Context: an optimization exercise on an open-source flow, tuned for small area, a short achievable clock period and few clock cycles per item. The choices shown serve that exercise and are no tape-out recipe.
RTL that was checked went through simulation tests only; none was proved equivalent to the original.
Not every run is shown, and edits may drop behaviour that the tests do not exercise.
For run 12, only the layout was checked, not whether the RTL still works.

`flow/design.v`:
```
module Convolution_without_pipeline(
    clk, rst_n, in_valid,
    In_IFM_1, In_IFM_2, In_IFM_3, In_IFM_4, In_IFM_5, In_IFM_6, In_IFM_7, In_IFM_8, In_IFM_9,
    In_Weight_1, In_Weight_2, In_Weight_3, In_Weight_4, In_Weight_5, In_Weight_6, In_Weight_7, In_Weight_8, In_Weight_9,
    out_valid, Out_OFM
    );
input clk, rst_n;
input in_valid;
input [7:0] In_IFM_1, In_IFM_2, In_IFM_3, In_IFM_4, In_IFM_5, In_IFM_6, In_IFM_7, In_IFM_8, In_IFM_9;
input [7:0] In_Weight_1, In_Weight_2, In_Weight_3, In_Weight_4, In_Weight_5, In_Weight_6, In_Weight_7, In_Weight_8, In_Weight_9;
output reg out_valid;
output [20:0] Out_OFM;
always @(posedge clk or negedge rst_n)
    if (!rst_n) out_valid <= 1'b0;
    else        out_valid <= in_valid;
wire p1_0_0, p1_0_1, p1_0_2, p1_0_3, p1_0_4, p1_0_5, p1_0_6, p1_0_7, p1_1_0, p1_1_1, p1_1_2, p1_1_3, p1_1_4, p1_1_5, p1_1_6, p1_1_7, p1_2_0, p1_2_1, p1_2_2, p1_2_3, p1_2_4, p1_2_5, p1_2_6, p1_2_7, p1_3_0, p1_3_1, p1_3_2, p1_3_3, p1_3_4, p1_3_5, p1_3_6, p1_3_7, p1_4_0, p1_4_1, p1_4_2, p1_4_3, p1_4_4, p1_4_5, p1_4_6, p1_4_7, p1_5_0, p1_5_1, p1_5_2, p1_5_3, p1_5_4, p1_5_5, p1_5_6, p1_5_7, p1_6_0, p1_6_1, p1_6_2, p1_6_3, p1_6_4, p1_6_5, p1_6_6, p1_6_7, p1_7_0, p1_7_1, p1_7_2, p1_7_3, p1_7_4, p1_7_5, p1_7_6, p1_7_7, p2_0_0, p2_0_1, p2_0_2, p2_0_3, p2_0_4, p2_0_5, p2_0_6, p2_0_7, p2_1_0, p2_1_1, p2_1_2, p2_1_3, p2_1_4, p2_1_5, p2_1_6, p2_1_7, p2_2_0, p2_2_1, p2_2_2, p2_2_3, p2_2_4, p2_2_5, p2_2_6, p2_2_7, p2_3_0, p2_3_1, p2_3_2, p2_3_3, p2_3_4, p2_3_5, p2_3_6, p2_3_7, p2_4_0, p2_4_1, p2_4_2, p2_4_3, p2_4_4, p2_4_5, p2_4_6, p2_4_7, p2_5_0, p2_5_1, p2_5_2, p2_5_3, p2_5_4, p2_5_5, p2_5_6, p2_5_7, p2_6_0, p2_6_1, p2_6_2, p2_6_3, p2_6_4, p2_6_5, p2_6_6, p2_6_7, p2_7_0, p2_7_1, p2_7_2, p2_7_3, p2_7_4, p2_7_5, p2_7_6, p2_7_7, p3_0_0, p3_0_1, p3_0_2, p3_0_3, p3_0_4, p3_0_5, p3_0_6, p3_0_7, p3_1_0, p3_1_1, p3_1_2, p3_1_3, p3_1_4, p3_1_5, p3_1_6, p3_1_7, p3_2_0, p3_2_1, p3_2_2, p3_2_3, p3_2_4, p3_2_5, p3_2_6, p3_2_7, p3_3_0, p3_3_1, p3_3_2, p3_3_3, p3_3_4, p3_3_5, p3_3_6, p3_3_7, p3_4_0, p3_4_1, p3_4_2, p3_4_3, p3_4_4, p3_4_5, p3_4_6, p3_4_7, p3_5_0, p3_5_1, p3_5_2, p3_5_3, p3_5_4, p3_5_5, p3_5_6, p3_5_7, p3_6_0, p3_6_1, p3_6_2, p3_6_3, p3_6_4, p3_6_5, p3_6_6, p3_6_7, p3_7_0, p3_7_1, p3_7_2, p3_7_3, p3_7_4, p3_7_5, p3_7_6, p3_7_7, p4_0_0, p4_0_1, p4_0_2, p4_0_3, p4_0_4, p4_0_5, p4_0_6, p4_0_7, p4_1_0, p4_1_1, p4_1_2, p4_1_3, p4_1_4, p4_1_5, p4_1_6, p4_1_7, p4_2_0, p4_2_1, p4_2_2, p4_2_3, p4_2_4, p4_2_5, p4_2_6, p4_2_7, p4_3_0, p4_3_1, p4_3_2, p4_3_3, p4_3_4, p4_3_5, p4_3_6, p4_3_7, p4_4_0, p4_4_1, p4_4_2, p4_4_3, p4_4_4, p4_4_5, p4_4_6, p4_4_7, p4_5_0, p4_5_1, p4_5_2, p4_5_3, p4_5_4, p4_5_5, p4_5_6, p4_5_7, p4_6_0, p4_6_1, p4_6_2, p4_6_3, p4_6_4, p4_6_5, p4_6_6, p4_6_7, p4_7_0, p4_7_1, p4_7_2, p4_7_3, p4_7_4, p4_7_5, p4_7_6, p4_7_7, p5_0_0, p5_0_1, p5_0_2, p5_0_3, p5_0_4, p5_0_5, p5_0_6, p5_0_7, p5_1_0, p5_1_1, p5_1_2, p5_1_3, p5_1_4, p5_1_5, p5_1_6, p5_1_7, p5_2_0, p5_2_1, p5_2_2, p5_2_3, p5_2_4, p5_2_5, p5_2_6, p5_2_7, p5_3_0, p5_3_1, p5_3_2, p5_3_3, p5_3_4, p5_3_5, p5_3_6, p5_3_7, p5_4_0, p5_4_1, p5_4_2, p5_4_3, p5_4_4, p5_4_5, p5_4_6, p5_4_7, p5_5_0, p5_5_1, p5_5_2, p5_5_3, p5_5_4, p5_5_5, p5_5_6, p5_5_7, p5_6_0, p5_6_1, p5_6_2, p5_6_3, p5_6_4, p5_6_5, p5_6_6, p5_6_7, p5_7_0, p5_7_1, p5_7_2, p5_7_3, p5_7_4, p5_7_5, p5_7_6, p5_7_7, p6_0_0, p6_0_1, p6_0_2, p6_0_3, p6_0_4, p6_0_5, p6_0_6, p6_0_7, p6_1_0, p6_1_1, p6_1_2, p6_1_3, p6_1_4, p6_1_5, p6_1_6, p6_1_7, p6_2_0, p6_2_1, p6_2_2, p6_2_3, p6_2_4, p6_2_5, p6_2_6, p6_2_7, p6_3_0, p6_3_1, p6_3_2, p6_3_3, p6_3_4, p6_3_5, p6_3_6, p6_3_7, p6_4_0, p6_4_1, p6_4_2, p6_4_3, p6_4_4, p6_4_5, p6_4_6, p6_4_7, p6_5_0, p6_5_1, p6_5_2, p6_5_3, p6_5_4, p6_5_5, p6_5_6, p6_5_7, p6_6_0, p6_6_1, p6_6_2, p6_6_3, p6_6_4, p6_6_5, p6_6_6, p6_6_7, p6_7_0, p6_7_1, p6_7_2, p6_7_3, p6_7_4, p6_7_5, p6_7_6, p6_7_7, p7_0_0, p7_0_1, p7_0_2, p7_0_3, p7_0_4, p7_0_5, p7_0_6, p7_0_7, p7_1_0, p7_1_1, p7_1_2, p7_1_3, p7_1_4, p7_1_5, p7_1_6, p7_1_7, p7_2_0, p7_2_1, p7_2_2, p7_2_3, p7_2_4, p7_2_5, p7_2_6, p7_2_7, p7_3_0, p7_3_1, p7_3_2, p7_3_3, p7_3_4, p7_3_5, p7_3_6, p7_3_7, p7_4_0, p7_4_1, p7_4_2, p7_4_3, p7_4_4, p7_4_5, p7_4_6, p7_4_7, p7_5_0, p7_5_1, p7_5_2, p7_5_3, p7_5_4, p7_5_5, p7_5_6, p7_5_7, p7_6_0, p7_6_1, p7_6_2, p7_6_3, p7_6_4, p7_6_5, p7_6_6, p7_6_7, p7_7_0, p7_7_1, p7_7_2, p7_7_3, p7_7_4, p7_7_5, p7_7_6, p7_7_7, p8_0_0, p8_0_1, p8_0_2, p8_0_3, p8_0_4, p8_0_5, p8_0_6, p8_0_7, p8_1_0, p8_1_1, p8_1_2, p8_1_3, p8_1_4, p8_1_5, p8_1_6, p8_1_7, p8_2_0, p8_2_1, p8_2_2, p8_2_3, p8_2_4, p8_2_5, p8_2_6, p8_2_7, p8_3_0, p8_3_1, p8_3_2, p8_3_3, p8_3_4, p8_3_5, p8_3_6, p8_3_7, p8_4_0, p8_4_1, p8_4_2, p8_4_3, p8_4_4, p8_4_5, p8_4_6, p8_4_7, p8_5_0, p8_5_1, p8_5_2, p8_5_3, p8_5_4, p8_5_5, p8_5_6, p8_5_7, p8_6_0, p8_6_1, p8_6_2, p8_6_3, p8_6_4, p8_6_5, p8_6_6, p8_6_7, p8_7_0, p8_7_1, p8_7_2, p8_7_3, p8_7_4, p8_7_5, p8_7_6, p8_7_7, p9_0_0, p9_0_1, p9_0_2, p9_0_3, p9_0_4, p9_0_5, p9_0_6, p9_0_7, p9_1_0, p9_1_1, p9_1_2, p9_1_3, p9_1_4, p9_1_5, p9_1_6, p9_1_7, p9_2_0, p9_2_1, p9_2_2, p9_2_3, p9_2_4, p9_2_5, p9_2_6, p9_2_7, p9_3_0, p9_3_1, p9_3_2, p9_3_3, p9_3_4, p9_3_5, p9_3_6, p9_3_7, p9_4_0, p9_4_1, p9_4_2, p9_4_3, p9_4_4, p9_4_5, p9_4_6, p9_4_7, p9_5_0, p9_5_1, p9_5_2, p9_5_3, p9_5_4, p9_5_5, p9_5_6, p9_5_7, p9_6_0, p9_6_1, p9_6_2, p9_6_3, p9_6_4, p9_6_5, p9_6_6, p9_6_7, p9_7_0, p9_7_1, p9_7_2, p9_7_3, p9_7_4, p9_7_5, p9_7_6, p9_7_7, s0, c0, s1, c1, s2, c2, s3, c3, s4, c4, s5, c5, s6, c6, s7, c7, s8, c8, s9, c9, s10, c10, s11, c11, s12, c12, s13, c13, s14, c14, s15, c15, s16, c16, s17, c17, s18, c18, s19, c19, s20, c20, s21, c21, s22, c22, s23, c23, s24, c24, s25, c25, s26, c26, s27, c27, s28, c28, s29, c29, s30, c30, s31, c31, s32, c32, s33, c33, s34, c34, s35, c35, s36, c36, s37, c37, s38, c38, s39, c39, s40, c40, s41, c41, s42, c42, s43, c43, s44, c44, s45, c45, s46, c46, s47, c47, s48, c48, s49, c49, s50, c50, s51, c51, s52, c52, s53, c53, s54, c54, s55, c55, s56, c56, s57, c57, s58, c58, s59, c59, s60, c60, s61, c61, s62, c62, s63, c63, s64, c64, s65, c65, s66, c66, s67, c67, s68, c68, s69, c69, s70, c70, s71, c71, s72, c72, s73, c73, s74, c74, s75, c75, s76, c76, s77, c77, s78, c78, s79, c79, s80, c80, s81, c81, s82, c82, s83, c83, s84, c84, s85, c85, s86, c86, s87, c87, s88, c88, s89, c89, s90, c90, s91, c91, s92, c92, s93, c93, s94, c94, s95, c95, s96, c96, s97, c97, s98, c98, s99, c99, s100, c100, s101, c101, s102, c102, s103, c103, s104, c104, s105, c105, s106, c106, s107, c107, s108, c108, s109, c109, s110, c110, s111, c111, s112, c112, s113, c113, s114, c114, s115, c115, s116, c116, s117, c117, s118, c118, s119, c119, s120, c120, s121, c121, s122, c122, s123, c123, s124, c124, s125, c125, s126, c126, s127, c127, s128, c128, s129, c129, s130, c130, s131, c131, s132, c132, s133, c133, s134, c134, s135, c135, s136, c136, s137, c137, s138, c138, s139, c139, s140, c140, s141, c141, s142, c142, s143, c143, s144, c144, s145, c145, s146, c146, s147, c147, s148, c148, s149, c149, s150, c150, s151, c151, s152, c152, s153, c153, s154, c154, s155, c155, s156, c156, s157, c157, s158, c158, s159, c159, s160, c160, s161, c161, s162, c162, s163, c163, s164, c164, s165, c165, s166, c166, s167, c167, s168, c168, s169, c169, s170, c170, s171, c171, s172, c172, s173, c173, s174, c174, s175, c175, s176, c176, s177, c177, s178, c178, s179, c179, s180, c180, s181, c181, s182, c182, s183, c183, s184, c184, s185, c185, s186, c186, s187, c187, s188, c188, s189, c189, s190, c190, s191, c191, s192, c192, s193, c193, s194, c194, s195, c195, s196, c196, s197, c197, s198, c198, s199, c199, s200, c200, s201, c201, s202, c202, s203, c203, s204, c204, s205, c205, s206, c206, s207, c207, s208, c208, s209, c209, s210, c210, s211, c211, s212, c212, s213, c213, s214, c214, s215, c215, s216, c216, s217, c217, s218, c218, s219, c219, s220, c220, s221, c221, s222, c222, s223, c223, s224, c224, s225, c225, s226, c226, s227, c227, s228, c228, s229, c229, s230, c230, s231, c231, s232, c232, s233, c233, s234, c234, s235, c235, s236, c236, s237, c237, s238, c238, s239, c239, s240, c240, s241, c241, s242, c242, s243, c243, s244, c244, s245, c245, s246, c246, s247, c247, s248, c248, s249, c249, s250, c250, s251, c251, s252, c252, s253, c253, s254, c254, s255, c255, s256, c256, s257, c257, s258, c258, s259, c259, s260, c260, s261, c261, s262, c262, s263, c263, s264, c264, s265, c265, s266, c266, s267, c267, s268, c268, s269, c269, s270, c270, s271, c271, s272, c272, s273, c273, s274, c274, s275, c275, s276, c276, s277, c277, s278, c278, s279, c279, s280, c280, s281, c281, s282, c282, s283, c283, s284, c284, s285, c285, s286, c286, s287, c287, s288, c288, s289, c289, s290, c290, s291, c291, s292, c292, s293, c293, s294, c294, s295, c295, s296, c296, s297, c297, s298, c298, s299, c299, s300, c300, s301, c301, s302, c302, s303, c303, s304, c304, s305, c305, s306, c306, s307, c307, s308, c308, s309, c309, s310, c310, s311, c311, s312, c312, s313, c313, s314, c314, s315, c315, s316, c316, s317, c317, s318, c318, s319, c319, s320, c320, s321, c321, s322, c322, s323, c323, s324, c324, s325, c325, s326, c326, s327, c327, s328, c328, s329, c329, s330, c330, s331, c331, s332, c332, s333, c333, s334, c334, s335, c335, s336, c336, s337, c337, s338, c338, s339, c339, s340, c340, s341, c341, s342, c342, s343, c343, s344, c344, s345, c345, s346, c346, s347, c347, s348, c348, s349, c349, s350, c350, s351, c351, s352, c352, s353, c353, s354, c354, s355, c355, s356, c356, s357, c357, s358, c358, s359, c359, s360, c360, s361, c361, s362, c362, s363, c363, s364, c364, s365, c365, s366, c366, s367, c367, s368, c368, s369, c369, s370, c370, s371, c371, s372, c372, s373, c373, s374, c374, s375, c375, s376, c376, s377, c377, s378, c378, s379, c379, s380, c380, s381, c381, s382, c382, s383, c383, s384, c384, s385, c385, s386, c386, s387, c387, s388, c388, s389, c389, s390, c390, s391, c391, s392, c392, s393, c393, s394, c394, s395, c395, s396, c396, s397, c397, s398, c398, s399, c399, s400, c400, s401, c401, s402, c402, s403, c403, s404, c404, s405, c405, s406, c406, s407, c407, s408, c408, s409, c409, s410, c410, s411, c411, s412, c412, s413, c413, s414, c414, s415, c415, s416, c416, s417, c417, s418, c418, s419, c419, s420, c420, s421, c421, s422, c422, s423, c423, s424, c424, s425, c425, s426, c426, s427, c427, s428, c428, s429, c429, s430, c430, s431, c431, s432, c432, s433, c433, s434, c434, s435, c435, s436, c436, s437, c437, s438, c438, s439, c439, s440, c440, s441, c441, s442, c442, s443, c443, s444, c444, s445, c445, s446, c446, s447, c447, s448, c448, s449, c449, s450, c450, s451, c451, s452, c452, s453, c453, s454, c454, s455, c455, s456, c456, s457, c457, s458, c458, s459, c459, s460, c460, s461, c461, s462, c462, s463, c463, s464, c464, s465, c465, s466, c466, s467, c467, s468, c468, s469, c469, s470, c470, s471, c471, s472, c472, s473, c473, s474, c474, s475, c475, s476, c476, s477, c477, s478, c478, s479, c479, s480, c480, s481, c481, s482, c482, s483, c483, s484, c484, s485, c485, s486, c486, s487, c487, s488, c488, s489, c489, s490, c490, s491, c491, s492, c492, s493, c493, s494, c494, s495, c495, s496, c496, s497, c497, s498, c498, s499, c499, s500, c500, s501, c501, s502, c502, s503, c503, s504, c504, s505, c505, s506, c506, s507, c507, s508, c508, s509, c509, s510, c510, s511, c511, s512, c512, s513, c513, s514, c514, s515, c515, s516, c516, s517, c517, s518, c518, s519, c519, s520, c520, s521, c521, s522, c522, s523, c523, s524, c524, s525, c525, s526, c526, s527, c527, s528, c528, s529, c529, s530, c530, s531, c531, s532, c532, s533, c533, s534, c534, s535, c535, s536, c536, s537, c537, s538, c538, s539, c539, s540, c540, s541, c541, s542, c542, s543, c543, s544, c544, s545, c545, s546, c546, s547, c547, s548, c548;
assign p1_0_0 = ~(In_IFM_1[0] & In_Weight_1[0]);
assign p1_0_1 = ~(In_IFM_1[0] & In_Weight_1[1]);
assign p1_0_2 = ~(In_IFM_1[0] & In_Weight_1[2]);
assign p1_0_3 = ~(In_IFM_1[0] & In_Weight_1[3]);
assign p1_0_4 = ~(In_IFM_1[0] & In_Weight_1[4]);
assign p1_0_5 = ~(In_IFM_1[0] & In_Weight_1[5]);
assign p1_0_6 = ~(In_IFM_1[0] & In_Weight_1[6]);
assign p1_0_7 = ~(In_IFM_1[0] & In_Weight_1[7]);
assign p1_1_0 = ~(In_IFM_1[1] & In_Weight_1[0]);
assign p1_1_1 = ~(In_IFM_1[1] & In_Weight_1[1]);
assign p1_1_2 = ~(In_IFM_1[1] & In_Weight_1[2]);
assign p1_1_3 = ~(In_IFM_1[1] & In_Weight_1[3]);
assign p1_1_4 = ~(In_IFM_1[1] & In_Weight_1[4]);
assign p1_1_5 = ~(In_IFM_1[1] & In_Weight_1[5]);
assign p1_1_6 = ~(In_IFM_1[1] & In_Weight_1[6]);
assign p1_1_7 = ~(In_IFM_1[1] & In_Weight_1[7]);
assign p1_2_0 = ~(In_IFM_1[2] & In_Weight_1[0]);
assign p1_2_1 = ~(In_IFM_1[2] & In_Weight_1[1]);
assign p1_2_2 = ~(In_IFM_1[2] & In_Weight_1[2]);
assign p1_2_3 = ~(In_IFM_1[2] & In_Weight_1[3]);
assign p1_2_4 = ~(In_IFM_1[2] & In_Weight_1[4]);
assign p1_2_5 = ~(In_IFM_1[2] & In_Weight_1[5]);
assign p1_2_6 = ~(In_IFM_1[2] & In_Weight_1[6]);
assign p1_2_7 = ~(In_IFM_1[2] & In_Weight_1[7]);
assign p1_3_0 = ~(In_IFM_1[3] & In_Weight_1[0]);
assign p1_3_1 = ~(In_IFM_1[3] & In_Weight_1[1]);
assign p1_3_2 = ~(In_IFM_1[3] & In_Weight_1[2]);
assign p1_3_3 = ~(In_IFM_1[3] & In_Weight_1[3]);
assign p1_3_4 = ~(In_IFM_1[3] & In_Weight_1[4]);
assign p1_3_5 = ~(In_IFM_1[3] & In_Weight_1[5]);
assign p1_3_6 = ~(In_IFM_1[3] & In_Weight_1[6]);
assign p1_3_7 = ~(In_IFM_1[3] & In_Weight_1[7]);
assign p1_4_0 = ~(In_IFM_1[4] & In_Weight_1[0]);
assign p1_4_1 = ~(In_IFM_1[4] & In_Weight_1[1]);
assign p1_4_2 = ~(In_IFM_1[4] & In_Weight_1[2]);
assign p1_4_3 = ~(In_IFM_1[4] & In_Weight_1[3]);
assign p1_4_4 = ~(In_IFM_1[4] & In_Weight_1[4]);
assign p1_4_5 = ~(In_IFM_1[4] & In_Weight_1[5]);
assign p1_4_6 = ~(In_IFM_1[4] & In_Weight_1[6]);
assign p1_4_7 = ~(In_IFM_1[4] & In_Weight_1[7]);
assign p1_5_0 = ~(In_IFM_1[5] & In_Weight_1[0]);
assign p1_5_1 = ~(In_IFM_1[5] & In_Weight_1[1]);
assign p1_5_2 = ~(In_IFM_1[5] & In_Weight_1[2]);
assign p1_5_3 = ~(In_IFM_1[5] & In_Weight_1[3]);
assign p1_5_4 = ~(In_IFM_1[5] & In_Weight_1[4]);
assign p1_5_5 = ~(In_IFM_1[5] & In_Weight_1[5]);
assign p1_5_6 = ~(In_IFM_1[5] & In_Weight_1[6]);
assign p1_5_7 = ~(In_IFM_1[5] & In_Weight_1[7]);
assign p1_6_0 = ~(In_IFM_1[6] & In_Weight_1[0]);
assign p1_6_1 = ~(In_IFM_1[6] & In_Weight_1[1]);
assign p1_6_2 = ~(In_IFM_1[6] & In_Weight_1[2]);
assign p1_6_3 = ~(In_IFM_1[6] & In_Weight_1[3]);
assign p1_6_4 = ~(In_IFM_1[6] & In_Weight_1[4]);
assign p1_6_5 = ~(In_IFM_1[6] & In_Weight_1[5]);
assign p1_6_6 = ~(In_IFM_1[6] & In_Weight_1[6]);
assign p1_6_7 = ~(In_IFM_1[6] & In_Weight_1[7]);
assign p1_7_0 = ~(In_IFM_1[7] & In_Weight_1[0]);
assign p1_7_1 = ~(In_IFM_1[7] & In_Weight_1[1]);
assign p1_7_2 = ~(In_IFM_1[7] & In_Weight_1[2]);
assign p1_7_3 = ~(In_IFM_1[7] & In_Weight_1[3]);
assign p1_7_4 = ~(In_IFM_1[7] & In_Weight_1[4]);
assign p1_7_5 = ~(In_IFM_1[7] & In_Weight_1[5]);
assign p1_7_6 = ~(In_IFM_1[7] & In_Weight_1[6]);
assign p1_7_7 = ~(In_IFM_1[7] & In_Weight_1[7]);
assign p2_0_0 = ~(In_IFM_2[0] & In_Weight_2[0]);
assign p2_0_1 = ~(In_IFM_2[0] & In_Weight_2[1]);
assign p2_0_2 = ~(In_IFM_2[0] & In_Weight_2[2]);
assign p2_0_3 = ~(In_IFM_2[0] & In_Weight_2[3]);
assign p2_0_4 = ~(In_IFM_2[0] & In_Weight_2[4]);
assign p2_0_5 = ~(In_IFM_2[0] & In_Weight_2[5]);
assign p2_0_6 = ~(In_IFM_2[0] & In_Weight_2[6]);
assign p2_0_7 = ~(In_IFM_2[0] & In_Weight_2[7]);
assign p2_1_0 = ~(In_IFM_2[1] & In_Weight_2[0]);
assign p2_1_1 = ~(In_IFM_2[1] & In_Weight_2[1]);
assign p2_1_2 = ~(In_IFM_2[1] & In_Weight_2[2]);
assign p2_1_3 = ~(In_IFM_2[1] & In_Weight_2[3]);
assign p2_1_4 = ~(In_IFM_2[1] & In_Weight_2[4]);
assign p2_1_5 = ~(In_IFM_2[1] & In_Weight_2[5]);
assign p2_1_6 = ~(In_IFM_2[1] & In_Weight_2[6]);
assign p2_1_7 = ~(In_IFM_2[1] & In_Weight_2[7]);
assign p2_2_0 = ~(In_IFM_2[2] & In_Weight_2[0]);
assign p2_2_1 = ~(In_IFM_2[2] & In_Weight_2[1]);
assign p2_2_2 = ~(In_IFM_2[2] & In_Weight_2[2]);
assign p2_2_3 = ~(In_IFM_2[2] & In_Weight_2[3]);
assign p2_2_4 = ~(In_IFM_2[2] & In_Weight_2[4]);
assign p2_2_5 = ~(In_IFM_2[2] & In_Weight_2[5]);
assign p2_2_6 = ~(In_IFM_2[2] & In_Weight_2[6]);
assign p2_2_7 = ~(In_IFM_2[2] & In_Weight_2[7]);
assign p2_3_0 = ~(In_IFM_2[3] & In_Weight_2[0]);
assign p2_3_1 = ~(In_IFM_2[3] & In_Weight_2[1]);
assign p2_3_2 = ~(In_IFM_2[3] & In_Weight_2[2]);
assign p2_3_3 = ~(In_IFM_2[3] & In_Weight_2[3]);
assign p2_3_4 = ~(In_IFM_2[3] & In_Weight_2[4]);
assign p2_3_5 = ~(In_IFM_2[3] & In_Weight_2[5]);
assign p2_3_6 = ~(In_IFM_2[3] & In_Weight_2[6]);
assign p2_3_7 = ~(In_IFM_2[3] & In_Weight_2[7]);
assign p2_4_0 = ~(In_IFM_2[4] & In_Weight_2[0]);
assign p2_4_1 = ~(In_IFM_2[4] & In_Weight_2[1]);
assign p2_4_2 = ~(In_IFM_2[4] & In_Weight_2[2]);
assign p2_4_3 = ~(In_IFM_2[4] & In_Weight_2[3]);
assign p2_4_4 = ~(In_IFM_2[4] & In_Weight_2[4]);
assign p2_4_5 = ~(In_IFM_2[4] & In_Weight_2[5]);
assign p2_4_6 = ~(In_IFM_2[4] & In_Weight_2[6]);
assign p2_4_7 = ~(In_IFM_2[4] & In_Weight_2[7]);
assign p2_5_0 = ~(In_IFM_2[5] & In_Weight_2[0]);
assign p2_5_1 = ~(In_IFM_2[5] & In_Weight_2[1]);
assign p2_5_2 = ~(In_IFM_2[5] & In_Weight_2[2]);
assign p2_5_3 = ~(In_IFM_2[5] & In_Weight_2[3]);
assign p2_5_4 = ~(In_IFM_2[5] & In_Weight_2[4]);
assign p2_5_5 = ~(In_IFM_2[5] & In_Weight_2[5]);
assign p2_5_6 = ~(In_IFM_2[5] & In_Weight_2[6]);
assign p2_5_7 = ~(In_IFM_2[5] & In_Weight_2[7]);
assign p2_6_0 = ~(In_IFM_2[6] & In_Weight_2[0]);
assign p2_6_1 = ~(In_IFM_2[6] & In_Weight_2[1]);
assign p2_6_2 = ~(In_IFM_2[6] & In_Weight_2[2]);
assign p2_6_3 = ~(In_IFM_2[6] & In_Weight_2[3]);
assign p2_6_4 = ~(In_IFM_2[6] & In_Weight_2[4]);
assign p2_6_5 = ~(In_IFM_2[6] & In_Weight_2[5]);
assign p2_6_6 = ~(In_IFM_2[6] & In_Weight_2[6]);
assign p2_6_7 = ~(In_IFM_2[6] & In_Weight_2[7]);
assign p2_7_0 = ~(In_IFM_2[7] & In_Weight_2[0]);
assign p2_7_1 = ~(In_IFM_2[7] & In_Weight_2[1]);
assign p2_7_2 = ~(In_IFM_2[7] & In_Weight_2[2]);
assign p2_7_3 = ~(In_IFM_2[7] & In_Weight_2[3]);
assign p2_7_4 = ~(In_IFM_2[7] & In_Weight_2[4]);
assign p2_7_5 = ~(In_IFM_2[7] & In_Weight_2[5]);
assign p2_7_6 = ~(In_IFM_2[7] & In_Weight_2[6]);
assign p2_7_7 = ~(In_IFM_2[7] & In_Weight_2[7]);
assign p3_0_0 = ~(In_IFM_3[0] & In_Weight_3[0]);
assign p3_0_1 = ~(In_IFM_3[0] & In_Weight_3[1]);
assign p3_0_2 = ~(In_IFM_3[0] & In_Weight_3[2]);
assign p3_0_3 = ~(In_IFM_3[0] & In_Weight_3[3]);
assign p3_0_4 = ~(In_IFM_3[0] & In_Weight_3[4]);
assign p3_0_5 = ~(In_IFM_3[0] & In_Weight_3[5]);
assign p3_0_6 = ~(In_IFM_3[0] & In_Weight_3[6]);
assign p3_0_7 = ~(In_IFM_3[0] & In_Weight_3[7]);
assign p3_1_0 = ~(In_IFM_3[1] & In_Weight_3[0]);
assign p3_1_1 = ~(In_IFM_3[1] & In_Weight_3[1]);
assign p3_1_2 = ~(In_IFM_3[1] & In_Weight_3[2]);
assign p3_1_3 = ~(In_IFM_3[1] & In_Weight_3[3]);
assign p3_1_4 = ~(In_IFM_3[1] & In_Weight_3[4]);
assign p3_1_5 = ~(In_IFM_3[1] & In_Weight_3[5]);
assign p3_1_6 = ~(In_IFM_3[1] & In_Weight_3[6]);
assign p3_1_7 = ~(In_IFM_3[1] & In_Weight_3[7]);
assign p3_2_0 = ~(In_IFM_3[2] & In_Weight_3[0]);
assign p3_2_1 = ~(In_IFM_3[2] & In_Weight_3[1]);
assign p3_2_2 = ~(In_IFM_3[2] & In_Weight_3[2]);
assign p3_2_3 = ~(In_IFM_3[2] & In_Weight_3[3]);
assign p3_2_4 = ~(In_IFM_3[2] & In_Weight_3[4]);
assign p3_2_5 = ~(In_IFM_3[2] & In_Weight_3[5]);
assign p3_2_6 = ~(In_IFM_3[2] & In_Weight_3[6]);
assign p3_2_7 = ~(In_IFM_3[2] & In_Weight_3[7]);
assign p3_3_0 = ~(In_IFM_3[3] & In_Weight_3[0]);
assign p3_3_1 = ~(In_IFM_3[3] & In_Weight_3[1]);
assign p3_3_2 = ~(In_IFM_3[3] & In_Weight_3[2]);
assign p3_3_3 = ~(In_IFM_3[3] & In_Weight_3[3]);
assign p3_3_4 = ~(In_IFM_3[3] & In_Weight_3[4]);
assign p3_3_5 = ~(In_IFM_3[3] & In_Weight_3[5]);
assign p3_3_6 = ~(In_IFM_3[3] & In_Weight_3[6]);
assign p3_3_7 = ~(In_IFM_3[3] & In_Weight_3[7]);
assign p3_4_0 = ~(In_IFM_3[4] & In_Weight_3[0]);
assign p3_4_1 = ~(In_IFM_3[4] & In_Weight_3[1]);
assign p3_4_2 = ~(In_IFM_3[4] & In_Weight_3[2]);
assign p3_4_3 = ~(In_IFM_3[4] & In_Weight_3[3]);
assign p3_4_4 = ~(In_IFM_3[4] & In_Weight_3[4]);
assign p3_4_5 = ~(In_IFM_3[4] & In_Weight_3[5]);
assign p3_4_6 = ~(In_IFM_3[4] & In_Weight_3[6]);
assign p3_4_7 = ~(In_IFM_3[4] & In_Weight_3[7]);
assign p3_5_0 = ~(In_IFM_3[5] & In_Weight_3[0]);
assign p3_5_1 = ~(In_IFM_3[5] & In_Weight_3[1]);
assign p3_5_2 = ~(In_IFM_3[5] & In_Weight_3[2]);
assign p3_5_3 = ~(In_IFM_3[5] & In_Weight_3[3]);
assign p3_5_4 = ~(In_IFM_3[5] & In_Weight_3[4]);
assign p3_5_5 = ~(In_IFM_3[5] & In_Weight_3[5]);
assign p3_5_6 = ~(In_IFM_3[5] & In_Weight_3[6]);
assign p3_5_7 = ~(In_IFM_3[5] & In_Weight_3[7]);
assign p3_6_0 = ~(In_IFM_3[6] & In_Weight_3[0]);
assign p3_6_1 = ~(In_IFM_3[6] & In_Weight_3[1]);
assign p3_6_2 = ~(In_IFM_3[6] & In_Weight_3[2]);
assign p3_6_3 = ~(In_IFM_3[6] & In_Weight_3[3]);
assign p3_6_4 = ~(In_IFM_3[6] & In_Weight_3[4]);
assign p3_6_5 = ~(In_IFM_3[6] & In_Weight_3[5]);
assign p3_6_6 = ~(In_IFM_3[6] & In_Weight_3[6]);
assign p3_6_7 = ~(In_IFM_3[6] & In_Weight_3[7]);
assign p3_7_0 = ~(In_IFM_3[7] & In_Weight_3[0]);
assign p3_7_1 = ~(In_IFM_3[7] & In_Weight_3[1]);
assign p3_7_2 = ~(In_IFM_3[7] & In_Weight_3[2]);
assign p3_7_3 = ~(In_IFM_3[7] & In_Weight_3[3]);
assign p3_7_4 = ~(In_IFM_3[7] & In_Weight_3[4]);
assign p3_7_5 = ~(In_IFM_3[7] & In_Weight_3[5]);
assign p3_7_6 = ~(In_IFM_3[7] & In_Weight_3[6]);
assign p3_7_7 = ~(In_IFM_3[7] & In_Weight_3[7]);
assign p4_0_0 = ~(In_IFM_4[0] & In_Weight_4[0]);
assign p4_0_1 = ~(In_IFM_4[0] & In_Weight_4[1]);
assign p4_0_2 = ~(In_IFM_4[0] & In_Weight_4[2]);
assign p4_0_3 = ~(In_IFM_4[0] & In_Weight_4[3]);
assign p4_0_4 = ~(In_IFM_4[0] & In_Weight_4[4]);
assign p4_0_5 = ~(In_IFM_4[0] & In_Weight_4[5]);
assign p4_0_6 = ~(In_IFM_4[0] & In_Weight_4[6]);
assign p4_0_7 = ~(In_IFM_4[0] & In_Weight_4[7]);
assign p4_1_0 = ~(In_IFM_4[1] & In_Weight_4[0]);
assign p4_1_1 = ~(In_IFM_4[1] & In_Weight_4[1]);
assign p4_1_2 = ~(In_IFM_4[1] & In_Weight_4[2]);
assign p4_1_3 = ~(In_IFM_4[1] & In_Weight_4[3]);
assign p4_1_4 = ~(In_IFM_4[1] & In_Weight_4[4]);
assign p4_1_5 = ~(In_IFM_4[1] & In_Weight_4[5]);
assign p4_1_6 = ~(In_IFM_4[1] & In_Weight_4[6]);
assign p4_1_7 = ~(In_IFM_4[1] & In_Weight_4[7]);
assign p4_2_0 = ~(In_IFM_4[2] & In_Weight_4[0]);
assign p4_2_1 = ~(In_IFM_4[2] & In_Weight_4[1]);
assign p4_2_2 = ~(In_IFM_4[2] & In_Weight_4[2]);
assign p4_2_3 = ~(In_IFM_4[2] & In_Weight_4[3]);
assign p4_2_4 = ~(In_IFM_4[2] & In_Weight_4[4]);
assign p4_2_5 = ~(In_IFM_4[2] & In_Weight_4[5]);
assign p4_2_6 = ~(In_IFM_4[2] & In_Weight_4[6]);
assign p4_2_7 = ~(In_IFM_4[2] & In_Weight_4[7]);
assign p4_3_0 = ~(In_IFM_4[3] & In_Weight_4[0]);
assign p4_3_1 = ~(In_IFM_4[3] & In_Weight_4[1]);
assign p4_3_2 = ~(In_IFM_4[3] & In_Weight_4[2]);
assign p4_3_3 = ~(In_IFM_4[3] & In_Weight_4[3]);
assign p4_3_4 = ~(In_IFM_4[3] & In_Weight_4[4]);
assign p4_3_5 = ~(In_IFM_4[3] & In_Weight_4[5]);
assign p4_3_6 = ~(In_IFM_4[3] & In_Weight_4[6]);
assign p4_3_7 = ~(In_IFM_4[3] & In_Weight_4[7]);
assign p4_4_0 = ~(In_IFM_4[4] & In_Weight_4[0]);
assign p4_4_1 = ~(In_IFM_4[4] & In_Weight_4[1]);
assign p4_4_2 = ~(In_IFM_4[4] & In_Weight_4[2]);
assign p4_4_3 = ~(In_IFM_4[4] & In_Weight_4[3]);
assign p4_4_4 = ~(In_IFM_4[4] & In_Weight_4[4]);
assign p4_4_5 = ~(In_IFM_4[4] & In_Weight_4[5]);
assign p4_4_6 = ~(In_IFM_4[4] & In_Weight_4[6]);
assign p4_4_7 = ~(In_IFM_4[4] & In_Weight_4[7]);
assign p4_5_0 = ~(In_IFM_4[5] & In_Weight_4[0]);
assign p4_5_1 = ~(In_IFM_4[5] & In_Weight_4[1]);
assign p4_5_2 = ~(In_IFM_4[5] & In_Weight_4[2]);
assign p4_5_3 = ~(In_IFM_4[5] & In_Weight_4[3]);
assign p4_5_4 = ~(In_IFM_4[5] & In_Weight_4[4]);
assign p4_5_5 = ~(In_IFM_4[5] & In_Weight_4[5]);
assign p4_5_6 = ~(In_IFM_4[5] & In_Weight_4[6]);
assign p4_5_7 = ~(In_IFM_4[5] & In_Weight_4[7]);
assign p4_6_0 = ~(In_IFM_4[6] & In_Weight_4[0]);
assign p4_6_1 = ~(In_IFM_4[6] & In_Weight_4[1]);
assign p4_6_2 = ~(In_IFM_4[6] & In_Weight_4[2]);
assign p4_6_3 = ~(In_IFM_4[6] & In_Weight_4[3]);
assign p4_6_4 = ~(In_IFM_4[6] & In_Weight_4[4]);
assign p4_6_5 = ~(In_IFM_4[6] & In_Weight_4[5]);
assign p4_6_6 = ~(In_IFM_4[6] & In_Weight_4[6]);
assign p4_6_7 = ~(In_IFM_4[6] & In_Weight_4[7]);
assign p4_7_0 = ~(In_IFM_4[7] & In_Weight_4[0]);
assign p4_7_1 = ~(In_IFM_4[7] & In_Weight_4[1]);
assign p4_7_2 = ~(In_IFM_4[7] & In_Weight_4[2]);
assign p4_7_3 = ~(In_IFM_4[7] & In_Weight_4[3]);
assign p4_7_4 = ~(In_IFM_4[7] & In_Weight_4[4]);
assign p4_7_5 = ~(In_IFM_4[7] & In_Weight_4[5]);
assign p4_7_6 = ~(In_IFM_4[7] & In_Weight_4[6]);
assign p4_7_7 = ~(In_IFM_4[7] & In_Weight_4[7]);
assign p5_0_0 = ~(In_IFM_5[0] & In_Weight_5[0]);
assign p5_0_1 = ~(In_IFM_5[0] & In_Weight_5[1]);
assign p5_0_2 = ~(In_IFM_5[0] & In_Weight_5[2]);
assign p5_0_3 = ~(In_IFM_5[0] & In_Weight_5[3]);
assign p5_0_4 = ~(In_IFM_5[0] & In_Weight_5[4]);
assign p5_0_5 = ~(In_IFM_5[0] & In_Weight_5[5]);
assign p5_0_6 = ~(In_IFM_5[0] & In_Weight_5[6]);
assign p5_0_7 = ~(In_IFM_5[0] & In_Weight_5[7]);
assign p5_1_0 = ~(In_IFM_5[1] & In_Weight_5[0]);
assign p5_1_1 = ~(In_IFM_5[1] & In_Weight_5[1]);
assign p5_1_2 = ~(In_IFM_5[1] & In_Weight_5[2]);
assign p5_1_3 = ~(In_IFM_5[1] & In_Weight_5[3]);
assign p5_1_4 = ~(In_IFM_5[1] & In_Weight_5[4]);
assign p5_1_5 = ~(In_IFM_5[1] & In_Weight_5[5]);
assign p5_1_6 = ~(In_IFM_5[1] & In_Weight_5[6]);
assign p5_1_7 = ~(In_IFM_5[1] & In_Weight_5[7]);
assign p5_2_0 = ~(In_IFM_5[2] & In_Weight_5[0]);
assign p5_2_1 = ~(In_IFM_5[2] & In_Weight_5[1]);
assign p5_2_2 = ~(In_IFM_5[2] & In_Weight_5[2]);
assign p5_2_3 = ~(In_IFM_5[2] & In_Weight_5[3]);
assign p5_2_4 = ~(In_IFM_5[2] & In_Weight_5[4]);
assign p5_2_5 = ~(In_IFM_5[2] & In_Weight_5[5]);
assign p5_2_6 = ~(In_IFM_5[2] & In_Weight_5[6]);
assign p5_2_7 = ~(In_IFM_5[2] & In_Weight_5[7]);
assign p5_3_0 = ~(In_IFM_5[3] & In_Weight_5[0]);
assign p5_3_1 = ~(In_IFM_5[3] & In_Weight_5[1]);
assign p5_3_2 = ~(In_IFM_5[3] & In_Weight_5[2]);
assign p5_3_3 = ~(In_IFM_5[3] & In_Weight_5[3]);
assign p5_3_4 = ~(In_IFM_5[3] & In_Weight_5[4]);
assign p5_3_5 = ~(In_IFM_5[3] & In_Weight_5[5]);
assign p5_3_6 = ~(In_IFM_5[3] & In_Weight_5[6]);
assign p5_3_7 = ~(In_IFM_5[3] & In_Weight_5[7]);
assign p5_4_0 = ~(In_IFM_5[4] & In_Weight_5[0]);
assign p5_4_1 = ~(In_IFM_5[4] & In_Weight_5[1]);
assign p5_4_2 = ~(In_IFM_5[4] & In_Weight_5[2]);
assign p5_4_3 = ~(In_IFM_5[4] & In_Weight_5[3]);
assign p5_4_4 = ~(In_IFM_5[4] & In_Weight_5[4]);
assign p5_4_5 = ~(In_IFM_5[4] & In_Weight_5[5]);
assign p5_4_6 = ~(In_IFM_5[4] & In_Weight_5[6]);
assign p5_4_7 = ~(In_IFM_5[4] & In_Weight_5[7]);
assign p5_5_0 = ~(In_IFM_5[5] & In_Weight_5[0]);
assign p5_5_1 = ~(In_IFM_5[5] & In_Weight_5[1]);
assign p5_5_2 = ~(In_IFM_5[5] & In_Weight_5[2]);
assign p5_5_3 = ~(In_IFM_5[5] & In_Weight_5[3]);
assign p5_5_4 = ~(In_IFM_5[5] & In_Weight_5[4]);
assign p5_5_5 = ~(In_IFM_5[5] & In_Weight_5[5]);
assign p5_5_6 = ~(In_IFM_5[5] & In_Weight_5[6]);
assign p5_5_7 = ~(In_IFM_5[5] & In_Weight_5[7]);
assign p5_6_0 = ~(In_IFM_5[6] & In_Weight_5[0]);
assign p5_6_1 = ~(In_IFM_5[6] & In_Weight_5[1]);
assign p5_6_2 = ~(In_IFM_5[6] & In_Weight_5[2]);
assign p5_6_3 = ~(In_IFM_5[6] & In_Weight_5[3]);
assign p5_6_4 = ~(In_IFM_5[6] & In_Weight_5[4]);
assign p5_6_5 = ~(In_IFM_5[6] & In_Weight_5[5]);
assign p5_6_6 = ~(In_IFM_5[6] & In_Weight_5[6]);
assign p5_6_7 = ~(In_IFM_5[6] & In_Weight_5[7]);
assign p5_7_0 = ~(In_IFM_5[7] & In_Weight_5[0]);
assign p5_7_1 = ~(In_IFM_5[7] & In_Weight_5[1]);
assign p5_7_2 = ~(In_IFM_5[7] & In_Weight_5[2]);
assign p5_7_3 = ~(In_IFM_5[7] & In_Weight_5[3]);
assign p5_7_4 = ~(In_IFM_5[7] & In_Weight_5[4]);
assign p5_7_5 = ~(In_IFM_5[7] & In_Weight_5[5]);
assign p5_7_6 = ~(In_IFM_5[7] & In_Weight_5[6]);
assign p5_7_7 = ~(In_IFM_5[7] & In_Weight_5[7]);
assign p6_0_0 = ~(In_IFM_6[0] & In_Weight_6[0]);
assign p6_0_1 = ~(In_IFM_6[0] & In_Weight_6[1]);
assign p6_0_2 = ~(In_IFM_6[0] & In_Weight_6[2]);
assign p6_0_3 = ~(In_IFM_6[0] & In_Weight_6[3]);
assign p6_0_4 = ~(In_IFM_6[0] & In_Weight_6[4]);
assign p6_0_5 = ~(In_IFM_6[0] & In_Weight_6[5]);
assign p6_0_6 = ~(In_IFM_6[0] & In_Weight_6[6]);
assign p6_0_7 = ~(In_IFM_6[0] & In_Weight_6[7]);
assign p6_1_0 = ~(In_IFM_6[1] & In_Weight_6[0]);
assign p6_1_1 = ~(In_IFM_6[1] & In_Weight_6[1]);
assign p6_1_2 = ~(In_IFM_6[1] & In_Weight_6[2]);
assign p6_1_3 = ~(In_IFM_6[1] & In_Weight_6[3]);
assign p6_1_4 = ~(In_IFM_6[1] & In_Weight_6[4]);
assign p6_1_5 = ~(In_IFM_6[1] & In_Weight_6[5]);
assign p6_1_6 = ~(In_IFM_6[1] & In_Weight_6[6]);
assign p6_1_7 = ~(In_IFM_6[1] & In_Weight_6[7]);
assign p6_2_0 = ~(In_IFM_6[2] & In_Weight_6[0]);
assign p6_2_1 = ~(In_IFM_6[2] & In_Weight_6[1]);
assign p6_2_2 = ~(In_IFM_6[2] & In_Weight_6[2]);
assign p6_2_3 = ~(In_IFM_6[2] & In_Weight_6[3]);
assign p6_2_4 = ~(In_IFM_6[2] & In_Weight_6[4]);
assign p6_2_5 = ~(In_IFM_6[2] & In_Weight_6[5]);
assign p6_2_6 = ~(In_IFM_6[2] & In_Weight_6[6]);
assign p6_2_7 = ~(In_IFM_6[2] & In_Weight_6[7]);
assign p6_3_0 = ~(In_IFM_6[3] & In_Weight_6[0]);
assign p6_3_1 = ~(In_IFM_6[3] & In_Weight_6[1]);
assign p6_3_2 = ~(In_IFM_6[3] & In_Weight_6[2]);
assign p6_3_3 = ~(In_IFM_6[3] & In_Weight_6[3]);
assign p6_3_4 = ~(In_IFM_6[3] & In_Weight_6[4]);
assign p6_3_5 = ~(In_IFM_6[3] & In_Weight_6[5]);
assign p6_3_6 = ~(In_IFM_6[3] & In_Weight_6[6]);
assign p6_3_7 = ~(In_IFM_6[3] & In_Weight_6[7]);
assign p6_4_0 = ~(In_IFM_6[4] & In_Weight_6[0]);
assign p6_4_1 = ~(In_IFM_6[4] & In_Weight_6[1]);
assign p6_4_2 = ~(In_IFM_6[4] & In_Weight_6[2]);
assign p6_4_3 = ~(In_IFM_6[4] & In_Weight_6[3]);
assign p6_4_4 = ~(In_IFM_6[4] & In_Weight_6[4]);
assign p6_4_5 = ~(In_IFM_6[4] & In_Weight_6[5]);
assign p6_4_6 = ~(In_IFM_6[4] & In_Weight_6[6]);
assign p6_4_7 = ~(In_IFM_6[4] & In_Weight_6[7]);
assign p6_5_0 = ~(In_IFM_6[5] & In_Weight_6[0]);
assign p6_5_1 = ~(In_IFM_6[5] & In_Weight_6[1]);
assign p6_5_2 = ~(In_IFM_6[5] & In_Weight_6[2]);
assign p6_5_3 = ~(In_IFM_6[5] & In_Weight_6[3]);
assign p6_5_4 = ~(In_IFM_6[5] & In_Weight_6[4]);
assign p6_5_5 = ~(In_IFM_6[5] & In_Weight_6[5]);
assign p6_5_6 = ~(In_IFM_6[5] & In_Weight_6[6]);
assign p6_5_7 = ~(In_IFM_6[5] & In_Weight_6[7]);
assign p6_6_0 = ~(In_IFM_6[6] & In_Weight_6[0]);
assign p6_6_1 = ~(In_IFM_6[6] & In_Weight_6[1]);
assign p6_6_2 = ~(In_IFM_6[6] & In_Weight_6[2]);
assign p6_6_3 = ~(In_IFM_6[6] & In_Weight_6[3]);
assign p6_6_4 = ~(In_IFM_6[6] & In_Weight_6[4]);
assign p6_6_5 = ~(In_IFM_6[6] & In_Weight_6[5]);
assign p6_6_6 = ~(In_IFM_6[6] & In_Weight_6[6]);
assign p6_6_7 = ~(In_IFM_6[6] & In_Weight_6[7]);
assign p6_7_0 = ~(In_IFM_6[7] & In_Weight_6[0]);
assign p6_7_1 = ~(In_IFM_6[7] & In_Weight_6[1]);
assign p6_7_2 = ~(In_IFM_6[7] & In_Weight_6[2]);
assign p6_7_3 = ~(In_IFM_6[7] & In_Weight_6[3]);
assign p6_7_4 = ~(In_IFM_6[7] & In_Weight_6[4]);
assign p6_7_5 = ~(In_IFM_6[7] & In_Weight_6[5]);
assign p6_7_6 = ~(In_IFM_6[7] & In_Weight_6[6]);
assign p6_7_7 = ~(In_IFM_6[7] & In_Weight_6[7]);
assign p7_0_0 = ~(In_IFM_7[0] & In_Weight_7[0]);
assign p7_0_1 = ~(In_IFM_7[0] & In_Weight_7[1]);
assign p7_0_2 = ~(In_IFM_7[0] & In_Weight_7[2]);
assign p7_0_3 = ~(In_IFM_7[0] & In_Weight_7[3]);
assign p7_0_4 = ~(In_IFM_7[0] & In_Weight_7[4]);
assign p7_0_5 = ~(In_IFM_7[0] & In_Weight_7[5]);
assign p7_0_6 = ~(In_IFM_7[0] & In_Weight_7[6]);
assign p7_0_7 = ~(In_IFM_7[0] & In_Weight_7[7]);
assign p7_1_0 = ~(In_IFM_7[1] & In_Weight_7[0]);
assign p7_1_1 = ~(In_IFM_7[1] & In_Weight_7[1]);
assign p7_1_2 = ~(In_IFM_7[1] & In_Weight_7[2]);
assign p7_1_3 = ~(In_IFM_7[1] & In_Weight_7[3]);
assign p7_1_4 = ~(In_IFM_7[1] & In_Weight_7[4]);
assign p7_1_5 = ~(In_IFM_7[1] & In_Weight_7[5]);
assign p7_1_6 = ~(In_IFM_7[1] & In_Weight_7[6]);
assign p7_1_7 = ~(In_IFM_7[1] & In_Weight_7[7]);
assign p7_2_0 = ~(In_IFM_7[2] & In_Weight_7[0]);
assign p7_2_1 = ~(In_IFM_7[2] & In_Weight_7[1]);
assign p7_2_2 = ~(In_IFM_7[2] & In_Weight_7[2]);
assign p7_2_3 = ~(In_IFM_7[2] & In_Weight_7[3]);
assign p7_2_4 = ~(In_IFM_7[2] & In_Weight_7[4]);
assign p7_2_5 = ~(In_IFM_7[2] & In_Weight_7[5]);
assign p7_2_6 = ~(In_IFM_7[2] & In_Weight_7[6]);
assign p7_2_7 = ~(In_IFM_7[2] & In_Weight_7[7]);
assign p7_3_0 = ~(In_IFM_7[3] & In_Weight_7[0]);
assign p7_3_1 = ~(In_IFM_7[3] & In_Weight_7[1]);
assign p7_3_2 = ~(In_IFM_7[3] & In_Weight_7[2]);
assign p7_3_3 = ~(In_IFM_7[3] & In_Weight_7[3]);
assign p7_3_4 = ~(In_IFM_7[3] & In_Weight_7[4]);
assign p7_3_5 = ~(In_IFM_7[3] & In_Weight_7[5]);
assign p7_3_6 = ~(In_IFM_7[3] & In_Weight_7[6]);
assign p7_3_7 = ~(In_IFM_7[3] & In_Weight_7[7]);
assign p7_4_0 = ~(In_IFM_7[4] & In_Weight_7[0]);
assign p7_4_1 = ~(In_IFM_7[4] & In_Weight_7[1]);
assign p7_4_2 = ~(In_IFM_7[4] & In_Weight_7[2]);
assign p7_4_3 = ~(In_IFM_7[4] & In_Weight_7[3]);
assign p7_4_4 = ~(In_IFM_7[4] & In_Weight_7[4]);
assign p7_4_5 = ~(In_IFM_7[4] & In_Weight_7[5]);
assign p7_4_6 = ~(In_IFM_7[4] & In_Weight_7[6]);
assign p7_4_7 = ~(In_IFM_7[4] & In_Weight_7[7]);
assign p7_5_0 = ~(In_IFM_7[5] & In_Weight_7[0]);
assign p7_5_1 = ~(In_IFM_7[5] & In_Weight_7[1]);
assign p7_5_2 = ~(In_IFM_7[5] & In_Weight_7[2]);
assign p7_5_3 = ~(In_IFM_7[5] & In_Weight_7[3]);
assign p7_5_4 = ~(In_IFM_7[5] & In_Weight_7[4]);
assign p7_5_5 = ~(In_IFM_7[5] & In_Weight_7[5]);
assign p7_5_6 = ~(In_IFM_7[5] & In_Weight_7[6]);
assign p7_5_7 = ~(In_IFM_7[5] & In_Weight_7[7]);
assign p7_6_0 = ~(In_IFM_7[6] & In_Weight_7[0]);
assign p7_6_1 = ~(In_IFM_7[6] & In_Weight_7[1]);
assign p7_6_2 = ~(In_IFM_7[6] & In_Weight_7[2]);
assign p7_6_3 = ~(In_IFM_7[6] & In_Weight_7[3]);
assign p7_6_4 = ~(In_IFM_7[6] & In_Weight_7[4]);
assign p7_6_5 = ~(In_IFM_7[6] & In_Weight_7[5]);
assign p7_6_6 = ~(In_IFM_7[6] & In_Weight_7[6]);
assign p7_6_7 = ~(In_IFM_7[6] & In_Weight_7[7]);
assign p7_7_0 = ~(In_IFM_7[7] & In_Weight_7[0]);
assign p7_7_1 = ~(In_IFM_7[7] & In_Weight_7[1]);
assign p7_7_2 = ~(In_IFM_7[7] & In_Weight_7[2]);
assign p7_7_3 = ~(In_IFM_7[7] & In_Weight_7[3]);
assign p7_7_4 = ~(In_IFM_7[7] & In_Weight_7[4]);
assign p7_7_5 = ~(In_IFM_7[7] & In_Weight_7[5]);
assign p7_7_6 = ~(In_IFM_7[7] & In_Weight_7[6]);
assign p7_7_7 = ~(In_IFM_7[7] & In_Weight_7[7]);
assign p8_0_0 = ~(In_IFM_8[0] & In_Weight_8[0]);
assign p8_0_1 = ~(In_IFM_8[0] & In_Weight_8[1]);
assign p8_0_2 = ~(In_IFM_8[0] & In_Weight_8[2]);
assign p8_0_3 = ~(In_IFM_8[0] & In_Weight_8[3]);
assign p8_0_4 = ~(In_IFM_8[0] & In_Weight_8[4]);
assign p8_0_5 = ~(In_IFM_8[0] & In_Weight_8[5]);
assign p8_0_6 = ~(In_IFM_8[0] & In_Weight_8[6]);
assign p8_0_7 = ~(In_IFM_8[0] & In_Weight_8[7]);
assign p8_1_0 = ~(In_IFM_8[1] & In_Weight_8[0]);
assign p8_1_1 = ~(In_IFM_8[1] & In_Weight_8[1]);
assign p8_1_2 = ~(In_IFM_8[1] & In_Weight_8[2]);
assign p8_1_3 = ~(In_IFM_8[1] & In_Weight_8[3]);
assign p8_1_4 = ~(In_IFM_8[1] & In_Weight_8[4]);
assign p8_1_5 = ~(In_IFM_8[1] & In_Weight_8[5]);
assign p8_1_6 = ~(In_IFM_8[1] & In_Weight_8[6]);
assign p8_1_7 = ~(In_IFM_8[1] & In_Weight_8[7]);
assign p8_2_0 = ~(In_IFM_8[2] & In_Weight_8[0]);
assign p8_2_1 = ~(In_IFM_8[2] & In_Weight_8[1]);
assign p8_2_2 = ~(In_IFM_8[2] & In_Weight_8[2]);
assign p8_2_3 = ~(In_IFM_8[2] & In_Weight_8[3]);
assign p8_2_4 = ~(In_IFM_8[2] & In_Weight_8[4]);
assign p8_2_5 = ~(In_IFM_8[2] & In_Weight_8[5]);
assign p8_2_6 = ~(In_IFM_8[2] & In_Weight_8[6]);
assign p8_2_7 = ~(In_IFM_8[2] & In_Weight_8[7]);
assign p8_3_0 = ~(In_IFM_8[3] & In_Weight_8[0]);
assign p8_3_1 = ~(In_IFM_8[3] & In_Weight_8[1]);
assign p8_3_2 = ~(In_IFM_8[3] & In_Weight_8[2]);
assign p8_3_3 = ~(In_IFM_8[3] & In_Weight_8[3]);
assign p8_3_4 = ~(In_IFM_8[3] & In_Weight_8[4]);
assign p8_3_5 = ~(In_IFM_8[3] & In_Weight_8[5]);
assign p8_3_6 = ~(In_IFM_8[3] & In_Weight_8[6]);
assign p8_3_7 = ~(In_IFM_8[3] & In_Weight_8[7]);
assign p8_4_0 = ~(In_IFM_8[4] & In_Weight_8[0]);
assign p8_4_1 = ~(In_IFM_8[4] & In_Weight_8[1]);
assign p8_4_2 = ~(In_IFM_8[4] & In_Weight_8[2]);
assign p8_4_3 = ~(In_IFM_8[4] & In_Weight_8[3]);
assign p8_4_4 = ~(In_IFM_8[4] & In_Weight_8[4]);
assign p8_4_5 = ~(In_IFM_8[4] & In_Weight_8[5]);
assign p8_4_6 = ~(In_IFM_8[4] & In_Weight_8[6]);
assign p8_4_7 = ~(In_IFM_8[4] & In_Weight_8[7]);
assign p8_5_0 = ~(In_IFM_8[5] & In_Weight_8[0]);
assign p8_5_1 = ~(In_IFM_8[5] & In_Weight_8[1]);
assign p8_5_2 = ~(In_IFM_8[5] & In_Weight_8[2]);
assign p8_5_3 = ~(In_IFM_8[5] & In_Weight_8[3]);
assign p8_5_4 = ~(In_IFM_8[5] & In_Weight_8[4]);
assign p8_5_5 = ~(In_IFM_8[5] & In_Weight_8[5]);
assign p8_5_6 = ~(In_IFM_8[5] & In_Weight_8[6]);
assign p8_5_7 = ~(In_IFM_8[5] & In_Weight_8[7]);
assign p8_6_0 = ~(In_IFM_8[6] & In_Weight_8[0]);
assign p8_6_1 = ~(In_IFM_8[6] & In_Weight_8[1]);
assign p8_6_2 = ~(In_IFM_8[6] & In_Weight_8[2]);
assign p8_6_3 = ~(In_IFM_8[6] & In_Weight_8[3]);
assign p8_6_4 = ~(In_IFM_8[6] & In_Weight_8[4]);
assign p8_6_5 = ~(In_IFM_8[6] & In_Weight_8[5]);
assign p8_6_6 = ~(In_IFM_8[6] & In_Weight_8[6]);
assign p8_6_7 = ~(In_IFM_8[6] & In_Weight_8[7]);
assign p8_7_0 = ~(In_IFM_8[7] & In_Weight_8[0]);
assign p8_7_1 = ~(In_IFM_8[7] & In_Weight_8[1]);
assign p8_7_2 = ~(In_IFM_8[7] & In_Weight_8[2]);
assign p8_7_3 = ~(In_IFM_8[7] & In_Weight_8[3]);
assign p8_7_4 = ~(In_IFM_8[7] & In_Weight_8[4]);
assign p8_7_5 = ~(In_IFM_8[7] & In_Weight_8[5]);
assign p8_7_6 = ~(In_IFM_8[7] & In_Weight_8[6]);
assign p8_7_7 = ~(In_IFM_8[7] & In_Weight_8[7]);
assign p9_0_0 = ~(In_IFM_9[0] & In_Weight_9[0]);
assign p9_0_1 = ~(In_IFM_9[0] & In_Weight_9[1]);
assign p9_0_2 = ~(In_IFM_9[0] & In_Weight_9[2]);
assign p9_0_3 = ~(In_IFM_9[0] & In_Weight_9[3]);
assign p9_0_4 = ~(In_IFM_9[0] & In_Weight_9[4]);
assign p9_0_5 = ~(In_IFM_9[0] & In_Weight_9[5]);
assign p9_0_6 = ~(In_IFM_9[0] & In_Weight_9[6]);
assign p9_0_7 = ~(In_IFM_9[0] & In_Weight_9[7]);
assign p9_1_0 = ~(In_IFM_9[1] & In_Weight_9[0]);
assign p9_1_1 = ~(In_IFM_9[1] & In_Weight_9[1]);
assign p9_1_2 = ~(In_IFM_9[1] & In_Weight_9[2]);
assign p9_1_3 = ~(In_IFM_9[1] & In_Weight_9[3]);
assign p9_1_4 = ~(In_IFM_9[1] & In_Weight_9[4]);
assign p9_1_5 = ~(In_IFM_9[1] & In_Weight_9[5]);
assign p9_1_6 = ~(In_IFM_9[1] & In_Weight_9[6]);
assign p9_1_7 = ~(In_IFM_9[1] & In_Weight_9[7]);
assign p9_2_0 = ~(In_IFM_9[2] & In_Weight_9[0]);
assign p9_2_1 = ~(In_IFM_9[2] & In_Weight_9[1]);
assign p9_2_2 = ~(In_IFM_9[2] & In_Weight_9[2]);
assign p9_2_3 = ~(In_IFM_9[2] & In_Weight_9[3]);
assign p9_2_4 = ~(In_IFM_9[2] & In_Weight_9[4]);
assign p9_2_5 = ~(In_IFM_9[2] & In_Weight_9[5]);
assign p9_2_6 = ~(In_IFM_9[2] & In_Weight_9[6]);
assign p9_2_7 = ~(In_IFM_9[2] & In_Weight_9[7]);
assign p9_3_0 = ~(In_IFM_9[3] & In_Weight_9[0]);
assign p9_3_1 = ~(In_IFM_9[3] & In_Weight_9[1]);
assign p9_3_2 = ~(In_IFM_9[3] & In_Weight_9[2]);
assign p9_3_3 = ~(In_IFM_9[3] & In_Weight_9[3]);
assign p9_3_4 = ~(In_IFM_9[3] & In_Weight_9[4]);
assign p9_3_5 = ~(In_IFM_9[3] & In_Weight_9[5]);
assign p9_3_6 = ~(In_IFM_9[3] & In_Weight_9[6]);
assign p9_3_7 = ~(In_IFM_9[3] & In_Weight_9[7]);
assign p9_4_0 = ~(In_IFM_9[4] & In_Weight_9[0]);
assign p9_4_1 = ~(In_IFM_9[4] & In_Weight_9[1]);
assign p9_4_2 = ~(In_IFM_9[4] & In_Weight_9[2]);
assign p9_4_3 = ~(In_IFM_9[4] & In_Weight_9[3]);
assign p9_4_4 = ~(In_IFM_9[4] & In_Weight_9[4]);
assign p9_4_5 = ~(In_IFM_9[4] & In_Weight_9[5]);
assign p9_4_6 = ~(In_IFM_9[4] & In_Weight_9[6]);
assign p9_4_7 = ~(In_IFM_9[4] & In_Weight_9[7]);
assign p9_5_0 = ~(In_IFM_9[5] & In_Weight_9[0]);
assign p9_5_1 = ~(In_IFM_9[5] & In_Weight_9[1]);
assign p9_5_2 = ~(In_IFM_9[5] & In_Weight_9[2]);
assign p9_5_3 = ~(In_IFM_9[5] & In_Weight_9[3]);
assign p9_5_4 = ~(In_IFM_9[5] & In_Weight_9[4]);
assign p9_5_5 = ~(In_IFM_9[5] & In_Weight_9[5]);
assign p9_5_6 = ~(In_IFM_9[5] & In_Weight_9[6]);
assign p9_5_7 = ~(In_IFM_9[5] & In_Weight_9[7]);
assign p9_6_0 = ~(In_IFM_9[6] & In_Weight_9[0]);
assign p9_6_1 = ~(In_IFM_9[6] & In_Weight_9[1]);
assign p9_6_2 = ~(In_IFM_9[6] & In_Weight_9[2]);
assign p9_6_3 = ~(In_IFM_9[6] & In_Weight_9[3]);
assign p9_6_4 = ~(In_IFM_9[6] & In_Weight_9[4]);
assign p9_6_5 = ~(In_IFM_9[6] & In_Weight_9[5]);
assign p9_6_6 = ~(In_IFM_9[6] & In_Weight_9[6]);
assign p9_6_7 = ~(In_IFM_9[6] & In_Weight_9[7]);
assign p9_7_0 = ~(In_IFM_9[7] & In_Weight_9[0]);
assign p9_7_1 = ~(In_IFM_9[7] & In_Weight_9[1]);
assign p9_7_2 = ~(In_IFM_9[7] & In_Weight_9[2]);
assign p9_7_3 = ~(In_IFM_9[7] & In_Weight_9[3]);
assign p9_7_4 = ~(In_IFM_9[7] & In_Weight_9[4]);
assign p9_7_5 = ~(In_IFM_9[7] & In_Weight_9[5]);
assign p9_7_6 = ~(In_IFM_9[7] & In_Weight_9[6]);
assign p9_7_7 = ~(In_IFM_9[7] & In_Weight_9[7]);
fa3 u_s0 (.a(p1_0_0), .b(p2_0_0), .c(p3_0_0), .s(s0), .co(c0));
fa3 u_s1 (.a(p4_0_0), .b(p5_0_0), .c(p6_0_0), .s(s1), .co(c1));
fa3 u_s2 (.a(p7_0_0), .b(p8_0_0), .c(p9_0_0), .s(s2), .co(c2));
fa3 u_s3 (.a(s0), .b(s1), .c(s2), .s(s3), .co(c3));
fa3 u_s4 (.a(p1_0_1), .b(p1_1_0), .c(p2_0_1), .s(s4), .co(c4));
fa3 u_s5 (.a(p2_1_0), .b(p3_0_1), .c(p3_1_0), .s(s5), .co(c5));
fa3 u_s6 (.a(p4_0_1), .b(p4_1_0), .c(p5_0_1), .s(s6), .co(c6));
fa3 u_s7 (.a(p5_1_0), .b(p6_0_1), .c(p6_1_0), .s(s7), .co(c7));
fa3 u_s8 (.a(p7_0_1), .b(p7_1_0), .c(p8_0_1), .s(s8), .co(c8));
fa3 u_s9 (.a(p8_1_0), .b(p9_0_1), .c(p9_1_0), .s(s9), .co(c9));
fa3 u_s10 (.a(c0), .b(c1), .c(c2), .s(s10), .co(c10));
fa3 u_s11 (.a(s4), .b(s5), .c(s6), .s(s11), .co(c11));
fa3 u_s12 (.a(s7), .b(s8), .c(s9), .s(s12), .co(c12));
fa3 u_s13 (.a(c3), .b(s10), .c(s11), .s(s13), .co(c13));
fa3 u_s14 (.a(p1_0_2), .b(p1_1_1), .c(p1_2_0), .s(s14), .co(c14));
fa3 u_s15 (.a(p2_0_2), .b(p2_1_1), .c(p2_2_0), .s(s15), .co(c15));
fa3 u_s16 (.a(p3_0_2), .b(p3_1_1), .c(p3_2_0), .s(s16), .co(c16));
fa3 u_s17 (.a(p4_0_2), .b(p4_1_1), .c(p4_2_0), .s(s17), .co(c17));
fa3 u_s18 (.a(p5_0_2), .b(p5_1_1), .c(p5_2_0), .s(s18), .co(c18));
fa3 u_s19 (.a(p6_0_2), .b(p6_1_1), .c(p6_2_0), .s(s19), .co(c19));
fa3 u_s20 (.a(p7_0_2), .b(p7_1_1), .c(p7_2_0), .s(s20), .co(c20));
fa3 u_s21 (.a(p8_0_2), .b(p8_1_1), .c(p8_2_0), .s(s21), .co(c21));
fa3 u_s22 (.a(p9_0_2), .b(p9_1_1), .c(p9_2_0), .s(s22), .co(c22));
fa3 u_s23 (.a(c4), .b(c5), .c(c6), .s(s23), .co(c23));
fa3 u_s24 (.a(c7), .b(c8), .c(c9), .s(s24), .co(c24));
fa3 u_s25 (.a(s14), .b(s15), .c(s16), .s(s25), .co(c25));
fa3 u_s26 (.a(s17), .b(s18), .c(s19), .s(s26), .co(c26));
fa3 u_s27 (.a(s20), .b(s21), .c(s22), .s(s27), .co(c27));
fa3 u_s28 (.a(c10), .b(c11), .c(c12), .s(s28), .co(c28));
fa3 u_s29 (.a(s23), .b(s24), .c(s25), .s(s29), .co(c29));
fa3 u_s30 (.a(s26), .b(s27), .c(c13), .s(s30), .co(c30));
fa3 u_s31 (.a(s28), .b(s29), .c(s30), .s(s31), .co(c31));
fa3 u_s32 (.a(p1_0_3), .b(p1_1_2), .c(p1_2_1), .s(s32), .co(c32));
fa3 u_s33 (.a(p1_3_0), .b(p2_0_3), .c(p2_1_2), .s(s33), .co(c33));
fa3 u_s34 (.a(p2_2_1), .b(p2_3_0), .c(p3_0_3), .s(s34), .co(c34));
fa3 u_s35 (.a(p3_1_2), .b(p3_2_1), .c(p3_3_0), .s(s35), .co(c35));
fa3 u_s36 (.a(p4_0_3), .b(p4_1_2), .c(p4_2_1), .s(s36), .co(c36));
fa3 u_s37 (.a(p4_3_0), .b(p5_0_3), .c(p5_1_2), .s(s37), .co(c37));
fa3 u_s38 (.a(p5_2_1), .b(p5_3_0), .c(p6_0_3), .s(s38), .co(c38));
fa3 u_s39 (.a(p6_1_2), .b(p6_2_1), .c(p6_3_0), .s(s39), .co(c39));
fa3 u_s40 (.a(p7_0_3), .b(p7_1_2), .c(p7_2_1), .s(s40), .co(c40));
fa3 u_s41 (.a(p7_3_0), .b(p8_0_3), .c(p8_1_2), .s(s41), .co(c41));
fa3 u_s42 (.a(p8_2_1), .b(p8_3_0), .c(p9_0_3), .s(s42), .co(c42));
fa3 u_s43 (.a(p9_1_2), .b(p9_2_1), .c(p9_3_0), .s(s43), .co(c43));
fa3 u_s44 (.a(c14), .b(c15), .c(c16), .s(s44), .co(c44));
fa3 u_s45 (.a(c17), .b(c18), .c(c19), .s(s45), .co(c45));
fa3 u_s46 (.a(c20), .b(c21), .c(c22), .s(s46), .co(c46));
fa3 u_s47 (.a(s32), .b(s33), .c(s34), .s(s47), .co(c47));
fa3 u_s48 (.a(s35), .b(s36), .c(s37), .s(s48), .co(c48));
fa3 u_s49 (.a(s38), .b(s39), .c(s40), .s(s49), .co(c49));
fa3 u_s50 (.a(s41), .b(s42), .c(s43), .s(s50), .co(c50));
fa3 u_s51 (.a(c23), .b(c24), .c(c25), .s(s51), .co(c51));
fa3 u_s52 (.a(c26), .b(c27), .c(s44), .s(s52), .co(c52));
fa3 u_s53 (.a(s45), .b(s46), .c(s47), .s(s53), .co(c53));
fa3 u_s54 (.a(s48), .b(s49), .c(s50), .s(s54), .co(c54));
fa3 u_s55 (.a(c28), .b(c29), .c(s51), .s(s55), .co(c55));
fa3 u_s56 (.a(s52), .b(s53), .c(s54), .s(s56), .co(c56));
fa3 u_s57 (.a(c30), .b(s55), .c(s56), .s(s57), .co(c57));
fa3 u_s58 (.a(p1_0_4), .b(p1_1_3), .c(p1_2_2), .s(s58), .co(c58));
fa3 u_s59 (.a(p1_3_1), .b(p1_4_0), .c(p2_0_4), .s(s59), .co(c59));
fa3 u_s60 (.a(p2_1_3), .b(p2_2_2), .c(p2_3_1), .s(s60), .co(c60));
fa3 u_s61 (.a(p2_4_0), .b(p3_0_4), .c(p3_1_3), .s(s61), .co(c61));
fa3 u_s62 (.a(p3_2_2), .b(p3_3_1), .c(p3_4_0), .s(s62), .co(c62));
fa3 u_s63 (.a(p4_0_4), .b(p4_1_3), .c(p4_2_2), .s(s63), .co(c63));
fa3 u_s64 (.a(p4_3_1), .b(p4_4_0), .c(p5_0_4), .s(s64), .co(c64));
fa3 u_s65 (.a(p5_1_3), .b(p5_2_2), .c(p5_3_1), .s(s65), .co(c65));
fa3 u_s66 (.a(p5_4_0), .b(p6_0_4), .c(p6_1_3), .s(s66), .co(c66));
fa3 u_s67 (.a(p6_2_2), .b(p6_3_1), .c(p6_4_0), .s(s67), .co(c67));
fa3 u_s68 (.a(p7_0_4), .b(p7_1_3), .c(p7_2_2), .s(s68), .co(c68));
fa3 u_s69 (.a(p7_3_1), .b(p7_4_0), .c(p8_0_4), .s(s69), .co(c69));
fa3 u_s70 (.a(p8_1_3), .b(p8_2_2), .c(p8_3_1), .s(s70), .co(c70));
fa3 u_s71 (.a(p8_4_0), .b(p9_0_4), .c(p9_1_3), .s(s71), .co(c71));
fa3 u_s72 (.a(p9_2_2), .b(p9_3_1), .c(p9_4_0), .s(s72), .co(c72));
fa3 u_s73 (.a(c32), .b(c33), .c(c34), .s(s73), .co(c73));
fa3 u_s74 (.a(c35), .b(c36), .c(c37), .s(s74), .co(c74));
fa3 u_s75 (.a(c38), .b(c39), .c(c40), .s(s75), .co(c75));
fa3 u_s76 (.a(c41), .b(c42), .c(c43), .s(s76), .co(c76));
fa3 u_s77 (.a(s58), .b(s59), .c(s60), .s(s77), .co(c77));
fa3 u_s78 (.a(s61), .b(s62), .c(s63), .s(s78), .co(c78));
fa3 u_s79 (.a(s64), .b(s65), .c(s66), .s(s79), .co(c79));
fa3 u_s80 (.a(s67), .b(s68), .c(s69), .s(s80), .co(c80));
fa3 u_s81 (.a(s70), .b(s71), .c(s72), .s(s81), .co(c81));
fa3 u_s82 (.a(c44), .b(c45), .c(c46), .s(s82), .co(c82));
fa3 u_s83 (.a(c47), .b(c48), .c(c49), .s(s83), .co(c83));
fa3 u_s84 (.a(c50), .b(s73), .c(s74), .s(s84), .co(c84));
fa3 u_s85 (.a(s75), .b(s76), .c(s77), .s(s85), .co(c85));
fa3 u_s86 (.a(s78), .b(s79), .c(s80), .s(s86), .co(c86));
fa3 u_s87 (.a(s81), .b(c51), .c(c52), .s(s87), .co(c87));
fa3 u_s88 (.a(s82), .b(c53), .c(c54), .s(s88), .co(c88));
fa3 u_s89 (.a(s83), .b(s84), .c(s85), .s(s89), .co(c89));
fa3 u_s90 (.a(s86), .b(c55), .c(s87), .s(s90), .co(c90));
fa3 u_s91 (.a(c56), .b(s88), .c(s89), .s(s91), .co(c91));
fa3 u_s92 (.a(s90), .b(c57), .c(s91), .s(s92), .co(c92));
fa3 u_s93 (.a(p1_0_5), .b(p1_1_4), .c(p1_2_3), .s(s93), .co(c93));
fa3 u_s94 (.a(p1_3_2), .b(p1_4_1), .c(p1_5_0), .s(s94), .co(c94));
fa3 u_s95 (.a(p2_0_5), .b(p2_1_4), .c(p2_2_3), .s(s95), .co(c95));
fa3 u_s96 (.a(p2_3_2), .b(p2_4_1), .c(p2_5_0), .s(s96), .co(c96));
fa3 u_s97 (.a(p3_0_5), .b(p3_1_4), .c(p3_2_3), .s(s97), .co(c97));
fa3 u_s98 (.a(p3_3_2), .b(p3_4_1), .c(p3_5_0), .s(s98), .co(c98));
fa3 u_s99 (.a(p4_0_5), .b(p4_1_4), .c(p4_2_3), .s(s99), .co(c99));
fa3 u_s100 (.a(p4_3_2), .b(p4_4_1), .c(p4_5_0), .s(s100), .co(c100));
fa3 u_s101 (.a(p5_0_5), .b(p5_1_4), .c(p5_2_3), .s(s101), .co(c101));
fa3 u_s102 (.a(p5_3_2), .b(p5_4_1), .c(p5_5_0), .s(s102), .co(c102));
fa3 u_s103 (.a(p6_0_5), .b(p6_1_4), .c(p6_2_3), .s(s103), .co(c103));
fa3 u_s104 (.a(p6_3_2), .b(p6_4_1), .c(p6_5_0), .s(s104), .co(c104));
fa3 u_s105 (.a(p7_0_5), .b(p7_1_4), .c(p7_2_3), .s(s105), .co(c105));
fa3 u_s106 (.a(p7_3_2), .b(p7_4_1), .c(p7_5_0), .s(s106), .co(c106));
fa3 u_s107 (.a(p8_0_5), .b(p8_1_4), .c(p8_2_3), .s(s107), .co(c107));
fa3 u_s108 (.a(p8_3_2), .b(p8_4_1), .c(p8_5_0), .s(s108), .co(c108));
fa3 u_s109 (.a(p9_0_5), .b(p9_1_4), .c(p9_2_3), .s(s109), .co(c109));
fa3 u_s110 (.a(p9_3_2), .b(p9_4_1), .c(p9_5_0), .s(s110), .co(c110));
fa3 u_s111 (.a(c58), .b(c59), .c(c60), .s(s111), .co(c111));
fa3 u_s112 (.a(c61), .b(c62), .c(c63), .s(s112), .co(c112));
fa3 u_s113 (.a(c64), .b(c65), .c(c66), .s(s113), .co(c113));
fa3 u_s114 (.a(c67), .b(c68), .c(c69), .s(s114), .co(c114));
fa3 u_s115 (.a(c70), .b(c71), .c(c72), .s(s115), .co(c115));
fa3 u_s116 (.a(s93), .b(s94), .c(s95), .s(s116), .co(c116));
fa3 u_s117 (.a(s96), .b(s97), .c(s98), .s(s117), .co(c117));
fa3 u_s118 (.a(s99), .b(s100), .c(s101), .s(s118), .co(c118));
fa3 u_s119 (.a(s102), .b(s103), .c(s104), .s(s119), .co(c119));
fa3 u_s120 (.a(s105), .b(s106), .c(s107), .s(s120), .co(c120));
fa3 u_s121 (.a(s108), .b(s109), .c(s110), .s(s121), .co(c121));
fa3 u_s122 (.a(c73), .b(c74), .c(c75), .s(s122), .co(c122));
fa3 u_s123 (.a(c76), .b(c77), .c(c78), .s(s123), .co(c123));
fa3 u_s124 (.a(c79), .b(c80), .c(c81), .s(s124), .co(c124));
fa3 u_s125 (.a(s111), .b(s112), .c(s113), .s(s125), .co(c125));
fa3 u_s126 (.a(s114), .b(s115), .c(s116), .s(s126), .co(c126));
fa3 u_s127 (.a(s117), .b(s118), .c(s119), .s(s127), .co(c127));
fa3 u_s128 (.a(s120), .b(s121), .c(c82), .s(s128), .co(c128));
fa3 u_s129 (.a(c83), .b(c84), .c(s122), .s(s129), .co(c129));
fa3 u_s130 (.a(c85), .b(c86), .c(s123), .s(s130), .co(c130));
fa3 u_s131 (.a(s124), .b(s125), .c(s126), .s(s131), .co(c131));
fa3 u_s132 (.a(s127), .b(c87), .c(s128), .s(s132), .co(c132));
fa3 u_s133 (.a(c88), .b(s129), .c(c89), .s(s133), .co(c133));
fa3 u_s134 (.a(s130), .b(s131), .c(c90), .s(s134), .co(c134));
fa3 u_s135 (.a(s132), .b(c91), .c(s133), .s(s135), .co(c135));
fa3 u_s136 (.a(r_s134), .b(r_c92), .c(r_s135), .s(s136), .co(c136));
fa3 u_s137 (.a(p1_0_6), .b(p1_1_5), .c(p1_2_4), .s(s137), .co(c137));
fa3 u_s138 (.a(p1_3_3), .b(p1_4_2), .c(p1_5_1), .s(s138), .co(c138));
fa3 u_s139 (.a(p1_6_0), .b(p2_0_6), .c(p2_1_5), .s(s139), .co(c139));
fa3 u_s140 (.a(p2_2_4), .b(p2_3_3), .c(p2_4_2), .s(s140), .co(c140));
fa3 u_s141 (.a(p2_5_1), .b(p2_6_0), .c(p3_0_6), .s(s141), .co(c141));
fa3 u_s142 (.a(p3_1_5), .b(p3_2_4), .c(p3_3_3), .s(s142), .co(c142));
fa3 u_s143 (.a(p3_4_2), .b(p3_5_1), .c(p3_6_0), .s(s143), .co(c143));
fa3 u_s144 (.a(p4_0_6), .b(p4_1_5), .c(p4_2_4), .s(s144), .co(c144));
fa3 u_s145 (.a(p4_3_3), .b(p4_4_2), .c(p4_5_1), .s(s145), .co(c145));
fa3 u_s146 (.a(p4_6_0), .b(p5_0_6), .c(p5_1_5), .s(s146), .co(c146));
fa3 u_s147 (.a(p5_2_4), .b(p5_3_3), .c(p5_4_2), .s(s147), .co(c147));
fa3 u_s148 (.a(p5_5_1), .b(p5_6_0), .c(p6_0_6), .s(s148), .co(c148));
fa3 u_s149 (.a(p6_1_5), .b(p6_2_4), .c(p6_3_3), .s(s149), .co(c149));
fa3 u_s150 (.a(p6_4_2), .b(p6_5_1), .c(p6_6_0), .s(s150), .co(c150));
fa3 u_s151 (.a(p7_0_6), .b(p7_1_5), .c(p7_2_4), .s(s151), .co(c151));
fa3 u_s152 (.a(p7_3_3), .b(p7_4_2), .c(p7_5_1), .s(s152), .co(c152));
fa3 u_s153 (.a(p7_6_0), .b(p8_0_6), .c(p8_1_5), .s(s153), .co(c153));
fa3 u_s154 (.a(p8_2_4), .b(p8_3_3), .c(p8_4_2), .s(s154), .co(c154));
fa3 u_s155 (.a(p8_5_1), .b(p8_6_0), .c(p9_0_6), .s(s155), .co(c155));
fa3 u_s156 (.a(p9_1_5), .b(p9_2_4), .c(p9_3_3), .s(s156), .co(c156));
fa3 u_s157 (.a(p9_4_2), .b(p9_5_1), .c(p9_6_0), .s(s157), .co(c157));
fa3 u_s158 (.a(c93), .b(c94), .c(c95), .s(s158), .co(c158));
fa3 u_s159 (.a(c96), .b(c97), .c(c98), .s(s159), .co(c159));
fa3 u_s160 (.a(c99), .b(c100), .c(c101), .s(s160), .co(c160));
fa3 u_s161 (.a(c102), .b(c103), .c(c104), .s(s161), .co(c161));
fa3 u_s162 (.a(c105), .b(c106), .c(c107), .s(s162), .co(c162));
fa3 u_s163 (.a(c108), .b(c109), .c(c110), .s(s163), .co(c163));
fa3 u_s164 (.a(s137), .b(s138), .c(s139), .s(s164), .co(c164));
fa3 u_s165 (.a(s140), .b(s141), .c(s142), .s(s165), .co(c165));
fa3 u_s166 (.a(s143), .b(s144), .c(s145), .s(s166), .co(c166));
fa3 u_s167 (.a(s146), .b(s147), .c(s148), .s(s167), .co(c167));
fa3 u_s168 (.a(s149), .b(s150), .c(s151), .s(s168), .co(c168));
fa3 u_s169 (.a(s152), .b(s153), .c(s154), .s(s169), .co(c169));
fa3 u_s170 (.a(s155), .b(s156), .c(s157), .s(s170), .co(c170));
fa3 u_s171 (.a(c111), .b(c112), .c(c113), .s(s171), .co(c171));
fa3 u_s172 (.a(c114), .b(c115), .c(c116), .s(s172), .co(c172));
fa3 u_s173 (.a(c117), .b(c118), .c(c119), .s(s173), .co(c173));
fa3 u_s174 (.a(c120), .b(c121), .c(s158), .s(s174), .co(c174));
fa3 u_s175 (.a(s159), .b(s160), .c(s161), .s(s175), .co(c175));
fa3 u_s176 (.a(s162), .b(s163), .c(s164), .s(s176), .co(c176));
fa3 u_s177 (.a(s165), .b(s166), .c(s167), .s(s177), .co(c177));
fa3 u_s178 (.a(s168), .b(s169), .c(s170), .s(s178), .co(c178));
fa3 u_s179 (.a(c122), .b(c123), .c(c124), .s(s179), .co(c179));
fa3 u_s180 (.a(c125), .b(s171), .c(c126), .s(s180), .co(c180));
fa3 u_s181 (.a(c127), .b(s172), .c(s173), .s(s181), .co(c181));
fa3 u_s182 (.a(s174), .b(s175), .c(s176), .s(s182), .co(c182));
fa3 u_s183 (.a(s177), .b(s178), .c(c128), .s(s183), .co(c183));
fa3 u_s184 (.a(c129), .b(c130), .c(s179), .s(s184), .co(c184));
fa3 u_s185 (.a(c131), .b(s180), .c(s181), .s(s185), .co(c185));
fa3 u_s186 (.a(s182), .b(c132), .c(s183), .s(s186), .co(c186));
fa3 u_s187 (.a(c133), .b(s184), .c(s185), .s(s187), .co(c187));
fa3 u_s188 (.a(r_c134), .b(r_s186), .c(r_c135), .s(s188), .co(c188));
fa3 u_s189 (.a(r_s187), .b(c136), .c(s188), .s(s189), .co(c189));
fa3 u_s190 (.a(p1_0_7), .b(p1_1_6), .c(p1_2_5), .s(s190), .co(c190));
fa3 u_s191 (.a(p1_3_4), .b(p1_4_3), .c(p1_5_2), .s(s191), .co(c191));
fa3 u_s192 (.a(p1_6_1), .b(p1_7_0), .c(p2_0_7), .s(s192), .co(c192));
fa3 u_s193 (.a(p2_1_6), .b(p2_2_5), .c(p2_3_4), .s(s193), .co(c193));
fa3 u_s194 (.a(p2_4_3), .b(p2_5_2), .c(p2_6_1), .s(s194), .co(c194));
fa3 u_s195 (.a(p2_7_0), .b(p3_0_7), .c(p3_1_6), .s(s195), .co(c195));
fa3 u_s196 (.a(p3_2_5), .b(p3_3_4), .c(p3_4_3), .s(s196), .co(c196));
fa3 u_s197 (.a(p3_5_2), .b(p3_6_1), .c(p3_7_0), .s(s197), .co(c197));
fa3 u_s198 (.a(p4_0_7), .b(p4_1_6), .c(p4_2_5), .s(s198), .co(c198));
fa3 u_s199 (.a(p4_3_4), .b(p4_4_3), .c(p4_5_2), .s(s199), .co(c199));
fa3 u_s200 (.a(p4_6_1), .b(p4_7_0), .c(p5_0_7), .s(s200), .co(c200));
fa3 u_s201 (.a(p5_1_6), .b(p5_2_5), .c(p5_3_4), .s(s201), .co(c201));
fa3 u_s202 (.a(p5_4_3), .b(p5_5_2), .c(p5_6_1), .s(s202), .co(c202));
fa3 u_s203 (.a(p5_7_0), .b(p6_0_7), .c(p6_1_6), .s(s203), .co(c203));
fa3 u_s204 (.a(p6_2_5), .b(p6_3_4), .c(p6_4_3), .s(s204), .co(c204));
fa3 u_s205 (.a(p6_5_2), .b(p6_6_1), .c(p6_7_0), .s(s205), .co(c205));
fa3 u_s206 (.a(p7_0_7), .b(p7_1_6), .c(p7_2_5), .s(s206), .co(c206));
fa3 u_s207 (.a(p7_3_4), .b(p7_4_3), .c(p7_5_2), .s(s207), .co(c207));
fa3 u_s208 (.a(p7_6_1), .b(p7_7_0), .c(p8_0_7), .s(s208), .co(c208));
fa3 u_s209 (.a(p8_1_6), .b(p8_2_5), .c(p8_3_4), .s(s209), .co(c209));
fa3 u_s210 (.a(p8_4_3), .b(p8_5_2), .c(p8_6_1), .s(s210), .co(c210));
fa3 u_s211 (.a(p8_7_0), .b(p9_0_7), .c(p9_1_6), .s(s211), .co(c211));
fa3 u_s212 (.a(p9_2_5), .b(p9_3_4), .c(p9_4_3), .s(s212), .co(c212));
fa3 u_s213 (.a(p9_5_2), .b(p9_6_1), .c(p9_7_0), .s(s213), .co(c213));
fa3 u_s214 (.a(c137), .b(c138), .c(c139), .s(s214), .co(c214));
fa3 u_s215 (.a(c140), .b(c141), .c(c142), .s(s215), .co(c215));
fa3 u_s216 (.a(c143), .b(c144), .c(c145), .s(s216), .co(c216));
fa3 u_s217 (.a(c146), .b(c147), .c(c148), .s(s217), .co(c217));
fa3 u_s218 (.a(c149), .b(c150), .c(c151), .s(s218), .co(c218));
fa3 u_s219 (.a(c152), .b(c153), .c(c154), .s(s219), .co(c219));
fa3 u_s220 (.a(c155), .b(c156), .c(c157), .s(s220), .co(c220));
fa3 u_s221 (.a(s190), .b(s191), .c(s192), .s(s221), .co(c221));
fa3 u_s222 (.a(s193), .b(s194), .c(s195), .s(s222), .co(c222));
fa3 u_s223 (.a(s196), .b(s197), .c(s198), .s(s223), .co(c223));
fa3 u_s224 (.a(s199), .b(s200), .c(s201), .s(s224), .co(c224));
fa3 u_s225 (.a(s202), .b(s203), .c(s204), .s(s225), .co(c225));
fa3 u_s226 (.a(s205), .b(s206), .c(s207), .s(s226), .co(c226));
fa3 u_s227 (.a(s208), .b(s209), .c(s210), .s(s227), .co(c227));
fa3 u_s228 (.a(s211), .b(s212), .c(s213), .s(s228), .co(c228));
fa3 u_s229 (.a(c158), .b(c159), .c(c160), .s(s229), .co(c229));
fa3 u_s230 (.a(c161), .b(c162), .c(c163), .s(s230), .co(c230));
fa3 u_s231 (.a(c164), .b(c165), .c(c166), .s(s231), .co(c231));
fa3 u_s232 (.a(c167), .b(c168), .c(c169), .s(s232), .co(c232));
fa3 u_s233 (.a(c170), .b(s214), .c(s215), .s(s233), .co(c233));
fa3 u_s234 (.a(s216), .b(s217), .c(s218), .s(s234), .co(c234));
fa3 u_s235 (.a(s219), .b(s220), .c(s221), .s(s235), .co(c235));
fa3 u_s236 (.a(s222), .b(s223), .c(s224), .s(s236), .co(c236));
fa3 u_s237 (.a(s225), .b(s226), .c(s227), .s(s237), .co(c237));
fa3 u_s238 (.a(s228), .b(c171), .c(c172), .s(s238), .co(c238));
fa3 u_s239 (.a(c173), .b(c174), .c(c175), .s(s239), .co(c239));
fa3 u_s240 (.a(s229), .b(s230), .c(c176), .s(s240), .co(c240));
fa3 u_s241 (.a(c177), .b(c178), .c(s231), .s(s241), .co(c241));
fa3 u_s242 (.a(s232), .b(s233), .c(s234), .s(s242), .co(c242));
fa3 u_s243 (.a(s235), .b(s236), .c(s237), .s(s243), .co(c243));
fa3 u_s244 (.a(c179), .b(c180), .c(c181), .s(s244), .co(c244));
fa3 u_s245 (.a(s238), .b(s239), .c(c182), .s(s245), .co(c245));
fa3 u_s246 (.a(s240), .b(s241), .c(s242), .s(s246), .co(c246));
fa3 u_s247 (.a(c183), .b(s243), .c(c184), .s(s247), .co(c247));
fa3 u_s248 (.a(c185), .b(s244), .c(s245), .s(s248), .co(c248));
fa3 u_s249 (.a(r_s246), .b(r_c186), .c(r_s247), .s(s249), .co(c249));
fa3 u_s250 (.a(r_c187), .b(r_s248), .c(c188), .s(s250), .co(c250));
fa3 u_s251 (.a(s249), .b(c189), .c(s250), .s(s251), .co(c251));
fa3 u_s252 (.a(p1_1_7), .b(p1_2_6), .c(p1_3_5), .s(s252), .co(c252));
fa3 u_s253 (.a(p1_4_4), .b(p1_5_3), .c(p1_6_2), .s(s253), .co(c253));
fa3 u_s254 (.a(p1_7_1), .b(p2_1_7), .c(p2_2_6), .s(s254), .co(c254));
fa3 u_s255 (.a(p2_3_5), .b(p2_4_4), .c(p2_5_3), .s(s255), .co(c255));
fa3 u_s256 (.a(p2_6_2), .b(p2_7_1), .c(p3_1_7), .s(s256), .co(c256));
fa3 u_s257 (.a(p3_2_6), .b(p3_3_5), .c(p3_4_4), .s(s257), .co(c257));
fa3 u_s258 (.a(p3_5_3), .b(p3_6_2), .c(p3_7_1), .s(s258), .co(c258));
fa3 u_s259 (.a(p4_1_7), .b(p4_2_6), .c(p4_3_5), .s(s259), .co(c259));
fa3 u_s260 (.a(p4_4_4), .b(p4_5_3), .c(p4_6_2), .s(s260), .co(c260));
fa3 u_s261 (.a(p4_7_1), .b(p5_1_7), .c(p5_2_6), .s(s261), .co(c261));
fa3 u_s262 (.a(p5_3_5), .b(p5_4_4), .c(p5_5_3), .s(s262), .co(c262));
fa3 u_s263 (.a(p5_6_2), .b(p5_7_1), .c(p6_1_7), .s(s263), .co(c263));
fa3 u_s264 (.a(p6_2_6), .b(p6_3_5), .c(p6_4_4), .s(s264), .co(c264));
fa3 u_s265 (.a(p6_5_3), .b(p6_6_2), .c(p6_7_1), .s(s265), .co(c265));
fa3 u_s266 (.a(p7_1_7), .b(p7_2_6), .c(p7_3_5), .s(s266), .co(c266));
fa3 u_s267 (.a(p7_4_4), .b(p7_5_3), .c(p7_6_2), .s(s267), .co(c267));
fa3 u_s268 (.a(p7_7_1), .b(p8_1_7), .c(p8_2_6), .s(s268), .co(c268));
fa3 u_s269 (.a(p8_3_5), .b(p8_4_4), .c(p8_5_3), .s(s269), .co(c269));
fa3 u_s270 (.a(p8_6_2), .b(p8_7_1), .c(p9_1_7), .s(s270), .co(c270));
fa3 u_s271 (.a(p9_2_6), .b(p9_3_5), .c(p9_4_4), .s(s271), .co(c271));
fa3 u_s272 (.a(p9_5_3), .b(p9_6_2), .c(p9_7_1), .s(s272), .co(c272));
fa3 u_s273 (.a(c190), .b(c191), .c(c192), .s(s273), .co(c273));
fa3 u_s274 (.a(c193), .b(c194), .c(c195), .s(s274), .co(c274));
fa3 u_s275 (.a(c196), .b(c197), .c(c198), .s(s275), .co(c275));
fa3 u_s276 (.a(c199), .b(c200), .c(c201), .s(s276), .co(c276));
fa3 u_s277 (.a(c202), .b(c203), .c(c204), .s(s277), .co(c277));
fa3 u_s278 (.a(c205), .b(c206), .c(c207), .s(s278), .co(c278));
fa3 u_s279 (.a(c208), .b(c209), .c(c210), .s(s279), .co(c279));
fa3 u_s280 (.a(c211), .b(c212), .c(c213), .s(s280), .co(c280));
fa3 u_s281 (.a(s252), .b(s253), .c(s254), .s(s281), .co(c281));
fa3 u_s282 (.a(s255), .b(s256), .c(s257), .s(s282), .co(c282));
fa3 u_s283 (.a(s258), .b(s259), .c(s260), .s(s283), .co(c283));
fa3 u_s284 (.a(s261), .b(s262), .c(s263), .s(s284), .co(c284));
fa3 u_s285 (.a(s264), .b(s265), .c(s266), .s(s285), .co(c285));
fa3 u_s286 (.a(s267), .b(s268), .c(s269), .s(s286), .co(c286));
fa3 u_s287 (.a(s270), .b(s271), .c(s272), .s(s287), .co(c287));
fa3 u_s288 (.a(c214), .b(c215), .c(c216), .s(s288), .co(c288));
fa3 u_s289 (.a(c217), .b(c218), .c(c219), .s(s289), .co(c289));
fa3 u_s290 (.a(c220), .b(c221), .c(c222), .s(s290), .co(c290));
fa3 u_s291 (.a(c223), .b(c224), .c(c225), .s(s291), .co(c291));
fa3 u_s292 (.a(c226), .b(c227), .c(c228), .s(s292), .co(c292));
fa3 u_s293 (.a(s273), .b(s274), .c(s275), .s(s293), .co(c293));
fa3 u_s294 (.a(s276), .b(s277), .c(s278), .s(s294), .co(c294));
fa3 u_s295 (.a(s279), .b(s280), .c(s281), .s(s295), .co(c295));
fa3 u_s296 (.a(s282), .b(s283), .c(s284), .s(s296), .co(c296));
fa3 u_s297 (.a(s285), .b(s286), .c(s287), .s(s297), .co(c297));
fa3 u_s298 (.a(c229), .b(c230), .c(c231), .s(s298), .co(c298));
fa3 u_s299 (.a(c232), .b(c233), .c(c234), .s(s299), .co(c299));
fa3 u_s300 (.a(s288), .b(s289), .c(c235), .s(s300), .co(c300));
fa3 u_s301 (.a(c236), .b(c237), .c(s290), .s(s301), .co(c301));
fa3 u_s302 (.a(s291), .b(s292), .c(s293), .s(s302), .co(c302));
fa3 u_s303 (.a(s294), .b(s295), .c(s296), .s(s303), .co(c303));
fa3 u_s304 (.a(s297), .b(c238), .c(c239), .s(s304), .co(c304));
fa3 u_s305 (.a(c240), .b(c241), .c(c242), .s(s305), .co(c305));
fa3 u_s306 (.a(s298), .b(s299), .c(c243), .s(s306), .co(c306));
fa3 u_s307 (.a(s300), .b(s301), .c(s302), .s(s307), .co(c307));
fa3 u_s308 (.a(s303), .b(c244), .c(s304), .s(s308), .co(c308));
fa3 u_s309 (.a(c245), .b(c246), .c(s305), .s(s309), .co(c309));
fa3 u_s310 (.a(r_s306), .b(r_s307), .c(r_c247), .s(s310), .co(c310));
fa3 u_s311 (.a(r_s308), .b(r_c248), .c(r_s309), .s(s311), .co(c311));
fa3 u_s312 (.a(c249), .b(s310), .c(s311), .s(s312), .co(c312));
fa3 u_s313 (.a(c250), .b(s312), .c(c251), .s(s313), .co(c313));
fa3 u_s314 (.a(p1_2_7), .b(p1_3_6), .c(p1_4_5), .s(s314), .co(c314));
fa3 u_s315 (.a(p1_5_4), .b(p1_6_3), .c(p1_7_2), .s(s315), .co(c315));
fa3 u_s316 (.a(p2_2_7), .b(p2_3_6), .c(p2_4_5), .s(s316), .co(c316));
fa3 u_s317 (.a(p2_5_4), .b(p2_6_3), .c(p2_7_2), .s(s317), .co(c317));
fa3 u_s318 (.a(p3_2_7), .b(p3_3_6), .c(p3_4_5), .s(s318), .co(c318));
fa3 u_s319 (.a(p3_5_4), .b(p3_6_3), .c(p3_7_2), .s(s319), .co(c319));
fa3 u_s320 (.a(p4_2_7), .b(p4_3_6), .c(p4_4_5), .s(s320), .co(c320));
fa3 u_s321 (.a(p4_5_4), .b(p4_6_3), .c(p4_7_2), .s(s321), .co(c321));
fa3 u_s322 (.a(p5_2_7), .b(p5_3_6), .c(p5_4_5), .s(s322), .co(c322));
fa3 u_s323 (.a(p5_5_4), .b(p5_6_3), .c(p5_7_2), .s(s323), .co(c323));
fa3 u_s324 (.a(p6_2_7), .b(p6_3_6), .c(p6_4_5), .s(s324), .co(c324));
fa3 u_s325 (.a(p6_5_4), .b(p6_6_3), .c(p6_7_2), .s(s325), .co(c325));
fa3 u_s326 (.a(p7_2_7), .b(p7_3_6), .c(p7_4_5), .s(s326), .co(c326));
fa3 u_s327 (.a(p7_5_4), .b(p7_6_3), .c(p7_7_2), .s(s327), .co(c327));
fa3 u_s328 (.a(p8_2_7), .b(p8_3_6), .c(p8_4_5), .s(s328), .co(c328));
fa3 u_s329 (.a(p8_5_4), .b(p8_6_3), .c(p8_7_2), .s(s329), .co(c329));
fa3 u_s330 (.a(p9_2_7), .b(p9_3_6), .c(p9_4_5), .s(s330), .co(c330));
fa3 u_s331 (.a(p9_5_4), .b(p9_6_3), .c(p9_7_2), .s(s331), .co(c331));
fa3 u_s332 (.a(c252), .b(c253), .c(c254), .s(s332), .co(c332));
fa3 u_s333 (.a(c255), .b(c256), .c(c257), .s(s333), .co(c333));
fa3 u_s334 (.a(c258), .b(c259), .c(c260), .s(s334), .co(c334));
fa3 u_s335 (.a(c261), .b(c262), .c(c263), .s(s335), .co(c335));
fa3 u_s336 (.a(c264), .b(c265), .c(c266), .s(s336), .co(c336));
fa3 u_s337 (.a(c267), .b(c268), .c(c269), .s(s337), .co(c337));
fa3 u_s338 (.a(c270), .b(c271), .c(c272), .s(s338), .co(c338));
fa3 u_s339 (.a(s314), .b(s315), .c(s316), .s(s339), .co(c339));
fa3 u_s340 (.a(s317), .b(s318), .c(s319), .s(s340), .co(c340));
fa3 u_s341 (.a(s320), .b(s321), .c(s322), .s(s341), .co(c341));
fa3 u_s342 (.a(s323), .b(s324), .c(s325), .s(s342), .co(c342));
fa3 u_s343 (.a(s326), .b(s327), .c(s328), .s(s343), .co(c343));
fa3 u_s344 (.a(s329), .b(s330), .c(s331), .s(s344), .co(c344));
fa3 u_s345 (.a(c273), .b(c274), .c(c275), .s(s345), .co(c345));
fa3 u_s346 (.a(c276), .b(c277), .c(c278), .s(s346), .co(c346));
fa3 u_s347 (.a(c279), .b(c280), .c(c281), .s(s347), .co(c347));
fa3 u_s348 (.a(c282), .b(c283), .c(c284), .s(s348), .co(c348));
fa3 u_s349 (.a(c285), .b(c286), .c(c287), .s(s349), .co(c349));
fa3 u_s350 (.a(s332), .b(s333), .c(s334), .s(s350), .co(c350));
fa3 u_s351 (.a(s335), .b(s336), .c(s337), .s(s351), .co(c351));
fa3 u_s352 (.a(s338), .b(s339), .c(s340), .s(s352), .co(c352));
fa3 u_s353 (.a(s341), .b(s342), .c(s343), .s(s353), .co(c353));
fa3 u_s354 (.a(s344), .b(c288), .c(c289), .s(s354), .co(c354));
fa3 u_s355 (.a(c290), .b(c291), .c(c292), .s(s355), .co(c355));
fa3 u_s356 (.a(c293), .b(c294), .c(s345), .s(s356), .co(c356));
fa3 u_s357 (.a(s346), .b(c295), .c(c296), .s(s357), .co(c357));
fa3 u_s358 (.a(c297), .b(s347), .c(s348), .s(s358), .co(c358));
fa3 u_s359 (.a(s349), .b(s350), .c(s351), .s(s359), .co(c359));
fa3 u_s360 (.a(s352), .b(s353), .c(c298), .s(s360), .co(c360));
fa3 u_s361 (.a(c299), .b(s354), .c(c300), .s(s361), .co(c361));
fa3 u_s362 (.a(c301), .b(c302), .c(s355), .s(s362), .co(c362));
fa3 u_s363 (.a(s356), .b(c303), .c(s357), .s(s363), .co(c363));
fa3 u_s364 (.a(s358), .b(s359), .c(c304), .s(s364), .co(c364));
fa3 u_s365 (.a(c305), .b(s360), .c(c306), .s(s365), .co(c365));
fa3 u_s366 (.a(c307), .b(s361), .c(s362), .s(s366), .co(c366));
fa3 u_s367 (.a(r_s363), .b(r_c308), .c(r_s364), .s(s367), .co(c367));
fa3 u_s368 (.a(r_c309), .b(r_s365), .c(r_s366), .s(s368), .co(c368));
fa3 u_s369 (.a(c310), .b(s367), .c(c311), .s(s369), .co(c369));
fa3 u_s370 (.a(s368), .b(c312), .c(s369), .s(s370), .co(c370));
fa3 u_s371 (.a(p1_3_7), .b(p1_4_6), .c(p1_5_5), .s(s371), .co(c371));
fa3 u_s372 (.a(p1_6_4), .b(p1_7_3), .c(p2_3_7), .s(s372), .co(c372));
fa3 u_s373 (.a(p2_4_6), .b(p2_5_5), .c(p2_6_4), .s(s373), .co(c373));
fa3 u_s374 (.a(p2_7_3), .b(p3_3_7), .c(p3_4_6), .s(s374), .co(c374));
fa3 u_s375 (.a(p3_5_5), .b(p3_6_4), .c(p3_7_3), .s(s375), .co(c375));
fa3 u_s376 (.a(p4_3_7), .b(p4_4_6), .c(p4_5_5), .s(s376), .co(c376));
fa3 u_s377 (.a(p4_6_4), .b(p4_7_3), .c(p5_3_7), .s(s377), .co(c377));
fa3 u_s378 (.a(p5_4_6), .b(p5_5_5), .c(p5_6_4), .s(s378), .co(c378));
fa3 u_s379 (.a(p5_7_3), .b(p6_3_7), .c(p6_4_6), .s(s379), .co(c379));
fa3 u_s380 (.a(p6_5_5), .b(p6_6_4), .c(p6_7_3), .s(s380), .co(c380));
fa3 u_s381 (.a(p7_3_7), .b(p7_4_6), .c(p7_5_5), .s(s381), .co(c381));
fa3 u_s382 (.a(p7_6_4), .b(p7_7_3), .c(p8_3_7), .s(s382), .co(c382));
fa3 u_s383 (.a(p8_4_6), .b(p8_5_5), .c(p8_6_4), .s(s383), .co(c383));
fa3 u_s384 (.a(p8_7_3), .b(p9_3_7), .c(p9_4_6), .s(s384), .co(c384));
fa3 u_s385 (.a(p9_5_5), .b(p9_6_4), .c(p9_7_3), .s(s385), .co(c385));
fa3 u_s386 (.a(c314), .b(c315), .c(c316), .s(s386), .co(c386));
fa3 u_s387 (.a(c317), .b(c318), .c(c319), .s(s387), .co(c387));
fa3 u_s388 (.a(c320), .b(c321), .c(c322), .s(s388), .co(c388));
fa3 u_s389 (.a(c323), .b(c324), .c(c325), .s(s389), .co(c389));
fa3 u_s390 (.a(c326), .b(c327), .c(c328), .s(s390), .co(c390));
fa3 u_s391 (.a(c329), .b(c330), .c(c331), .s(s391), .co(c391));
fa3 u_s392 (.a(s371), .b(s372), .c(s373), .s(s392), .co(c392));
fa3 u_s393 (.a(s374), .b(s375), .c(s376), .s(s393), .co(c393));
fa3 u_s394 (.a(s377), .b(s378), .c(s379), .s(s394), .co(c394));
fa3 u_s395 (.a(s380), .b(s381), .c(s382), .s(s395), .co(c395));
fa3 u_s396 (.a(s383), .b(s384), .c(s385), .s(s396), .co(c396));
fa3 u_s397 (.a(c332), .b(c333), .c(c334), .s(s397), .co(c397));
fa3 u_s398 (.a(c335), .b(c336), .c(c337), .s(s398), .co(c398));
fa3 u_s399 (.a(c338), .b(c339), .c(c340), .s(s399), .co(c399));
fa3 u_s400 (.a(c341), .b(c342), .c(c343), .s(s400), .co(c400));
fa3 u_s401 (.a(c344), .b(s386), .c(s387), .s(s401), .co(c401));
fa3 u_s402 (.a(s388), .b(s389), .c(s390), .s(s402), .co(c402));
fa3 u_s403 (.a(s391), .b(s392), .c(s393), .s(s403), .co(c403));
fa3 u_s404 (.a(s394), .b(s395), .c(s396), .s(s404), .co(c404));
fa3 u_s405 (.a(c345), .b(c346), .c(c347), .s(s405), .co(c405));
fa3 u_s406 (.a(c348), .b(c349), .c(c350), .s(s406), .co(c406));
fa3 u_s407 (.a(c351), .b(s397), .c(s398), .s(s407), .co(c407));
fa3 u_s408 (.a(c352), .b(c353), .c(s399), .s(s408), .co(c408));
fa3 u_s409 (.a(s400), .b(s401), .c(s402), .s(s409), .co(c409));
fa3 u_s410 (.a(s403), .b(s404), .c(c354), .s(s410), .co(c410));
fa3 u_s411 (.a(c355), .b(c356), .c(c357), .s(s411), .co(c411));
fa3 u_s412 (.a(c358), .b(c359), .c(s405), .s(s412), .co(c412));
fa3 u_s413 (.a(s406), .b(s407), .c(s408), .s(s413), .co(c413));
fa3 u_s414 (.a(s409), .b(c360), .c(s410), .s(s414), .co(c414));
fa3 u_s415 (.a(c361), .b(c362), .c(c363), .s(s415), .co(c415));
fa3 u_s416 (.a(s411), .b(s412), .c(s413), .s(s416), .co(c416));
fa3 u_s417 (.a(r_c364), .b(r_s414), .c(r_c365), .s(s417), .co(c417));
fa3 u_s418 (.a(r_c366), .b(r_s415), .c(r_s416), .s(s418), .co(c418));
fa3 u_s419 (.a(c367), .b(c368), .c(s417), .s(s419), .co(c419));
fa3 u_s420 (.a(s418), .b(c369), .c(s419), .s(s420), .co(c420));
fa3 u_s421 (.a(p1_4_7), .b(p1_5_6), .c(p1_6_5), .s(s421), .co(c421));
fa3 u_s422 (.a(p1_7_4), .b(p2_4_7), .c(p2_5_6), .s(s422), .co(c422));
fa3 u_s423 (.a(p2_6_5), .b(p2_7_4), .c(p3_4_7), .s(s423), .co(c423));
fa3 u_s424 (.a(p3_5_6), .b(p3_6_5), .c(p3_7_4), .s(s424), .co(c424));
fa3 u_s425 (.a(p4_4_7), .b(p4_5_6), .c(p4_6_5), .s(s425), .co(c425));
fa3 u_s426 (.a(p4_7_4), .b(p5_4_7), .c(p5_5_6), .s(s426), .co(c426));
fa3 u_s427 (.a(p5_6_5), .b(p5_7_4), .c(p6_4_7), .s(s427), .co(c427));
fa3 u_s428 (.a(p6_5_6), .b(p6_6_5), .c(p6_7_4), .s(s428), .co(c428));
fa3 u_s429 (.a(p7_4_7), .b(p7_5_6), .c(p7_6_5), .s(s429), .co(c429));
fa3 u_s430 (.a(p7_7_4), .b(p8_4_7), .c(p8_5_6), .s(s430), .co(c430));
fa3 u_s431 (.a(p8_6_5), .b(p8_7_4), .c(p9_4_7), .s(s431), .co(c431));
fa3 u_s432 (.a(p9_5_6), .b(p9_6_5), .c(p9_7_4), .s(s432), .co(c432));
fa3 u_s433 (.a(c371), .b(c372), .c(c373), .s(s433), .co(c433));
fa3 u_s434 (.a(c374), .b(c375), .c(c376), .s(s434), .co(c434));
fa3 u_s435 (.a(c377), .b(c378), .c(c379), .s(s435), .co(c435));
fa3 u_s436 (.a(c380), .b(c381), .c(c382), .s(s436), .co(c436));
fa3 u_s437 (.a(c383), .b(c384), .c(c385), .s(s437), .co(c437));
fa3 u_s438 (.a(s421), .b(s422), .c(s423), .s(s438), .co(c438));
fa3 u_s439 (.a(s424), .b(s425), .c(s426), .s(s439), .co(c439));
fa3 u_s440 (.a(s427), .b(s428), .c(s429), .s(s440), .co(c440));
fa3 u_s441 (.a(s430), .b(s431), .c(s432), .s(s441), .co(c441));
fa3 u_s442 (.a(c386), .b(c387), .c(c388), .s(s442), .co(c442));
fa3 u_s443 (.a(c389), .b(c390), .c(c391), .s(s443), .co(c443));
fa3 u_s444 (.a(c392), .b(c393), .c(c394), .s(s444), .co(c444));
fa3 u_s445 (.a(c395), .b(c396), .c(s433), .s(s445), .co(c445));
fa3 u_s446 (.a(s434), .b(s435), .c(s436), .s(s446), .co(c446));
fa3 u_s447 (.a(s437), .b(s438), .c(s439), .s(s447), .co(c447));
fa3 u_s448 (.a(s440), .b(s441), .c(c397), .s(s448), .co(c448));
fa3 u_s449 (.a(c398), .b(c399), .c(c400), .s(s449), .co(c449));
fa3 u_s450 (.a(c401), .b(c402), .c(s442), .s(s450), .co(c450));
fa3 u_s451 (.a(s443), .b(c403), .c(c404), .s(s451), .co(c451));
fa3 u_s452 (.a(s444), .b(s445), .c(s446), .s(s452), .co(c452));
fa3 u_s453 (.a(s447), .b(c405), .c(c406), .s(s453), .co(c453));
fa3 u_s454 (.a(c407), .b(s448), .c(c408), .s(s454), .co(c454));
fa3 u_s455 (.a(c409), .b(s449), .c(s450), .s(s455), .co(c455));
fa3 u_s456 (.a(s451), .b(s452), .c(c410), .s(s456), .co(c456));
fa3 u_s457 (.a(c411), .b(c412), .c(s453), .s(s457), .co(c457));
fa3 u_s458 (.a(c413), .b(s454), .c(s455), .s(s458), .co(c458));
fa3 u_s459 (.a(r_c414), .b(r_s456), .c(r_c415), .s(s459), .co(c459));
fa3 u_s460 (.a(r_s457), .b(r_c416), .c(r_s458), .s(s460), .co(c460));
fa3 u_s461 (.a(c417), .b(s459), .c(c418), .s(s461), .co(c461));
fa3 u_s462 (.a(s460), .b(c419), .c(s461), .s(s462), .co(c462));
fa3 u_s463 (.a(p1_5_7), .b(p1_6_6), .c(p1_7_5), .s(s463), .co(c463));
fa3 u_s464 (.a(p2_5_7), .b(p2_6_6), .c(p2_7_5), .s(s464), .co(c464));
fa3 u_s465 (.a(p3_5_7), .b(p3_6_6), .c(p3_7_5), .s(s465), .co(c465));
fa3 u_s466 (.a(p4_5_7), .b(p4_6_6), .c(p4_7_5), .s(s466), .co(c466));
fa3 u_s467 (.a(p5_5_7), .b(p5_6_6), .c(p5_7_5), .s(s467), .co(c467));
fa3 u_s468 (.a(p6_5_7), .b(p6_6_6), .c(p6_7_5), .s(s468), .co(c468));
fa3 u_s469 (.a(p7_5_7), .b(p7_6_6), .c(p7_7_5), .s(s469), .co(c469));
fa3 u_s470 (.a(p8_5_7), .b(p8_6_6), .c(p8_7_5), .s(s470), .co(c470));
fa3 u_s471 (.a(p9_5_7), .b(p9_6_6), .c(p9_7_5), .s(s471), .co(c471));
fa3 u_s472 (.a(c421), .b(c422), .c(c423), .s(s472), .co(c472));
fa3 u_s473 (.a(c424), .b(c425), .c(c426), .s(s473), .co(c473));
fa3 u_s474 (.a(c427), .b(c428), .c(c429), .s(s474), .co(c474));
fa3 u_s475 (.a(c430), .b(c431), .c(c432), .s(s475), .co(c475));
fa3 u_s476 (.a(s463), .b(s464), .c(s465), .s(s476), .co(c476));
fa3 u_s477 (.a(s466), .b(s467), .c(s468), .s(s477), .co(c477));
fa3 u_s478 (.a(s469), .b(s470), .c(s471), .s(s478), .co(c478));
fa3 u_s479 (.a(c433), .b(c434), .c(c435), .s(s479), .co(c479));
fa3 u_s480 (.a(c436), .b(c437), .c(c438), .s(s480), .co(c480));
fa3 u_s481 (.a(c439), .b(c440), .c(c441), .s(s481), .co(c481));
fa3 u_s482 (.a(s472), .b(s473), .c(s474), .s(s482), .co(c482));
fa3 u_s483 (.a(s475), .b(s476), .c(s477), .s(s483), .co(c483));
fa3 u_s484 (.a(s478), .b(c442), .c(c443), .s(s484), .co(c484));
fa3 u_s485 (.a(c444), .b(c445), .c(c446), .s(s485), .co(c485));
fa3 u_s486 (.a(s479), .b(c447), .c(s480), .s(s486), .co(c486));
fa3 u_s487 (.a(s481), .b(s482), .c(s483), .s(s487), .co(c487));
fa3 u_s488 (.a(c448), .b(c449), .c(c450), .s(s488), .co(c488));
fa3 u_s489 (.a(s484), .b(c451), .c(c452), .s(s489), .co(c489));
fa3 u_s490 (.a(s485), .b(s486), .c(s487), .s(s490), .co(c490));
fa3 u_s491 (.a(c453), .b(c454), .c(c455), .s(s491), .co(c491));
fa3 u_s492 (.a(s488), .b(s489), .c(c456), .s(s492), .co(c492));
fa3 u_s493 (.a(r_s490), .b(r_c457), .c(r_c458), .s(s493), .co(c493));
fa3 u_s494 (.a(r_s491), .b(r_s492), .c(c459), .s(s494), .co(c494));
fa3 u_s495 (.a(c460), .b(s493), .c(s494), .s(s495), .co(c495));
fa3 u_s496 (.a(c461), .b(s495), .c(c462), .s(s496), .co(c496));
fa3 u_s497 (.a(p1_6_7), .b(p1_7_6), .c(p2_6_7), .s(s497), .co(c497));
fa3 u_s498 (.a(p2_7_6), .b(p3_6_7), .c(p3_7_6), .s(s498), .co(c498));
fa3 u_s499 (.a(p4_6_7), .b(p4_7_6), .c(p5_6_7), .s(s499), .co(c499));
fa3 u_s500 (.a(p5_7_6), .b(p6_6_7), .c(p6_7_6), .s(s500), .co(c500));
fa3 u_s501 (.a(p7_6_7), .b(p7_7_6), .c(p8_6_7), .s(s501), .co(c501));
fa3 u_s502 (.a(p8_7_6), .b(p9_6_7), .c(p9_7_6), .s(s502), .co(c502));
fa3 u_s503 (.a(c463), .b(c464), .c(c465), .s(s503), .co(c503));
fa3 u_s504 (.a(c466), .b(c467), .c(c468), .s(s504), .co(c504));
fa3 u_s505 (.a(c469), .b(c470), .c(c471), .s(s505), .co(c505));
fa3 u_s506 (.a(s497), .b(s498), .c(s499), .s(s506), .co(c506));
fa3 u_s507 (.a(s500), .b(s501), .c(s502), .s(s507), .co(c507));
fa3 u_s508 (.a(c472), .b(c473), .c(c474), .s(s508), .co(c508));
fa3 u_s509 (.a(c475), .b(c476), .c(c477), .s(s509), .co(c509));
fa3 u_s510 (.a(c478), .b(s503), .c(s504), .s(s510), .co(c510));
fa3 u_s511 (.a(s505), .b(s506), .c(s507), .s(s511), .co(c511));
fa3 u_s512 (.a(c479), .b(c480), .c(c481), .s(s512), .co(c512));
fa3 u_s513 (.a(c482), .b(s508), .c(c483), .s(s513), .co(c513));
fa3 u_s514 (.a(s509), .b(s510), .c(s511), .s(s514), .co(c514));
fa3 u_s515 (.a(c484), .b(c485), .c(c486), .s(s515), .co(c515));
fa3 u_s516 (.a(s512), .b(c487), .c(s513), .s(s516), .co(c516));
fa3 u_s517 (.a(s514), .b(c488), .c(c489), .s(s517), .co(c517));
fa3 u_s518 (.a(s515), .b(c490), .c(s516), .s(s518), .co(c518));
fa3 u_s519 (.a(r_c491), .b(r_s517), .c(r_c492), .s(s519), .co(c519));
fa3 u_s520 (.a(r_s518), .b(c493), .c(s519), .s(s520), .co(c520));
fa3 u_s521 (.a(c494), .b(s520), .c(c495), .s(s521), .co(c521));
fa3 u_s522 (.a(p1_7_7), .b(p2_7_7), .c(p3_7_7), .s(s522), .co(c522));
fa3 u_s523 (.a(p4_7_7), .b(p5_7_7), .c(p6_7_7), .s(s523), .co(c523));
fa3 u_s524 (.a(p7_7_7), .b(p8_7_7), .c(p9_7_7), .s(s524), .co(c524));
fa3 u_s525 (.a(c497), .b(c498), .c(c499), .s(s525), .co(c525));
fa3 u_s526 (.a(c500), .b(c501), .c(c502), .s(s526), .co(c526));
fa3 u_s527 (.a(s522), .b(s523), .c(s524), .s(s527), .co(c527));
fa3 u_s528 (.a(c503), .b(c504), .c(c505), .s(s528), .co(c528));
fa3 u_s529 (.a(c506), .b(c507), .c(s525), .s(s529), .co(c529));
fa3 u_s530 (.a(s526), .b(s527), .c(c508), .s(s530), .co(c530));
fa3 u_s531 (.a(c509), .b(c510), .c(s528), .s(s531), .co(c531));
fa3 u_s532 (.a(c511), .b(s529), .c(c512), .s(s532), .co(c532));
fa3 u_s533 (.a(s530), .b(c513), .c(s531), .s(s533), .co(c533));
fa3 u_s534 (.a(c514), .b(c515), .c(s532), .s(s534), .co(c534));
fa3 u_s535 (.a(r_c516), .b(r_s533), .c(r_c517), .s(s535), .co(c535));
fa3 u_s536 (.a(r_s534), .b(r_c518), .c(s535), .s(s536), .co(c536));
fa3 u_s537 (.a(c519), .b(s536), .c(c520), .s(s537), .co(c537));
fa3 u_s538 (.a(c522), .b(c523), .c(c524), .s(s538), .co(c538));
fa3 u_s539 (.a(c525), .b(c526), .c(c527), .s(s539), .co(c539));
fa3 u_s540 (.a(s538), .b(c528), .c(c529), .s(s540), .co(c540));
fa3 u_s541 (.a(s539), .b(c530), .c(c531), .s(s541), .co(c541));
fa3 u_s542 (.a(s540), .b(c532), .c(c533), .s(s542), .co(c542));
fa3 u_s543 (.a(r_s541), .b(r_c534), .c(r_s542), .s(s543), .co(c543));
fa3 u_s544 (.a(c535), .b(s543), .c(c536), .s(s544), .co(c544));
fa3 u_s545 (.a(c538), .b(c539), .c(c540), .s(s545), .co(c545));
fa3 u_s546 (.a(r_c541), .b(r_s545), .c(r_c542), .s(s546), .co(c546));
fa3 u_s547 (.a(c543), .b(s546), .c(c544), .s(s547), .co(c547));
fa3 u_s548 (.a(r_c545), .b(c546), .c(c547), .s(s548), .co(c548));
reg r_s3, r_s12, r_s13, r_s31, r_c31, r_s57, r_s92, r_c92, r_s134, r_c134, r_s135, r_c135, r_s186, r_c186, r_s187, r_c187, r_s246, r_s247, r_c247, r_s248, r_c248, r_s306, r_s307, r_s308, r_c308, r_s309, r_c309, r_s363, r_s364, r_c364, r_s365, r_c365, r_s366, r_c366, r_s414, r_c414, r_s415, r_c415, r_s416, r_c416, r_s456, r_s457, r_c457, r_s458, r_c458, r_s490, r_s491, r_c491, r_s492, r_c492, r_c516, r_s517, r_c517, r_s518, r_c518, r_s533, r_s534, r_c534, r_s541, r_c541, r_s542, r_c542, r_s545, r_c545;
always @(posedge clk) begin
    r_s3 <= s3;
    r_s12 <= s12;
    r_s13 <= s13;
    r_s31 <= s31;
    r_c31 <= c31;
    r_s57 <= s57;
    r_s92 <= s92;
    r_c92 <= c92;
    r_s134 <= s134;
    r_c134 <= c134;
    r_s135 <= s135;
    r_c135 <= c135;
    r_s186 <= s186;
    r_c186 <= c186;
    r_s187 <= s187;
    r_c187 <= c187;
    r_s246 <= s246;
    r_s247 <= s247;
    r_c247 <= c247;
    r_s248 <= s248;
    r_c248 <= c248;
    r_s306 <= s306;
    r_s307 <= s307;
    r_s308 <= s308;
    r_c308 <= c308;
    r_s309 <= s309;
    r_c309 <= c309;
    r_s363 <= s363;
    r_s364 <= s364;
    r_c364 <= c364;
    r_s365 <= s365;
    r_c365 <= c365;
    r_s366 <= s366;
    r_c366 <= c366;
    r_s414 <= s414;
    r_c414 <= c414;
    r_s415 <= s415;
    r_c415 <= c415;
    r_s416 <= s416;
    r_c416 <= c416;
    r_s456 <= s456;
    r_s457 <= s457;
    r_c457 <= c457;
    r_s458 <= s458;
    r_c458 <= c458;
    r_s490 <= s490;
    r_s491 <= s491;
    r_c491 <= c491;
    r_s492 <= s492;
    r_c492 <= c492;
    r_c516 <= c516;
    r_s517 <= s517;
    r_c517 <= c517;
    r_s518 <= s518;
    r_c518 <= c518;
    r_s533 <= s533;
    r_s534 <= s534;
    r_c534 <= c534;
    r_s541 <= s541;
    r_c541 <= c541;
    r_s542 <= s542;
    r_c542 <= c542;
    r_s545 <= s545;
    r_c545 <= c545;
end
wire [19:0] row_a_n = {1'b1, c548, s548, s547, s544, s537, s521, s496, c420, c370, s370, s313, s251, s189, s136, r_s92, r_c31, r_s31, r_s12, r_s3};
wire [19:0] row_b_n = {1'b1, 1'b1, 1'b1, 1'b1, c537, c521, c496, 1'b1, s462, s420, c313, 1'b1, 1'b1, 1'b1, 1'b1, 1'b1, r_s57, 1'b1, r_s13, 1'b1};
wire [19:0] sum = ~row_a_n + ~row_b_n;
assign Out_OFM = {1'b0, sum};
endmodule
module fa3(input a, input b, input c, output s, output co);
assign s = a ^ b ^ c;
assign co = (a & b) | (a & c) | (b & c);
endmodule
```
`flow/run.sh`:
```
#!/bin/bash
# synth_recipe.tcl (not shown) runs the flow's synth.tcl, then flattens the netlist and writes it again
# the make line also repeats each setting of config.mk as NAME=value (left out here)
make -C /OpenROAD-flow-scripts/flow DESIGN_CONFIG=/design/flow/config.mk WORK_HOME=/design/flow/orfs CLKGATE_MAP_FILE= SYNTH_SCRIPT=/design/flow/synth_recipe.tcl finish
```
`flow/config.mk`:
```
export PLATFORM = sky130hd
export DESIGN_NAME = Convolution_without_pipeline
export DESIGN_NICKNAME = Convolution_without_pipeline
export VERILOG_FILES = /design/flow/design.v
export SDC_FILE = /design/flow/constraint.sdc
export NUM_CORES = 4
export LEC_CHECK = 0
export CAP_MARGIN = 20
export CORE_MARGIN = 2
export CORE_UTILIZATION = 40
export SLEW_MARGIN = 20
export SYNTH_HIERARCHICAL = 1
export SYNTH_MINIMUM_KEEP_SIZE = 0
```
`flow/constraint.sdc`:
```
create_clock -name core_clock -period 10.0 [get_ports {clk}]
set_input_delay 2.0000 -clock core_clock [delete_from_list [all_inputs] [get_ports {clk}]]
set_output_delay 2.0000 -clock core_clock [all_outputs]
set_load 0.01 [all_outputs]
```
Fig. 1: run 1, port wiring
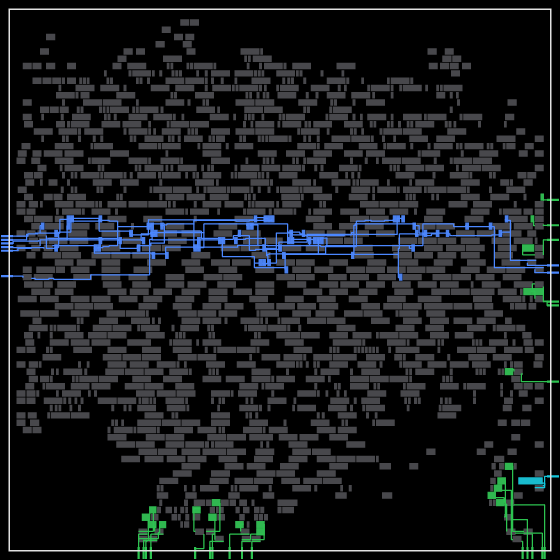
- Out_OFM: green (bits 21; direction output; edge 15 bottom, 6 right; end cells 21; buffers 20; wire 378 um)
- out_valid: cyan (bits 1; direction output; edge right; end cells 1; buffers 1; wire 11.9 um)
- In_IFM_4: blue (bits 8; direction input; edge 6 left, 2 right; end cells 64; buffers 8; wire 1320 um)
PortBufs: 167
num ports: 169

Fig. 2: run 1, clock network drawn from the DEF
Scale bar: 50 um.
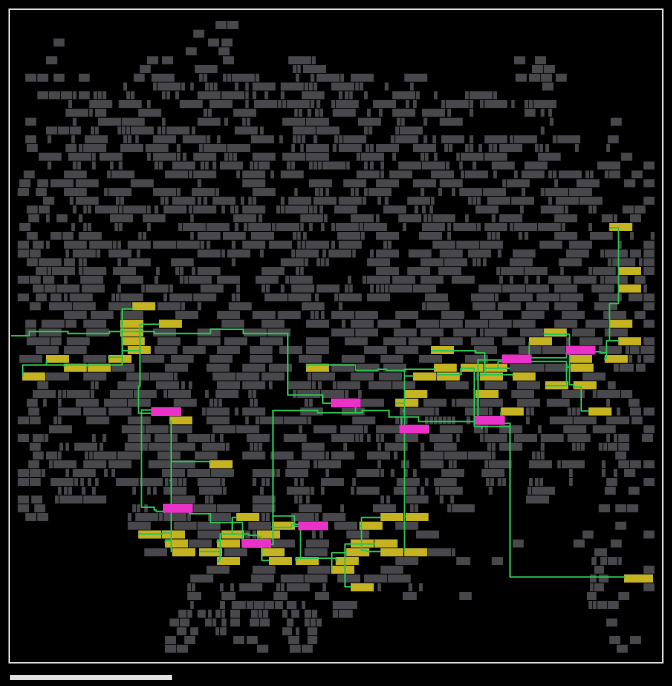
- cells driving clock nets: magenta (count 9)
- flip-flops: yellow (count 65)
- clock wires: green (length 1160 um)
- routed clock nets: 10

Fig. 3: run 1, finished layout with every layer on
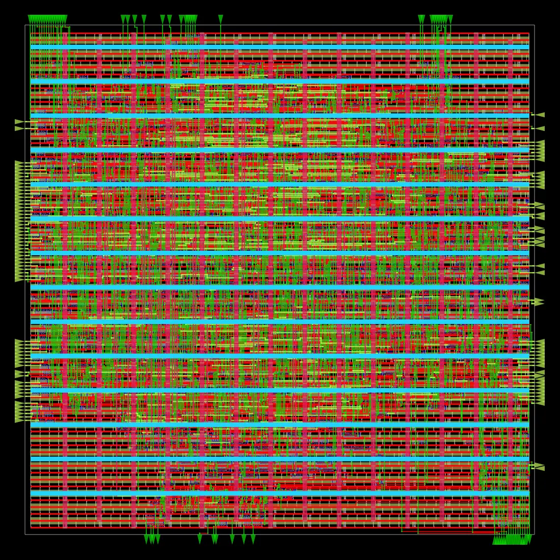
Routed WL: 51400 um
Die W: 202 um

==> results.sh, run 1 <==
export IMPL_status="no timing/DRC/antenna violations"
export IMPL_path_clk_slew_ns=0.06
export IMPL_yosysWarnings=7
export IMPL_postSynthCellCount=1430
export IMPL_avgViaCountPerCell=5.43
export IMPL_row_count=72
export IMPL_cts_made_buffers=9
export IMPL_nNonClkBuffers=168
export IMPL_cap_viol_max_count=0
export IMPL_seq_share_pct=7.36
export IMPL_multi_input_area_share_pct=77.3
export IMPL_track_usage_pct=26.5
export IMPL_cts_tree="done"
export IMPL_dr_pass1_iters=5
export IMPL_gr_total_overflow=0
export IMPL_largestClassByArea="multi-input gates"
export IMPL_first_iter_violations=1009
export IMPL_cp_slowest_stage_delay_ns=0.55
export IMPL_final_nets=2168
export IMPL_cp_data_arrival_time_ns=4.34
export IMPL_antenna_cells=0
export IMPL_crit_type="reg2out"
export IMPL_syn_to_final_growth_pct=13.3
export IMPL_nMultiInputCombCells=1199
export IMPL_syn_num_nets=2135
export IMPL_area_share_clock_buf_inv_pct=1.75
export IMPL_register_area_um2=1310
export IMPL_syn_avg_cell_area_um2=10.9
export IMPL_tightest_slew_ns=0.553
export IMPL_synth_commonest_cells="nand2_1, fa_1, clkbuf_1, dfxtp_1, inv_1"
export IMPL_tns_ns=0
export IMPL_grt_pass1_vias=12000
export IMPL_slew_viol_final=0
export IMPL_n_tap_cell=518
export IMPL_worstPathCellList="fa_1, fa_1, fa_1, fa_1, inv_1, ha_1, nor2b_1, a31o_1, o31ai_2, a21oi_2, xnor2_1, clkdlybuf4s50_1"
export IMPL_layout_drive_gt1_share_pct=1.43
export IMPL_async_flop_share_pct=1.54
export IMPL_fillers=3574
export IMPL_synthFlopType="dfxtp_1"
export IMPL_grt_max_degree=12
export IMPL_post_cts_buffers=0
export IMPL_synthesis_area_um2=15700
export IMPL_fin_crit_ns=6.34
export IMPL_synth_area_leaders="fa_1, nand2_1, dfxtp_1, clkbuf_1, ha_1"
export IMPL_clockBufferDepth=2
export IMPL_finalSetupViolations=0
export IMPL_hold_buffers=0
export IMPL_relSlewSlack_pct=63.0
export IMPL_wl_per_cell_um=25.9
export IMPL_cts_root_buf="clkbuf_16"
export IMPL_synthMostInstantiatedCell="nand2_1"
export IMPL_ys_types=37
export IMPL_fin_util_pct=45.9
export IMPL_multi_input_area_um2=13700
export IMPL_min_period_over_period_pct=63.4
export IMPL_grt_pass1_wl_um=77700
export IMPL_synth_top_cell_area_share_pct=70.2
export IMPL_hold_path_class="in2async"
export IMPL_critPathMaxFanout=4
export IMPL_hold_viol=0
export IMPL_crit_path_end_kind="output port"
export IMPL_postCtsResizedCells=0
export IMPL_max_clock_freq_mhz=158
export IMPL_htreeDepth=3
export IMPL_die_area_um2=40700
export IMPL_detail_route_antenna_nets=0
export IMPL_bufAreaShareNonClock_pct=9.46
export IMPL_seq_cells=65
export IMPL_rsz0062_at_grt="no"
export IMPL_yosys_area_top_type="fa_1"
export IMPL_start_kind="flop"
export IMPL_antenna_found_initial=0
export IMPL_place_gp_congestion=0.943
export IMPL_synth_edf_count=0
export IMPL_drc=0
export IMPL_cts_num_sinks=65
export IMPL_cp_required_ns=8.00
export IMPL_hpwl_um=46800
export IMPL_ys_seq_elements=65
export IMPL_via_count=10800
export IMPL_initial_core_util_pct=40.5
export IMPL_clkbuf_count=10
export IMPL_critPathSlowestCell="clkdlybuf4s50_1"
export IMPL_inverters=20
export IMPL_core_region_area_um2=38600
export IMPL_ys_seq_area_share_pct=8.34
export IMPL_path_common_cell="fa_1"
Testbench counts for the RTL of run 1, summed over its fixed seeds: cycles 3,208, items 3,200.
## run 1: layout by cell type, fill, tap and decap left out, types with 2 or more instances in the layout
| master | synthesis | routed |
|---|---|---|
| nand2_1 | 580 | 580 |
| fa_1 | 549 | 549 |
| clkdlybuf4s50_1 | 0 | 167 |
| dfxtp_1 | 64 | 64 |
| inv_1 | 20 | 20 |
| ha_1 | 9 | 9 |
| clkbuf_16 | 0 | 9 |
| xor2_1 | 8 | 8 |
| a21oi_1 | 7 | 7 |
| nor2_1 | 7 | 7 |
| xnor2_1 | 7 | 7 |
| nor3_1 | 3 | 3 |
| or3_1 | 3 | 3 |
| o31ai_2 | 2 | 2 |
| a21o_1 | 2 | 2 |
| nand4b_1 | 2 | 2 |
| nand3_1 | 2 | 2 |
| bufinv_16 | 0 | 2 |
## run 1: per-layer routing
metal	GRT usage, %	part of all wire [%]	vias up
li1	-	-	4253
met1	37.5	40	5801
met2	41.4	47	647
met3	4.05	8.5	85
met4	10.8	4.9	0
met5	0	0	-
## run 1: through the flow
stage	setup slack, ns	instances	hold slack [ns]	area (um^2)
after floorplan	4.62	1430	1.70	15700
after global placement	3.85	1970	2.15	17400
after global routing	3.38	1985	1.78	17700
after detailed placement	3.85	1970	2.15	17400
after CTS	3.63	1985	1.78	17700
final	3.66	1985	1.79	17700
## run 1: worst paths after layout
kind                           from          end  slack (ns)
min in group core_clock    in_valid    out_valid        2.09
max in group asynchronous     rst_n    out_valid        8.12
hold / removal                rst_n    out_valid        1.79
setup / recovery             r_c414  Out_OFM[17]        3.66
## run 1: worst max-delay path, delay by kind of cell (launching register included)
family | cells | cell delay, ns
simple gates | 1 | 0.19
xor+xnor | 1 | 0.14
compound gates | 3 | 0.69
flops | 1 | 0.31
buf+inv | 2 | 0.59
fa+ha+maj | 5 | 2.07
## run 1: logic make-up after synthesis
group	synth area share [%]
adders and majority gates	70.9
buffers and inverters	4.00
other	0.0240
DFF	8.34
and+or+nand+nor	15.0
xor gates and xnor gates	0.839
AOI/OAI and AO/OA	0.879
==> run 1 -> run 2 <==
--- a/flow/design.v
+++ b/flow/design.v
@@ -720,7 +720,7 @@
 fa3 u_s127 (.a(s117), .b(s118), .c(s119), .s(s127), .co(c127));
 fa3 u_s128 (.a(s120), .b(s121), .c(c82), .s(s128), .co(c128));
 fa3 u_s129 (.a(c83), .b(c84), .c(s122), .s(s129), .co(c129));
-fa3 u_s130 (.a(c85), .b(c86), .c(s123), .s(s130), .co(c130));
+fa3 u_s130 (.a(c85), .b(s123), .c(c86), .s(s130), .co(c130));
 fa3 u_s131 (.a(s124), .b(s125), .c(s126), .s(s131), .co(c131));
 fa3 u_s132 (.a(s127), .b(c87), .c(s128), .s(s132), .co(c132));
 fa3 u_s133 (.a(c88), .b(s129), .c(c89), .s(s133), .co(c133));
@@ -771,15 +771,15 @@
 fa3 u_s178 (.a(s168), .b(s169), .c(s170), .s(s178), .co(c178));
 fa3 u_s179 (.a(c122), .b(c123), .c(c124), .s(s179), .co(c179));
 fa3 u_s180 (.a(c125), .b(s171), .c(c126), .s(s180), .co(c180));
-fa3 u_s181 (.a(c127), .b(s172), .c(s173), .s(s181), .co(c181));
+fa3 u_s181 (.a(s172), .b(c127), .c(s173), .s(s181), .co(c181));
 fa3 u_s182 (.a(s174), .b(s175), .c(s176), .s(s182), .co(c182));
 fa3 u_s183 (.a(s177), .b(s178), .c(c128), .s(s183), .co(c183));
 fa3 u_s184 (.a(c129), .b(c130), .c(s179), .s(s184), .co(c184));
-fa3 u_s185 (.a(c131), .b(s180), .c(s181), .s(s185), .co(c185));
-fa3 u_s186 (.a(s182), .b(c132), .c(s183), .s(s186), .co(c186));
+fa3 u_s185 (.a(s180), .b(c131), .c(s181), .s(s185), .co(c185));
+fa3 u_s186 (.a(s182), .b(s183), .c(c132), .s(s186), .co(c186));
 fa3 u_s187 (.a(c133), .b(s184), .c(s185), .s(s187), .co(c187));
-fa3 u_s188 (.a(r_c134), .b(r_s186), .c(r_c135), .s(s188), .co(c188));
-fa3 u_s189 (.a(r_s187), .b(c136), .c(s188), .s(s189), .co(c189));
+fa3 u_s188 (.a(c134), .b(s186), .c(c135), .s(s188), .co(c188));
+fa3 u_s189 (.a(r_s187), .b(r_s188), .c(c136), .s(s189), .co(c189));
 fa3 u_s190 (.a(p1_0_7), .b(p1_1_6), .c(p1_2_5), .s(s190), .co(c190));
 fa3 u_s191 (.a(p1_3_4), .b(p1_4_3), .c(p1_5_2), .s(s191), .co(c191));
 fa3 u_s192 (.a(p1_6_1), .b(p1_7_0), .c(p2_0_7), .s(s192), .co(c192));
@@ -834,14 +834,14 @@
 fa3 u_s241 (.a(c177), .b(c178), .c(s231), .s(s241), .co(c241));
 fa3 u_s242 (.a(s232), .b(s233), .c(s234), .s(s242), .co(c242));
 fa3 u_s243 (.a(s235), .b(s236), .c(s237), .s(s243), .co(c243));
-fa3 u_s244 (.a(c179), .b(c180), .c(c181), .s(s244), .co(c244));
-fa3 u_s245 (.a(s238), .b(s239), .c(c182), .s(s245), .co(c245));
-fa3 u_s246 (.a(s240), .b(s241), .c(s242), .s(s246), .co(c246));
-fa3 u_s247 (.a(c183), .b(s243), .c(c184), .s(s247), .co(c247));
-fa3 u_s248 (.a(c185), .b(s244), .c(s245), .s(s248), .co(c248));
-fa3 u_s249 (.a(r_s246), .b(r_c186), .c(r_s247), .s(s249), .co(c249));
-fa3 u_s250 (.a(r_c187), .b(r_s248), .c(c188), .s(s250), .co(c250));
-fa3 u_s251 (.a(s249), .b(c189), .c(s250), .s(s251), .co(c251));
+fa3 u_s244 (.a(c179), .b(c180), .c(s238), .s(s244), .co(c244));
+fa3 u_s245 (.a(c181), .b(s239), .c(s240), .s(s245), .co(c245));
+fa3 u_s246 (.a(c182), .b(c183), .c(s241), .s(s246), .co(c246));
+fa3 u_s247 (.a(s242), .b(s243), .c(c184), .s(s247), .co(c247));
+fa3 u_s248 (.a(s244), .b(c185), .c(s245), .s(s248), .co(c248));
+fa3 u_s249 (.a(c186), .b(s246), .c(s247), .s(s249), .co(c249));
+fa3 u_s250 (.a(r_c187), .b(r_s248), .c(r_c188), .s(s250), .co(c250));
+fa3 u_s251 (.a(r_s249), .b(s250), .c(c189), .s(s251), .co(c251));
 fa3 u_s252 (.a(p1_1_7), .b(p1_2_6), .c(p1_3_5), .s(s252), .co(c252));
 fa3 u_s253 (.a(p1_4_4), .b(p1_5_3), .c(p1_6_2), .s(s253), .co(c253));
 fa3 u_s254 (.a(p1_7_1), .b(p2_1_7), .c(p2_2_6), .s(s254), .co(c254));
@@ -891,18 +891,18 @@
 fa3 u_s298 (.a(c229), .b(c230), .c(c231), .s(s298), .co(c298));
 fa3 u_s299 (.a(c232), .b(c233), .c(c234), .s(s299), .co(c299));
 fa3 u_s300 (.a(s288), .b(s289), .c(c235), .s(s300), .co(c300));
-fa3 u_s301 (.a(c236), .b(c237), .c(s290), .s(s301), .co(c301));
+fa3 u_s301 (.a(s290), .b(c236), .c(c237), .s(s301), .co(c301));
 fa3 u_s302 (.a(s291), .b(s292), .c(s293), .s(s302), .co(c302));
 fa3 u_s303 (.a(s294), .b(s295), .c(s296), .s(s303), .co(c303));
 fa3 u_s304 (.a(s297), .b(c238), .c(c239), .s(s304), .co(c304));
-fa3 u_s305 (.a(c240), .b(c241), .c(c242), .s(s305), .co(c305));
-fa3 u_s306 (.a(s298), .b(s299), .c(c243), .s(s306), .co(c306));
-fa3 u_s307 (.a(s300), .b(s301), .c(s302), .s(s307), .co(c307));
+fa3 u_s305 (.a(c240), .b(s298), .c(c241), .s(s305), .co(c305));
+fa3 u_s306 (.a(c242), .b(s299), .c(s300), .s(s306), .co(c306));
+fa3 u_s307 (.a(c243), .b(s301), .c(s302), .s(s307), .co(c307));
 fa3 u_s308 (.a(s303), .b(c244), .c(s304), .s(s308), .co(c308));
-fa3 u_s309 (.a(c245), .b(c246), .c(s305), .s(s309), .co(c309));
-fa3 u_s310 (.a(r_s306), .b(r_s307), .c(r_c247), .s(s310), .co(c310));
+fa3 u_s309 (.a(c245), .b(s305), .c(c246), .s(s309), .co(c309));
+fa3 u_s310 (.a(s306), .b(s307), .c(c247), .s(s310), .co(c310));
 fa3 u_s311 (.a(r_s308), .b(r_c248), .c(r_s309), .s(s311), .co(c311));
-fa3 u_s312 (.a(c249), .b(s310), .c(s311), .s(s312), .co(c312));
+fa3 u_s312 (.a(r_c249), .b(r_s310), .c(s311), .s(s312), .co(c312));
 fa3 u_s313 (.a(c250), .b(s312), .c(c251), .s(s313), .co(c313));
 fa3 u_s314 (.a(p1_2_7), .b(p1_3_6), .c(p1_4_5), .s(s314), .co(c314));
 fa3 u_s315 (.a(p1_5_4), .b(p1_6_3), .c(p1_7_2), .s(s315), .co(c315));
@@ -947,19 +947,19 @@
 fa3 u_s354 (.a(s344), .b(c288), .c(c289), .s(s354), .co(c354));
 fa3 u_s355 (.a(c290), .b(c291), .c(c292), .s(s355), .co(c355));
 fa3 u_s356 (.a(c293), .b(c294), .c(s345), .s(s356), .co(c356));
-fa3 u_s357 (.a(s346), .b(c295), .c(c296), .s(s357), .co(c357));
-fa3 u_s358 (.a(c297), .b(s347), .c(s348), .s(s358), .co(c358));
+fa3 u_s357 (.a(s346), .b(c295), .c(s347), .s(s357), .co(c357));
+fa3 u_s358 (.a(c296), .b(c297), .c(s348), .s(s358), .co(c358));
 fa3 u_s359 (.a(s349), .b(s350), .c(s351), .s(s359), .co(c359));
 fa3 u_s360 (.a(s352), .b(s353), .c(c298), .s(s360), .co(c360));
-fa3 u_s361 (.a(c299), .b(s354), .c(c300), .s(s361), .co(c361));
-fa3 u_s362 (.a(c301), .b(c302), .c(s355), .s(s362), .co(c362));
-fa3 u_s363 (.a(s356), .b(c303), .c(s357), .s(s363), .co(c363));
+fa3 u_s361 (.a(s354), .b(c299), .c(c300), .s(s361), .co(c361));
+fa3 u_s362 (.a(c301), .b(s355), .c(c302), .s(s362), .co(c362));
+fa3 u_s363 (.a(s356), .b(s357), .c(c303), .s(s363), .co(c363));
 fa3 u_s364 (.a(s358), .b(s359), .c(c304), .s(s364), .co(c364));
-fa3 u_s365 (.a(c305), .b(s360), .c(c306), .s(s365), .co(c365));
-fa3 u_s366 (.a(c307), .b(s361), .c(s362), .s(s366), .co(c366));
-fa3 u_s367 (.a(r_s363), .b(r_c308), .c(r_s364), .s(s367), .co(c367));
+fa3 u_s365 (.a(s360), .b(c305), .c(s361), .s(s365), .co(c365));
+fa3 u_s366 (.a(c306), .b(c307), .c(s362), .s(s366), .co(c366));
+fa3 u_s367 (.a(s363), .b(c308), .c(s364), .s(s367), .co(c367));
 fa3 u_s368 (.a(r_c309), .b(r_s365), .c(r_s366), .s(s368), .co(c368));
-fa3 u_s369 (.a(c310), .b(s367), .c(c311), .s(s369), .co(c369));
+fa3 u_s369 (.a(r_c310), .b(r_s367), .c(c311), .s(s369), .co(c369));
 fa3 u_s370 (.a(s368), .b(c312), .c(s369), .s(s370), .co(c370));
 fa3 u_s371 (.a(p1_3_7), .b(p1_4_6), .c(p1_5_5), .s(s371), .co(c371));
 fa3 u_s372 (.a(p1_6_4), .b(p1_7_3), .c(p2_3_7), .s(s372), .co(c372));
@@ -998,18 +998,18 @@
 fa3 u_s405 (.a(c345), .b(c346), .c(c347), .s(s405), .co(c405));
 fa3 u_s406 (.a(c348), .b(c349), .c(c350), .s(s406), .co(c406));
 fa3 u_s407 (.a(c351), .b(s397), .c(s398), .s(s407), .co(c407));
-fa3 u_s408 (.a(c352), .b(c353), .c(s399), .s(s408), .co(c408));
+fa3 u_s408 (.a(c352), .b(s399), .c(c353), .s(s408), .co(c408));
 fa3 u_s409 (.a(s400), .b(s401), .c(s402), .s(s409), .co(c409));
 fa3 u_s410 (.a(s403), .b(s404), .c(c354), .s(s410), .co(c410));
-fa3 u_s411 (.a(c355), .b(c356), .c(c357), .s(s411), .co(c411));
-fa3 u_s412 (.a(c358), .b(c359), .c(s405), .s(s412), .co(c412));
+fa3 u_s411 (.a(c355), .b(c356), .c(s405), .s(s411), .co(c411));
+fa3 u_s412 (.a(c357), .b(c358), .c(c359), .s(s412), .co(c412));
 fa3 u_s413 (.a(s406), .b(s407), .c(s408), .s(s413), .co(c413));
 fa3 u_s414 (.a(s409), .b(c360), .c(s410), .s(s414), .co(c414));
-fa3 u_s415 (.a(c361), .b(c362), .c(c363), .s(s415), .co(c415));
-fa3 u_s416 (.a(s411), .b(s412), .c(s413), .s(s416), .co(c416));
-fa3 u_s417 (.a(r_c364), .b(r_s414), .c(r_c365), .s(s417), .co(c417));
+fa3 u_s415 (.a(c361), .b(c362), .c(s411), .s(s415), .co(c415));
+fa3 u_s416 (.a(c363), .b(s412), .c(s413), .s(s416), .co(c416));
+fa3 u_s417 (.a(c364), .b(s414), .c(c365), .s(s417), .co(c417));
 fa3 u_s418 (.a(r_c366), .b(r_s415), .c(r_s416), .s(s418), .co(c418));
-fa3 u_s419 (.a(c367), .b(c368), .c(s417), .s(s419), .co(c419));
+fa3 u_s419 (.a(r_c367), .b(r_s417), .c(c368), .s(s419), .co(c419));
 fa3 u_s420 (.a(s418), .b(c369), .c(s419), .s(s420), .co(c420));
 fa3 u_s421 (.a(p1_4_7), .b(p1_5_6), .c(p1_6_5), .s(s421), .co(c421));
 fa3 u_s422 (.a(p1_7_4), .b(p2_4_7), .c(p2_5_6), .s(s422), .co(c422));
@@ -1043,15 +1043,15 @@
 fa3 u_s450 (.a(c401), .b(c402), .c(s442), .s(s450), .co(c450));
 fa3 u_s451 (.a(s443), .b(c403), .c(c404), .s(s451), .co(c451));
 fa3 u_s452 (.a(s444), .b(s445), .c(s446), .s(s452), .co(c452));
-fa3 u_s453 (.a(s447), .b(c405), .c(c406), .s(s453), .co(c453));
-fa3 u_s454 (.a(c407), .b(s448), .c(c408), .s(s454), .co(c454));
-fa3 u_s455 (.a(c409), .b(s449), .c(s450), .s(s455), .co(c455));
+fa3 u_s453 (.a(s447), .b(c405), .c(s448), .s(s453), .co(c453));
+fa3 u_s454 (.a(c406), .b(c407), .c(s449), .s(s454), .co(c454));
+fa3 u_s455 (.a(c408), .b(c409), .c(s450), .s(s455), .co(c455));
 fa3 u_s456 (.a(s451), .b(s452), .c(c410), .s(s456), .co(c456));
-fa3 u_s457 (.a(c411), .b(c412), .c(s453), .s(s457), .co(c457));
-fa3 u_s458 (.a(c413), .b(s454), .c(s455), .s(s458), .co(c458));
-fa3 u_s459 (.a(r_c414), .b(r_s456), .c(r_c415), .s(s459), .co(c459));
+fa3 u_s457 (.a(c411), .b(s453), .c(c412), .s(s457), .co(c457));
+fa3 u_s458 (.a(s454), .b(c413), .c(s455), .s(s458), .co(c458));
+fa3 u_s459 (.a(c414), .b(s456), .c(c415), .s(s459), .co(c459));
 fa3 u_s460 (.a(r_s457), .b(r_c416), .c(r_s458), .s(s460), .co(c460));
-fa3 u_s461 (.a(c417), .b(s459), .c(c418), .s(s461), .co(c461));
+fa3 u_s461 (.a(r_c417), .b(r_s459), .c(c418), .s(s461), .co(c461));
 fa3 u_s462 (.a(s460), .b(c419), .c(s461), .s(s462), .co(c462));
 fa3 u_s463 (.a(p1_5_7), .b(p1_6_6), .c(p1_7_5), .s(s463), .co(c463));
 fa3 u_s464 (.a(p2_5_7), .b(p2_6_6), .c(p2_7_5), .s(s464), .co(c464));
@@ -1076,16 +1076,16 @@
 fa3 u_s483 (.a(s475), .b(s476), .c(s477), .s(s483), .co(c483));
 fa3 u_s484 (.a(s478), .b(c442), .c(c443), .s(s484), .co(c484));
 fa3 u_s485 (.a(c444), .b(c445), .c(c446), .s(s485), .co(c485));
-fa3 u_s486 (.a(s479), .b(c447), .c(s480), .s(s486), .co(c486));
+fa3 u_s486 (.a(s479), .b(s480), .c(c447), .s(s486), .co(c486));
 fa3 u_s487 (.a(s481), .b(s482), .c(s483), .s(s487), .co(c487));
-fa3 u_s488 (.a(c448), .b(c449), .c(c450), .s(s488), .co(c488));
-fa3 u_s489 (.a(s484), .b(c451), .c(c452), .s(s489), .co(c489));
+fa3 u_s488 (.a(c448), .b(c449), .c(s484), .s(s488), .co(c488));
+fa3 u_s489 (.a(c450), .b(c451), .c(c452), .s(s489), .co(c489));
 fa3 u_s490 (.a(s485), .b(s486), .c(s487), .s(s490), .co(c490));
-fa3 u_s491 (.a(c453), .b(c454), .c(c455), .s(s491), .co(c491));
-fa3 u_s492 (.a(s488), .b(s489), .c(c456), .s(s492), .co(c492));
-fa3 u_s493 (.a(r_s490), .b(r_c457), .c(r_c458), .s(s493), .co(c493));
-fa3 u_s494 (.a(r_s491), .b(r_s492), .c(c459), .s(s494), .co(c494));
-fa3 u_s495 (.a(c460), .b(s493), .c(s494), .s(s495), .co(c495));
+fa3 u_s491 (.a(c453), .b(c454), .c(s488), .s(s491), .co(c491));
+fa3 u_s492 (.a(c455), .b(s489), .c(c456), .s(s492), .co(c492));
+fa3 u_s493 (.a(s490), .b(c457), .c(s491), .s(s493), .co(c493));
+fa3 u_s494 (.a(r_c458), .b(r_s492), .c(r_c459), .s(s494), .co(c494));
+fa3 u_s495 (.a(r_s493), .b(c460), .c(s494), .s(s495), .co(c495));
 fa3 u_s496 (.a(c461), .b(s495), .c(c462), .s(s496), .co(c496));
 fa3 u_s497 (.a(p1_6_7), .b(p1_7_6), .c(p2_6_7), .s(s497), .co(c497));
 fa3 u_s498 (.a(p2_7_6), .b(p3_6_7), .c(p3_7_6), .s(s498), .co(c498));
@@ -1106,11 +1106,11 @@
 fa3 u_s513 (.a(c482), .b(s508), .c(c483), .s(s513), .co(c513));
 fa3 u_s514 (.a(s509), .b(s510), .c(s511), .s(s514), .co(c514));
 fa3 u_s515 (.a(c484), .b(c485), .c(c486), .s(s515), .co(c515));
-fa3 u_s516 (.a(s512), .b(c487), .c(s513), .s(s516), .co(c516));
+fa3 u_s516 (.a(s512), .b(s513), .c(c487), .s(s516), .co(c516));
 fa3 u_s517 (.a(s514), .b(c488), .c(c489), .s(s517), .co(c517));
 fa3 u_s518 (.a(s515), .b(c490), .c(s516), .s(s518), .co(c518));
-fa3 u_s519 (.a(r_c491), .b(r_s517), .c(r_c492), .s(s519), .co(c519));
-fa3 u_s520 (.a(r_s518), .b(c493), .c(s519), .s(s520), .co(c520));
+fa3 u_s519 (.a(c491), .b(s517), .c(c492), .s(s519), .co(c519));
+fa3 u_s520 (.a(r_s518), .b(r_c493), .c(r_s519), .s(s520), .co(c520));
 fa3 u_s521 (.a(c494), .b(s520), .c(c495), .s(s521), .co(c521));
 fa3 u_s522 (.a(p1_7_7), .b(p2_7_7), .c(p3_7_7), .s(s522), .co(c522));
 fa3 u_s523 (.a(p4_7_7), .b(p5_7_7), .c(p6_7_7), .s(s523), .co(c523));
@@ -1125,21 +1125,21 @@
 fa3 u_s532 (.a(c511), .b(s529), .c(c512), .s(s532), .co(c532));
 fa3 u_s533 (.a(s530), .b(c513), .c(s531), .s(s533), .co(c533));
 fa3 u_s534 (.a(c514), .b(c515), .c(s532), .s(s534), .co(c534));
-fa3 u_s535 (.a(r_c516), .b(r_s533), .c(r_c517), .s(s535), .co(c535));
-fa3 u_s536 (.a(r_s534), .b(r_c518), .c(s535), .s(s536), .co(c536));
-fa3 u_s537 (.a(c519), .b(s536), .c(c520), .s(s537), .co(c537));
+fa3 u_s535 (.a(c516), .b(s533), .c(c517), .s(s535), .co(c535));
+fa3 u_s536 (.a(r_s534), .b(r_c518), .c(r_s535), .s(s536), .co(c536));
+fa3 u_s537 (.a(r_c519), .b(s536), .c(c520), .s(s537), .co(c537));
 fa3 u_s538 (.a(c522), .b(c523), .c(c524), .s(s538), .co(c538));
 fa3 u_s539 (.a(c525), .b(c526), .c(c527), .s(s539), .co(c539));
 fa3 u_s540 (.a(s538), .b(c528), .c(c529), .s(s540), .co(c540));
 fa3 u_s541 (.a(s539), .b(c530), .c(c531), .s(s541), .co(c541));
-fa3 u_s542 (.a(s540), .b(c532), .c(c533), .s(s542), .co(c542));
-fa3 u_s543 (.a(r_s541), .b(r_c534), .c(r_s542), .s(s543), .co(c543));
-fa3 u_s544 (.a(c535), .b(s543), .c(c536), .s(s544), .co(c544));
+fa3 u_s542 (.a(s540), .b(c532), .c(s541), .s(s542), .co(c542));
+fa3 u_s543 (.a(c533), .b(c534), .c(s542), .s(s543), .co(c543));
+fa3 u_s544 (.a(r_c535), .b(r_s543), .c(c536), .s(s544), .co(c544));
 fa3 u_s545 (.a(c538), .b(c539), .c(c540), .s(s545), .co(c545));
-fa3 u_s546 (.a(r_c541), .b(r_s545), .c(r_c542), .s(s546), .co(c546));
-fa3 u_s547 (.a(c543), .b(s546), .c(c544), .s(s547), .co(c547));
-fa3 u_s548 (.a(r_c545), .b(c546), .c(c547), .s(s548), .co(c548));
-reg r_s3, r_s12, r_s13, r_s31, r_c31, r_s57, r_s92, r_c92, r_s134, r_c134, r_s135, r_c135, r_s186, r_c186, r_s187, r_c187, r_s246, r_s247, r_c247, r_s248, r_c248, r_s306, r_s307, r_s308, r_c308, r_s309, r_c309, r_s363, r_s364, r_c364, r_s365, r_c365, r_s366, r_c366, r_s414, r_c414, r_s415, r_c415, r_s416, r_c416, r_s456, r_s457, r_c457, r_s458, r_c458, r_s490, r_s491, r_c491, r_s492, r_c492, r_c516, r_s517, r_c517, r_s518, r_c518, r_s533, r_s534, r_c534, r_s541, r_c541, r_s542, r_c542, r_s545, r_c545;
+fa3 u_s546 (.a(c541), .b(s545), .c(c542), .s(s546), .co(c546));
+fa3 u_s547 (.a(r_c543), .b(r_s546), .c(c544), .s(s547), .co(c547));
+fa3 u_s548 (.a(r_c545), .b(r_c546), .c(c547), .s(s548), .co(c548));
+reg r_s3, r_s12, r_s13, r_s31, r_c31, r_s57, r_s92, r_c92, r_s134, r_s135, r_s187, r_c187, r_s188, r_c188, r_s248, r_c248, r_s249, r_c249, r_s308, r_s309, r_c309, r_s310, r_c310, r_s365, r_s366, r_c366, r_s367, r_c367, r_s415, r_s416, r_c416, r_s417, r_c417, r_s457, r_s458, r_c458, r_s459, r_c459, r_s492, r_s493, r_c493, r_s518, r_c518, r_s519, r_c519, r_s534, r_s535, r_c535, r_s543, r_c543, r_c545, r_s546, r_c546;
 always @(posedge clk) begin
     r_s3 <= s3;
     r_s12 <= s12;
@@ -1150,61 +1150,50 @@
     r_s92 <= s92;
     r_c92 <= c92;
     r_s134 <= s134;
-    r_c134 <= c134;
     r_s135 <= s135;
-    r_c135 <= c135;
-    r_s186 <= s186;
-    r_c186 <= c186;
     r_s187 <= s187;
     r_c187 <= c187;
-    r_s246 <= s246;
-    r_s247 <= s247;
-    r_c247 <= c247;
+    r_s188 <= s188;
+    r_c188 <= c188;
     r_s248 <= s248;
     r_c248 <= c248;
-    r_s306 <= s306;
-    r_s307 <= s307;
+    r_s249 <= s249;
+    r_c249 <= c249;
     r_s308 <= s308;
-    r_c308 <= c308;
     r_s309 <= s309;
     r_c309 <= c309;
-    r_s363 <= s363;
-    r_s364 <= s364;
-    r_c364 <= c364;
+    r_s310 <= s310;
+    r_c310 <= c310;
     r_s365 <= s365;
-    r_c365 <= c365;
     r_s366 <= s366;
     r_c366 <= c366;
-    r_s414 <= s414;
-    r_c414 <= c414;
+    r_s367 <= s367;
+    r_c367 <= c367;
     r_s415 <= s415;
-    r_c415 <= c415;
     r_s416 <= s416;
     r_c416 <= c416;
-    r_s456 <= s456;
+    r_s417 <= s417;
+    r_c417 <= c417;
     r_s457 <= s457;
-    r_c457 <= c457;
     r_s458 <= s458;
     r_c458 <= c458;
-    r_s490 <= s490;
-    r_s491 <= s491;
-    r_c491 <= c491;
+    r_s459 <= s459;
+    r_c459 <= c459;
     r_s492 <= s492;
-    r_c492 <= c492;
-    r_c516 <= c516;
-    r_s517 <= s517;
-    r_c517 <= c517;
+    r_s493 <= s493;
+    r_c493 <= c493;
     r_s518 <= s518;
     r_c518 <= c518;
-    r_s533 <= s533;
+    r_s519 <= s519;
+    r_c519 <= c519;
     r_s534 <= s534;
-    r_c534 <= c534;
-    r_s541 <= s541;
-    r_c541 <= c541;
-    r_s542 <= s542;
-    r_c542 <= c542;
-    r_s545 <= s545;
+    r_s535 <= s535;
+    r_c535 <= c535;
+    r_s543 <= s543;
+    r_c543 <= c543;
     r_c545 <= c545;
+    r_s546 <= s546;
+    r_c546 <= c546;
 end
 wire [19:0] row_a_n = {1'b1, c548, s548, s547, s544, s537, s521, s496, c420, c370, s370, s313, s251, s189, s136, r_s92, r_c31, r_s31, r_s12, r_s3};
 wire [19:0] row_b_n = {1'b1, 1'b1, 1'b1, 1'b1, c537, c521, c496, 1'b1, s462, s420, c313, 1'b1, 1'b1, 1'b1, 1'b1, 1'b1, r_s57, 1'b1, r_s13, 1'b1};
==> run 2 against run 1 <==
  * Still clean
  * Via count fell by 0.38%
  * Maximum frequency grew 1.7%
==> results.sh, run 2 <==
export IMPL_detail_route_antenna_nets=0
export IMPL_wl_per_cell_um=25.0
export IMPL_yosys_area_share_simple_pct=15.6
export IMPL_track_usage_pct=25.9
export IMPL_cp_required_ns=8.00
export IMPL_pre_cts_ws_ns=3.46
export IMPL_yosys_area_top_type="fa_1"
export IMPL_dpl_cell_count=1974
export IMPL_critPathMaxFanout=6
export IMPL_postSynthCellCount=1436
export IMPL_grt_max_degree=16
export IMPL_grt_pass1_wl_um=76500
export IMPL_final_nets=2168
export IMPL_relSlewSlack_pct=33.4
export IMPL_ys_types=48
export IMPL_synthMostInstantiatedCell="nand2_1"
export IMPL_avgViaCountPerCell=5.42
export IMPL_gr_total_overflow=0
export IMPL_antenna_found_initial=0
export IMPL_cp_slowest_stage_delay_ns=0.61
export IMPL_tns_ns=0
export IMPL_postCtsResizedCells=0
export IMPL_cts_root_buf="clkbuf_16"
export IMPL_synth_top_family_by_area="adder cells"
export IMPL_min_period_over_period_pct=62.4
export IMPL_clockBufferDepth=2
export IMPL_synthesis_area_um2=15500
export IMPL_drc=0
export IMPL_fillers=3619
export IMPL_cts_num_sinks=54
export IMPL_hold_viol=0
export IMPL_crit_path_end_kind="output port"
export IMPL_start_kind="flop"
export IMPL_hpwl_um=45500
export IMPL_synth_edf_count=0
export IMPL_slew_viol_final=0
export IMPL_multi_input_area_um2=13800
export IMPL_cts_made_buffers=5
export IMPL_synth_adder_area_share_pct=71.4
export IMPL_first_iter_violations=865
export IMPL_rsz0062_at_grt="no"
export IMPL_synth_area_leaders="fa_1, nand2_1, dfxtp_1, clkbuf_1, ha_1"
export IMPL_io_buffers=167
export IMPL_synth_area_mux_share_pct=0
export IMPL_ys_seq_area_share_pct=6.98
export IMPL_critPathSlowestCell="clkdlybuf4s50_1"
export IMPL_drt_wl_total_um=49500
export IMPL_htreeDepth=2
export IMPL_yosysWarnings=7
export IMPL_synth_compound_area_share_pct=1.15
export IMPL_layout_drive_gt1_share_pct=0.820
export IMPL_async_flop_share_pct=1.85
export IMPL_hold_path_class="in2async"
export IMPL_max_clock_freq_mhz=160
export IMPL_path_clk_slew_ns=0.07
export IMPL_syn_to_final_growth_pct=12.2
export IMPL_place_gp_congestion=0.984
export IMPL_post_cts_buffers=0
export IMPL_initial_core_util_pct=40.4
export IMPL_die_w_um=201
export IMPL_synth_commonest_cells="nand2_1, fa_1, clkbuf_1, dfxtp_1, inv_1"
export IMPL_path_common_cell="fa_1"
export IMPL_crit_type="reg2out"
export IMPL_die_area_um2=40500
export IMPL_dr_pass1_iters=5
export IMPL_tightest_slew_ns=0.999
export IMPL_fin_crit_ns=6.24
export IMPL_synth_top_cell_area_share_pct=70.7
export IMPL_mostFrequentLayoutCells="nand2_1, fa_1, clkdlybuf4s50_1"
export IMPL_ios=169
export IMPL_core_region_area_um2=38500
export IMPL_syn_avg_cell_area_um2=10.8
export IMPL_hold_buffers=0
export IMPL_via_count=10700
export IMPL_worstPathCellList="fa_1, fa_1, fa_1, inv_1, ha_1, and4bb_1, o211ai_1, and4_1, a2111oi_0, clkdlybuf4s50_1"
export IMPL_finalSetupViolations=0
export IMPL_cp_data_arrival_time_ns=4.24
export IMPL_cap_viol_max_count=0
export IMPL_ys_seq_elements=54
export IMPL_syn_num_nets=2141
export IMPL_antenna_cells=0
export IMPL_cts_tree="done"
export IMPL_status="no timing/DRC/antenna violations"
export IMPL_fin_ws_ns=3.76
export IMPL_grt_pass1_vias=12300
export IMPL_synthFlopType="dfxtp_1"
export IMPL_synthXorXnorAreaFrac_pct=0.676
export IMPL_register_area_um2=1090
Testbench counts for the RTL of run 2, summed over its fixed seeds: cycles 3,208, items 3,200.
==> run 2: per-layer routing <==
layer  vias up  GRT usage, %  share of wire [%]
met3        52          4.39                9.2
met1      5789          36.4                 40
met4         0          5.05                2.3
met2       622          43.0                 49
li1       4282             -                  -
met5         -             0                  0
==> run 2: worst max-delay path, delay by kind of cell, from the launching register on <==
family                     cells  cell delay, ns
buffers and inverters          2            0.65
DFF                            1            0.33
adders and majority gates      4            1.84
and+or+nand+nor                2            0.52
AOI/OAI and AO/OA              2            0.59
==> run 2: cell families (layout without fill, tap and decap cells) <==
group                      after synthesis  count (layout)
and+or+nand+nor                        616             616
adders and majority gates              558             558
buffers and inverters                  170             197
DFF                                     54              54
AOI/OAI and AO/OA                       25              25
xor gates and xnor gates                12              12
other                                    1               1
==> run 2: stage by stage <==
step                      hold WS [ns]  cell area [um^2]  utilization [%]
after global routing              1.83             17400             45.4
after floorplan                   1.70             15500                -
after CTS                         1.82             17400             45.4
after detailed placement          2.15             17300             45.0
after global placement            2.15             17300             45.0
final                             1.83             17400             45.4
==> run 2: area by class of cell <==
class / instances / share of cell area (%)
well taps: 518 / 3.71
inverters: 23 / 0.495
repair buffers: 167 / 9.58
multi-input cells: 1212 / 79.2
clock buffers: 7 / 0.818
flip-flops and latches: 54 / 6.22
==> run 2: worst max path at each step <==
stage,startpoint,endpoint,slack [ns],cells past startpoint
after CTS,r_c309,Out_OFM[12],3.68,10
after floorplan,In_Weight_1[6],r_s519,4.24,10
final,r_c309,Out_OFM[12],3.76,10
after detailed placement,In_IFM_1[3],r_s519,3.46,10
after global placement,In_Weight_1[3],r_s519,3.46,10
after global routing,r_s308,Out_OFM[12],3.49,10
==> run 2: Yosys stat by module (local to each module, per instance) <==
| module | cell area, um^2 | cells |
|---|---|---|
| Convolution_without_pipeline | 4560 | 887 |
| fa3 | 20.0 | 1 |
Fig. 4: run 2, finished layout with every layer on
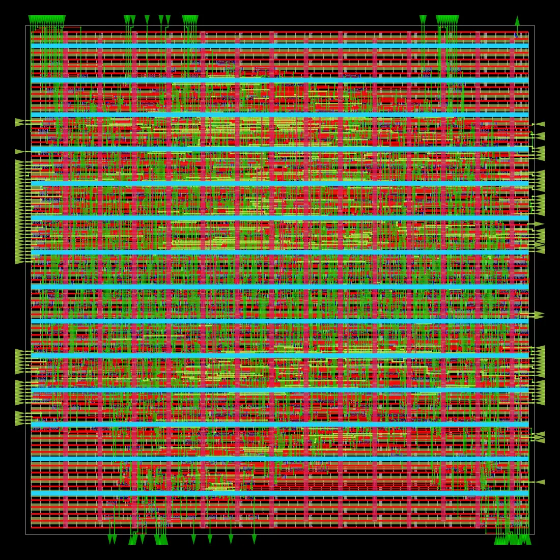
die height: 201 um
design area: 17400 um^2
Final Non-Filler Cells: 1981
row count: 72

Fig. 5: run 2, port wiring
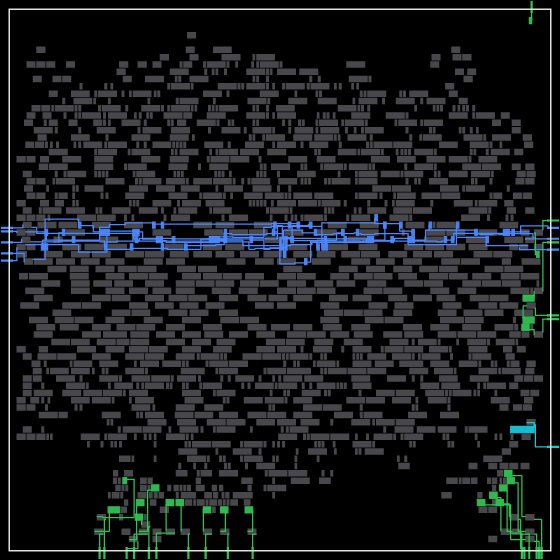

Fig. 6: run 2, logic cells by family
Scale bar: 50 um.
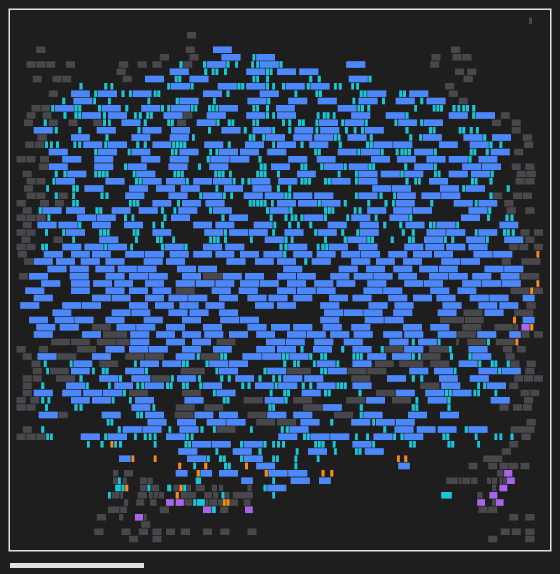
- XOR/XNOR gates: purple (cells 12; most used xnor2_1)
- inverters: orange (cells 23; most used inv_1)
- NAND gates: cyan (cells 589; most used nand2_1; where all over the die)
- adder and majority cells: blue (cells 558; most used fa_1)
multi-input logic portion of the cell area: 79.2%
most common cell after layout, fill and taps aside: nand2_1

==> run 2 -> run 3 <==
--- a/flow/config.mk
+++ b/flow/config.mk
@@ -8,6 +8,7 @@
 export CAP_MARGIN = 20
 export CORE_MARGIN = 2
 export CORE_UTILIZATION = 40
+export SETUP_SLACK_MARGIN = 4.5
 export SLEW_MARGIN = 20
 export SYNTH_HIERARCHICAL = 1
 export SYNTH_MINIMUM_KEEP_SIZE = 0
==> run 3 against run 2 <==
  * Via count increased by 1.3%
  * Global-route usage fell by 0.064 points
  * Maximum frequency increased by 14%
  * Still clean on timing, DRC and antenna
  * Synthesized area did not move
  * Critical path depth is 1 lower
  * Final cell count is 0.71% higher
  * Sequential share of layout area is essentially flat
  * Final area about the same
  * Non-clock buffer count increased by 13
  * Routed wire length rose by 1.8%
  * Utilization barely moved
==> results.sh, run 3 <==
export IMPL_drt_wl_total_um=50400
export IMPL_grt_pass1_vias=12000
export IMPL_rsz0062_at_grt="yes"
export IMPL_cts_made_buffers=5
export IMPL_async_flop_share_pct=1.85
export IMPL_syn_num_nets=2141
export IMPL_postSynthCellCount=1436
export IMPL_mostFrequentLayoutCells="nand2_1, fa_1, fa_2"
export IMPL_core_region_area_um2=38500
export IMPL_dr_pass1_iters=5
export IMPL_tns_ns=0
export IMPL_grt_max_degree=17
export IMPL_ys_seq_elements=54
export IMPL_synthesis_area_um2=15500
export IMPL_finalSetupViolations=0
export IMPL_critPathMaxFanout=8
export IMPL_status="no timing/DRC/antenna violations"
export IMPL_worst_hold_slack_ns=1.83
export IMPL_initial_core_util_pct=40.4
export IMPL_avgViaCountPerCell=5.45
export IMPL_ys_seq_area_share_pct=6.98
export IMPL_die_h_um=201
export IMPL_die_area_um2=40500
export IMPL_layout_drive_gt1_share_pct=19.8
export IMPL_crit_type="in2reg"
export IMPL_cts_root_buf="clkbuf_16"
export IMPL_cts_tree="done"
export IMPL_synthXorXnorAreaFrac_pct=0.676
export IMPL_antenna_cells=0
export IMPL_hpwl_um=45800
export IMPL_yosys_area_share_simple_pct=15.6
export IMPL_hold_buffers=0
export IMPL_synth_commonest_cells="nand2_1, fa_1, clkbuf_1, dfxtp_1, inv_1"
export IMPL_syn_avg_cell_area_um2=10.8
export IMPL_first_iter_violations=1031
export IMPL_synthMostInstantiatedCell="nand2_1"
export IMPL_relSlewSlack_pct=32.6
export IMPL_grt_pass1_wl_um=76100
export IMPL_row_count=72
export IMPL_cp_data_arrival_time_ns=5.66
export IMPL_fin_crit_ns=5.48
export IMPL_synth_compound_area_share_pct=1.15
export IMPL_tightest_slew_ns=1.01
export IMPL_synth_top_family_by_area="adder cells"
export IMPL_start_kind="primary input"
export IMPL_cp_required_ns=10.17
export IMPL_ios=169
export IMPL_cts_num_sinks=54
export IMPL_multi_input_area_um2=14200
export IMPL_hold_path_class="in2async"
export IMPL_cap_viol_max_count=0
export IMPL_synth_edf_count=0
export IMPL_detail_route_antenna_nets=0
export IMPL_syn_to_final_growth_pct=12.2
export IMPL_track_usage_pct=25.9
export IMPL_synth_area_mux_share_pct=0
export IMPL_htreeDepth=2
export IMPL_clockBufferDepth=2
export IMPL_min_period_over_period_pct=54.8
export IMPL_hold_viol=0
export IMPL_crit_path_end_kind="flop"
export IMPL_place_gp_congestion=0.973
export IMPL_fin_cells=1995
export IMPL_synth_top_cell_area_share_pct=70.7
export IMPL_fillers=3664
export IMPL_dpl_cell_count=1974
export IMPL_synth_area_leaders="fa_1, nand2_1, dfxtp_1, clkbuf_1, ha_1"
export IMPL_wl_per_cell_um=25.2
export IMPL_io_buffers=167
export IMPL_register_area_um2=1090
export IMPL_synthFlopType="dfxtp_1"
export IMPL_slew_viol_final=0
export IMPL_die_w_um=201
export IMPL_gr_total_overflow=0
export IMPL_final_nets=2181
export IMPL_path_clk_slew_ns=0.08
export IMPL_yosysWarnings=7
export IMPL_antenna_found_initial=0
export IMPL_ys_types=48
export IMPL_synth_adder_area_share_pct=71.4
export IMPL_layout_commonest_cell="nand2_1"
export IMPL_max_clock_freq_mhz=182
export IMPL_drc=0
export IMPL_yosys_area_top_type="fa_1"
## run 3: cell counts after synthesis
Identical to the previous run, type by type.
## run 3: area by class of cell
class,count,area share [%]
repair buffers,180,7.17
clock buffers,7,0.875
clock inverters,1,0.0502
inverters,23,0.495
multi-input cells,1212,81.4
flip-flops and latches,54,6.25
well taps,518,3.71
## run 3: metal layers
metal | vias to the layer above | routed length [um] | global-route usage [%]
met5 | - | 0 | 0
met4 | 0 | 1340 | 5.58
met3 | 65 | 4280 | 3.73
met2 | 659 | 24700 | 43.0
met1 | 5850 | 20000 | 36.5
li1 | 4307 | - | -
## run 3: kinds of logic (layout without fill, tap and decap cells)
| group | after synthesis | after routing |
|---|---|---|
| xor+xnor | 12 | 12 |
| fa+ha+maj | 558 | 558 |
| simple gates | 616 | 616 |
| flops | 54 | 54 |
| buf+inv | 170 | 211 |
| other cells | 1 | 1 |
| compound gates | 25 | 25 |
## run 3: per-stage QoR
stage / utilization, % / worst slack [ns] / instance area, um^2
after global routing: 45.4 / 4.36 / 17500
final: 45.4 / 4.52 / 17500
after detailed placement: 45.3 / 3.58 / 17400
after CTS: 44.7 / 4.46 / 17200
after floorplan: - / 4.46 / 15800
after global placement: 45.3 / 3.59 / 17400
## run 3: modules after synthesis (local to each module, per instance)
module	times used	area, um^2
fa3	549	20.0
Convolution_without_pipeline	1	4560
## run 3: critical path: stages
cell,delay [ns]
buf_2,0.21
nand2_1,0.11
fa_1,0.45
fa_1,0.49
fa_2,0.44
fa_1,0.47
fa_1,0.54
fa_1,0.44
fa_1,0.50
## run 3: timing repair
action | 4_1_cts | 5_1_grt
setup endpoints to repair | 56 | 27
buffers inserted | 11 | 2
pin swaps | 19 | 16
gates resized for setup | 783 | 147
## run 3: worst paths after layout
check | from | end | slack, ns | depth (start not counted)
max | In_IFM_5[6] | r_s493 | 4.52 | 9
min | rst_n | out_valid | 1.83 | 1
max in group asynchronous | rst_n | out_valid | 8.08 | 1
min in group core_clock | in_valid | out_valid | 2.13 | 1
Fig. 7: run 3, the routed nets
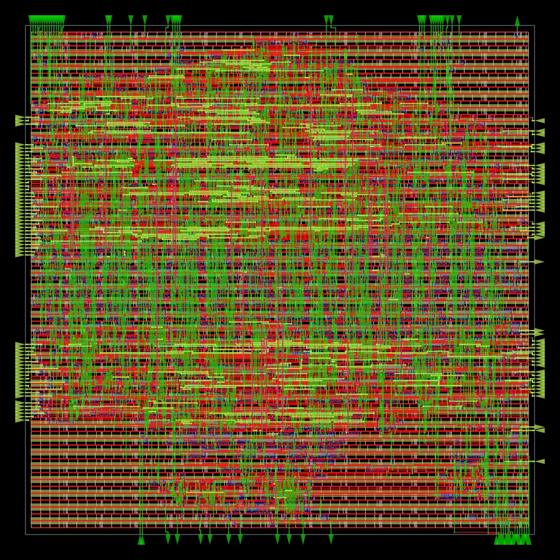
met3 routed WL: 4280 um
top sig layer: met4
DR vias: 10900

Fig. 8: run 3, port wiring
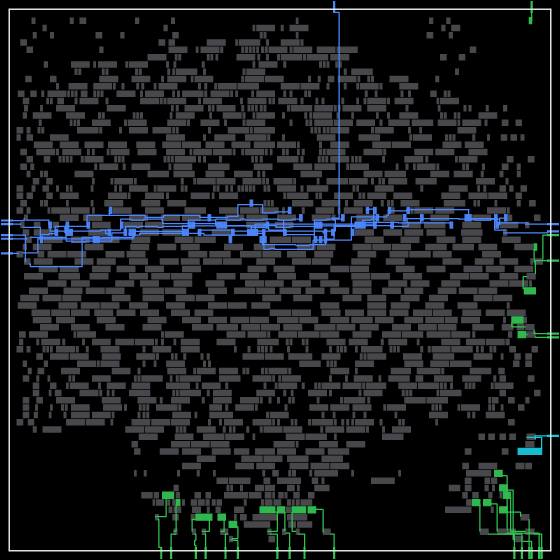
- In_IFM_4: blue (bits 8; direction input; edge 5 left, 2 right, 1 top; end cells 64; buffers 8; wire 1210 um)
- out_valid: cyan (bits 1; direction output; edge right; end cells 1; buffers 1; wire 16.2 um)
- Out_OFM: green (bits 21; direction output; edge 16 bottom, 4 right, 1 top; end cells 21; buffers 20; wire 377 um)

Fig. 9: run 3, clock network drawn from the DEF
Scale bar: 50 um.
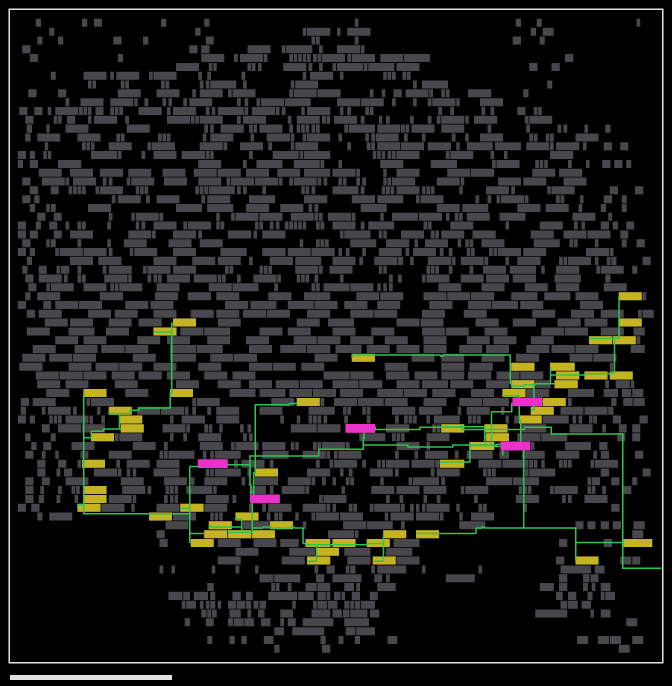
- clock wires: green (length 941 um)
- cells driving clock nets: magenta (count 5)
- flip-flops: yellow (count 54)
- routed clock nets: 6

==> run 3 -> run 4 <==
--- a/flow/config.mk
+++ b/flow/config.mk
@@ -8,7 +8,7 @@
 export CAP_MARGIN = 20
 export CORE_MARGIN = 2
 export CORE_UTILIZATION = 40
-export SETUP_SLACK_MARGIN = 4.5
+export SETUP_SLACK_MARGIN = 5
 export SLEW_MARGIN = 20
 export SYNTH_HIERARCHICAL = 1
 export SYNTH_MINIMUM_KEEP_SIZE = 0
==> run 4 against run 3 <==
  * First-iteration DRC count is 34% lower
  * Final cell count increased by 0.60%
  * Synthesized cell count is the same
  * Critical path depth grew 2
  * Via count is essentially flat
==> results.sh, run 4 <==
export IMPL_die_area_um2=40500
export IMPL_initial_core_util_pct=40.4
export IMPL_cts_made_buffers=5
export IMPL_layout_drive_gt1_share_pct=56.5
export IMPL_slew_viol_final=0
export IMPL_yosysWarnings=7
export IMPL_dr_pass1_iters=5
export IMPL_hold_viol=0
export IMPL_grt_pass1_vias=12200
export IMPL_clockBufferDepth=2
export IMPL_avgViaCountPerCell=5.42
export IMPL_worst_hold_slack_ns=1.82
export IMPL_status="no timing/DRC/antenna violations"
export IMPL_max_clock_freq_mhz=185
export IMPL_tns_ns=0
export IMPL_cp_required_ns=8.00
export IMPL_grt_pass1_wl_um=77000
export IMPL_gr_total_overflow=0
export IMPL_synthMostInstantiatedCell="nand2_1"
export IMPL_antenna_cells=0
export IMPL_detail_route_antenna_nets=0
export IMPL_fin_crit_ns=5.41
export IMPL_syn_to_final_growth_pct=32.0
export IMPL_tightest_slew_ns=0.638
export IMPL_path_common_cell="fa_2"
export IMPL_die_w_um=201
export IMPL_hold_buffers=0
export IMPL_cts_tree="done"
export IMPL_final_cell_area_um2=20500
export IMPL_synth_edf_count=0
export IMPL_first_iter_violations=681
export IMPL_worst_path_buf_inv=3
export IMPL_pre_cts_ws_ns=3.67
export IMPL_syn_avg_cell_area_um2=10.8
export IMPL_critPathMaxFanout=7
export IMPL_min_period_over_period_pct=54.1
export IMPL_syn_num_nets=2141
export IMPL_rsz0062_at_grt="yes"
export IMPL_hpwl_um=46100
export IMPL_fin_ws_ns=4.59
export IMPL_start_kind="flop"
export IMPL_antenna_found_initial=0
export IMPL_die_h_um=201
export IMPL_crit_path_end_kind="output port"
export IMPL_synth_commonest_cells="nand2_1, fa_1, clkbuf_1, dfxtp_1, inv_1"
export IMPL_via_count=10900
export IMPL_wl_per_cell_um=25.6
export IMPL_synth_top_cell_area_share_pct=70.7
export IMPL_row_count=72
export IMPL_cts_root_buf="clkbuf_16"
export IMPL_path_clk_slew_ns=0.08
export IMPL_yosys_area_top_type="fa_1"
export IMPL_cp_slowest_stage_delay_ns=0.54
export IMPL_relSlewSlack_pct=57.4
export IMPL_synthesis_area_um2=15500
export IMPL_fillers=3287
export IMPL_postSynthCellCount=1436
export IMPL_worstPathCellList="fa_2, fa_1, fa_2, inv_1, ha_4, nand4b_1, nor4_4, buf_4, o211ai_1, nor3b_2, buf_2"
export IMPL_critPathSlowestCell="fa_2"
export IMPL_synthFlopType="dfxtp_1"
[run 4: cell counts after synthesis]
No cell type changed its count.
[run 4: kinds of logic after synthesis]
group                    after synthesis  synth area share (%)
XOR/XNOR                              12                 0.676
buffers and inverters                170                  4.18
AND/OR/NAND/NOR                      616                  15.6
adder cells (fa/ha/maj)              558                  71.4
flip-flops                            54                  6.98
AO/OA/AOI/OAI                         25                  1.15
other                                  1                0.0241
[run 4: worst paths after layout]
check / startpoint / endpoint / slack, ns / cells past startpoint
min: rst_n / out_valid / 1.82 / 1
min in group core_clock: in_valid / out_valid / 2.12 / 1
max in group asynchronous: rst_n / out_valid / 8.09 / 1
max: r_c366 / Out_OFM[17] / 4.59 / 11
[run 4: Yosys stat by module (local to each module, per instance)]
module	flops+latches	cell area [um^2]	times used	cells inside
Convolution_without_pipeline	54	4560	1	887
fa3	0	20.0	549	1
[run 4: final cells by class]
| cell class | instances | area [um^2] | share of cell area [%] |
|---|---|---|---|
| Tap cell | 518 | 648 | 3.16 |
| Clock buffer | 5 | 125 | 0.609 |
| Timing Repair Buffer | 192 | 2720 | 13.2 |
| Multi-Input combinational cell | 1212 | 15800 | 77.1 |
| Inverter | 23 | 86.3 | 0.421 |
| Sequential cell | 54 | 1090 | 5.32 |
| Clock inverter | 3 | 28.8 | 0.140 |
[run 4: timing repair]
item / in CTS / in global routing
hold endpoints to repair: 0 / 0
endpoints found under the setup margin: 63 / 33
pin swaps: 188 / 156
cloned: 0 / 0
gates resized for setup: 1347 / 166
buffers inserted: 13 / 12
[run 4: per-layer routing]
layer	part of all wire (%)	global-route usage, %	wire, um	up-vias
li1	-	-	-	4341
met1	39	35.7	20100	5969
met5	0	0	0	-
met4	3.4	7.83	1760	0
met2	51	44.5	26000	506
met3	6.8	3.60	3500	62
Fig. 10: run 4, clock network drawn from the DEF
Scale bar: 50 um.
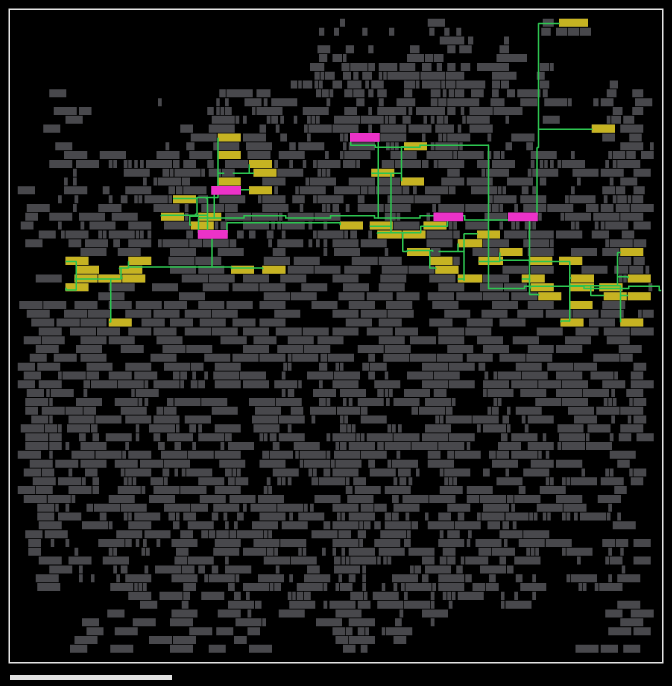
- clock wires: green (length 869 um)
- flip-flops: yellow (count 54)
- cells driving clock nets: magenta (count 5)
- flops lie: a band across the middle

Fig. 11: run 4, the routed nets
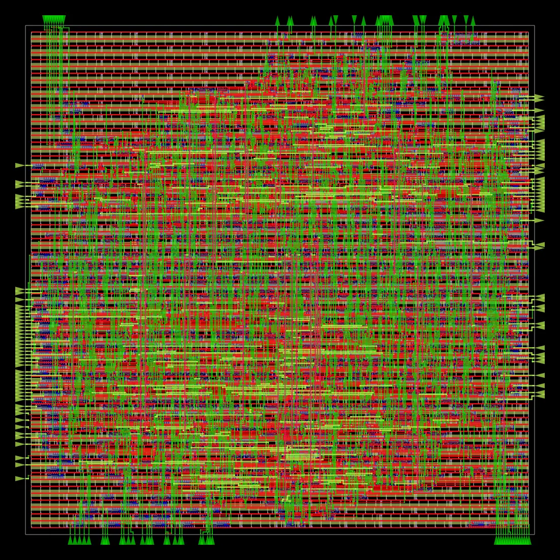
met3 routed WL: 3500 um
gr usage total: 26.3%

Fig. 12: run 4, logic cells by family
Scale bar: 50 um.
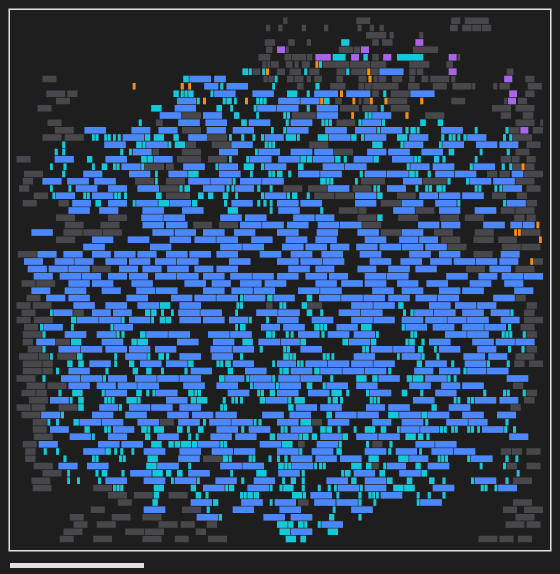
- adder and majority cells: blue (cells 558; most used fa_2)
- XOR/XNOR gates: purple (cells 12; most used xnor2_1; where upper right)
- NAND gates: cyan (cells 589; most used nand2_1; where all over the die)
- inverters: orange (cells 23; most used inv_1)
Final Non-Filler Cells: 2007
most common cell after layout, fill and taps aside: fa_2
multi-input logic portion of the cell area: 77.1%

==> run 4 -> run 5 <==
--- a/flow/config.mk
+++ b/flow/config.mk
@@ -7,7 +7,7 @@
 export LEC_CHECK = 0
 export CAP_MARGIN = 20
 export CORE_MARGIN = 2
-export CORE_UTILIZATION = 40
+export CORE_UTILIZATION = 60
 export SETUP_SLACK_MARGIN = 5
 export SLEW_MARGIN = 20
 export SYNTH_HIERARCHICAL = 1
==> run 5 against run 4 <==
  * Still clean
  * Count of clock-buffer cells in the layout unchanged
  * Flip-flop and latch count unchanged
  * Maximum frequency decreased by 2.8%
  * Critical path depth unchanged
  * Global-route usage increased by 13 points
  * Synthesized cell count unchanged
  * Final cell count decreased by 9.1%
  * Non-clock buffer count increased by 6
  * Critical path type unchanged
  * Largest cell class unchanged
  * Highest routed layer is now met5
==> results.sh, run 5 <==
export IMPL_slew_viol_final=0
export IMPL_synth_edf_count=0
export IMPL_initial_core_util_pct=61.4
export IMPL_antenna_cells=0
export IMPL_cts_made_buffers=5
export IMPL_hold_viol=0
export IMPL_pre_cts_ws_ns=3.71
export IMPL_rsz0062_at_grt="yes"
export IMPL_syn_to_final_growth_pct=29.2
export IMPL_start_kind="flop"
export IMPL_first_iter_violations=1049
export IMPL_min_period_over_period_pct=55.7
export IMPL_hpwl_um=42900
export IMPL_postSynthCellCount=1436
export IMPL_yosys_area_top_type="fa_1"
export IMPL_worstPathCellList="fa_2, fa_2, fa_1, inv_2, ha_4, nand4bb_1, buf_4, buf_4, o31ai_1, xor2_1, dlygate4sd2_1"
export IMPL_synth_top_cell_area_share_pct=70.7
export IMPL_tightest_slew_ns=0.844
export IMPL_wl_met3_um=4540
export IMPL_die_h_um=165
export IMPL_max_clock_freq_mhz=179
export IMPL_clockBufferDepth=2
export IMPL_relSlewSlack_pct=43.7
export IMPL_cp_required_ns=8.00
export IMPL_syn_num_nets=2141
export IMPL_layout_commonest_cell="fa_2"
export IMPL_status="no timing/DRC/antenna violations"
export IMPL_routed_top_layer="met5"
export IMPL_critPathSlowestCell="fa_1"
export IMPL_tns_ns=0
export IMPL_cp_depth=11
export IMPL_synthesis_area_um2=15500
export IMPL_die_w_um=165
export IMPL_dr_pass1_iters=5
export IMPL_fin_crit_ns=5.57
export IMPL_worst_path_buf_inv=4
export IMPL_grt_pass1_vias=12600
export IMPL_detail_route_antenna_nets=0
export IMPL_crit_path_end_kind="output port"
export IMPL_path_clk_slew_ns=0.08
export IMPL_fin_ws_ns=4.43
export IMPL_cp_slowest_stage_delay_ns=0.51
export IMPL_synthMostInstantiatedCell="nand2_1"
run 5: cell counts after synthesis:
No cell type changed its count.
run 5: worst paths after layout:
| kind | from | end | slack (ns) |
|---|---|---|---|
| max | r_c309 | Out_OFM[11] | 4.43 |
| min | rst_n | out_valid | 1.82 |
| max in group asynchronous | rst_n | out_valid | 8.08 |
| min in group core_clock | in_valid | out_valid | 2.13 |
run 5: layer usage:
layer	GRT usage (%)	vias up
li1	-	4355
met1	49.7	6056
met2	63.2	817
met3	6.05	179
met4	24.8	2
met5	0	-
run 5: final cells by class:
type                       count  area (um^2)
fill                        1503         5240
timing repair buffer         198         2580
inverter                      23         86.3
tap                          330          413
sequential                    54         1090
multi-input combinational   1212        15700
clock buffer                   5          125
clock inverter                 3         47.5
run 5: timing repair:
action,CTS,global route
resized for setup,1269,176
endpoints found under the setup margin,61,34
endpoints found under the hold margin,0,0
setup buffers,22,9
pin swaps,173,150
hold buffers,0,0
run 5: per-stage QoR:
stage / hold slack [ns]
finish: 1.82
global route: 1.82
CTS: 1.82
detailed placement: 2.16
global placement: 2.15
floorplan: 1.70
run 5: cells by family after synthesis:
logic type      synth area share (%)
flops                           6.98
buf+inv                         4.18
compound gates                  1.15
xor+xnor                       0.676
other cells                   0.0241
simple gates                    15.6
fa+ha+maj                       71.4
run 5: per-module statistics from Yosys (local to each module, per instance):
module | times used | flops+latches
fa3 | 549 | 0
Convolution_without_pipeline | 1 | 54
Fig. 13: run 5, the routed nets
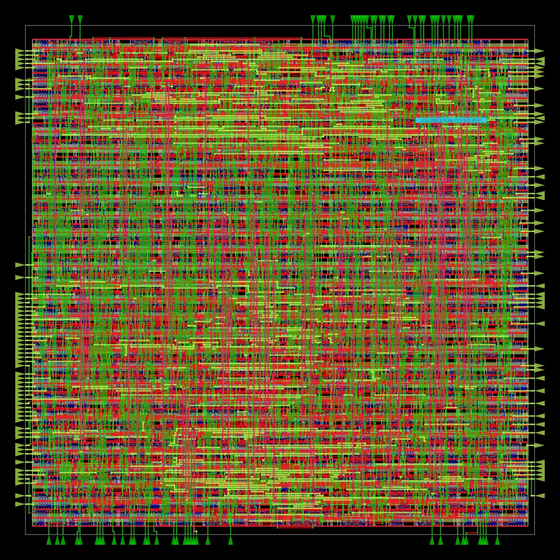
gr usage total: 39.0%
DR vias: 11400
Routed WL: 50000 um
Metal-1 WL: 16700 um
WL/cell: 27.4 um

Fig. 14: run 5, zoomed window
Scale bar: 10 um. Window x 67 to 97, y 100 to 130 um. Cells in grey, sequential cells in the stronger grey; small squares are vias.
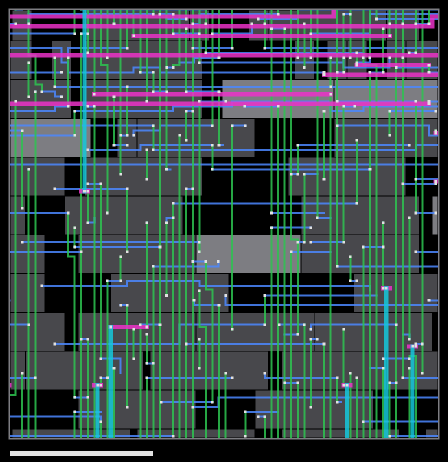
- met2: green
- met4: cyan
- met3: magenta
- met1: blue
- most frequent: fa_2 (19), nand2_1 (9), fa_1 (4)
- cells with their middle in the window: 37
- sequential cells in the window: 4

Fig. 15: run 5, finished layout with every layer on
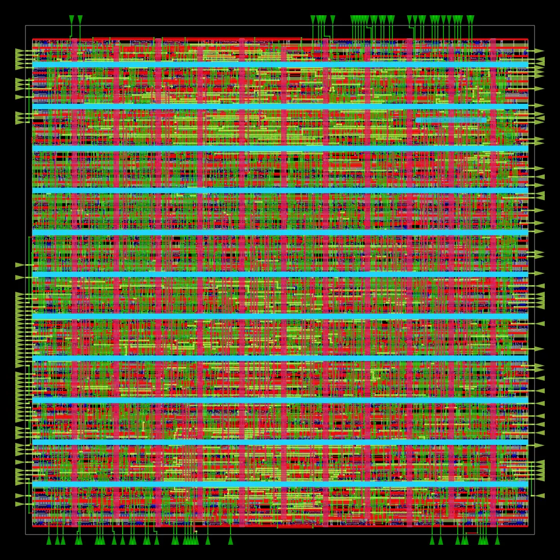
die area: 27200 um^2
Util after Layout: 79.3%
row count: 58
Final Non-Filler Cells: 1825

==> run 5 -> run 6 <==
--- a/flow/config.mk
+++ b/flow/config.mk
@@ -8,7 +8,7 @@
 export CAP_MARGIN = 20
 export CORE_MARGIN = 2
 export CORE_UTILIZATION = 60
-export SETUP_SLACK_MARGIN = 5
+export SETUP_SLACK_MARGIN = 4.5
 export SLEW_MARGIN = 20
 export SYNTH_HIERARCHICAL = 1
 export SYNTH_MINIMUM_KEEP_SIZE = 0
==> run 6 against run 5 <==
  * Critical endpoint is now Out_OFM[17]
  * Sequential share of layout area is 0.93 points higher
  * Via count fell by 3.4%
  * Global-route usage down 1.4 points
  * Synthesized area is the same
  * Flip-flop and latch count is the same
  * Routed wire length is 4.9% lower
  * Critical path depth unchanged
  * Non-clock buffer count fell by 15
  * Setup slack improved by 0.0065 ns
==> results.sh, run 6 <==
export IMPL_synth_top_cell_area_share_pct=70.7
export IMPL_multi_input_area_um2=14200
export IMPL_fin_ws_ns=4.43
export IMPL_synthMostInstantiatedCell="nand2_1"
export IMPL_min_period_over_period_pct=55.7
export IMPL_wl_per_cell_um=26.3
export IMPL_synth_edf_count=0
export IMPL_cts_made_buffers=5
export IMPL_tns_ns=0
export IMPL_die_area_um2=27200
export IMPL_synthesis_area_um2=15500
export IMPL_cp_required_ns=8.00
export IMPL_crit_path_end_kind="output port"
export IMPL_track_usage_pct=37.6
export IMPL_pre_cts_ws_ns=3.59
export IMPL_max_clock_freq_mhz=180
export IMPL_fillers=2009
export IMPL_status="no timing/DRC/antenna violations"
export IMPL_die_w_um=165
export IMPL_hold_viol=0
export IMPL_row_count=58
export IMPL_path_clk_slew_ns=0.08
export IMPL_hold_buffers=0
export IMPL_tightest_slew_ns=0.788
export IMPL_initial_core_util_pct=61.4
export IMPL_yosysWarnings=7
export IMPL_yosys_area_top_type="fa_1"
export IMPL_hpwl_um=42800
export IMPL_dr_pass1_iters=7
export IMPL_antenna_cells=0
export IMPL_slew_viol_final=0
export IMPL_die_h_um=165
export IMPL_drt_wl_total_um=47600
export IMPL_first_iter_violations=1102
export IMPL_fin_crit_ns=5.57
export IMPL_postSynthCellCount=1436
export IMPL_syn_num_nets=2141
## run 6: cell counts after synthesis
No cell type changed its count.
## run 6: layout make-up
type | count | area share, %
well taps | 330 | 2.41
repair buffers | 183 | 7.00
flip-flops and latches | 54 | 6.36
inverters | 23 | 0.503
clock inverters | 2 | 0.0948
multi-input cells | 1212 | 82.8
clock buffers | 6 | 0.809
## run 6: per-stage QoR
step	utilization (%)	area, um^2	hold slack (ns)
3_5_place_dp	67.8	17200	2.16
3_3_place_gp	67.8	17200	2.15
5_1_grt	67.8	17200	1.83
2_1_floorplan	-	15800	1.70
4_1_cts	67.9	17200	1.83
6_report	67.8	17200	1.83
## run 6: logic make-up after synthesis
family / share of synthesized area, %
simple gates: 15.6
fa+ha+maj: 71.4
buf+inv: 4.18
flops: 6.98
compound gates: 1.15
xor+xnor: 0.676
other cells: 0.0241
## run 6: routing by layer
layer,global-route usage (%),part of all wire (%)
met5,0,0
met4,20.2,6.6
met3,6.38,9.6
met2,59.1,48
met1,51.0,36
## run 6: Yosys stat by module (local to each module, per instance)
module / cells / flops+latches / area (um^2) / copies in the design
fa3: 1 / 0 / 20.0 / 549
Convolution_without_pipeline: 887 / 54 / 4560 / 1
## run 6: critical path, stage by stage (launching register included)
cell      delay, ns
dfxtp_1        0.32
fa_1           0.49
fa_2           0.38
fa_2           0.61
inv_2          0.06
ha_4           0.30
nand4b_1       0.17
nor4_4         0.36
buf_4          0.18
o211ai_1       0.07
nor3b_2        0.17
buf_2          0.14
## run 6: worst paths after layout
check / from / end / slack, ns / cells after the start
worst max-delay path: r_c458 / Out_OFM[17] / 4.43 / 11
worst min-delay path: rst_n / out_valid / 1.83 / 1
max in group asynchronous: rst_n / out_valid / 8.08 / 1
min in group core_clock: in_valid / out_valid / 2.13 / 1
## run 6: repair_timing
item	in CTS	in global routing
setup buffers	9	7
gates cloned	0	0
resized for setup	718	168
endpoints found under the setup margin	57	27
pin swaps	23	25
Fig. 16: run 6, zoomed window
Scale bar: 10 um. Window x 67 to 97, y 100 to 130 um. Cells in grey, sequential cells in the stronger grey; small squares are vias.
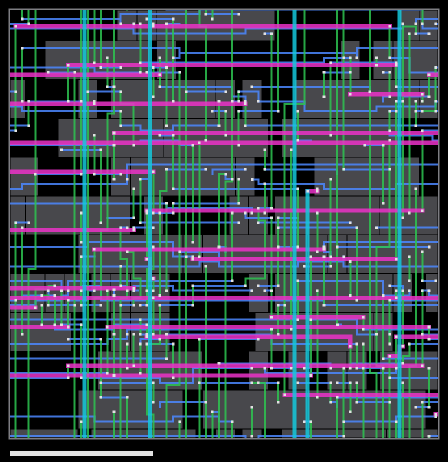
- met1: blue
- met2: green
- met4: cyan
- met3: magenta
- most frequent: nand2_1 (39), fa_1 (16), fa_2 (6)
- sequential cells in the window: 0
- cells with their middle in the window: 61

Fig. 17: run 6, logic cells by family
Scale bar: 50 um.
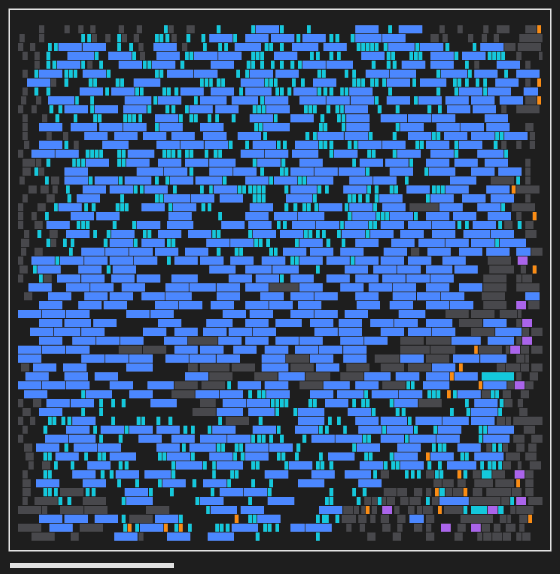
most common cell after layout, fill and taps aside: nand2_1
multi-input logic portion of the cell area: 82.8%
Final Non-Filler Cells: 1810

Fig. 18: run 6, clock network drawn from the DEF
Scale bar: 50 um.
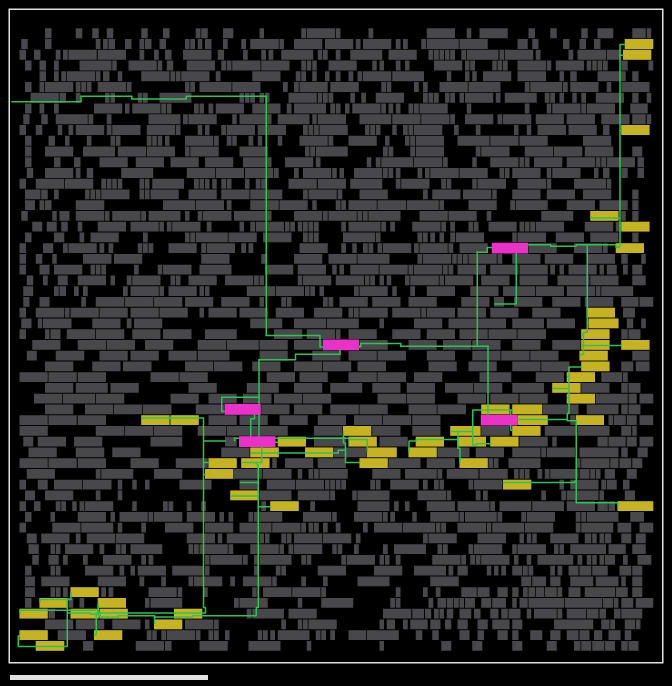
- cells driving clock nets: magenta (count 5)
- flip-flops: yellow (count 54)
- clock wires: green (length 959 um)
- routed clock nets: 6

==> run 6 -> run 7 <==
--- a/flow/config.mk
+++ b/flow/config.mk
@@ -7,8 +7,8 @@
 export LEC_CHECK = 0
 export CAP_MARGIN = 20
 export CORE_MARGIN = 2
-export CORE_UTILIZATION = 60
-export SETUP_SLACK_MARGIN = 4.5
+export CORE_UTILIZATION = 40
+export SETUP_SLACK_MARGIN = 4.7
 export SLEW_MARGIN = 20
 export SYNTH_HIERARCHICAL = 1
 export SYNTH_MINIMUM_KEEP_SIZE = 0
==> run 7 against run 6 <==
  * Final cell count up 10%
  * Utilization fell by 20 points
  * Maximum frequency is 1.6% higher
  * Setup slack better by 0.085 ns
  * Sequential share of layout area shrank 0.43 points
  * Routed wire length increased by 6.9%
  * Final area up 7.1%
  * Largest cell class unchanged
  * Highest routed layer unchanged
==> results.sh, run 7 <==
export IMPL_fin_crit_ns=5.48
export IMPL_cts_made_buffers=5
export IMPL_antenna_found_initial=0
export IMPL_cts_tree="done"
export IMPL_final_cell_area_um2=18400
export IMPL_ys_seq_elements=54
export IMPL_synth_edf_count=0
export IMPL_mostFrequentLayoutCells="nand2_1, fa_2, fa_1"
export IMPL_cp_required_ns=8.00
export IMPL_max_clock_freq_mhz=182
export IMPL_grt_pass1_wl_um=76800
export IMPL_cap_viol_max_count=0
export IMPL_io_buffers=167
export IMPL_hold_buffers=0
export IMPL_yosys_area_top_type="fa_1"
export IMPL_drc=0
export IMPL_synthMostInstantiatedCell="nand2_1"
export IMPL_async_flop_share_pct=1.85
export IMPL_synthFlopType="dfxtp_1"
export IMPL_placed_cell_area_um2=17900
export IMPL_synthesis_area_um2=15500
export IMPL_core_region_area_um2=38500
export IMPL_gr_total_overflow=0
export IMPL_wl_per_cell_um=25.5
export IMPL_place_gp_congestion=0.949
export IMPL_crit_type="reg2out"
export IMPL_rsz0062_at_grt="yes"
export IMPL_fillers=3582
export IMPL_postSynthCellCount=1436
export IMPL_ys_types=48
export IMPL_die_w_um=201
export IMPL_hold_path_class="in2async"
export IMPL_initial_core_util_pct=40.4
export IMPL_hpwl_um=46500
export IMPL_fin_cells=1992
export IMPL_syn_to_final_growth_pct=18.2
export IMPL_relSlewSlack_pct=28.5
export IMPL_die_h_um=201
export IMPL_layout_drive_gt1_share_pct=36.2
export IMPL_synth_commonest_cells="nand2_1, fa_1, clkbuf_1, dfxtp_1, inv_1"
export IMPL_cts_num_sinks=54
export IMPL_cts_root_buf="clkbuf_16"
export IMPL_avgViaCountPerCell=5.44
export IMPL_track_usage_pct=26.3
export IMPL_dpl_cell_count=1974
export IMPL_path_clk_slew_ns=0.08
export IMPL_cp_data_arrival_time_ns=3.48
export IMPL_dr_pass1_iters=5
export IMPL_start_kind="flop"
export IMPL_finalSetupViolations=0
export IMPL_yosysWarnings=7
export IMPL_detail_route_antenna_nets=0
export IMPL_syn_num_nets=2141
export IMPL_grt_pass1_vias=12300
export IMPL_synth_area_leaders="fa_1, nand2_1, dfxtp_1, clkbuf_1, ha_1"
export IMPL_tns_ns=0
export IMPL_synth_top_cell_area_share_pct=70.7
export IMPL_crit_path_end_kind="output port"
export IMPL_first_iter_violations=934
export IMPL_ios=169
export IMPL_die_area_um2=40500
export IMPL_hold_viol=0
export IMPL_tightest_slew_ns=1.07
export IMPL_min_period_over_period_pct=54.8
export IMPL_syn_avg_cell_area_um2=10.8
export IMPL_grt_max_degree=20
export IMPL_ys_seq_area_share_pct=6.98
export IMPL_via_count=10800
export IMPL_final_nets=2177
export IMPL_clockBufferDepth=2
export IMPL_slew_viol_final=0
export IMPL_critPathMaxFanout=4
export IMPL_layout_commonest_cell="nand2_1"
export IMPL_htreeDepth=2
export IMPL_status="no timing/DRC/antenna violations"
[run 7: cell counts after synthesis]
No cell type changed its count.
[run 7: cell type report]
cell class	count	area (um^2)	area share, %
inverter	23	86.3	0.470
tap	518	648	3.53
timing repair buffer	176	1530	8.33
clock buffer	5	125	0.681
clock inverter	3	28.8	0.157
multi-input combinational	1212	14900	80.9
sequential	54	1090	5.94
antenna	1	2.50	0.0136
[run 7: timing repair]
| item | 4_1_cts | 5_1_grt |
|---|---|---|
| setup endpoints to repair | 57 | 24 |
| pin swaps | 24 | 64 |
| cloned | 0 | 0 |
| buffers inserted | 9 | 0 |
| gates resized for setup | 901 | 201 |
[run 7: kinds of logic after synthesis]
kind of cell	Yosys count	synth area share, %
buf+inv	170	4.18
flops	54	6.98
fa+ha+maj	558	71.4
xor+xnor	12	0.676
simple gates	616	15.6
compound gates	25	1.15
other cells	1	0.0241
[run 7: worst paths after layout]
check	from	endpoint	depth (start not counted)
max in group asynchronous	rst_n	out_valid	1
min	rst_n	out_valid	1
max	r_c366	Out_OFM[17]	12
min in group core_clock	in_valid	out_valid	1
[run 7: worst max-delay path, stage by stage (launching register included)]
cell and delay, ns:
dfxtp_2 0.33, fa_2 0.39, fa_1 0.46, fa_2 0.36, fa_2 0.37, inv_2 0.09
ha_4 0.16, nand4b_1 0.20, nor4_4 0.25, buf_4 0.18, o211ai_1 0.08, nor3b_2 0.16
buf_2 0.14
[run 7: layer usage]
| metal | up-vias | track usage [%] | part of all wire, % |
|---|---|---|---|
| met1 | 5751 | 35.1 | 37 |
| li1 | 4307 | - | - |
| met3 | 74 | 5.86 | 10 |
| met4 | 0 | 8.41 | 3.9 |
| met2 | 700 | 43.1 | 49 |
| met5 | - | 0 | 0 |
[run 7: per-stage QoR]
step | utilization, % | hold WS, ns | worst slack, ns
4_1_cts | 46.4 | 1.80 | 4.52
3_5_place_dp | 46.6 | 2.15 | 3.63
5_1_grt | 47.8 | 1.81 | 4.36
6_report | 47.8 | 1.82 | 4.52
2_1_floorplan | - | 1.70 | 4.58
3_3_place_gp | 46.6 | 2.15 | 3.72
Fig. 19: run 7, finished layout with every layer on
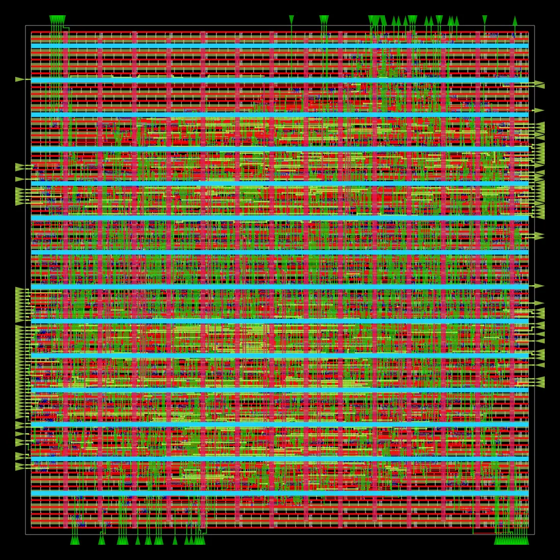
row count: 72
Routed WL: 50900 um

Fig. 20: run 7, zoomed window
Scale bar: 10 um. Window x 86 to 116, y 126 to 156 um. Cells in grey, sequential cells in the stronger grey; small squares are vias.
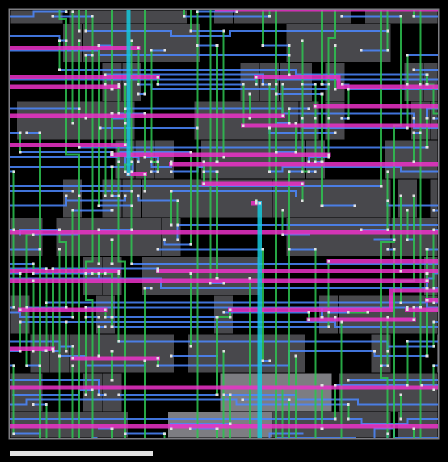
- met2: green
- met3: magenta
- met4: cyan
- met1: blue
- most frequent: nand2_1 (31), fa_2 (9), fa_1 (7)
- netlist names of flops here include: r_c366 (1), r_s415 (1)
- cells with their middle in the window: 51
- sequential cells in the window: 2

Fig. 21: run 7, clock network drawn from the DEF
Scale bar: 50 um.
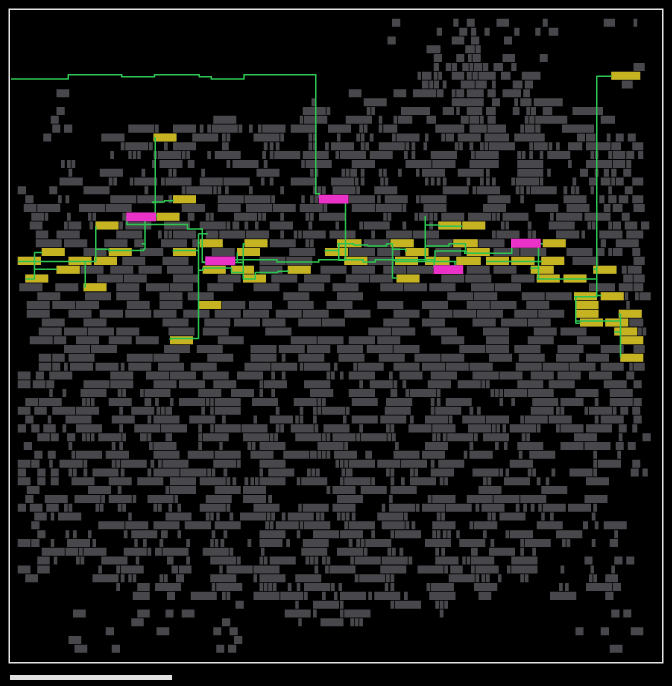
- flip-flops: yellow (count 54)
- cells driving clock nets: magenta (count 5)
- clock wires: green (length 811 um)
- routed clock nets: 6
- flops lie: a band across the middle

==> run 7 -> run 8 <==
--- a/flow/config.mk
+++ b/flow/config.mk
@@ -8,7 +8,7 @@
 export CAP_MARGIN = 20
 export CORE_MARGIN = 2
 export CORE_UTILIZATION = 40
-export SETUP_SLACK_MARGIN = 4.7
+export SETUP_SLACK_MARGIN = 4.4
 export SLEW_MARGIN = 20
 export SYNTH_HIERARCHICAL = 1
 export SYNTH_MINIMUM_KEEP_SIZE = 0
==> run 8 against run 7 <==
  * Utilization down 3.1 points
  * Non-clock buffer count down 3
  * Synthesized cell count unchanged
  * Via count up 0.96%
  * Final cell count down 0.20%
==> results.sh, run 8 <==
export IMPL_status="no timing/DRC/antenna violations"
export IMPL_relSlewSlack_pct=31.1
export IMPL_synth_top_cell_area_share_pct=70.7
export IMPL_fin_cells=1988
export IMPL_pre_cts_ws_ns=3.51
export IMPL_tns_ns=0
export IMPL_die_w_um=201
export IMPL_cts_num_sinks=54
export IMPL_cts_tree="done"
export IMPL_tightest_slew_ns=1.03
export IMPL_grt_pass1_wl_um=77100
export IMPL_syn_num_nets=2141
export IMPL_crit_start="r_s309"
export IMPL_die_area_um2=40500
export IMPL_crit_path_end_kind="output port"
export IMPL_fin_util_pct=44.7
export IMPL_final_nets=2174
export IMPL_layout_commonest_cell="nand2_1"
export IMPL_dr_pass1_iters=6
export IMPL_syn_to_final_growth_pct=10.5
export IMPL_critPathMaxFanout=4
export IMPL_cp_required_ns=8.00
export IMPL_yosys_area_top_type="fa_1"
export IMPL_drt_wl_total_um=51000
export IMPL_cap_viol_max_count=0
export IMPL_detail_route_antenna_nets=0
export IMPL_io_buffers=167
export IMPL_grt_max_degree=19
export IMPL_synthMostInstantiatedCell="nand2_1"
export IMPL_layout_drive_gt1_share_pct=16.0
export IMPL_gr_total_overflow=0
export IMPL_slew_viol_final=0
export IMPL_via_count=10900
export IMPL_antenna_found_initial=0
export IMPL_synth_area_leaders="fa_1, nand2_1, dfxtp_1, clkbuf_1, ha_1"
export IMPL_syn_avg_cell_area_um2=10.8
export IMPL_finalSetupViolations=0
export IMPL_row_count=72
export IMPL_core_region_area_um2=38500
export IMPL_final_cell_area_um2=17200
export IMPL_crit_type="reg2out"
export IMPL_die_h_um=201
export IMPL_ys_types=48
export IMPL_async_flop_share_pct=1.85
export IMPL_yosysWarnings=7
export IMPL_max_clock_freq_mhz=180
export IMPL_grt_pass1_vias=12100
export IMPL_synth_commonest_cells="nand2_1, fa_1, clkbuf_1, dfxtp_1, inv_1"
export IMPL_clockBufferDepth=2
export IMPL_dpl_cell_count=1974
export IMPL_placed_cell_area_um2=17300
export IMPL_mostFrequentLayoutCells="nand2_1, fa_1, buf_2"
export IMPL_antenna_cells=0
export IMPL_rsz0062_at_grt="yes"
export IMPL_synth_edf_count=0
export IMPL_ios=169
export IMPL_initial_core_util_pct=40.4
export IMPL_fin_crit_ns=5.55
export IMPL_path_clk_slew_ns=0.08
export IMPL_hpwl_um=46500
export IMPL_start_kind="flop"
export IMPL_drc=0
export IMPL_postSynthCellCount=1436
export IMPL_cts_root_buf="clkbuf_16"
export IMPL_place_gp_congestion=0.932
export IMPL_htreeDepth=2
export IMPL_cp_data_arrival_time_ns=3.55
export IMPL_synthesis_area_um2=15500
## run 8: worst max-delay path: stages, from the launching register on
cell and delay [ns]:
dfxtp_2 0.33, fa_2 0.47, fa_2 0.35, fa_1 0.56
inv_2 0.06, ha_4 0.30, and4bb_1 0.19, o211ai_1 0.22
and4_1 0.26, a2111oi_2 0.32, buf_2 0.18
## run 8: kinds of logic after synthesis
family / share of synthesized area (%)
buffers and inverters: 4.18
adder cells (fa/ha/maj): 71.4
AND/OR/NAND/NOR: 15.6
XOR/XNOR: 0.676
flip-flops: 6.98
AO/OA/AOI/OAI: 1.15
other: 0.0241
## run 8: cell type report
class                   count  area [um^2]
inverters                  23         86.3
multi-input cells        1212        14100
well taps                 518          648
repair buffers            173         1100
fillers                  3685        21300
flip-flops and latches     54         1090
clock buffers               5          125
clock inverters             3         48.8
## run 8: repair_timing
item                       4_1_cts  5_1_grt
setup endpoints to repair       55       22
buffers inserted                 4        2
pin swaps                       14        8
resized for setup              590      216
hold buffers                     0        0
## run 8: worst max path at each step
stage / depth (start not counted) / to
CTS: 12 / Out_OFM[12]
global placement: 9 / r_s249
detailed placement: 9 / r_s249
floorplan: 10 / r_s519
global route: 10 / Out_OFM[12]
finish: 10 / Out_OFM[12]
## run 8: per-module statistics from Yosys (local to each module, per instance)
| module | flops+latches | times used | area [um^2] | cells |
|---|---|---|---|---|
| Convolution_without_pipeline | 54 | 1 | 4560 | 887 |
| fa3 | 0 | 549 | 20.0 | 1 |
## run 8: metal layers
layer  vias up  GRT usage, %  wire [um]
met5         -             0          0
met3        78          3.94       4410
met2       672          42.4      24500
li1       4294             -          -
met4         0          8.94       2060
met1      5892          37.0      20000
Fig. 22: run 8, the routed nets
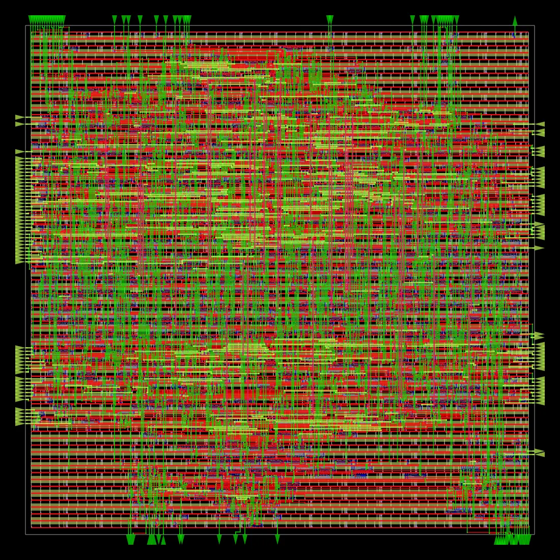
WL/cell: 25.6 um
gr usage total: 26.4%
Metal-1 WL: 20000 um
met3 routed WL: 4410 um

Fig. 23: run 8, port wiring
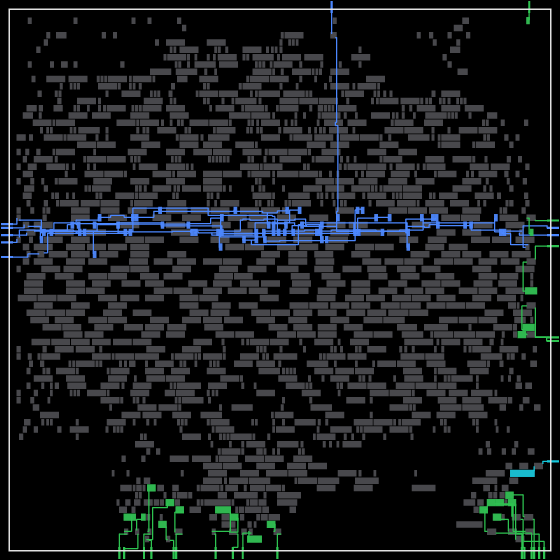
- Out_OFM: green (bits 21; direction output; edge 16 bottom, 4 right, 1 top; end cells 21; buffers 20; wire 388 um)
- In_IFM_4: blue (bits 8; direction input; edge 5 left, 2 right, 1 top; end cells 64; buffers 8; wire 1210 um)
- out_valid: cyan (bits 1; direction output; edge right; end cells 1; buffers 1; wire 4.80 um)

Fig. 24: run 8, clock network drawn from the DEF
Scale bar: 50 um.
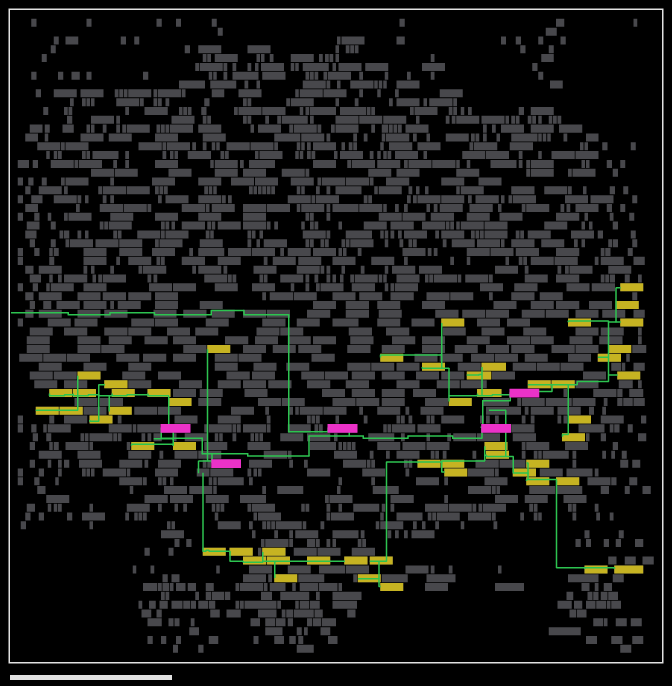
- clock wires: green (length 921 um)
- cells driving clock nets: magenta (count 5)
- flip-flops: yellow (count 54)
- routed clock nets: 6

==> run 8 -> run 9 <==
==> flow/flow/run.sh (new file) <==
#!/bin/bash
# Own flow: the standard ORFS flow, with the port buffers made from buf_2
# cells (instead of the slow clkdlybuf4s50_1 that buffer_ports picks by default).
set -euo pipefail
bash standard.sh synth > synth.log 2>&1
bash standard.sh "BUFFER_PORTS_ARGS=-buffer_cell sky130_fd_sc_hd__buf_2" finish > layout.log 2>&1
==> flow/standard.sh (new file) <==
#!/bin/bash
# synth_recipe.tcl (not shown) runs the flow's synth.tcl, then flattens the netlist and writes it again
# the make line also repeats each setting of config.mk as NAME=value (left out here)
make -C /OpenROAD-flow-scripts/flow DESIGN_CONFIG=/design/flow/config.mk WORK_HOME=/design/flow/orfs CLKGATE_MAP_FILE= SYNTH_SCRIPT=/design/flow/synth_recipe.tcl "${@:-finish}"
--- a/flow/config.mk
+++ b/flow/config.mk
@@ -8,7 +8,7 @@
 export CAP_MARGIN = 20
 export CORE_MARGIN = 2
 export CORE_UTILIZATION = 40
-export SETUP_SLACK_MARGIN = 4.4
+export SETUP_SLACK_MARGIN = 4.5
 export SLEW_MARGIN = 20
 export SYNTH_HIERARCHICAL = 1
 export SYNTH_MINIMUM_KEEP_SIZE = 0
removed: flow/run.sh
==> run 9 against run 8 <==
  * Maximum frequency grew 1.0%
  * Via count fell by 1.4%
  * Critical path depth rose by 2
  * Synthesized cell count did not move
  * Hold slack lost 0.36 ns
  * Final area increased by 1.2%
  * Sequential share of layout area down 0.073 points
  * Routed wire length fell by 2.7%
  * Count of clock-buffer cells in the layout grew 1
  * Die area stayed put
  * Final cell count up 0.10%
==> results.sh, run 9 <==
export IMPL_cts_root_buf="clkbuf_16"
export IMPL_layout_drive_gt1_share_pct=21.0
export IMPL_synth_area_leaders="fa_1, nand2_1, dfxtp_1, clkbuf_1, ha_1"
export IMPL_synth_edf_count=0
export IMPL_tightest_slew_ns=1.03
export IMPL_synth_commonest_cells="nand2_1, fa_1, clkbuf_1, dfxtp_1, inv_1"
export IMPL_grt_pass1_wl_um=75700
export IMPL_mostFrequentLayoutCells="nand2_1, fa_1, fa_2"
export IMPL_async_flop_share_pct=1.85
export IMPL_fin_crit_ns=5.49
export IMPL_io_buffers=167
export IMPL_start_kind="flop"
export IMPL_register_area_um2=1090
export IMPL_synthesis_area_um2=15500
export IMPL_detail_route_antenna_nets=0
export IMPL_crit_path_end_kind="output port"
export IMPL_die_h_um=201
export IMPL_hold_buffers=0
export IMPL_die_area_um2=40500
export IMPL_synthMostInstantiatedCell="nand2_1"
export IMPL_final_nets=2177
export IMPL_via_count=10800
export IMPL_grt_pass1_vias=12000
export IMPL_track_usage_pct=25.7
export IMPL_status="no timing/DRC/antenna violations"
export IMPL_synth_top_cell_area_share_pct=70.7
export IMPL_hpwl_um=45700
export IMPL_gr_total_overflow=0
export IMPL_final_cell_area_um2=17400
export IMPL_yosysWarnings=7
export IMPL_cts_tree="done"
export IMPL_cts_num_sinks=54
export IMPL_drc=0
export IMPL_tns_ns=0
export IMPL_yosys_area_top_type="fa_1"
export IMPL_grt_max_degree=16
export IMPL_core_region_area_um2=38500
export IMPL_antenna_cells=0
export IMPL_syn_num_nets=2141
export IMPL_critPathMaxFanout=4
export IMPL_fin_util_pct=45.2
export IMPL_multi_input_area_um2=14200
export IMPL_ys_types=48
export IMPL_rsz0062_at_grt="yes"
## run 9: final timing paths
check	from	to	slack, ns	depth (start not counted)
setup / recovery	r_c366	Out_OFM[17]	4.51	12
hold / removal	rst_n	out_valid	1.46	1
max in group asynchronous	rst_n	out_valid	8.46	1
min in group core_clock	in_valid	out_valid	1.81	1
## run 9: worst max-delay path, cell delays in order, from the launching register on
cell and delay, ns:
dfxtp_2 0.33, fa_2 0.38, fa_1 0.46, fa_2 0.35
fa_2 0.34, inv_2 0.07, ha_4 0.16, nand4b_1 0.20
nor4_4 0.30, buf_4 0.19, o211ai_1 0.09, nor3b_2 0.17
buf_2 0.14
## run 9: what timing repair did
| action | CTS | global route |
|---|---|---|
| gates resized for setup | 54 | 144 |
| pin swaps | 18 | 30 |
| endpoints found under the setup margin | 15 | 21 |
| hold endpoints to repair | 0 | 0 |
| buffers inserted | 6 | 3 |
## run 9: area by class of cell
cell class | count | area share, %
inverter | 23 | 0.497
sequential | 54 | 6.27
clock buffer | 6 | 0.741
clock inverter | 1 | 0.0432
multi-input combinational | 1212 | 81.9
timing repair buffer | 176 | 6.80
tap | 518 | 3.73
## run 9: Yosys stat by module, one instance, submodules excluded
module	cell area, um^2	cells inside	flip-flops and latches
fa3	20.0	1	0
Convolution_without_pipeline	4560	887	54
## run 9: stage by stage
stage,worst slack (ns),std cells
2_1_floorplan,4.46,1436
3_3_place_gp,4.08,1974
3_5_place_dp,4.11,1974
4_1_cts,4.45,1987
5_1_grt,4.40,1990
6_report,4.51,1990
## run 9: kinds of logic after synthesis
family / after synthesis / share of synthesized area (%)
AO/OA/AOI/OAI: 25 / 1.15
XOR/XNOR: 12 / 0.676
adder cells (fa/ha/maj): 558 / 71.4
buffers and inverters: 170 / 4.18
flip-flops: 54 / 6.98
other: 1 / 0.0241
AND/OR/NAND/NOR: 616 / 15.6
## run 9: metal layers
layer / global-route usage (%) / up-vias / wire, um
li1: - / 4302 / -
met1: 36.5 / 5731 / 20000
met2: 41.0 / 659 / 23300
met3: 3.61 / 88 / 4180
met4: 9.02 / 0 / 2120
met5: 0 / - / 0
Fig. 25: run 9, the routed nets
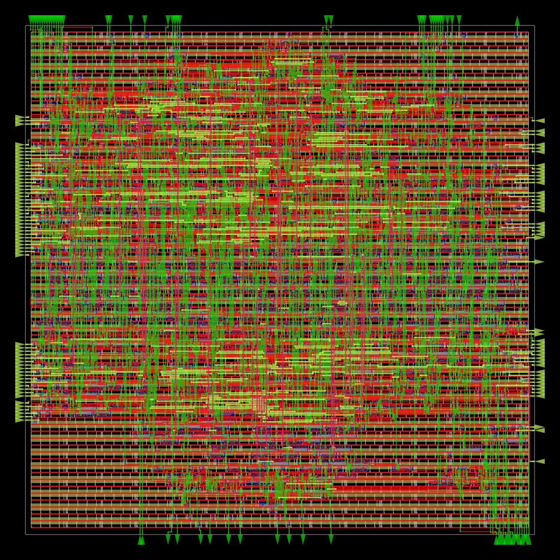
Metal-1 WL: 20000 um
WL/cell: 24.9 um

Fig. 26: run 9, logic cells by family
Scale bar: 50 um.
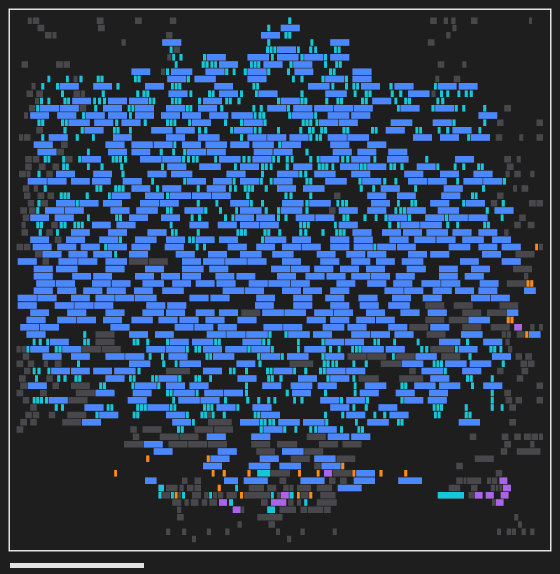
- XOR/XNOR gates: purple (cells 12; most used xnor2_1)
- NAND gates: cyan (cells 589; most used nand2_1)
- inverters: orange (cells 23; most used inv_1)
- adder and majority cells: blue (cells 558; most used fa_1)
multi-input logic portion of the cell area: 81.9%
Final Non-Filler Cells: 1990

Fig. 27: run 9, clock network drawn from the DEF
Scale bar: 50 um.
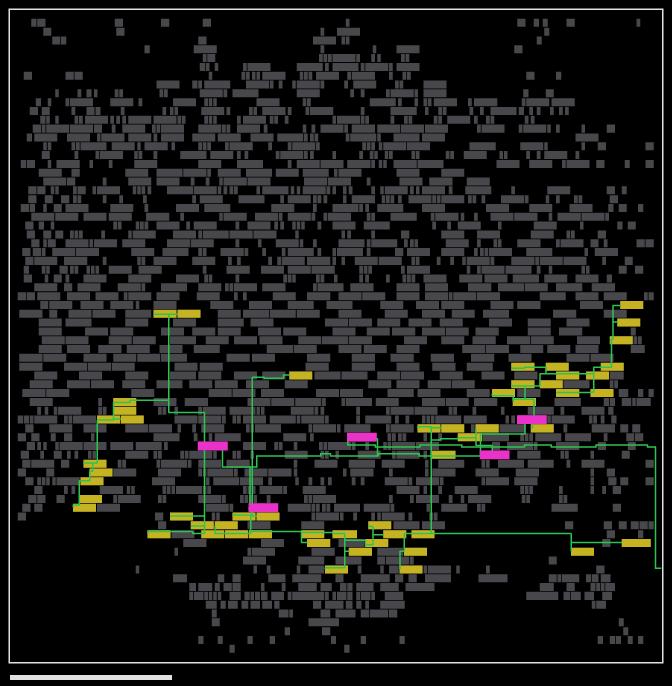
- cells driving clock nets: magenta (count 5)
- clock wires: green (length 918 um)
- flip-flops: yellow (count 54)
- routed clock nets: 6

==> run 9 -> run 10 <==
==> flow/flow/run.sh (replaced) <==
#!/bin/bash
# Own flow: the standard flow (standard.sh) with its synthesis unchanged.
# The layout steps only differ in two ways:
#  * the delay cells (clkdlybuf4s*, dlygate*, dlymetal*) are not used, so the
#    port buffers and the resizer use ordinary buffers instead;
#  * buffer_ports uses buf_2 for the port buffers.
set -euo pipefail
bash standard.sh synth > synth.log 2>&1
PLATFORM_DONT_USE="sky130_fd_sc_hd__probe_p_8 sky130_fd_sc_hd__probec_p_8 sky130_fd_sc_hd__lpflow_bleeder_1 sky130_fd_sc_hd__lpflow_clkbufkapwr_1 sky130_fd_sc_hd__lpflow_clkbufkapwr_16 sky130_fd_sc_hd__lpflow_clkbufkapwr_2 sky130_fd_sc_hd__lpflow_clkbufkapwr_4 sky130_fd_sc_hd__lpflow_clkbufkapwr_8 sky130_fd_sc_hd__lpflow_clkinvkapwr_1 sky130_fd_sc_hd__lpflow_clkinvkapwr_16 sky130_fd_sc_hd__lpflow_clkinvkapwr_2 sky130_fd_sc_hd__lpflow_clkinvkapwr_4 sky130_fd_sc_hd__lpflow_clkinvkapwr_8 sky130_fd_sc_hd__lpflow_decapkapwr_12 sky130_fd_sc_hd__lpflow_decapkapwr_3 sky130_fd_sc_hd__lpflow_decapkapwr_4 sky130_fd_sc_hd__lpflow_decapkapwr_6 sky130_fd_sc_hd__lpflow_decapkapwr_8 sky130_fd_sc_hd__lpflow_inputiso0n_1 sky130_fd_sc_hd__lpflow_inputiso0p_1 sky130_fd_sc_hd__lpflow_inputiso1n_1 sky130_fd_sc_hd__lpflow_inputiso1p_1 sky130_fd_sc_hd__lpflow_inputisolatch_1 sky130_fd_sc_hd__lpflow_isobufsrc_1 sky130_fd_sc_hd__lpflow_isobufsrc_16 sky130_fd_sc_hd__lpflow_isobufsrc_2 sky130_fd_sc_hd__lpflow_isobufsrc_4 sky130_fd_sc_hd__lpflow_isobufsrc_8 sky130_fd_sc_hd__lpflow_isobufsrckapwr_16 sky130_fd_sc_hd__lpflow_lsbuf_lh_hl_isowell_tap_1 sky130_fd_sc_hd__lpflow_lsbuf_lh_hl_isowell_tap_2 sky130_fd_sc_hd__lpflow_lsbuf_lh_hl_isowell_tap_4 sky130_fd_sc_hd__lpflow_lsbuf_lh_isowell_4 sky130_fd_sc_hd__lpflow_lsbuf_lh_isowell_tap_1 sky130_fd_sc_hd__lpflow_lsbuf_lh_isowell_tap_2 sky130_fd_sc_hd__lpflow_lsbuf_lh_isowell_tap_4"
DELAY_CELLS="sky130_fd_sc_hd__clkdlybuf4s15_1 sky130_fd_sc_hd__clkdlybuf4s15_2 sky130_fd_sc_hd__clkdlybuf4s18_1 sky130_fd_sc_hd__clkdlybuf4s18_2 sky130_fd_sc_hd__clkdlybuf4s25_1 sky130_fd_sc_hd__clkdlybuf4s25_2 sky130_fd_sc_hd__clkdlybuf4s50_1 sky130_fd_sc_hd__clkdlybuf4s50_2 sky130_fd_sc_hd__dlygate4sd1_1 sky130_fd_sc_hd__dlygate4sd2_1 sky130_fd_sc_hd__dlygate4sd3_1 sky130_fd_sc_hd__dlymetal6s2s_1 sky130_fd_sc_hd__dlymetal6s4s_1 sky130_fd_sc_hd__dlymetal6s6s_1"
bash standard.sh "DONT_USE_CELLS=$PLATFORM_DONT_USE $DELAY_CELLS" \
  "BUFFER_PORTS_ARGS=-buffer_cell sky130_fd_sc_hd__buf_2" finish > layout.log 2>&1
==> run 10 against run 9 <==
  * Final area decreased by 0.45%
  * Critical path type is now in2reg
  * Largest cell class unchanged
  * Flip-flop and latch count unchanged
  * Still clean on timing, DRC and antenna
==> results.sh, run 10 <==
export IMPL_mostFrequentLayoutCells="nand2_1, fa_1, fa_2"
export IMPL_cts_tree="done"
export IMPL_initial_core_util_pct=40.4
export IMPL_min_period_over_period_pct=54.9
export IMPL_ys_types=48
export IMPL_critPathMaxFanout=8
export IMPL_avgViaCountPerCell=5.43
export IMPL_ios=169
export IMPL_synthesis_area_um2=15500
export IMPL_fin_crit_ns=5.49
export IMPL_crit_path_end_kind="flop"
export IMPL_track_usage_pct=25.7
export IMPL_cp_endpoint="r_s367"
export IMPL_place_gp_congestion=0.954
export IMPL_cap_viol_max_count=0
export IMPL_crit_type="in2reg"
export IMPL_ys_seq_area_share_pct=6.98
export IMPL_register_area_um2=1090
export IMPL_start_kind="primary input"
export IMPL_status="no timing/DRC/antenna violations"
export IMPL_cts_root_buf="clkbuf_16"
export IMPL_tns_ns=0
export IMPL_hold_path_class="in2async"
export IMPL_max_clock_freq_mhz=182
export IMPL_cp_required_ns=10.16
export IMPL_fin_ws_ns=4.51
export IMPL_io_buffers=167
export IMPL_layout_drive_gt1_share_pct=20.4
export IMPL_synth_top_cell_area_share_pct=70.7
export IMPL_rsz0062_at_grt="yes"
export IMPL_die_w_um=201
export IMPL_syn_num_nets=2141
export IMPL_die_area_um2=40500
export IMPL_slew_viol_final=0
export IMPL_yosysWarnings=7
export IMPL_multi_input_area_um2=14200
export IMPL_hpwl_um=45700
export IMPL_syn_to_final_growth_pct=11.3
export IMPL_clockBufferDepth=2
export IMPL_gr_total_overflow=0
export IMPL_finalSetupViolations=0
export IMPL_grt_pass1_vias=12000
export IMPL_detail_route_antenna_nets=0
export IMPL_drc=0
export IMPL_grt_pass1_wl_um=75600
export IMPL_wl_per_cell_um=24.9
export IMPL_drt_wl_total_um=49600
export IMPL_fillers=3664
export IMPL_crit_start="In_IFM_8[3]"
export IMPL_synth_edf_count=0
export IMPL_placed_cell_area_um2=16600
export IMPL_pre_cts_ws_ns=4.11
export IMPL_die_h_um=201
export IMPL_synth_adder_area_share_pct=71.4
export IMPL_synthXorXnorAreaFrac_pct=0.676
export IMPL_synthMostInstantiatedCell="nand2_1"
export IMPL_layout_commonest_cell="nand2_1"
export IMPL_postSynthCellCount=1436
export IMPL_cp_data_arrival_time_ns=5.66
export IMPL_final_cell_area_um2=17300
export IMPL_via_count=10800
export IMPL_syn_avg_cell_area_um2=10.8
export IMPL_async_flop_share_pct=1.85
export IMPL_first_iter_violations=978
export IMPL_antenna_cells=0
export IMPL_ys_seq_elements=54
export IMPL_yosys_area_top_type="fa_1"
export IMPL_final_nets=2177
export IMPL_htreeDepth=2
export IMPL_synthFlopType="dfxtp_1"
export IMPL_row_count=72
export IMPL_cts_num_sinks=54
export IMPL_synth_top_family_by_area="adder cells"
export IMPL_relSlewSlack_pct=36.9
export IMPL_core_region_area_um2=38500
export IMPL_hold_viol=0
export IMPL_synth_compound_area_share_pct=1.15
export IMPL_cts_made_buffers=5
export IMPL_dr_pass1_iters=5
export IMPL_yosys_area_share_simple_pct=15.6
export IMPL_synth_area_leaders="fa_1, nand2_1, dfxtp_1, clkbuf_1, ha_1"
export IMPL_antenna_found_initial=0
export IMPL_synth_commonest_cells="nand2_1, fa_1, clkbuf_1, dfxtp_1, inv_1"
export IMPL_synth_area_mux_share_pct=0
export IMPL_tightest_slew_ns=0.946
export IMPL_path_clk_slew_ns=0.07
export IMPL_grt_max_degree=16
run 10: cell counts after synthesis:
Identical to the previous run, type by type.
run 10: cell type report:
class / count / share of cell area (%)
Tap cell: 518 / 3.75
Timing Repair Buffer: 176 / 6.72
Sequential cell: 54 / 6.30
Clock inverter: 1 / 0.0434
Inverter: 23 / 0.499
Multi-Input combinational cell: 1212 / 82.0
Clock buffer: 6 / 0.745
run 10: metal layers:
layer  vias up  share of wire [%]  track usage [%]  wire (um)
met1      5756                 40             36.5      19800
met3        90                8.8             3.61       4350
met2       662                 47             40.8      23300
met5         -                  0                0          0
li1       4302                  -                -          -
met4         0                4.3             9.02       2140
run 10: logic make-up (layout without fill, tap and decap cells):
| family | after synthesis | after routing |
|---|---|---|
| AO/OA/AOI/OAI | 25 | 25 |
| AND/OR/NAND/NOR | 616 | 616 |
| adder cells (fa/ha/maj) | 558 | 558 |
| flip-flops | 54 | 54 |
| other | 1 | 1 |
| XOR/XNOR | 12 | 12 |
| buffers and inverters | 170 | 206 |
run 10: Yosys stat by module (local to each module, per instance):
module / copies in the design / cell area [um^2]
Convolution_without_pipeline: 1 / 4560
fa3: 549 / 20.0
run 10: through the flow:
step	hold slack, ns	std cells	util (%)
6_report	1.45	1990	45.0
5_1_grt	1.45	1990	45.0
4_1_cts	1.45	1986	44.0
3_5_place_dp	1.78	1974	43.1
3_3_place_gp	1.77	1974	43.1
2_1_floorplan	1.70	1436	-
run 10: what timing repair did:
item                       in CTS  in global routing
pin swaps                      15                 30
hold buffers                    0                  0
buffers inserted                5                  4
resized for setup              47                142
setup endpoints to repair      15                 21
run 10: critical path, cell delays in order:
cell and delay (ns):
buf_2 0.21, nand2_1 0.12, fa_1 0.52, fa_1 0.52, fa_1 0.44, fa_1 0.42, fa_1 0.40, fa_1 0.49
fa_1 0.53
Fig. 28: run 10, clock network drawn from the DEF
Scale bar: 50 um.
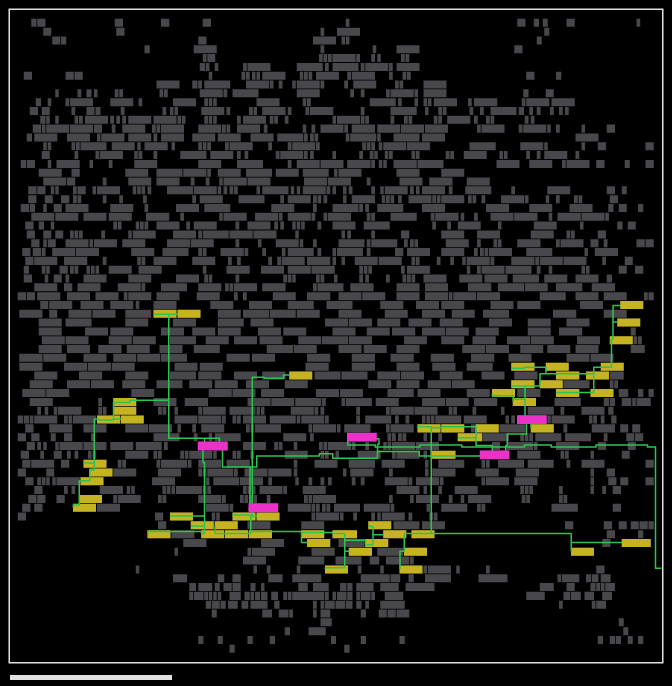

Fig. 29: run 10, zoomed window
Scale bar: 10 um. Window x 86 to 116, y 126 to 156 um. Cells in grey, sequential cells in the stronger grey; small squares are vias.
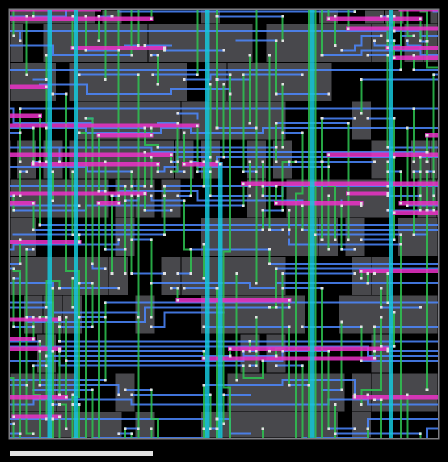
- met2: green
- met4: cyan
- met3: magenta
- met1: blue
- most frequent: nand2_1 (40), fa_1 (12), fa_2 (7)
- sequential cells in the window: 0
- cells with their middle in the window: 59

Fig. 30: run 10, port wiring
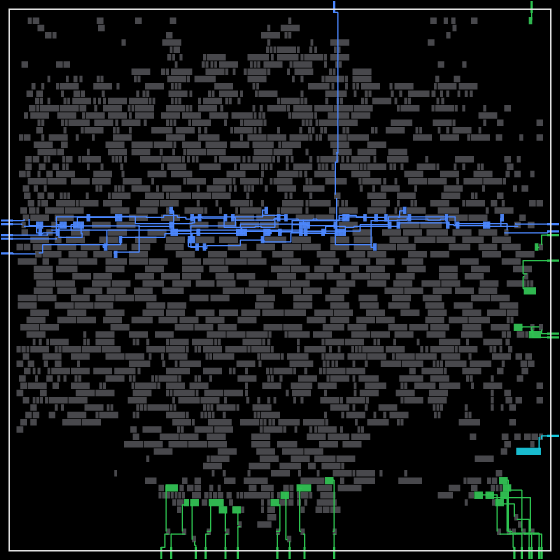
- Out_OFM: green (bits 21; direction output; edge 16 bottom, 4 right, 1 top; end cells 21; buffers 20; wire 432 um)
- In_IFM_4: blue (bits 8; direction input; edge 5 left, 2 right, 1 top; end cells 64; buffers 8; wire 1200 um)
- out_valid: cyan (bits 1; direction output; edge right; end cells 1; buffers 1; wire 8.80 um)

==> run 10 -> run 11 <==
--- a/flow/config.mk
+++ b/flow/config.mk
@@ -8,7 +8,7 @@
 export CAP_MARGIN = 20
 export CORE_MARGIN = 2
 export CORE_UTILIZATION = 40
-export SETUP_SLACK_MARGIN = 4.5
+export SETUP_SLACK_MARGIN = 4.6
 export SLEW_MARGIN = 20
 export SYNTH_HIERARCHICAL = 1
 export SYNTH_MINIMUM_KEEP_SIZE = 0
==> run 11 against run 10 <==
  * Still clean on timing, DRC and antenna
  * Setup slack got worse by 0.0075 ns
  * Synthesized cell count unchanged
  * Via count decreased by 0.84%
  * Non-clock buffer count increased by 2
  * Die area unchanged
  * Utilization increased by 0.75 points
  * Final area increased by 1.7%
  * Global-route usage increased by 0.53 points
  * Count of clock-buffer cells in the layout decreased by 1
  * Critical endpoint is now Out_OFM[18]
  * Largest cell class unchanged
==> results.sh, run 11 <==
export IMPL_cp_data_arrival_time_ns=3.50
export IMPL_placed_cell_area_um2=16900
export IMPL_syn_to_final_growth_pct=13.1
export IMPL_fin_crit_ns=5.50
export IMPL_critPathMaxFanout=4
export IMPL_grt_max_degree=20
export IMPL_async_flop_share_pct=1.85
export IMPL_tightest_slew_ns=0.717
export IMPL_final_nets=2179
export IMPL_start_kind="flop"
export IMPL_antenna_found_initial=0
export IMPL_die_w_um=201
export IMPL_drt_wl_total_um=50600
export IMPL_synthFlopType="dfxtp_1"
export IMPL_synthMostInstantiatedCell="nand2_1"
export IMPL_crit_start="r_c366"
export IMPL_tns_ns=0
export IMPL_first_iter_violations=882
export IMPL_ys_seq_elements=54
export IMPL_cts_root_buf="clkbuf_16"
export IMPL_grt_pass1_vias=12000
export IMPL_rsz0062_at_grt="yes"
export IMPL_max_clock_freq_mhz=182
export IMPL_worst_hold_slack_ns=1.43
export IMPL_place_gp_congestion=0.952
export IMPL_detail_route_antenna_nets=0
export IMPL_status="no timing/DRC/antenna violations"
export IMPL_cp_required_ns=8.00
export IMPL_hold_buffers=0
export IMPL_clockBufferDepth=2
export IMPL_hold_viol=0
export IMPL_yosys_area_top_type="fa_1"
export IMPL_antenna_cells=0
export IMPL_synth_top_cell_area_share_pct=70.7
export IMPL_ios=169
export IMPL_dr_pass1_iters=5
export IMPL_gr_total_overflow=0
export IMPL_ys_seq_area_share_pct=6.98
export IMPL_synth_commonest_cells="nand2_1, fa_1, clkbuf_1, dfxtp_1, inv_1"
export IMPL_fillers=3648
export IMPL_die_h_um=201
export IMPL_finalSetupViolations=0
export IMPL_mostFrequentLayoutCells="nand2_1, fa_1, fa_2"
export IMPL_postSynthCellCount=1436
export IMPL_wl_per_cell_um=25.4
export IMPL_path_clk_slew_ns=0.09
export IMPL_crit_path_end_kind="output port"
export IMPL_avgViaCountPerCell=5.38
export IMPL_relSlewSlack_pct=52.2
export IMPL_syn_avg_cell_area_um2=10.8
export IMPL_grt_pass1_wl_um=76400
export IMPL_ys_types=48
export IMPL_cap_viol_max_count=0
export IMPL_fin_util_pct=45.7
export IMPL_synth_area_leaders="fa_1, nand2_1, dfxtp_1, clkbuf_1, ha_1"
export IMPL_cts_made_buffers=5
export IMPL_yosysWarnings=7
export IMPL_cp_endpoint="Out_OFM[18]"
export IMPL_synthesis_area_um2=15500
export IMPL_drc=0
export IMPL_io_buffers=167
export IMPL_cts_tree="done"
-- run 11: repair_timing --
action	4_1_cts	5_1_grt
endpoints found under the setup margin	13	19
pin swaps	15	12
gates resized for setup	46	113
buffers inserted	8	3
-- run 11: per-layer routing --
metal	up-vias	global-route usage, %	wire (um)
li1	4302	-	-
met5	-	0	0
met4	0	7.35	1710
met2	577	44.6	25200
met1	5781	35.5	19800
met3	59	3.56	3790
-- run 11: final cells by class --
class,count,area [um^2],area share [%]
multi-input combinational,1212,14500,82.5
timing repair buffer,178,1110,6.30
sequential,54,1090,6.20
tap,518,648,3.68
clock buffer,5,125,0.711
inverter,23,86.3,0.491
clock inverter,3,26.3,0.149
-- run 11: cells by family after synthesis --
| kind of cell | Yosys count | share of synthesized area, % |
|---|---|---|
| buffers and inverters | 170 | 4.18 |
| and+or+nand+nor | 616 | 15.6 |
| xor gates and xnor gates | 12 | 0.676 |
| DFF | 54 | 6.98 |
| other | 1 | 0.0241 |
| adders and majority gates | 558 | 71.4 |
| AOI/OAI and AO/OA | 25 | 1.15 |
-- run 11: Yosys stat by module, one instance, submodules excluded --
module / times used / area (um^2) / cells inside / flip-flops and latches
fa3: 549 / 20.0 / 1 / 0
Convolution_without_pipeline: 1 / 4560 / 887 / 54
-- run 11: critical path, cell delays in order (launching register included) --
cell	delay (ns)
dfxtp_2	0.33
fa_2	0.38
fa_1	0.46
fa_2	0.35
fa_2	0.38
inv_2	0.08
ha_4	0.16
and4b_1	0.24
and3_4	0.21
o31ai_2	0.07
nor4b_2	0.32
buf_2	0.18
-- run 11: worst min path at each step --
stage	startpoint	to	slack, ns	cells after the start
global route	rst_n	out_valid	1.42	1
floorplan	rst_n	out_valid	1.70	0
detailed placement	rst_n	out_valid	1.78	1
finish	rst_n	out_valid	1.43	1
global placement	rst_n	out_valid	1.78	1
CTS	rst_n	out_valid	1.42	1
Fig. 31: run 11, logic cells by family
Scale bar: 50 um.
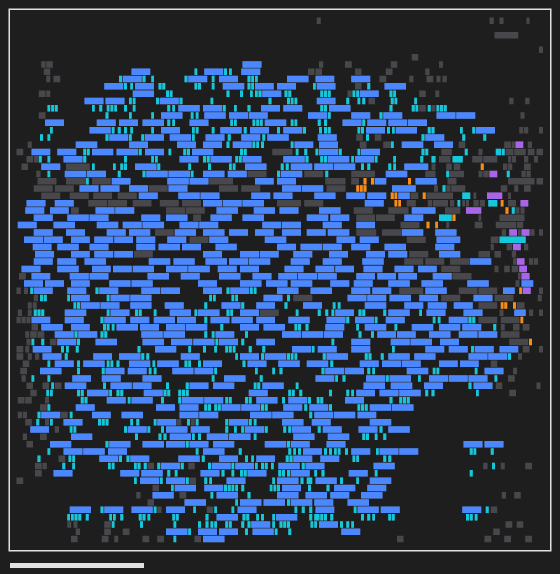
Final Non-Filler Cells: 1993
multi-input logic portion of the cell area: 82.5%

Fig. 32: run 11, finished layout with every layer on
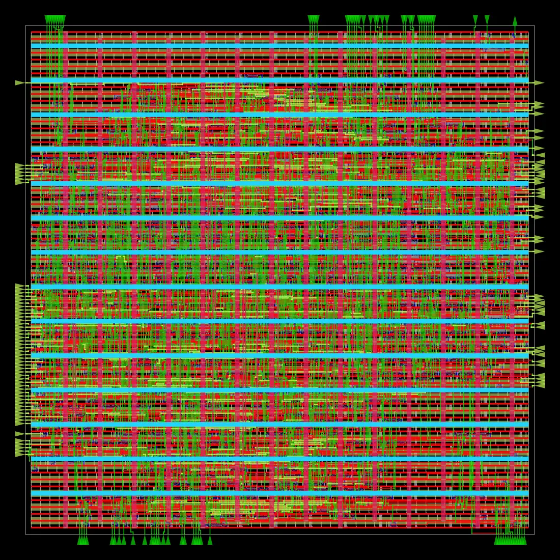
die area: 40500 um^2
design area: 17600 um^2

Fig. 33: run 11, the routed nets
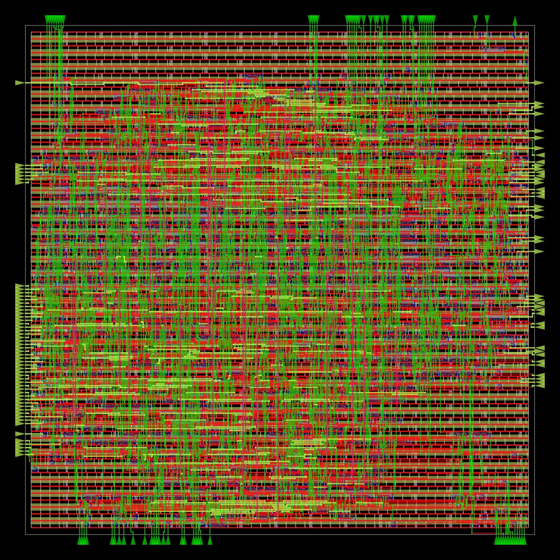
met2 wire len: 25200 um
gr usage total: 26.2%
Metal-1 WL: 19800 um
DR vias: 10700
met3 routed WL: 3790 um

==> run 11 -> run 12 <==
--- a/flow/design.v
+++ b/flow/design.v
@@ -778,8 +778,8 @@
 fa3 u_s185 (.a(s180), .b(c131), .c(s181), .s(s185), .co(c185));
 fa3 u_s186 (.a(s182), .b(s183), .c(c132), .s(s186), .co(c186));
 fa3 u_s187 (.a(c133), .b(s184), .c(s185), .s(s187), .co(c187));
-fa3 u_s188 (.a(c134), .b(s186), .c(c135), .s(s188), .co(c188));
-fa3 u_s189 (.a(r_s187), .b(r_s188), .c(c136), .s(s189), .co(c189));
+fa3 u_s188 (.a(r_c134), .b(r_s186), .c(r_c135), .s(s188), .co(c188));
+fa3 u_s189 (.a(r_s187), .b(s188), .c(c136), .s(s189), .co(c189));
 fa3 u_s190 (.a(p1_0_7), .b(p1_1_6), .c(p1_2_5), .s(s190), .co(c190));
 fa3 u_s191 (.a(p1_3_4), .b(p1_4_3), .c(p1_5_2), .s(s191), .co(c191));
 fa3 u_s192 (.a(p1_6_1), .b(p1_7_0), .c(p2_0_7), .s(s192), .co(c192));
@@ -839,9 +839,9 @@
 fa3 u_s246 (.a(c182), .b(c183), .c(s241), .s(s246), .co(c246));
 fa3 u_s247 (.a(s242), .b(s243), .c(c184), .s(s247), .co(c247));
 fa3 u_s248 (.a(s244), .b(c185), .c(s245), .s(s248), .co(c248));
-fa3 u_s249 (.a(c186), .b(s246), .c(s247), .s(s249), .co(c249));
-fa3 u_s250 (.a(r_c187), .b(r_s248), .c(r_c188), .s(s250), .co(c250));
-fa3 u_s251 (.a(r_s249), .b(s250), .c(c189), .s(s251), .co(c251));
+fa3 u_s249 (.a(r_c186), .b(r_s246), .c(r_s247), .s(s249), .co(c249));
+fa3 u_s250 (.a(r_c187), .b(r_s248), .c(c188), .s(s250), .co(c250));
+fa3 u_s251 (.a(s249), .b(s250), .c(c189), .s(s251), .co(c251));
 fa3 u_s252 (.a(p1_1_7), .b(p1_2_6), .c(p1_3_5), .s(s252), .co(c252));
 fa3 u_s253 (.a(p1_4_4), .b(p1_5_3), .c(p1_6_2), .s(s253), .co(c253));
 fa3 u_s254 (.a(p1_7_1), .b(p2_1_7), .c(p2_2_6), .s(s254), .co(c254));
@@ -902,7 +902,7 @@
 fa3 u_s309 (.a(c245), .b(s305), .c(c246), .s(s309), .co(c309));
 fa3 u_s310 (.a(s306), .b(s307), .c(c247), .s(s310), .co(c310));
 fa3 u_s311 (.a(r_s308), .b(r_c248), .c(r_s309), .s(s311), .co(c311));
-fa3 u_s312 (.a(r_c249), .b(r_s310), .c(s311), .s(s312), .co(c312));
+fa3 u_s312 (.a(c249), .b(r_s310), .c(s311), .s(s312), .co(c312));
 fa3 u_s313 (.a(c250), .b(s312), .c(c251), .s(s313), .co(c313));
 fa3 u_s314 (.a(p1_2_7), .b(p1_3_6), .c(p1_4_5), .s(s314), .co(c314));
 fa3 u_s315 (.a(p1_5_4), .b(p1_6_3), .c(p1_7_2), .s(s315), .co(c315));
@@ -1007,9 +1007,9 @@
 fa3 u_s414 (.a(s409), .b(c360), .c(s410), .s(s414), .co(c414));
 fa3 u_s415 (.a(c361), .b(c362), .c(s411), .s(s415), .co(c415));
 fa3 u_s416 (.a(c363), .b(s412), .c(s413), .s(s416), .co(c416));
-fa3 u_s417 (.a(c364), .b(s414), .c(c365), .s(s417), .co(c417));
+fa3 u_s417 (.a(r_c364), .b(r_s414), .c(r_c365), .s(s417), .co(c417));
 fa3 u_s418 (.a(r_c366), .b(r_s415), .c(r_s416), .s(s418), .co(c418));
-fa3 u_s419 (.a(r_c367), .b(r_s417), .c(c368), .s(s419), .co(c419));
+fa3 u_s419 (.a(r_c367), .b(s417), .c(c368), .s(s419), .co(c419));
 fa3 u_s420 (.a(s418), .b(c369), .c(s419), .s(s420), .co(c420));
 fa3 u_s421 (.a(p1_4_7), .b(p1_5_6), .c(p1_6_5), .s(s421), .co(c421));
 fa3 u_s422 (.a(p1_7_4), .b(p2_4_7), .c(p2_5_6), .s(s422), .co(c422));
@@ -1049,9 +1049,9 @@
 fa3 u_s456 (.a(s451), .b(s452), .c(c410), .s(s456), .co(c456));
 fa3 u_s457 (.a(c411), .b(s453), .c(c412), .s(s457), .co(c457));
 fa3 u_s458 (.a(s454), .b(c413), .c(s455), .s(s458), .co(c458));
-fa3 u_s459 (.a(c414), .b(s456), .c(c415), .s(s459), .co(c459));
+fa3 u_s459 (.a(r_c414), .b(r_s456), .c(r_c415), .s(s459), .co(c459));
 fa3 u_s460 (.a(r_s457), .b(r_c416), .c(r_s458), .s(s460), .co(c460));
-fa3 u_s461 (.a(r_c417), .b(r_s459), .c(c418), .s(s461), .co(c461));
+fa3 u_s461 (.a(c417), .b(s459), .c(c418), .s(s461), .co(c461));
 fa3 u_s462 (.a(s460), .b(c419), .c(s461), .s(s462), .co(c462));
 fa3 u_s463 (.a(p1_5_7), .b(p1_6_6), .c(p1_7_5), .s(s463), .co(c463));
 fa3 u_s464 (.a(p2_5_7), .b(p2_6_6), .c(p2_7_5), .s(s464), .co(c464));
@@ -1083,9 +1083,9 @@
 fa3 u_s490 (.a(s485), .b(s486), .c(s487), .s(s490), .co(c490));
 fa3 u_s491 (.a(c453), .b(c454), .c(s488), .s(s491), .co(c491));
 fa3 u_s492 (.a(c455), .b(s489), .c(c456), .s(s492), .co(c492));
-fa3 u_s493 (.a(s490), .b(c457), .c(s491), .s(s493), .co(c493));
-fa3 u_s494 (.a(r_c458), .b(r_s492), .c(r_c459), .s(s494), .co(c494));
-fa3 u_s495 (.a(r_s493), .b(c460), .c(s494), .s(s495), .co(c495));
+fa3 u_s493 (.a(r_s490), .b(r_c457), .c(r_s491), .s(s493), .co(c493));
+fa3 u_s494 (.a(r_c458), .b(r_s492), .c(c459), .s(s494), .co(c494));
+fa3 u_s495 (.a(s493), .b(c460), .c(s494), .s(s495), .co(c495));
 fa3 u_s496 (.a(c461), .b(s495), .c(c462), .s(s496), .co(c496));
 fa3 u_s497 (.a(p1_6_7), .b(p1_7_6), .c(p2_6_7), .s(s497), .co(c497));
 fa3 u_s498 (.a(p2_7_6), .b(p3_6_7), .c(p3_7_6), .s(s498), .co(c498));
@@ -1109,8 +1109,8 @@
 fa3 u_s516 (.a(s512), .b(s513), .c(c487), .s(s516), .co(c516));
 fa3 u_s517 (.a(s514), .b(c488), .c(c489), .s(s517), .co(c517));
 fa3 u_s518 (.a(s515), .b(c490), .c(s516), .s(s518), .co(c518));
-fa3 u_s519 (.a(c491), .b(s517), .c(c492), .s(s519), .co(c519));
-fa3 u_s520 (.a(r_s518), .b(r_c493), .c(r_s519), .s(s520), .co(c520));
+fa3 u_s519 (.a(r_c491), .b(r_s517), .c(r_c492), .s(s519), .co(c519));
+fa3 u_s520 (.a(r_s518), .b(c493), .c(s519), .s(s520), .co(c520));
 fa3 u_s521 (.a(c494), .b(s520), .c(c495), .s(s521), .co(c521));
 fa3 u_s522 (.a(p1_7_7), .b(p2_7_7), .c(p3_7_7), .s(s522), .co(c522));
 fa3 u_s523 (.a(p4_7_7), .b(p5_7_7), .c(p6_7_7), .s(s523), .co(c523));
@@ -1127,19 +1127,19 @@
 fa3 u_s534 (.a(c514), .b(c515), .c(s532), .s(s534), .co(c534));
 fa3 u_s535 (.a(c516), .b(s533), .c(c517), .s(s535), .co(c535));
 fa3 u_s536 (.a(r_s534), .b(r_c518), .c(r_s535), .s(s536), .co(c536));
-fa3 u_s537 (.a(r_c519), .b(s536), .c(c520), .s(s537), .co(c537));
+fa3 u_s537 (.a(c519), .b(s536), .c(c520), .s(s537), .co(c537));
 fa3 u_s538 (.a(c522), .b(c523), .c(c524), .s(s538), .co(c538));
 fa3 u_s539 (.a(c525), .b(c526), .c(c527), .s(s539), .co(c539));
 fa3 u_s540 (.a(s538), .b(c528), .c(c529), .s(s540), .co(c540));
 fa3 u_s541 (.a(s539), .b(c530), .c(c531), .s(s541), .co(c541));
 fa3 u_s542 (.a(s540), .b(c532), .c(s541), .s(s542), .co(c542));
-fa3 u_s543 (.a(c533), .b(c534), .c(s542), .s(s543), .co(c543));
-fa3 u_s544 (.a(r_c535), .b(r_s543), .c(c536), .s(s544), .co(c544));
+fa3 u_s543 (.a(r_c533), .b(r_c534), .c(r_s542), .s(s543), .co(c543));
+fa3 u_s544 (.a(r_c535), .b(s543), .c(c536), .s(s544), .co(c544));
 fa3 u_s545 (.a(c538), .b(c539), .c(c540), .s(s545), .co(c545));
 fa3 u_s546 (.a(c541), .b(s545), .c(c542), .s(s546), .co(c546));
-fa3 u_s547 (.a(r_c543), .b(r_s546), .c(c544), .s(s547), .co(c547));
+fa3 u_s547 (.a(c543), .b(r_s546), .c(c544), .s(s547), .co(c547));
 fa3 u_s548 (.a(r_c545), .b(r_c546), .c(c547), .s(s548), .co(c548));
-reg r_s3, r_s12, r_s13, r_s31, r_c31, r_s57, r_s92, r_c92, r_s134, r_s135, r_s187, r_c187, r_s188, r_c188, r_s248, r_c248, r_s249, r_c249, r_s308, r_s309, r_c309, r_s310, r_c310, r_s365, r_s366, r_c366, r_s367, r_c367, r_s415, r_s416, r_c416, r_s417, r_c417, r_s457, r_s458, r_c458, r_s459, r_c459, r_s492, r_s493, r_c493, r_s518, r_c518, r_s519, r_c519, r_s534, r_s535, r_c535, r_s543, r_c543, r_c545, r_s546, r_c546;
+reg r_s3, r_s12, r_s13, r_s31, r_c31, r_s57, r_s92, r_c92, r_s134, r_c134, r_s135, r_c135, r_s186, r_c186, r_s187, r_c187, r_s246, r_s247, r_s248, r_c248, r_s308, r_s309, r_c309, r_s310, r_c310, r_c364, r_s365, r_c365, r_s366, r_c366, r_s367, r_c367, r_s414, r_c414, r_s415, r_c415, r_s416, r_c416, r_s456, r_s457, r_c457, r_s458, r_c458, r_s490, r_s491, r_c491, r_s492, r_c492, r_s517, r_s518, r_c518, r_c533, r_s534, r_c534, r_s535, r_c535, r_s542, r_c545, r_s546, r_c546;
 always @(posedge clk) begin
     r_s3 <= s3;
     r_s12 <= s12;
@@ -1150,47 +1150,54 @@
     r_s92 <= s92;
     r_c92 <= c92;
     r_s134 <= s134;
+    r_c134 <= c134;
     r_s135 <= s135;
+    r_c135 <= c135;
+    r_s186 <= s186;
+    r_c186 <= c186;
     r_s187 <= s187;
     r_c187 <= c187;
-    r_s188 <= s188;
-    r_c188 <= c188;
+    r_s246 <= s246;
+    r_s247 <= s247;
     r_s248 <= s248;
     r_c248 <= c248;
-    r_s249 <= s249;
-    r_c249 <= c249;
     r_s308 <= s308;
     r_s309 <= s309;
     r_c309 <= c309;
     r_s310 <= s310;
     r_c310 <= c310;
+    r_c364 <= c364;
     r_s365 <= s365;
+    r_c365 <= c365;
     r_s366 <= s366;
     r_c366 <= c366;
     r_s367 <= s367;
     r_c367 <= c367;
+    r_s414 <= s414;
+    r_c414 <= c414;
     r_s415 <= s415;
+    r_c415 <= c415;
     r_s416 <= s416;
     r_c416 <= c416;
-    r_s417 <= s417;
-    r_c417 <= c417;
+    r_s456 <= s456;
     r_s457 <= s457;
+    r_c457 <= c457;
     r_s458 <= s458;
     r_c458 <= c458;
-    r_s459 <= s459;
-    r_c459 <= c459;
+    r_s490 <= s490;
+    r_s491 <= s491;
+    r_c491 <= c491;
     r_s492 <= s492;
-    r_s493 <= s493;
-    r_c493 <= c493;
+    r_c492 <= c492;
+    r_s517 <= s517;
     r_s518 <= s518;
     r_c518 <= c518;
-    r_s519 <= s519;
-    r_c519 <= c519;
+    r_c533 <= c533;
     r_s534 <= s534;
+    r_c534 <= c534;
     r_s535 <= s535;
     r_c535 <= c535;
-    r_s543 <= s543;
-    r_c543 <= c543;
+    r_s542 <= s542;
     r_c545 <= c545;
     r_s546 <= s546;
     r_c546 <= c546;
==> flow/run.sh (new file) <==
#!/bin/bash
# synth_recipe.tcl (not shown) runs the flow's synth.tcl, then flattens the netlist and writes it again
# the make line also repeats each setting of config.mk as NAME=value (left out here)
make -C /OpenROAD-flow-scripts/flow DESIGN_CONFIG=/design/flow/config.mk WORK_HOME=/design/flow/orfs CLKGATE_MAP_FILE= SYNTH_SCRIPT=/design/flow/synth_recipe.tcl finish
--- a/flow/config.mk
+++ b/flow/config.mk
@@ -8,7 +8,7 @@
 export CAP_MARGIN = 20
 export CORE_MARGIN = 2
 export CORE_UTILIZATION = 40
-export SETUP_SLACK_MARGIN = 4.6
+export SETUP_SLACK_MARGIN = 4.5
 export SLEW_MARGIN = 20
 export SYNTH_HIERARCHICAL = 1
 export SYNTH_MINIMUM_KEEP_SIZE = 0
removed: flow/flow/run.sh
removed: flow/standard.sh
==> run 12 against run 11 <==
  * Still clean on timing, DRC and antenna
  * Flip-flop and latch count grew 7
  * Hold slack better by 0.37 ns
  * Synthesized area up 0.90%
  * Count of clock-buffer cells in the layout increased by 5
  * Critical path type unchanged
  * Largest cell class unchanged
==> results.sh, run 12 <==
export IMPL_status="no timing/DRC/antenna violations"
export IMPL_max_clock_freq_mhz=168
export IMPL_synthFlopType="dfxtp_1"
export IMPL_antenna_found_initial=1
export IMPL_via_count=10900
export IMPL_crit_start="r_c415"
export IMPL_seq_share_pct=7.04
export IMPL_yosysWarnings=7
export IMPL_ys_types=48
export IMPL_antenna_cells=0
export IMPL_worstPathCellList="fa_2, fa_1, fa_2, fa_2, inv_2, ha_4, nand4b_1, nor4_4, buf_4, o211ai_1, nor3b_2, buf_2"
export IMPL_worst_path_buf_inv=3
export IMPL_final_cell_area_um2=17500
export IMPL_nNonClkBuffers=175
## run 12: changes by cell type after synthesis
cell	before	now
dfxtp_1	53	60
## run 12: layer usage
metal	vias up	wire length [um]	GRT usage (%)
met5	-	0	0
met4	0	2090	9.22
met3	85	4050	3.31
met2	642	23700	40.9
met1	5856	20800	38.0
li1	4334	-	-
## run 12: logic make-up after synthesis
logic type / after synthesis / share of synthesized area, %
buffers and inverters: 170 / 4.15
AND/OR/NAND/NOR: 616 / 15.4
flip-flops: 61 / 7.82
adder cells (fa/ha/maj): 558 / 70.8
XOR/XNOR: 12 / 0.670
other: 1 / 0.0239
AO/OA/AOI/OAI: 25 / 1.14
Fig. 34: run 12, clock network drawn from the DEF
Scale bar: 50 um.
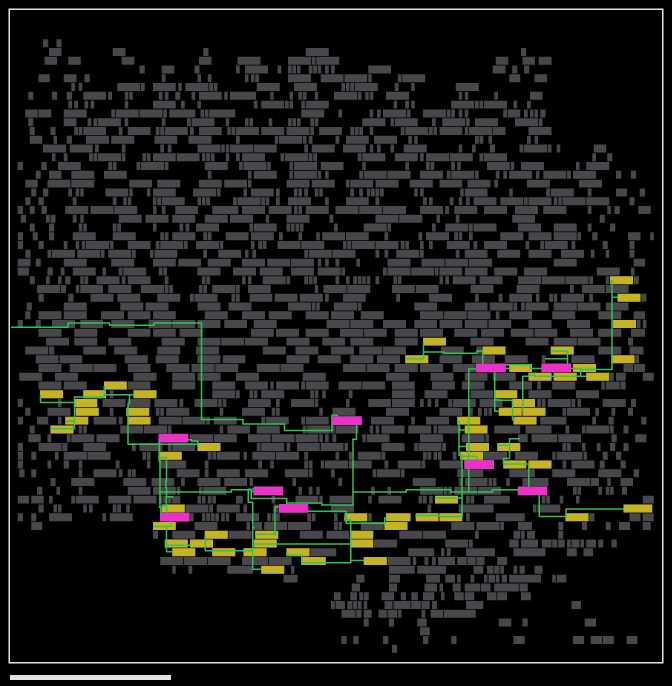
- flip-flops: yellow (count 61)
- cells driving clock nets: magenta (count 9)
- clock wires: green (length 1030 um)
- routed clock nets: 10

Fig. 35: run 12, finished layout with every layer on
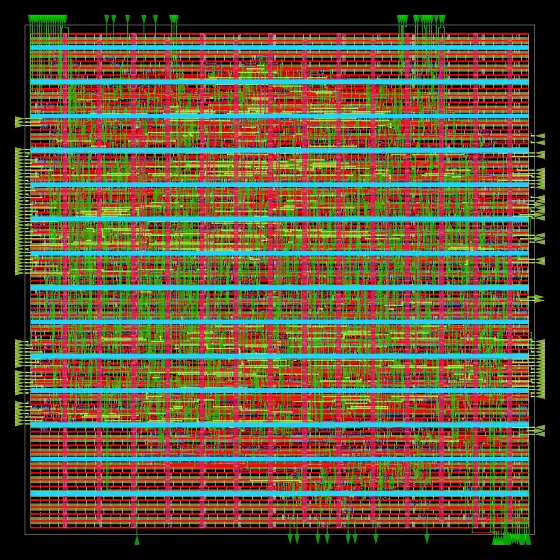
Die W: 202 um
die height: 202 um
Routed WL: 50600 um
Final Non-Filler Cells: 2005
die area: 40800 um^2

Fig. 36: run 12, zoomed window
Scale bar: 10 um. Window x 86 to 116, y 126 to 156 um. Cells in grey, sequential cells in the stronger grey; small squares are vias.
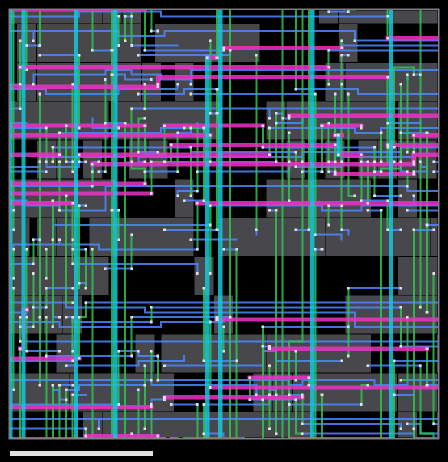


## Gallery

The routed nets.
panel A
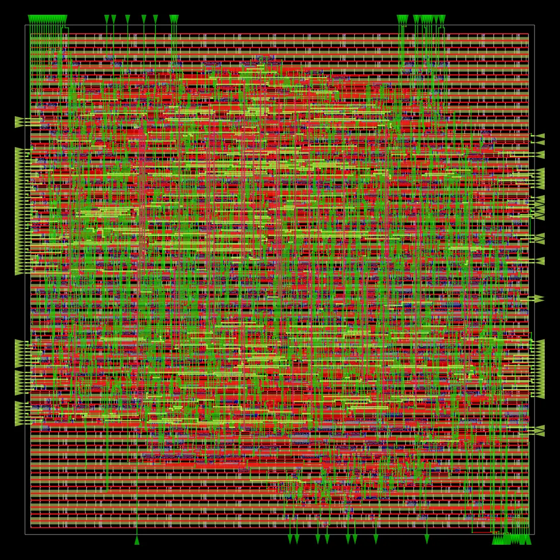
panel B
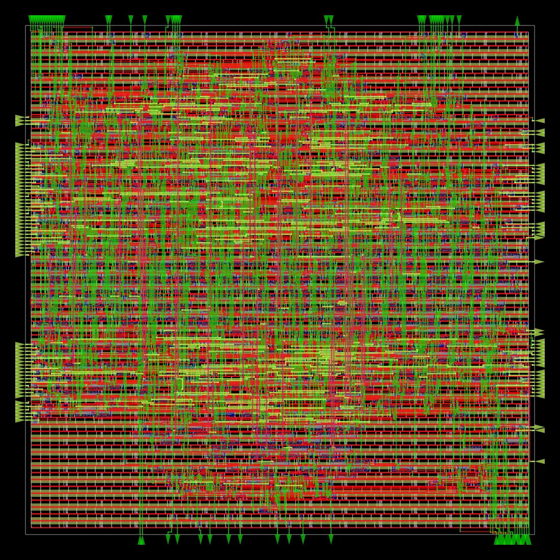
panel C
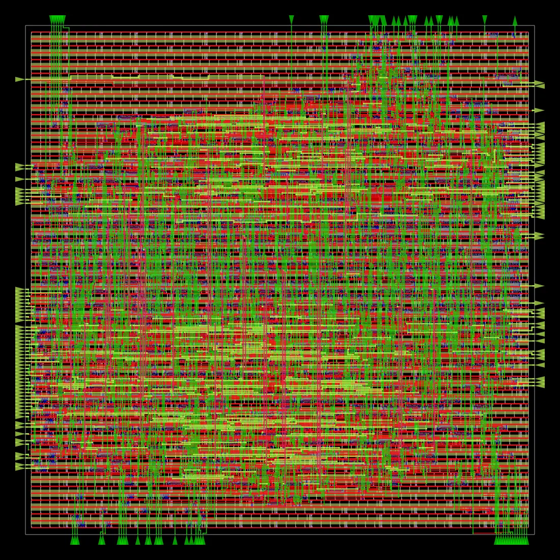
panel D
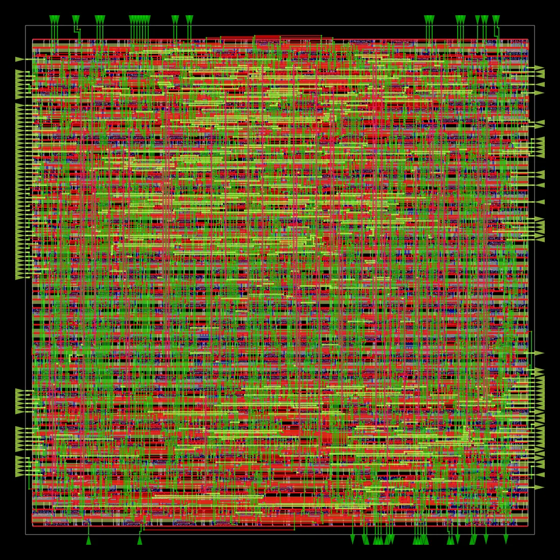
- panel A = run 12
- panel D = run 6
- panel B = run 10
- panel C = run 7
Of these, highest track usage: panel D


## Gallery

Port wiring.
Plate I
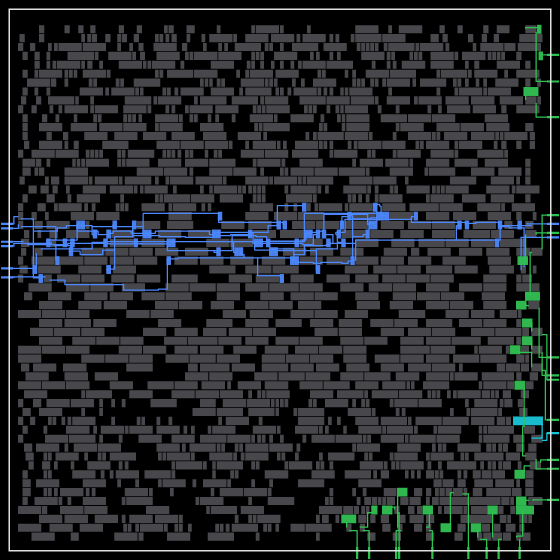
Plate II
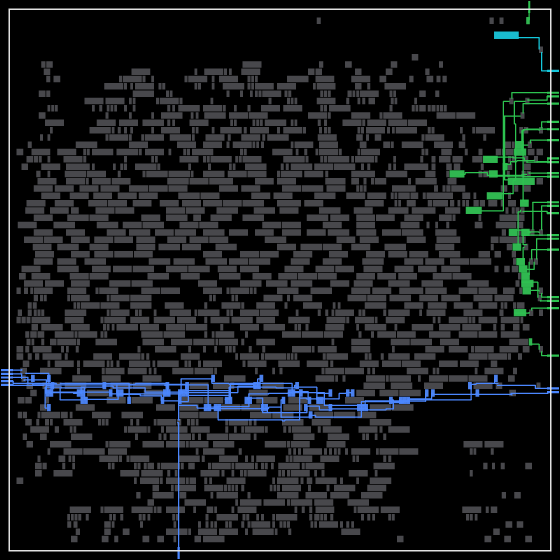
Plate III
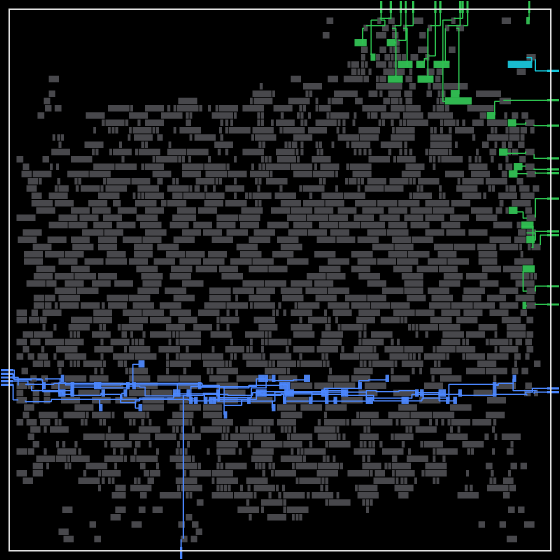
Plate IV
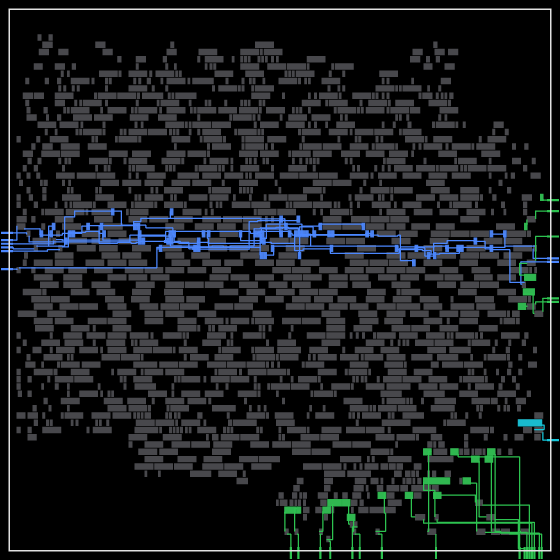
Plate V
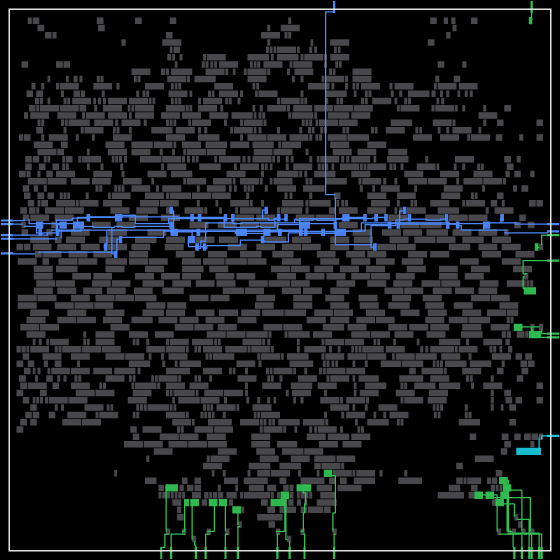
- Plate IV = run 12
- Plate II = run 11
- Plate III = run 7
- Plate V = run 9
- Plate I = run 6

Key to Plate IV:
- out_valid: cyan (bits 1; direction output; edge right; end cells 1; buffers 1; wire 11.4 um)
- In_IFM_4: blue (bits 8; direction input; edge 6 left, 2 right; end cells 64; buffers 8; wire 1250 um)
- Out_OFM: green (bits 21; direction output; edge 16 bottom, 5 right; end cells 21; buffers 20; wire 629 um)

-- static timing again, ports no longer ideal --
Ports are ideal in the flow. The routed layouts listed here were re-timed in OpenROAD.
Step 1 (the two cells are an assumption about what drives the block):
set clk [get_ports {clk}]
set_driving_cell -lib_cell sky130_fd_sc_hd__clkbuf_16 $clk
set_driving_cell -lib_cell sky130_fd_sc_hd__buf_2 [delete_from_list [all_inputs] $clk]
Step 2 adds t to the input delays and takes it off the output delays; t is the mean of the earliest and latest rising clock arrival at the registers after step 1. Input paths then give back, and output paths get back, about the clock's delay inside the block.
Three values: ideal ports, drivers, drivers and shift; two values: the first two.
| run | t (ns) | setup WS [ns] | worst setup path at the end |
|---|---|---|---|
| run 1 | 0.391 | 3.656 / 3.610 / 3.788 | input to register |
| run 2 | 0.349 | 3.760 / 3.711 / 3.448 | input to register |
| run 3 | 0.352 | 4.516 / 4.475 / 4.187 | input to register |
| run 4 | 0.354 | 4.586 / 4.537 / 4.442 | input to register |
| run 5 | 0.361 | 4.428 / 4.373 / 4.362 | input to register |
| run 6 | 0.360 | 4.434 / 4.384 / 4.208 | input to register |
| run 7 | 0.350 | 4.520 / 4.477 / 4.342 | input to register |
| run 8 | 0.353 | 4.452 / 4.405 / 4.128 | input to register |
| run 9 | 0.350 | 4.509 / 4.462 / 4.187 | input to register |
| run 10 | 0.351 | 4.509 / 4.495 / 4.174 | input to register |
| run 11 | 0.364 | 4.501 / 4.453 / 4.283 | input to register |
| run 12 | 0.392 | 4.033 / 3.983 / 4.189 | input to register |
After both steps every run listed still meets setup and hold. For run 10, which loses most, drivers alone change the setup slack by -0.014 ns; drivers and shift together by -0.335 ns.
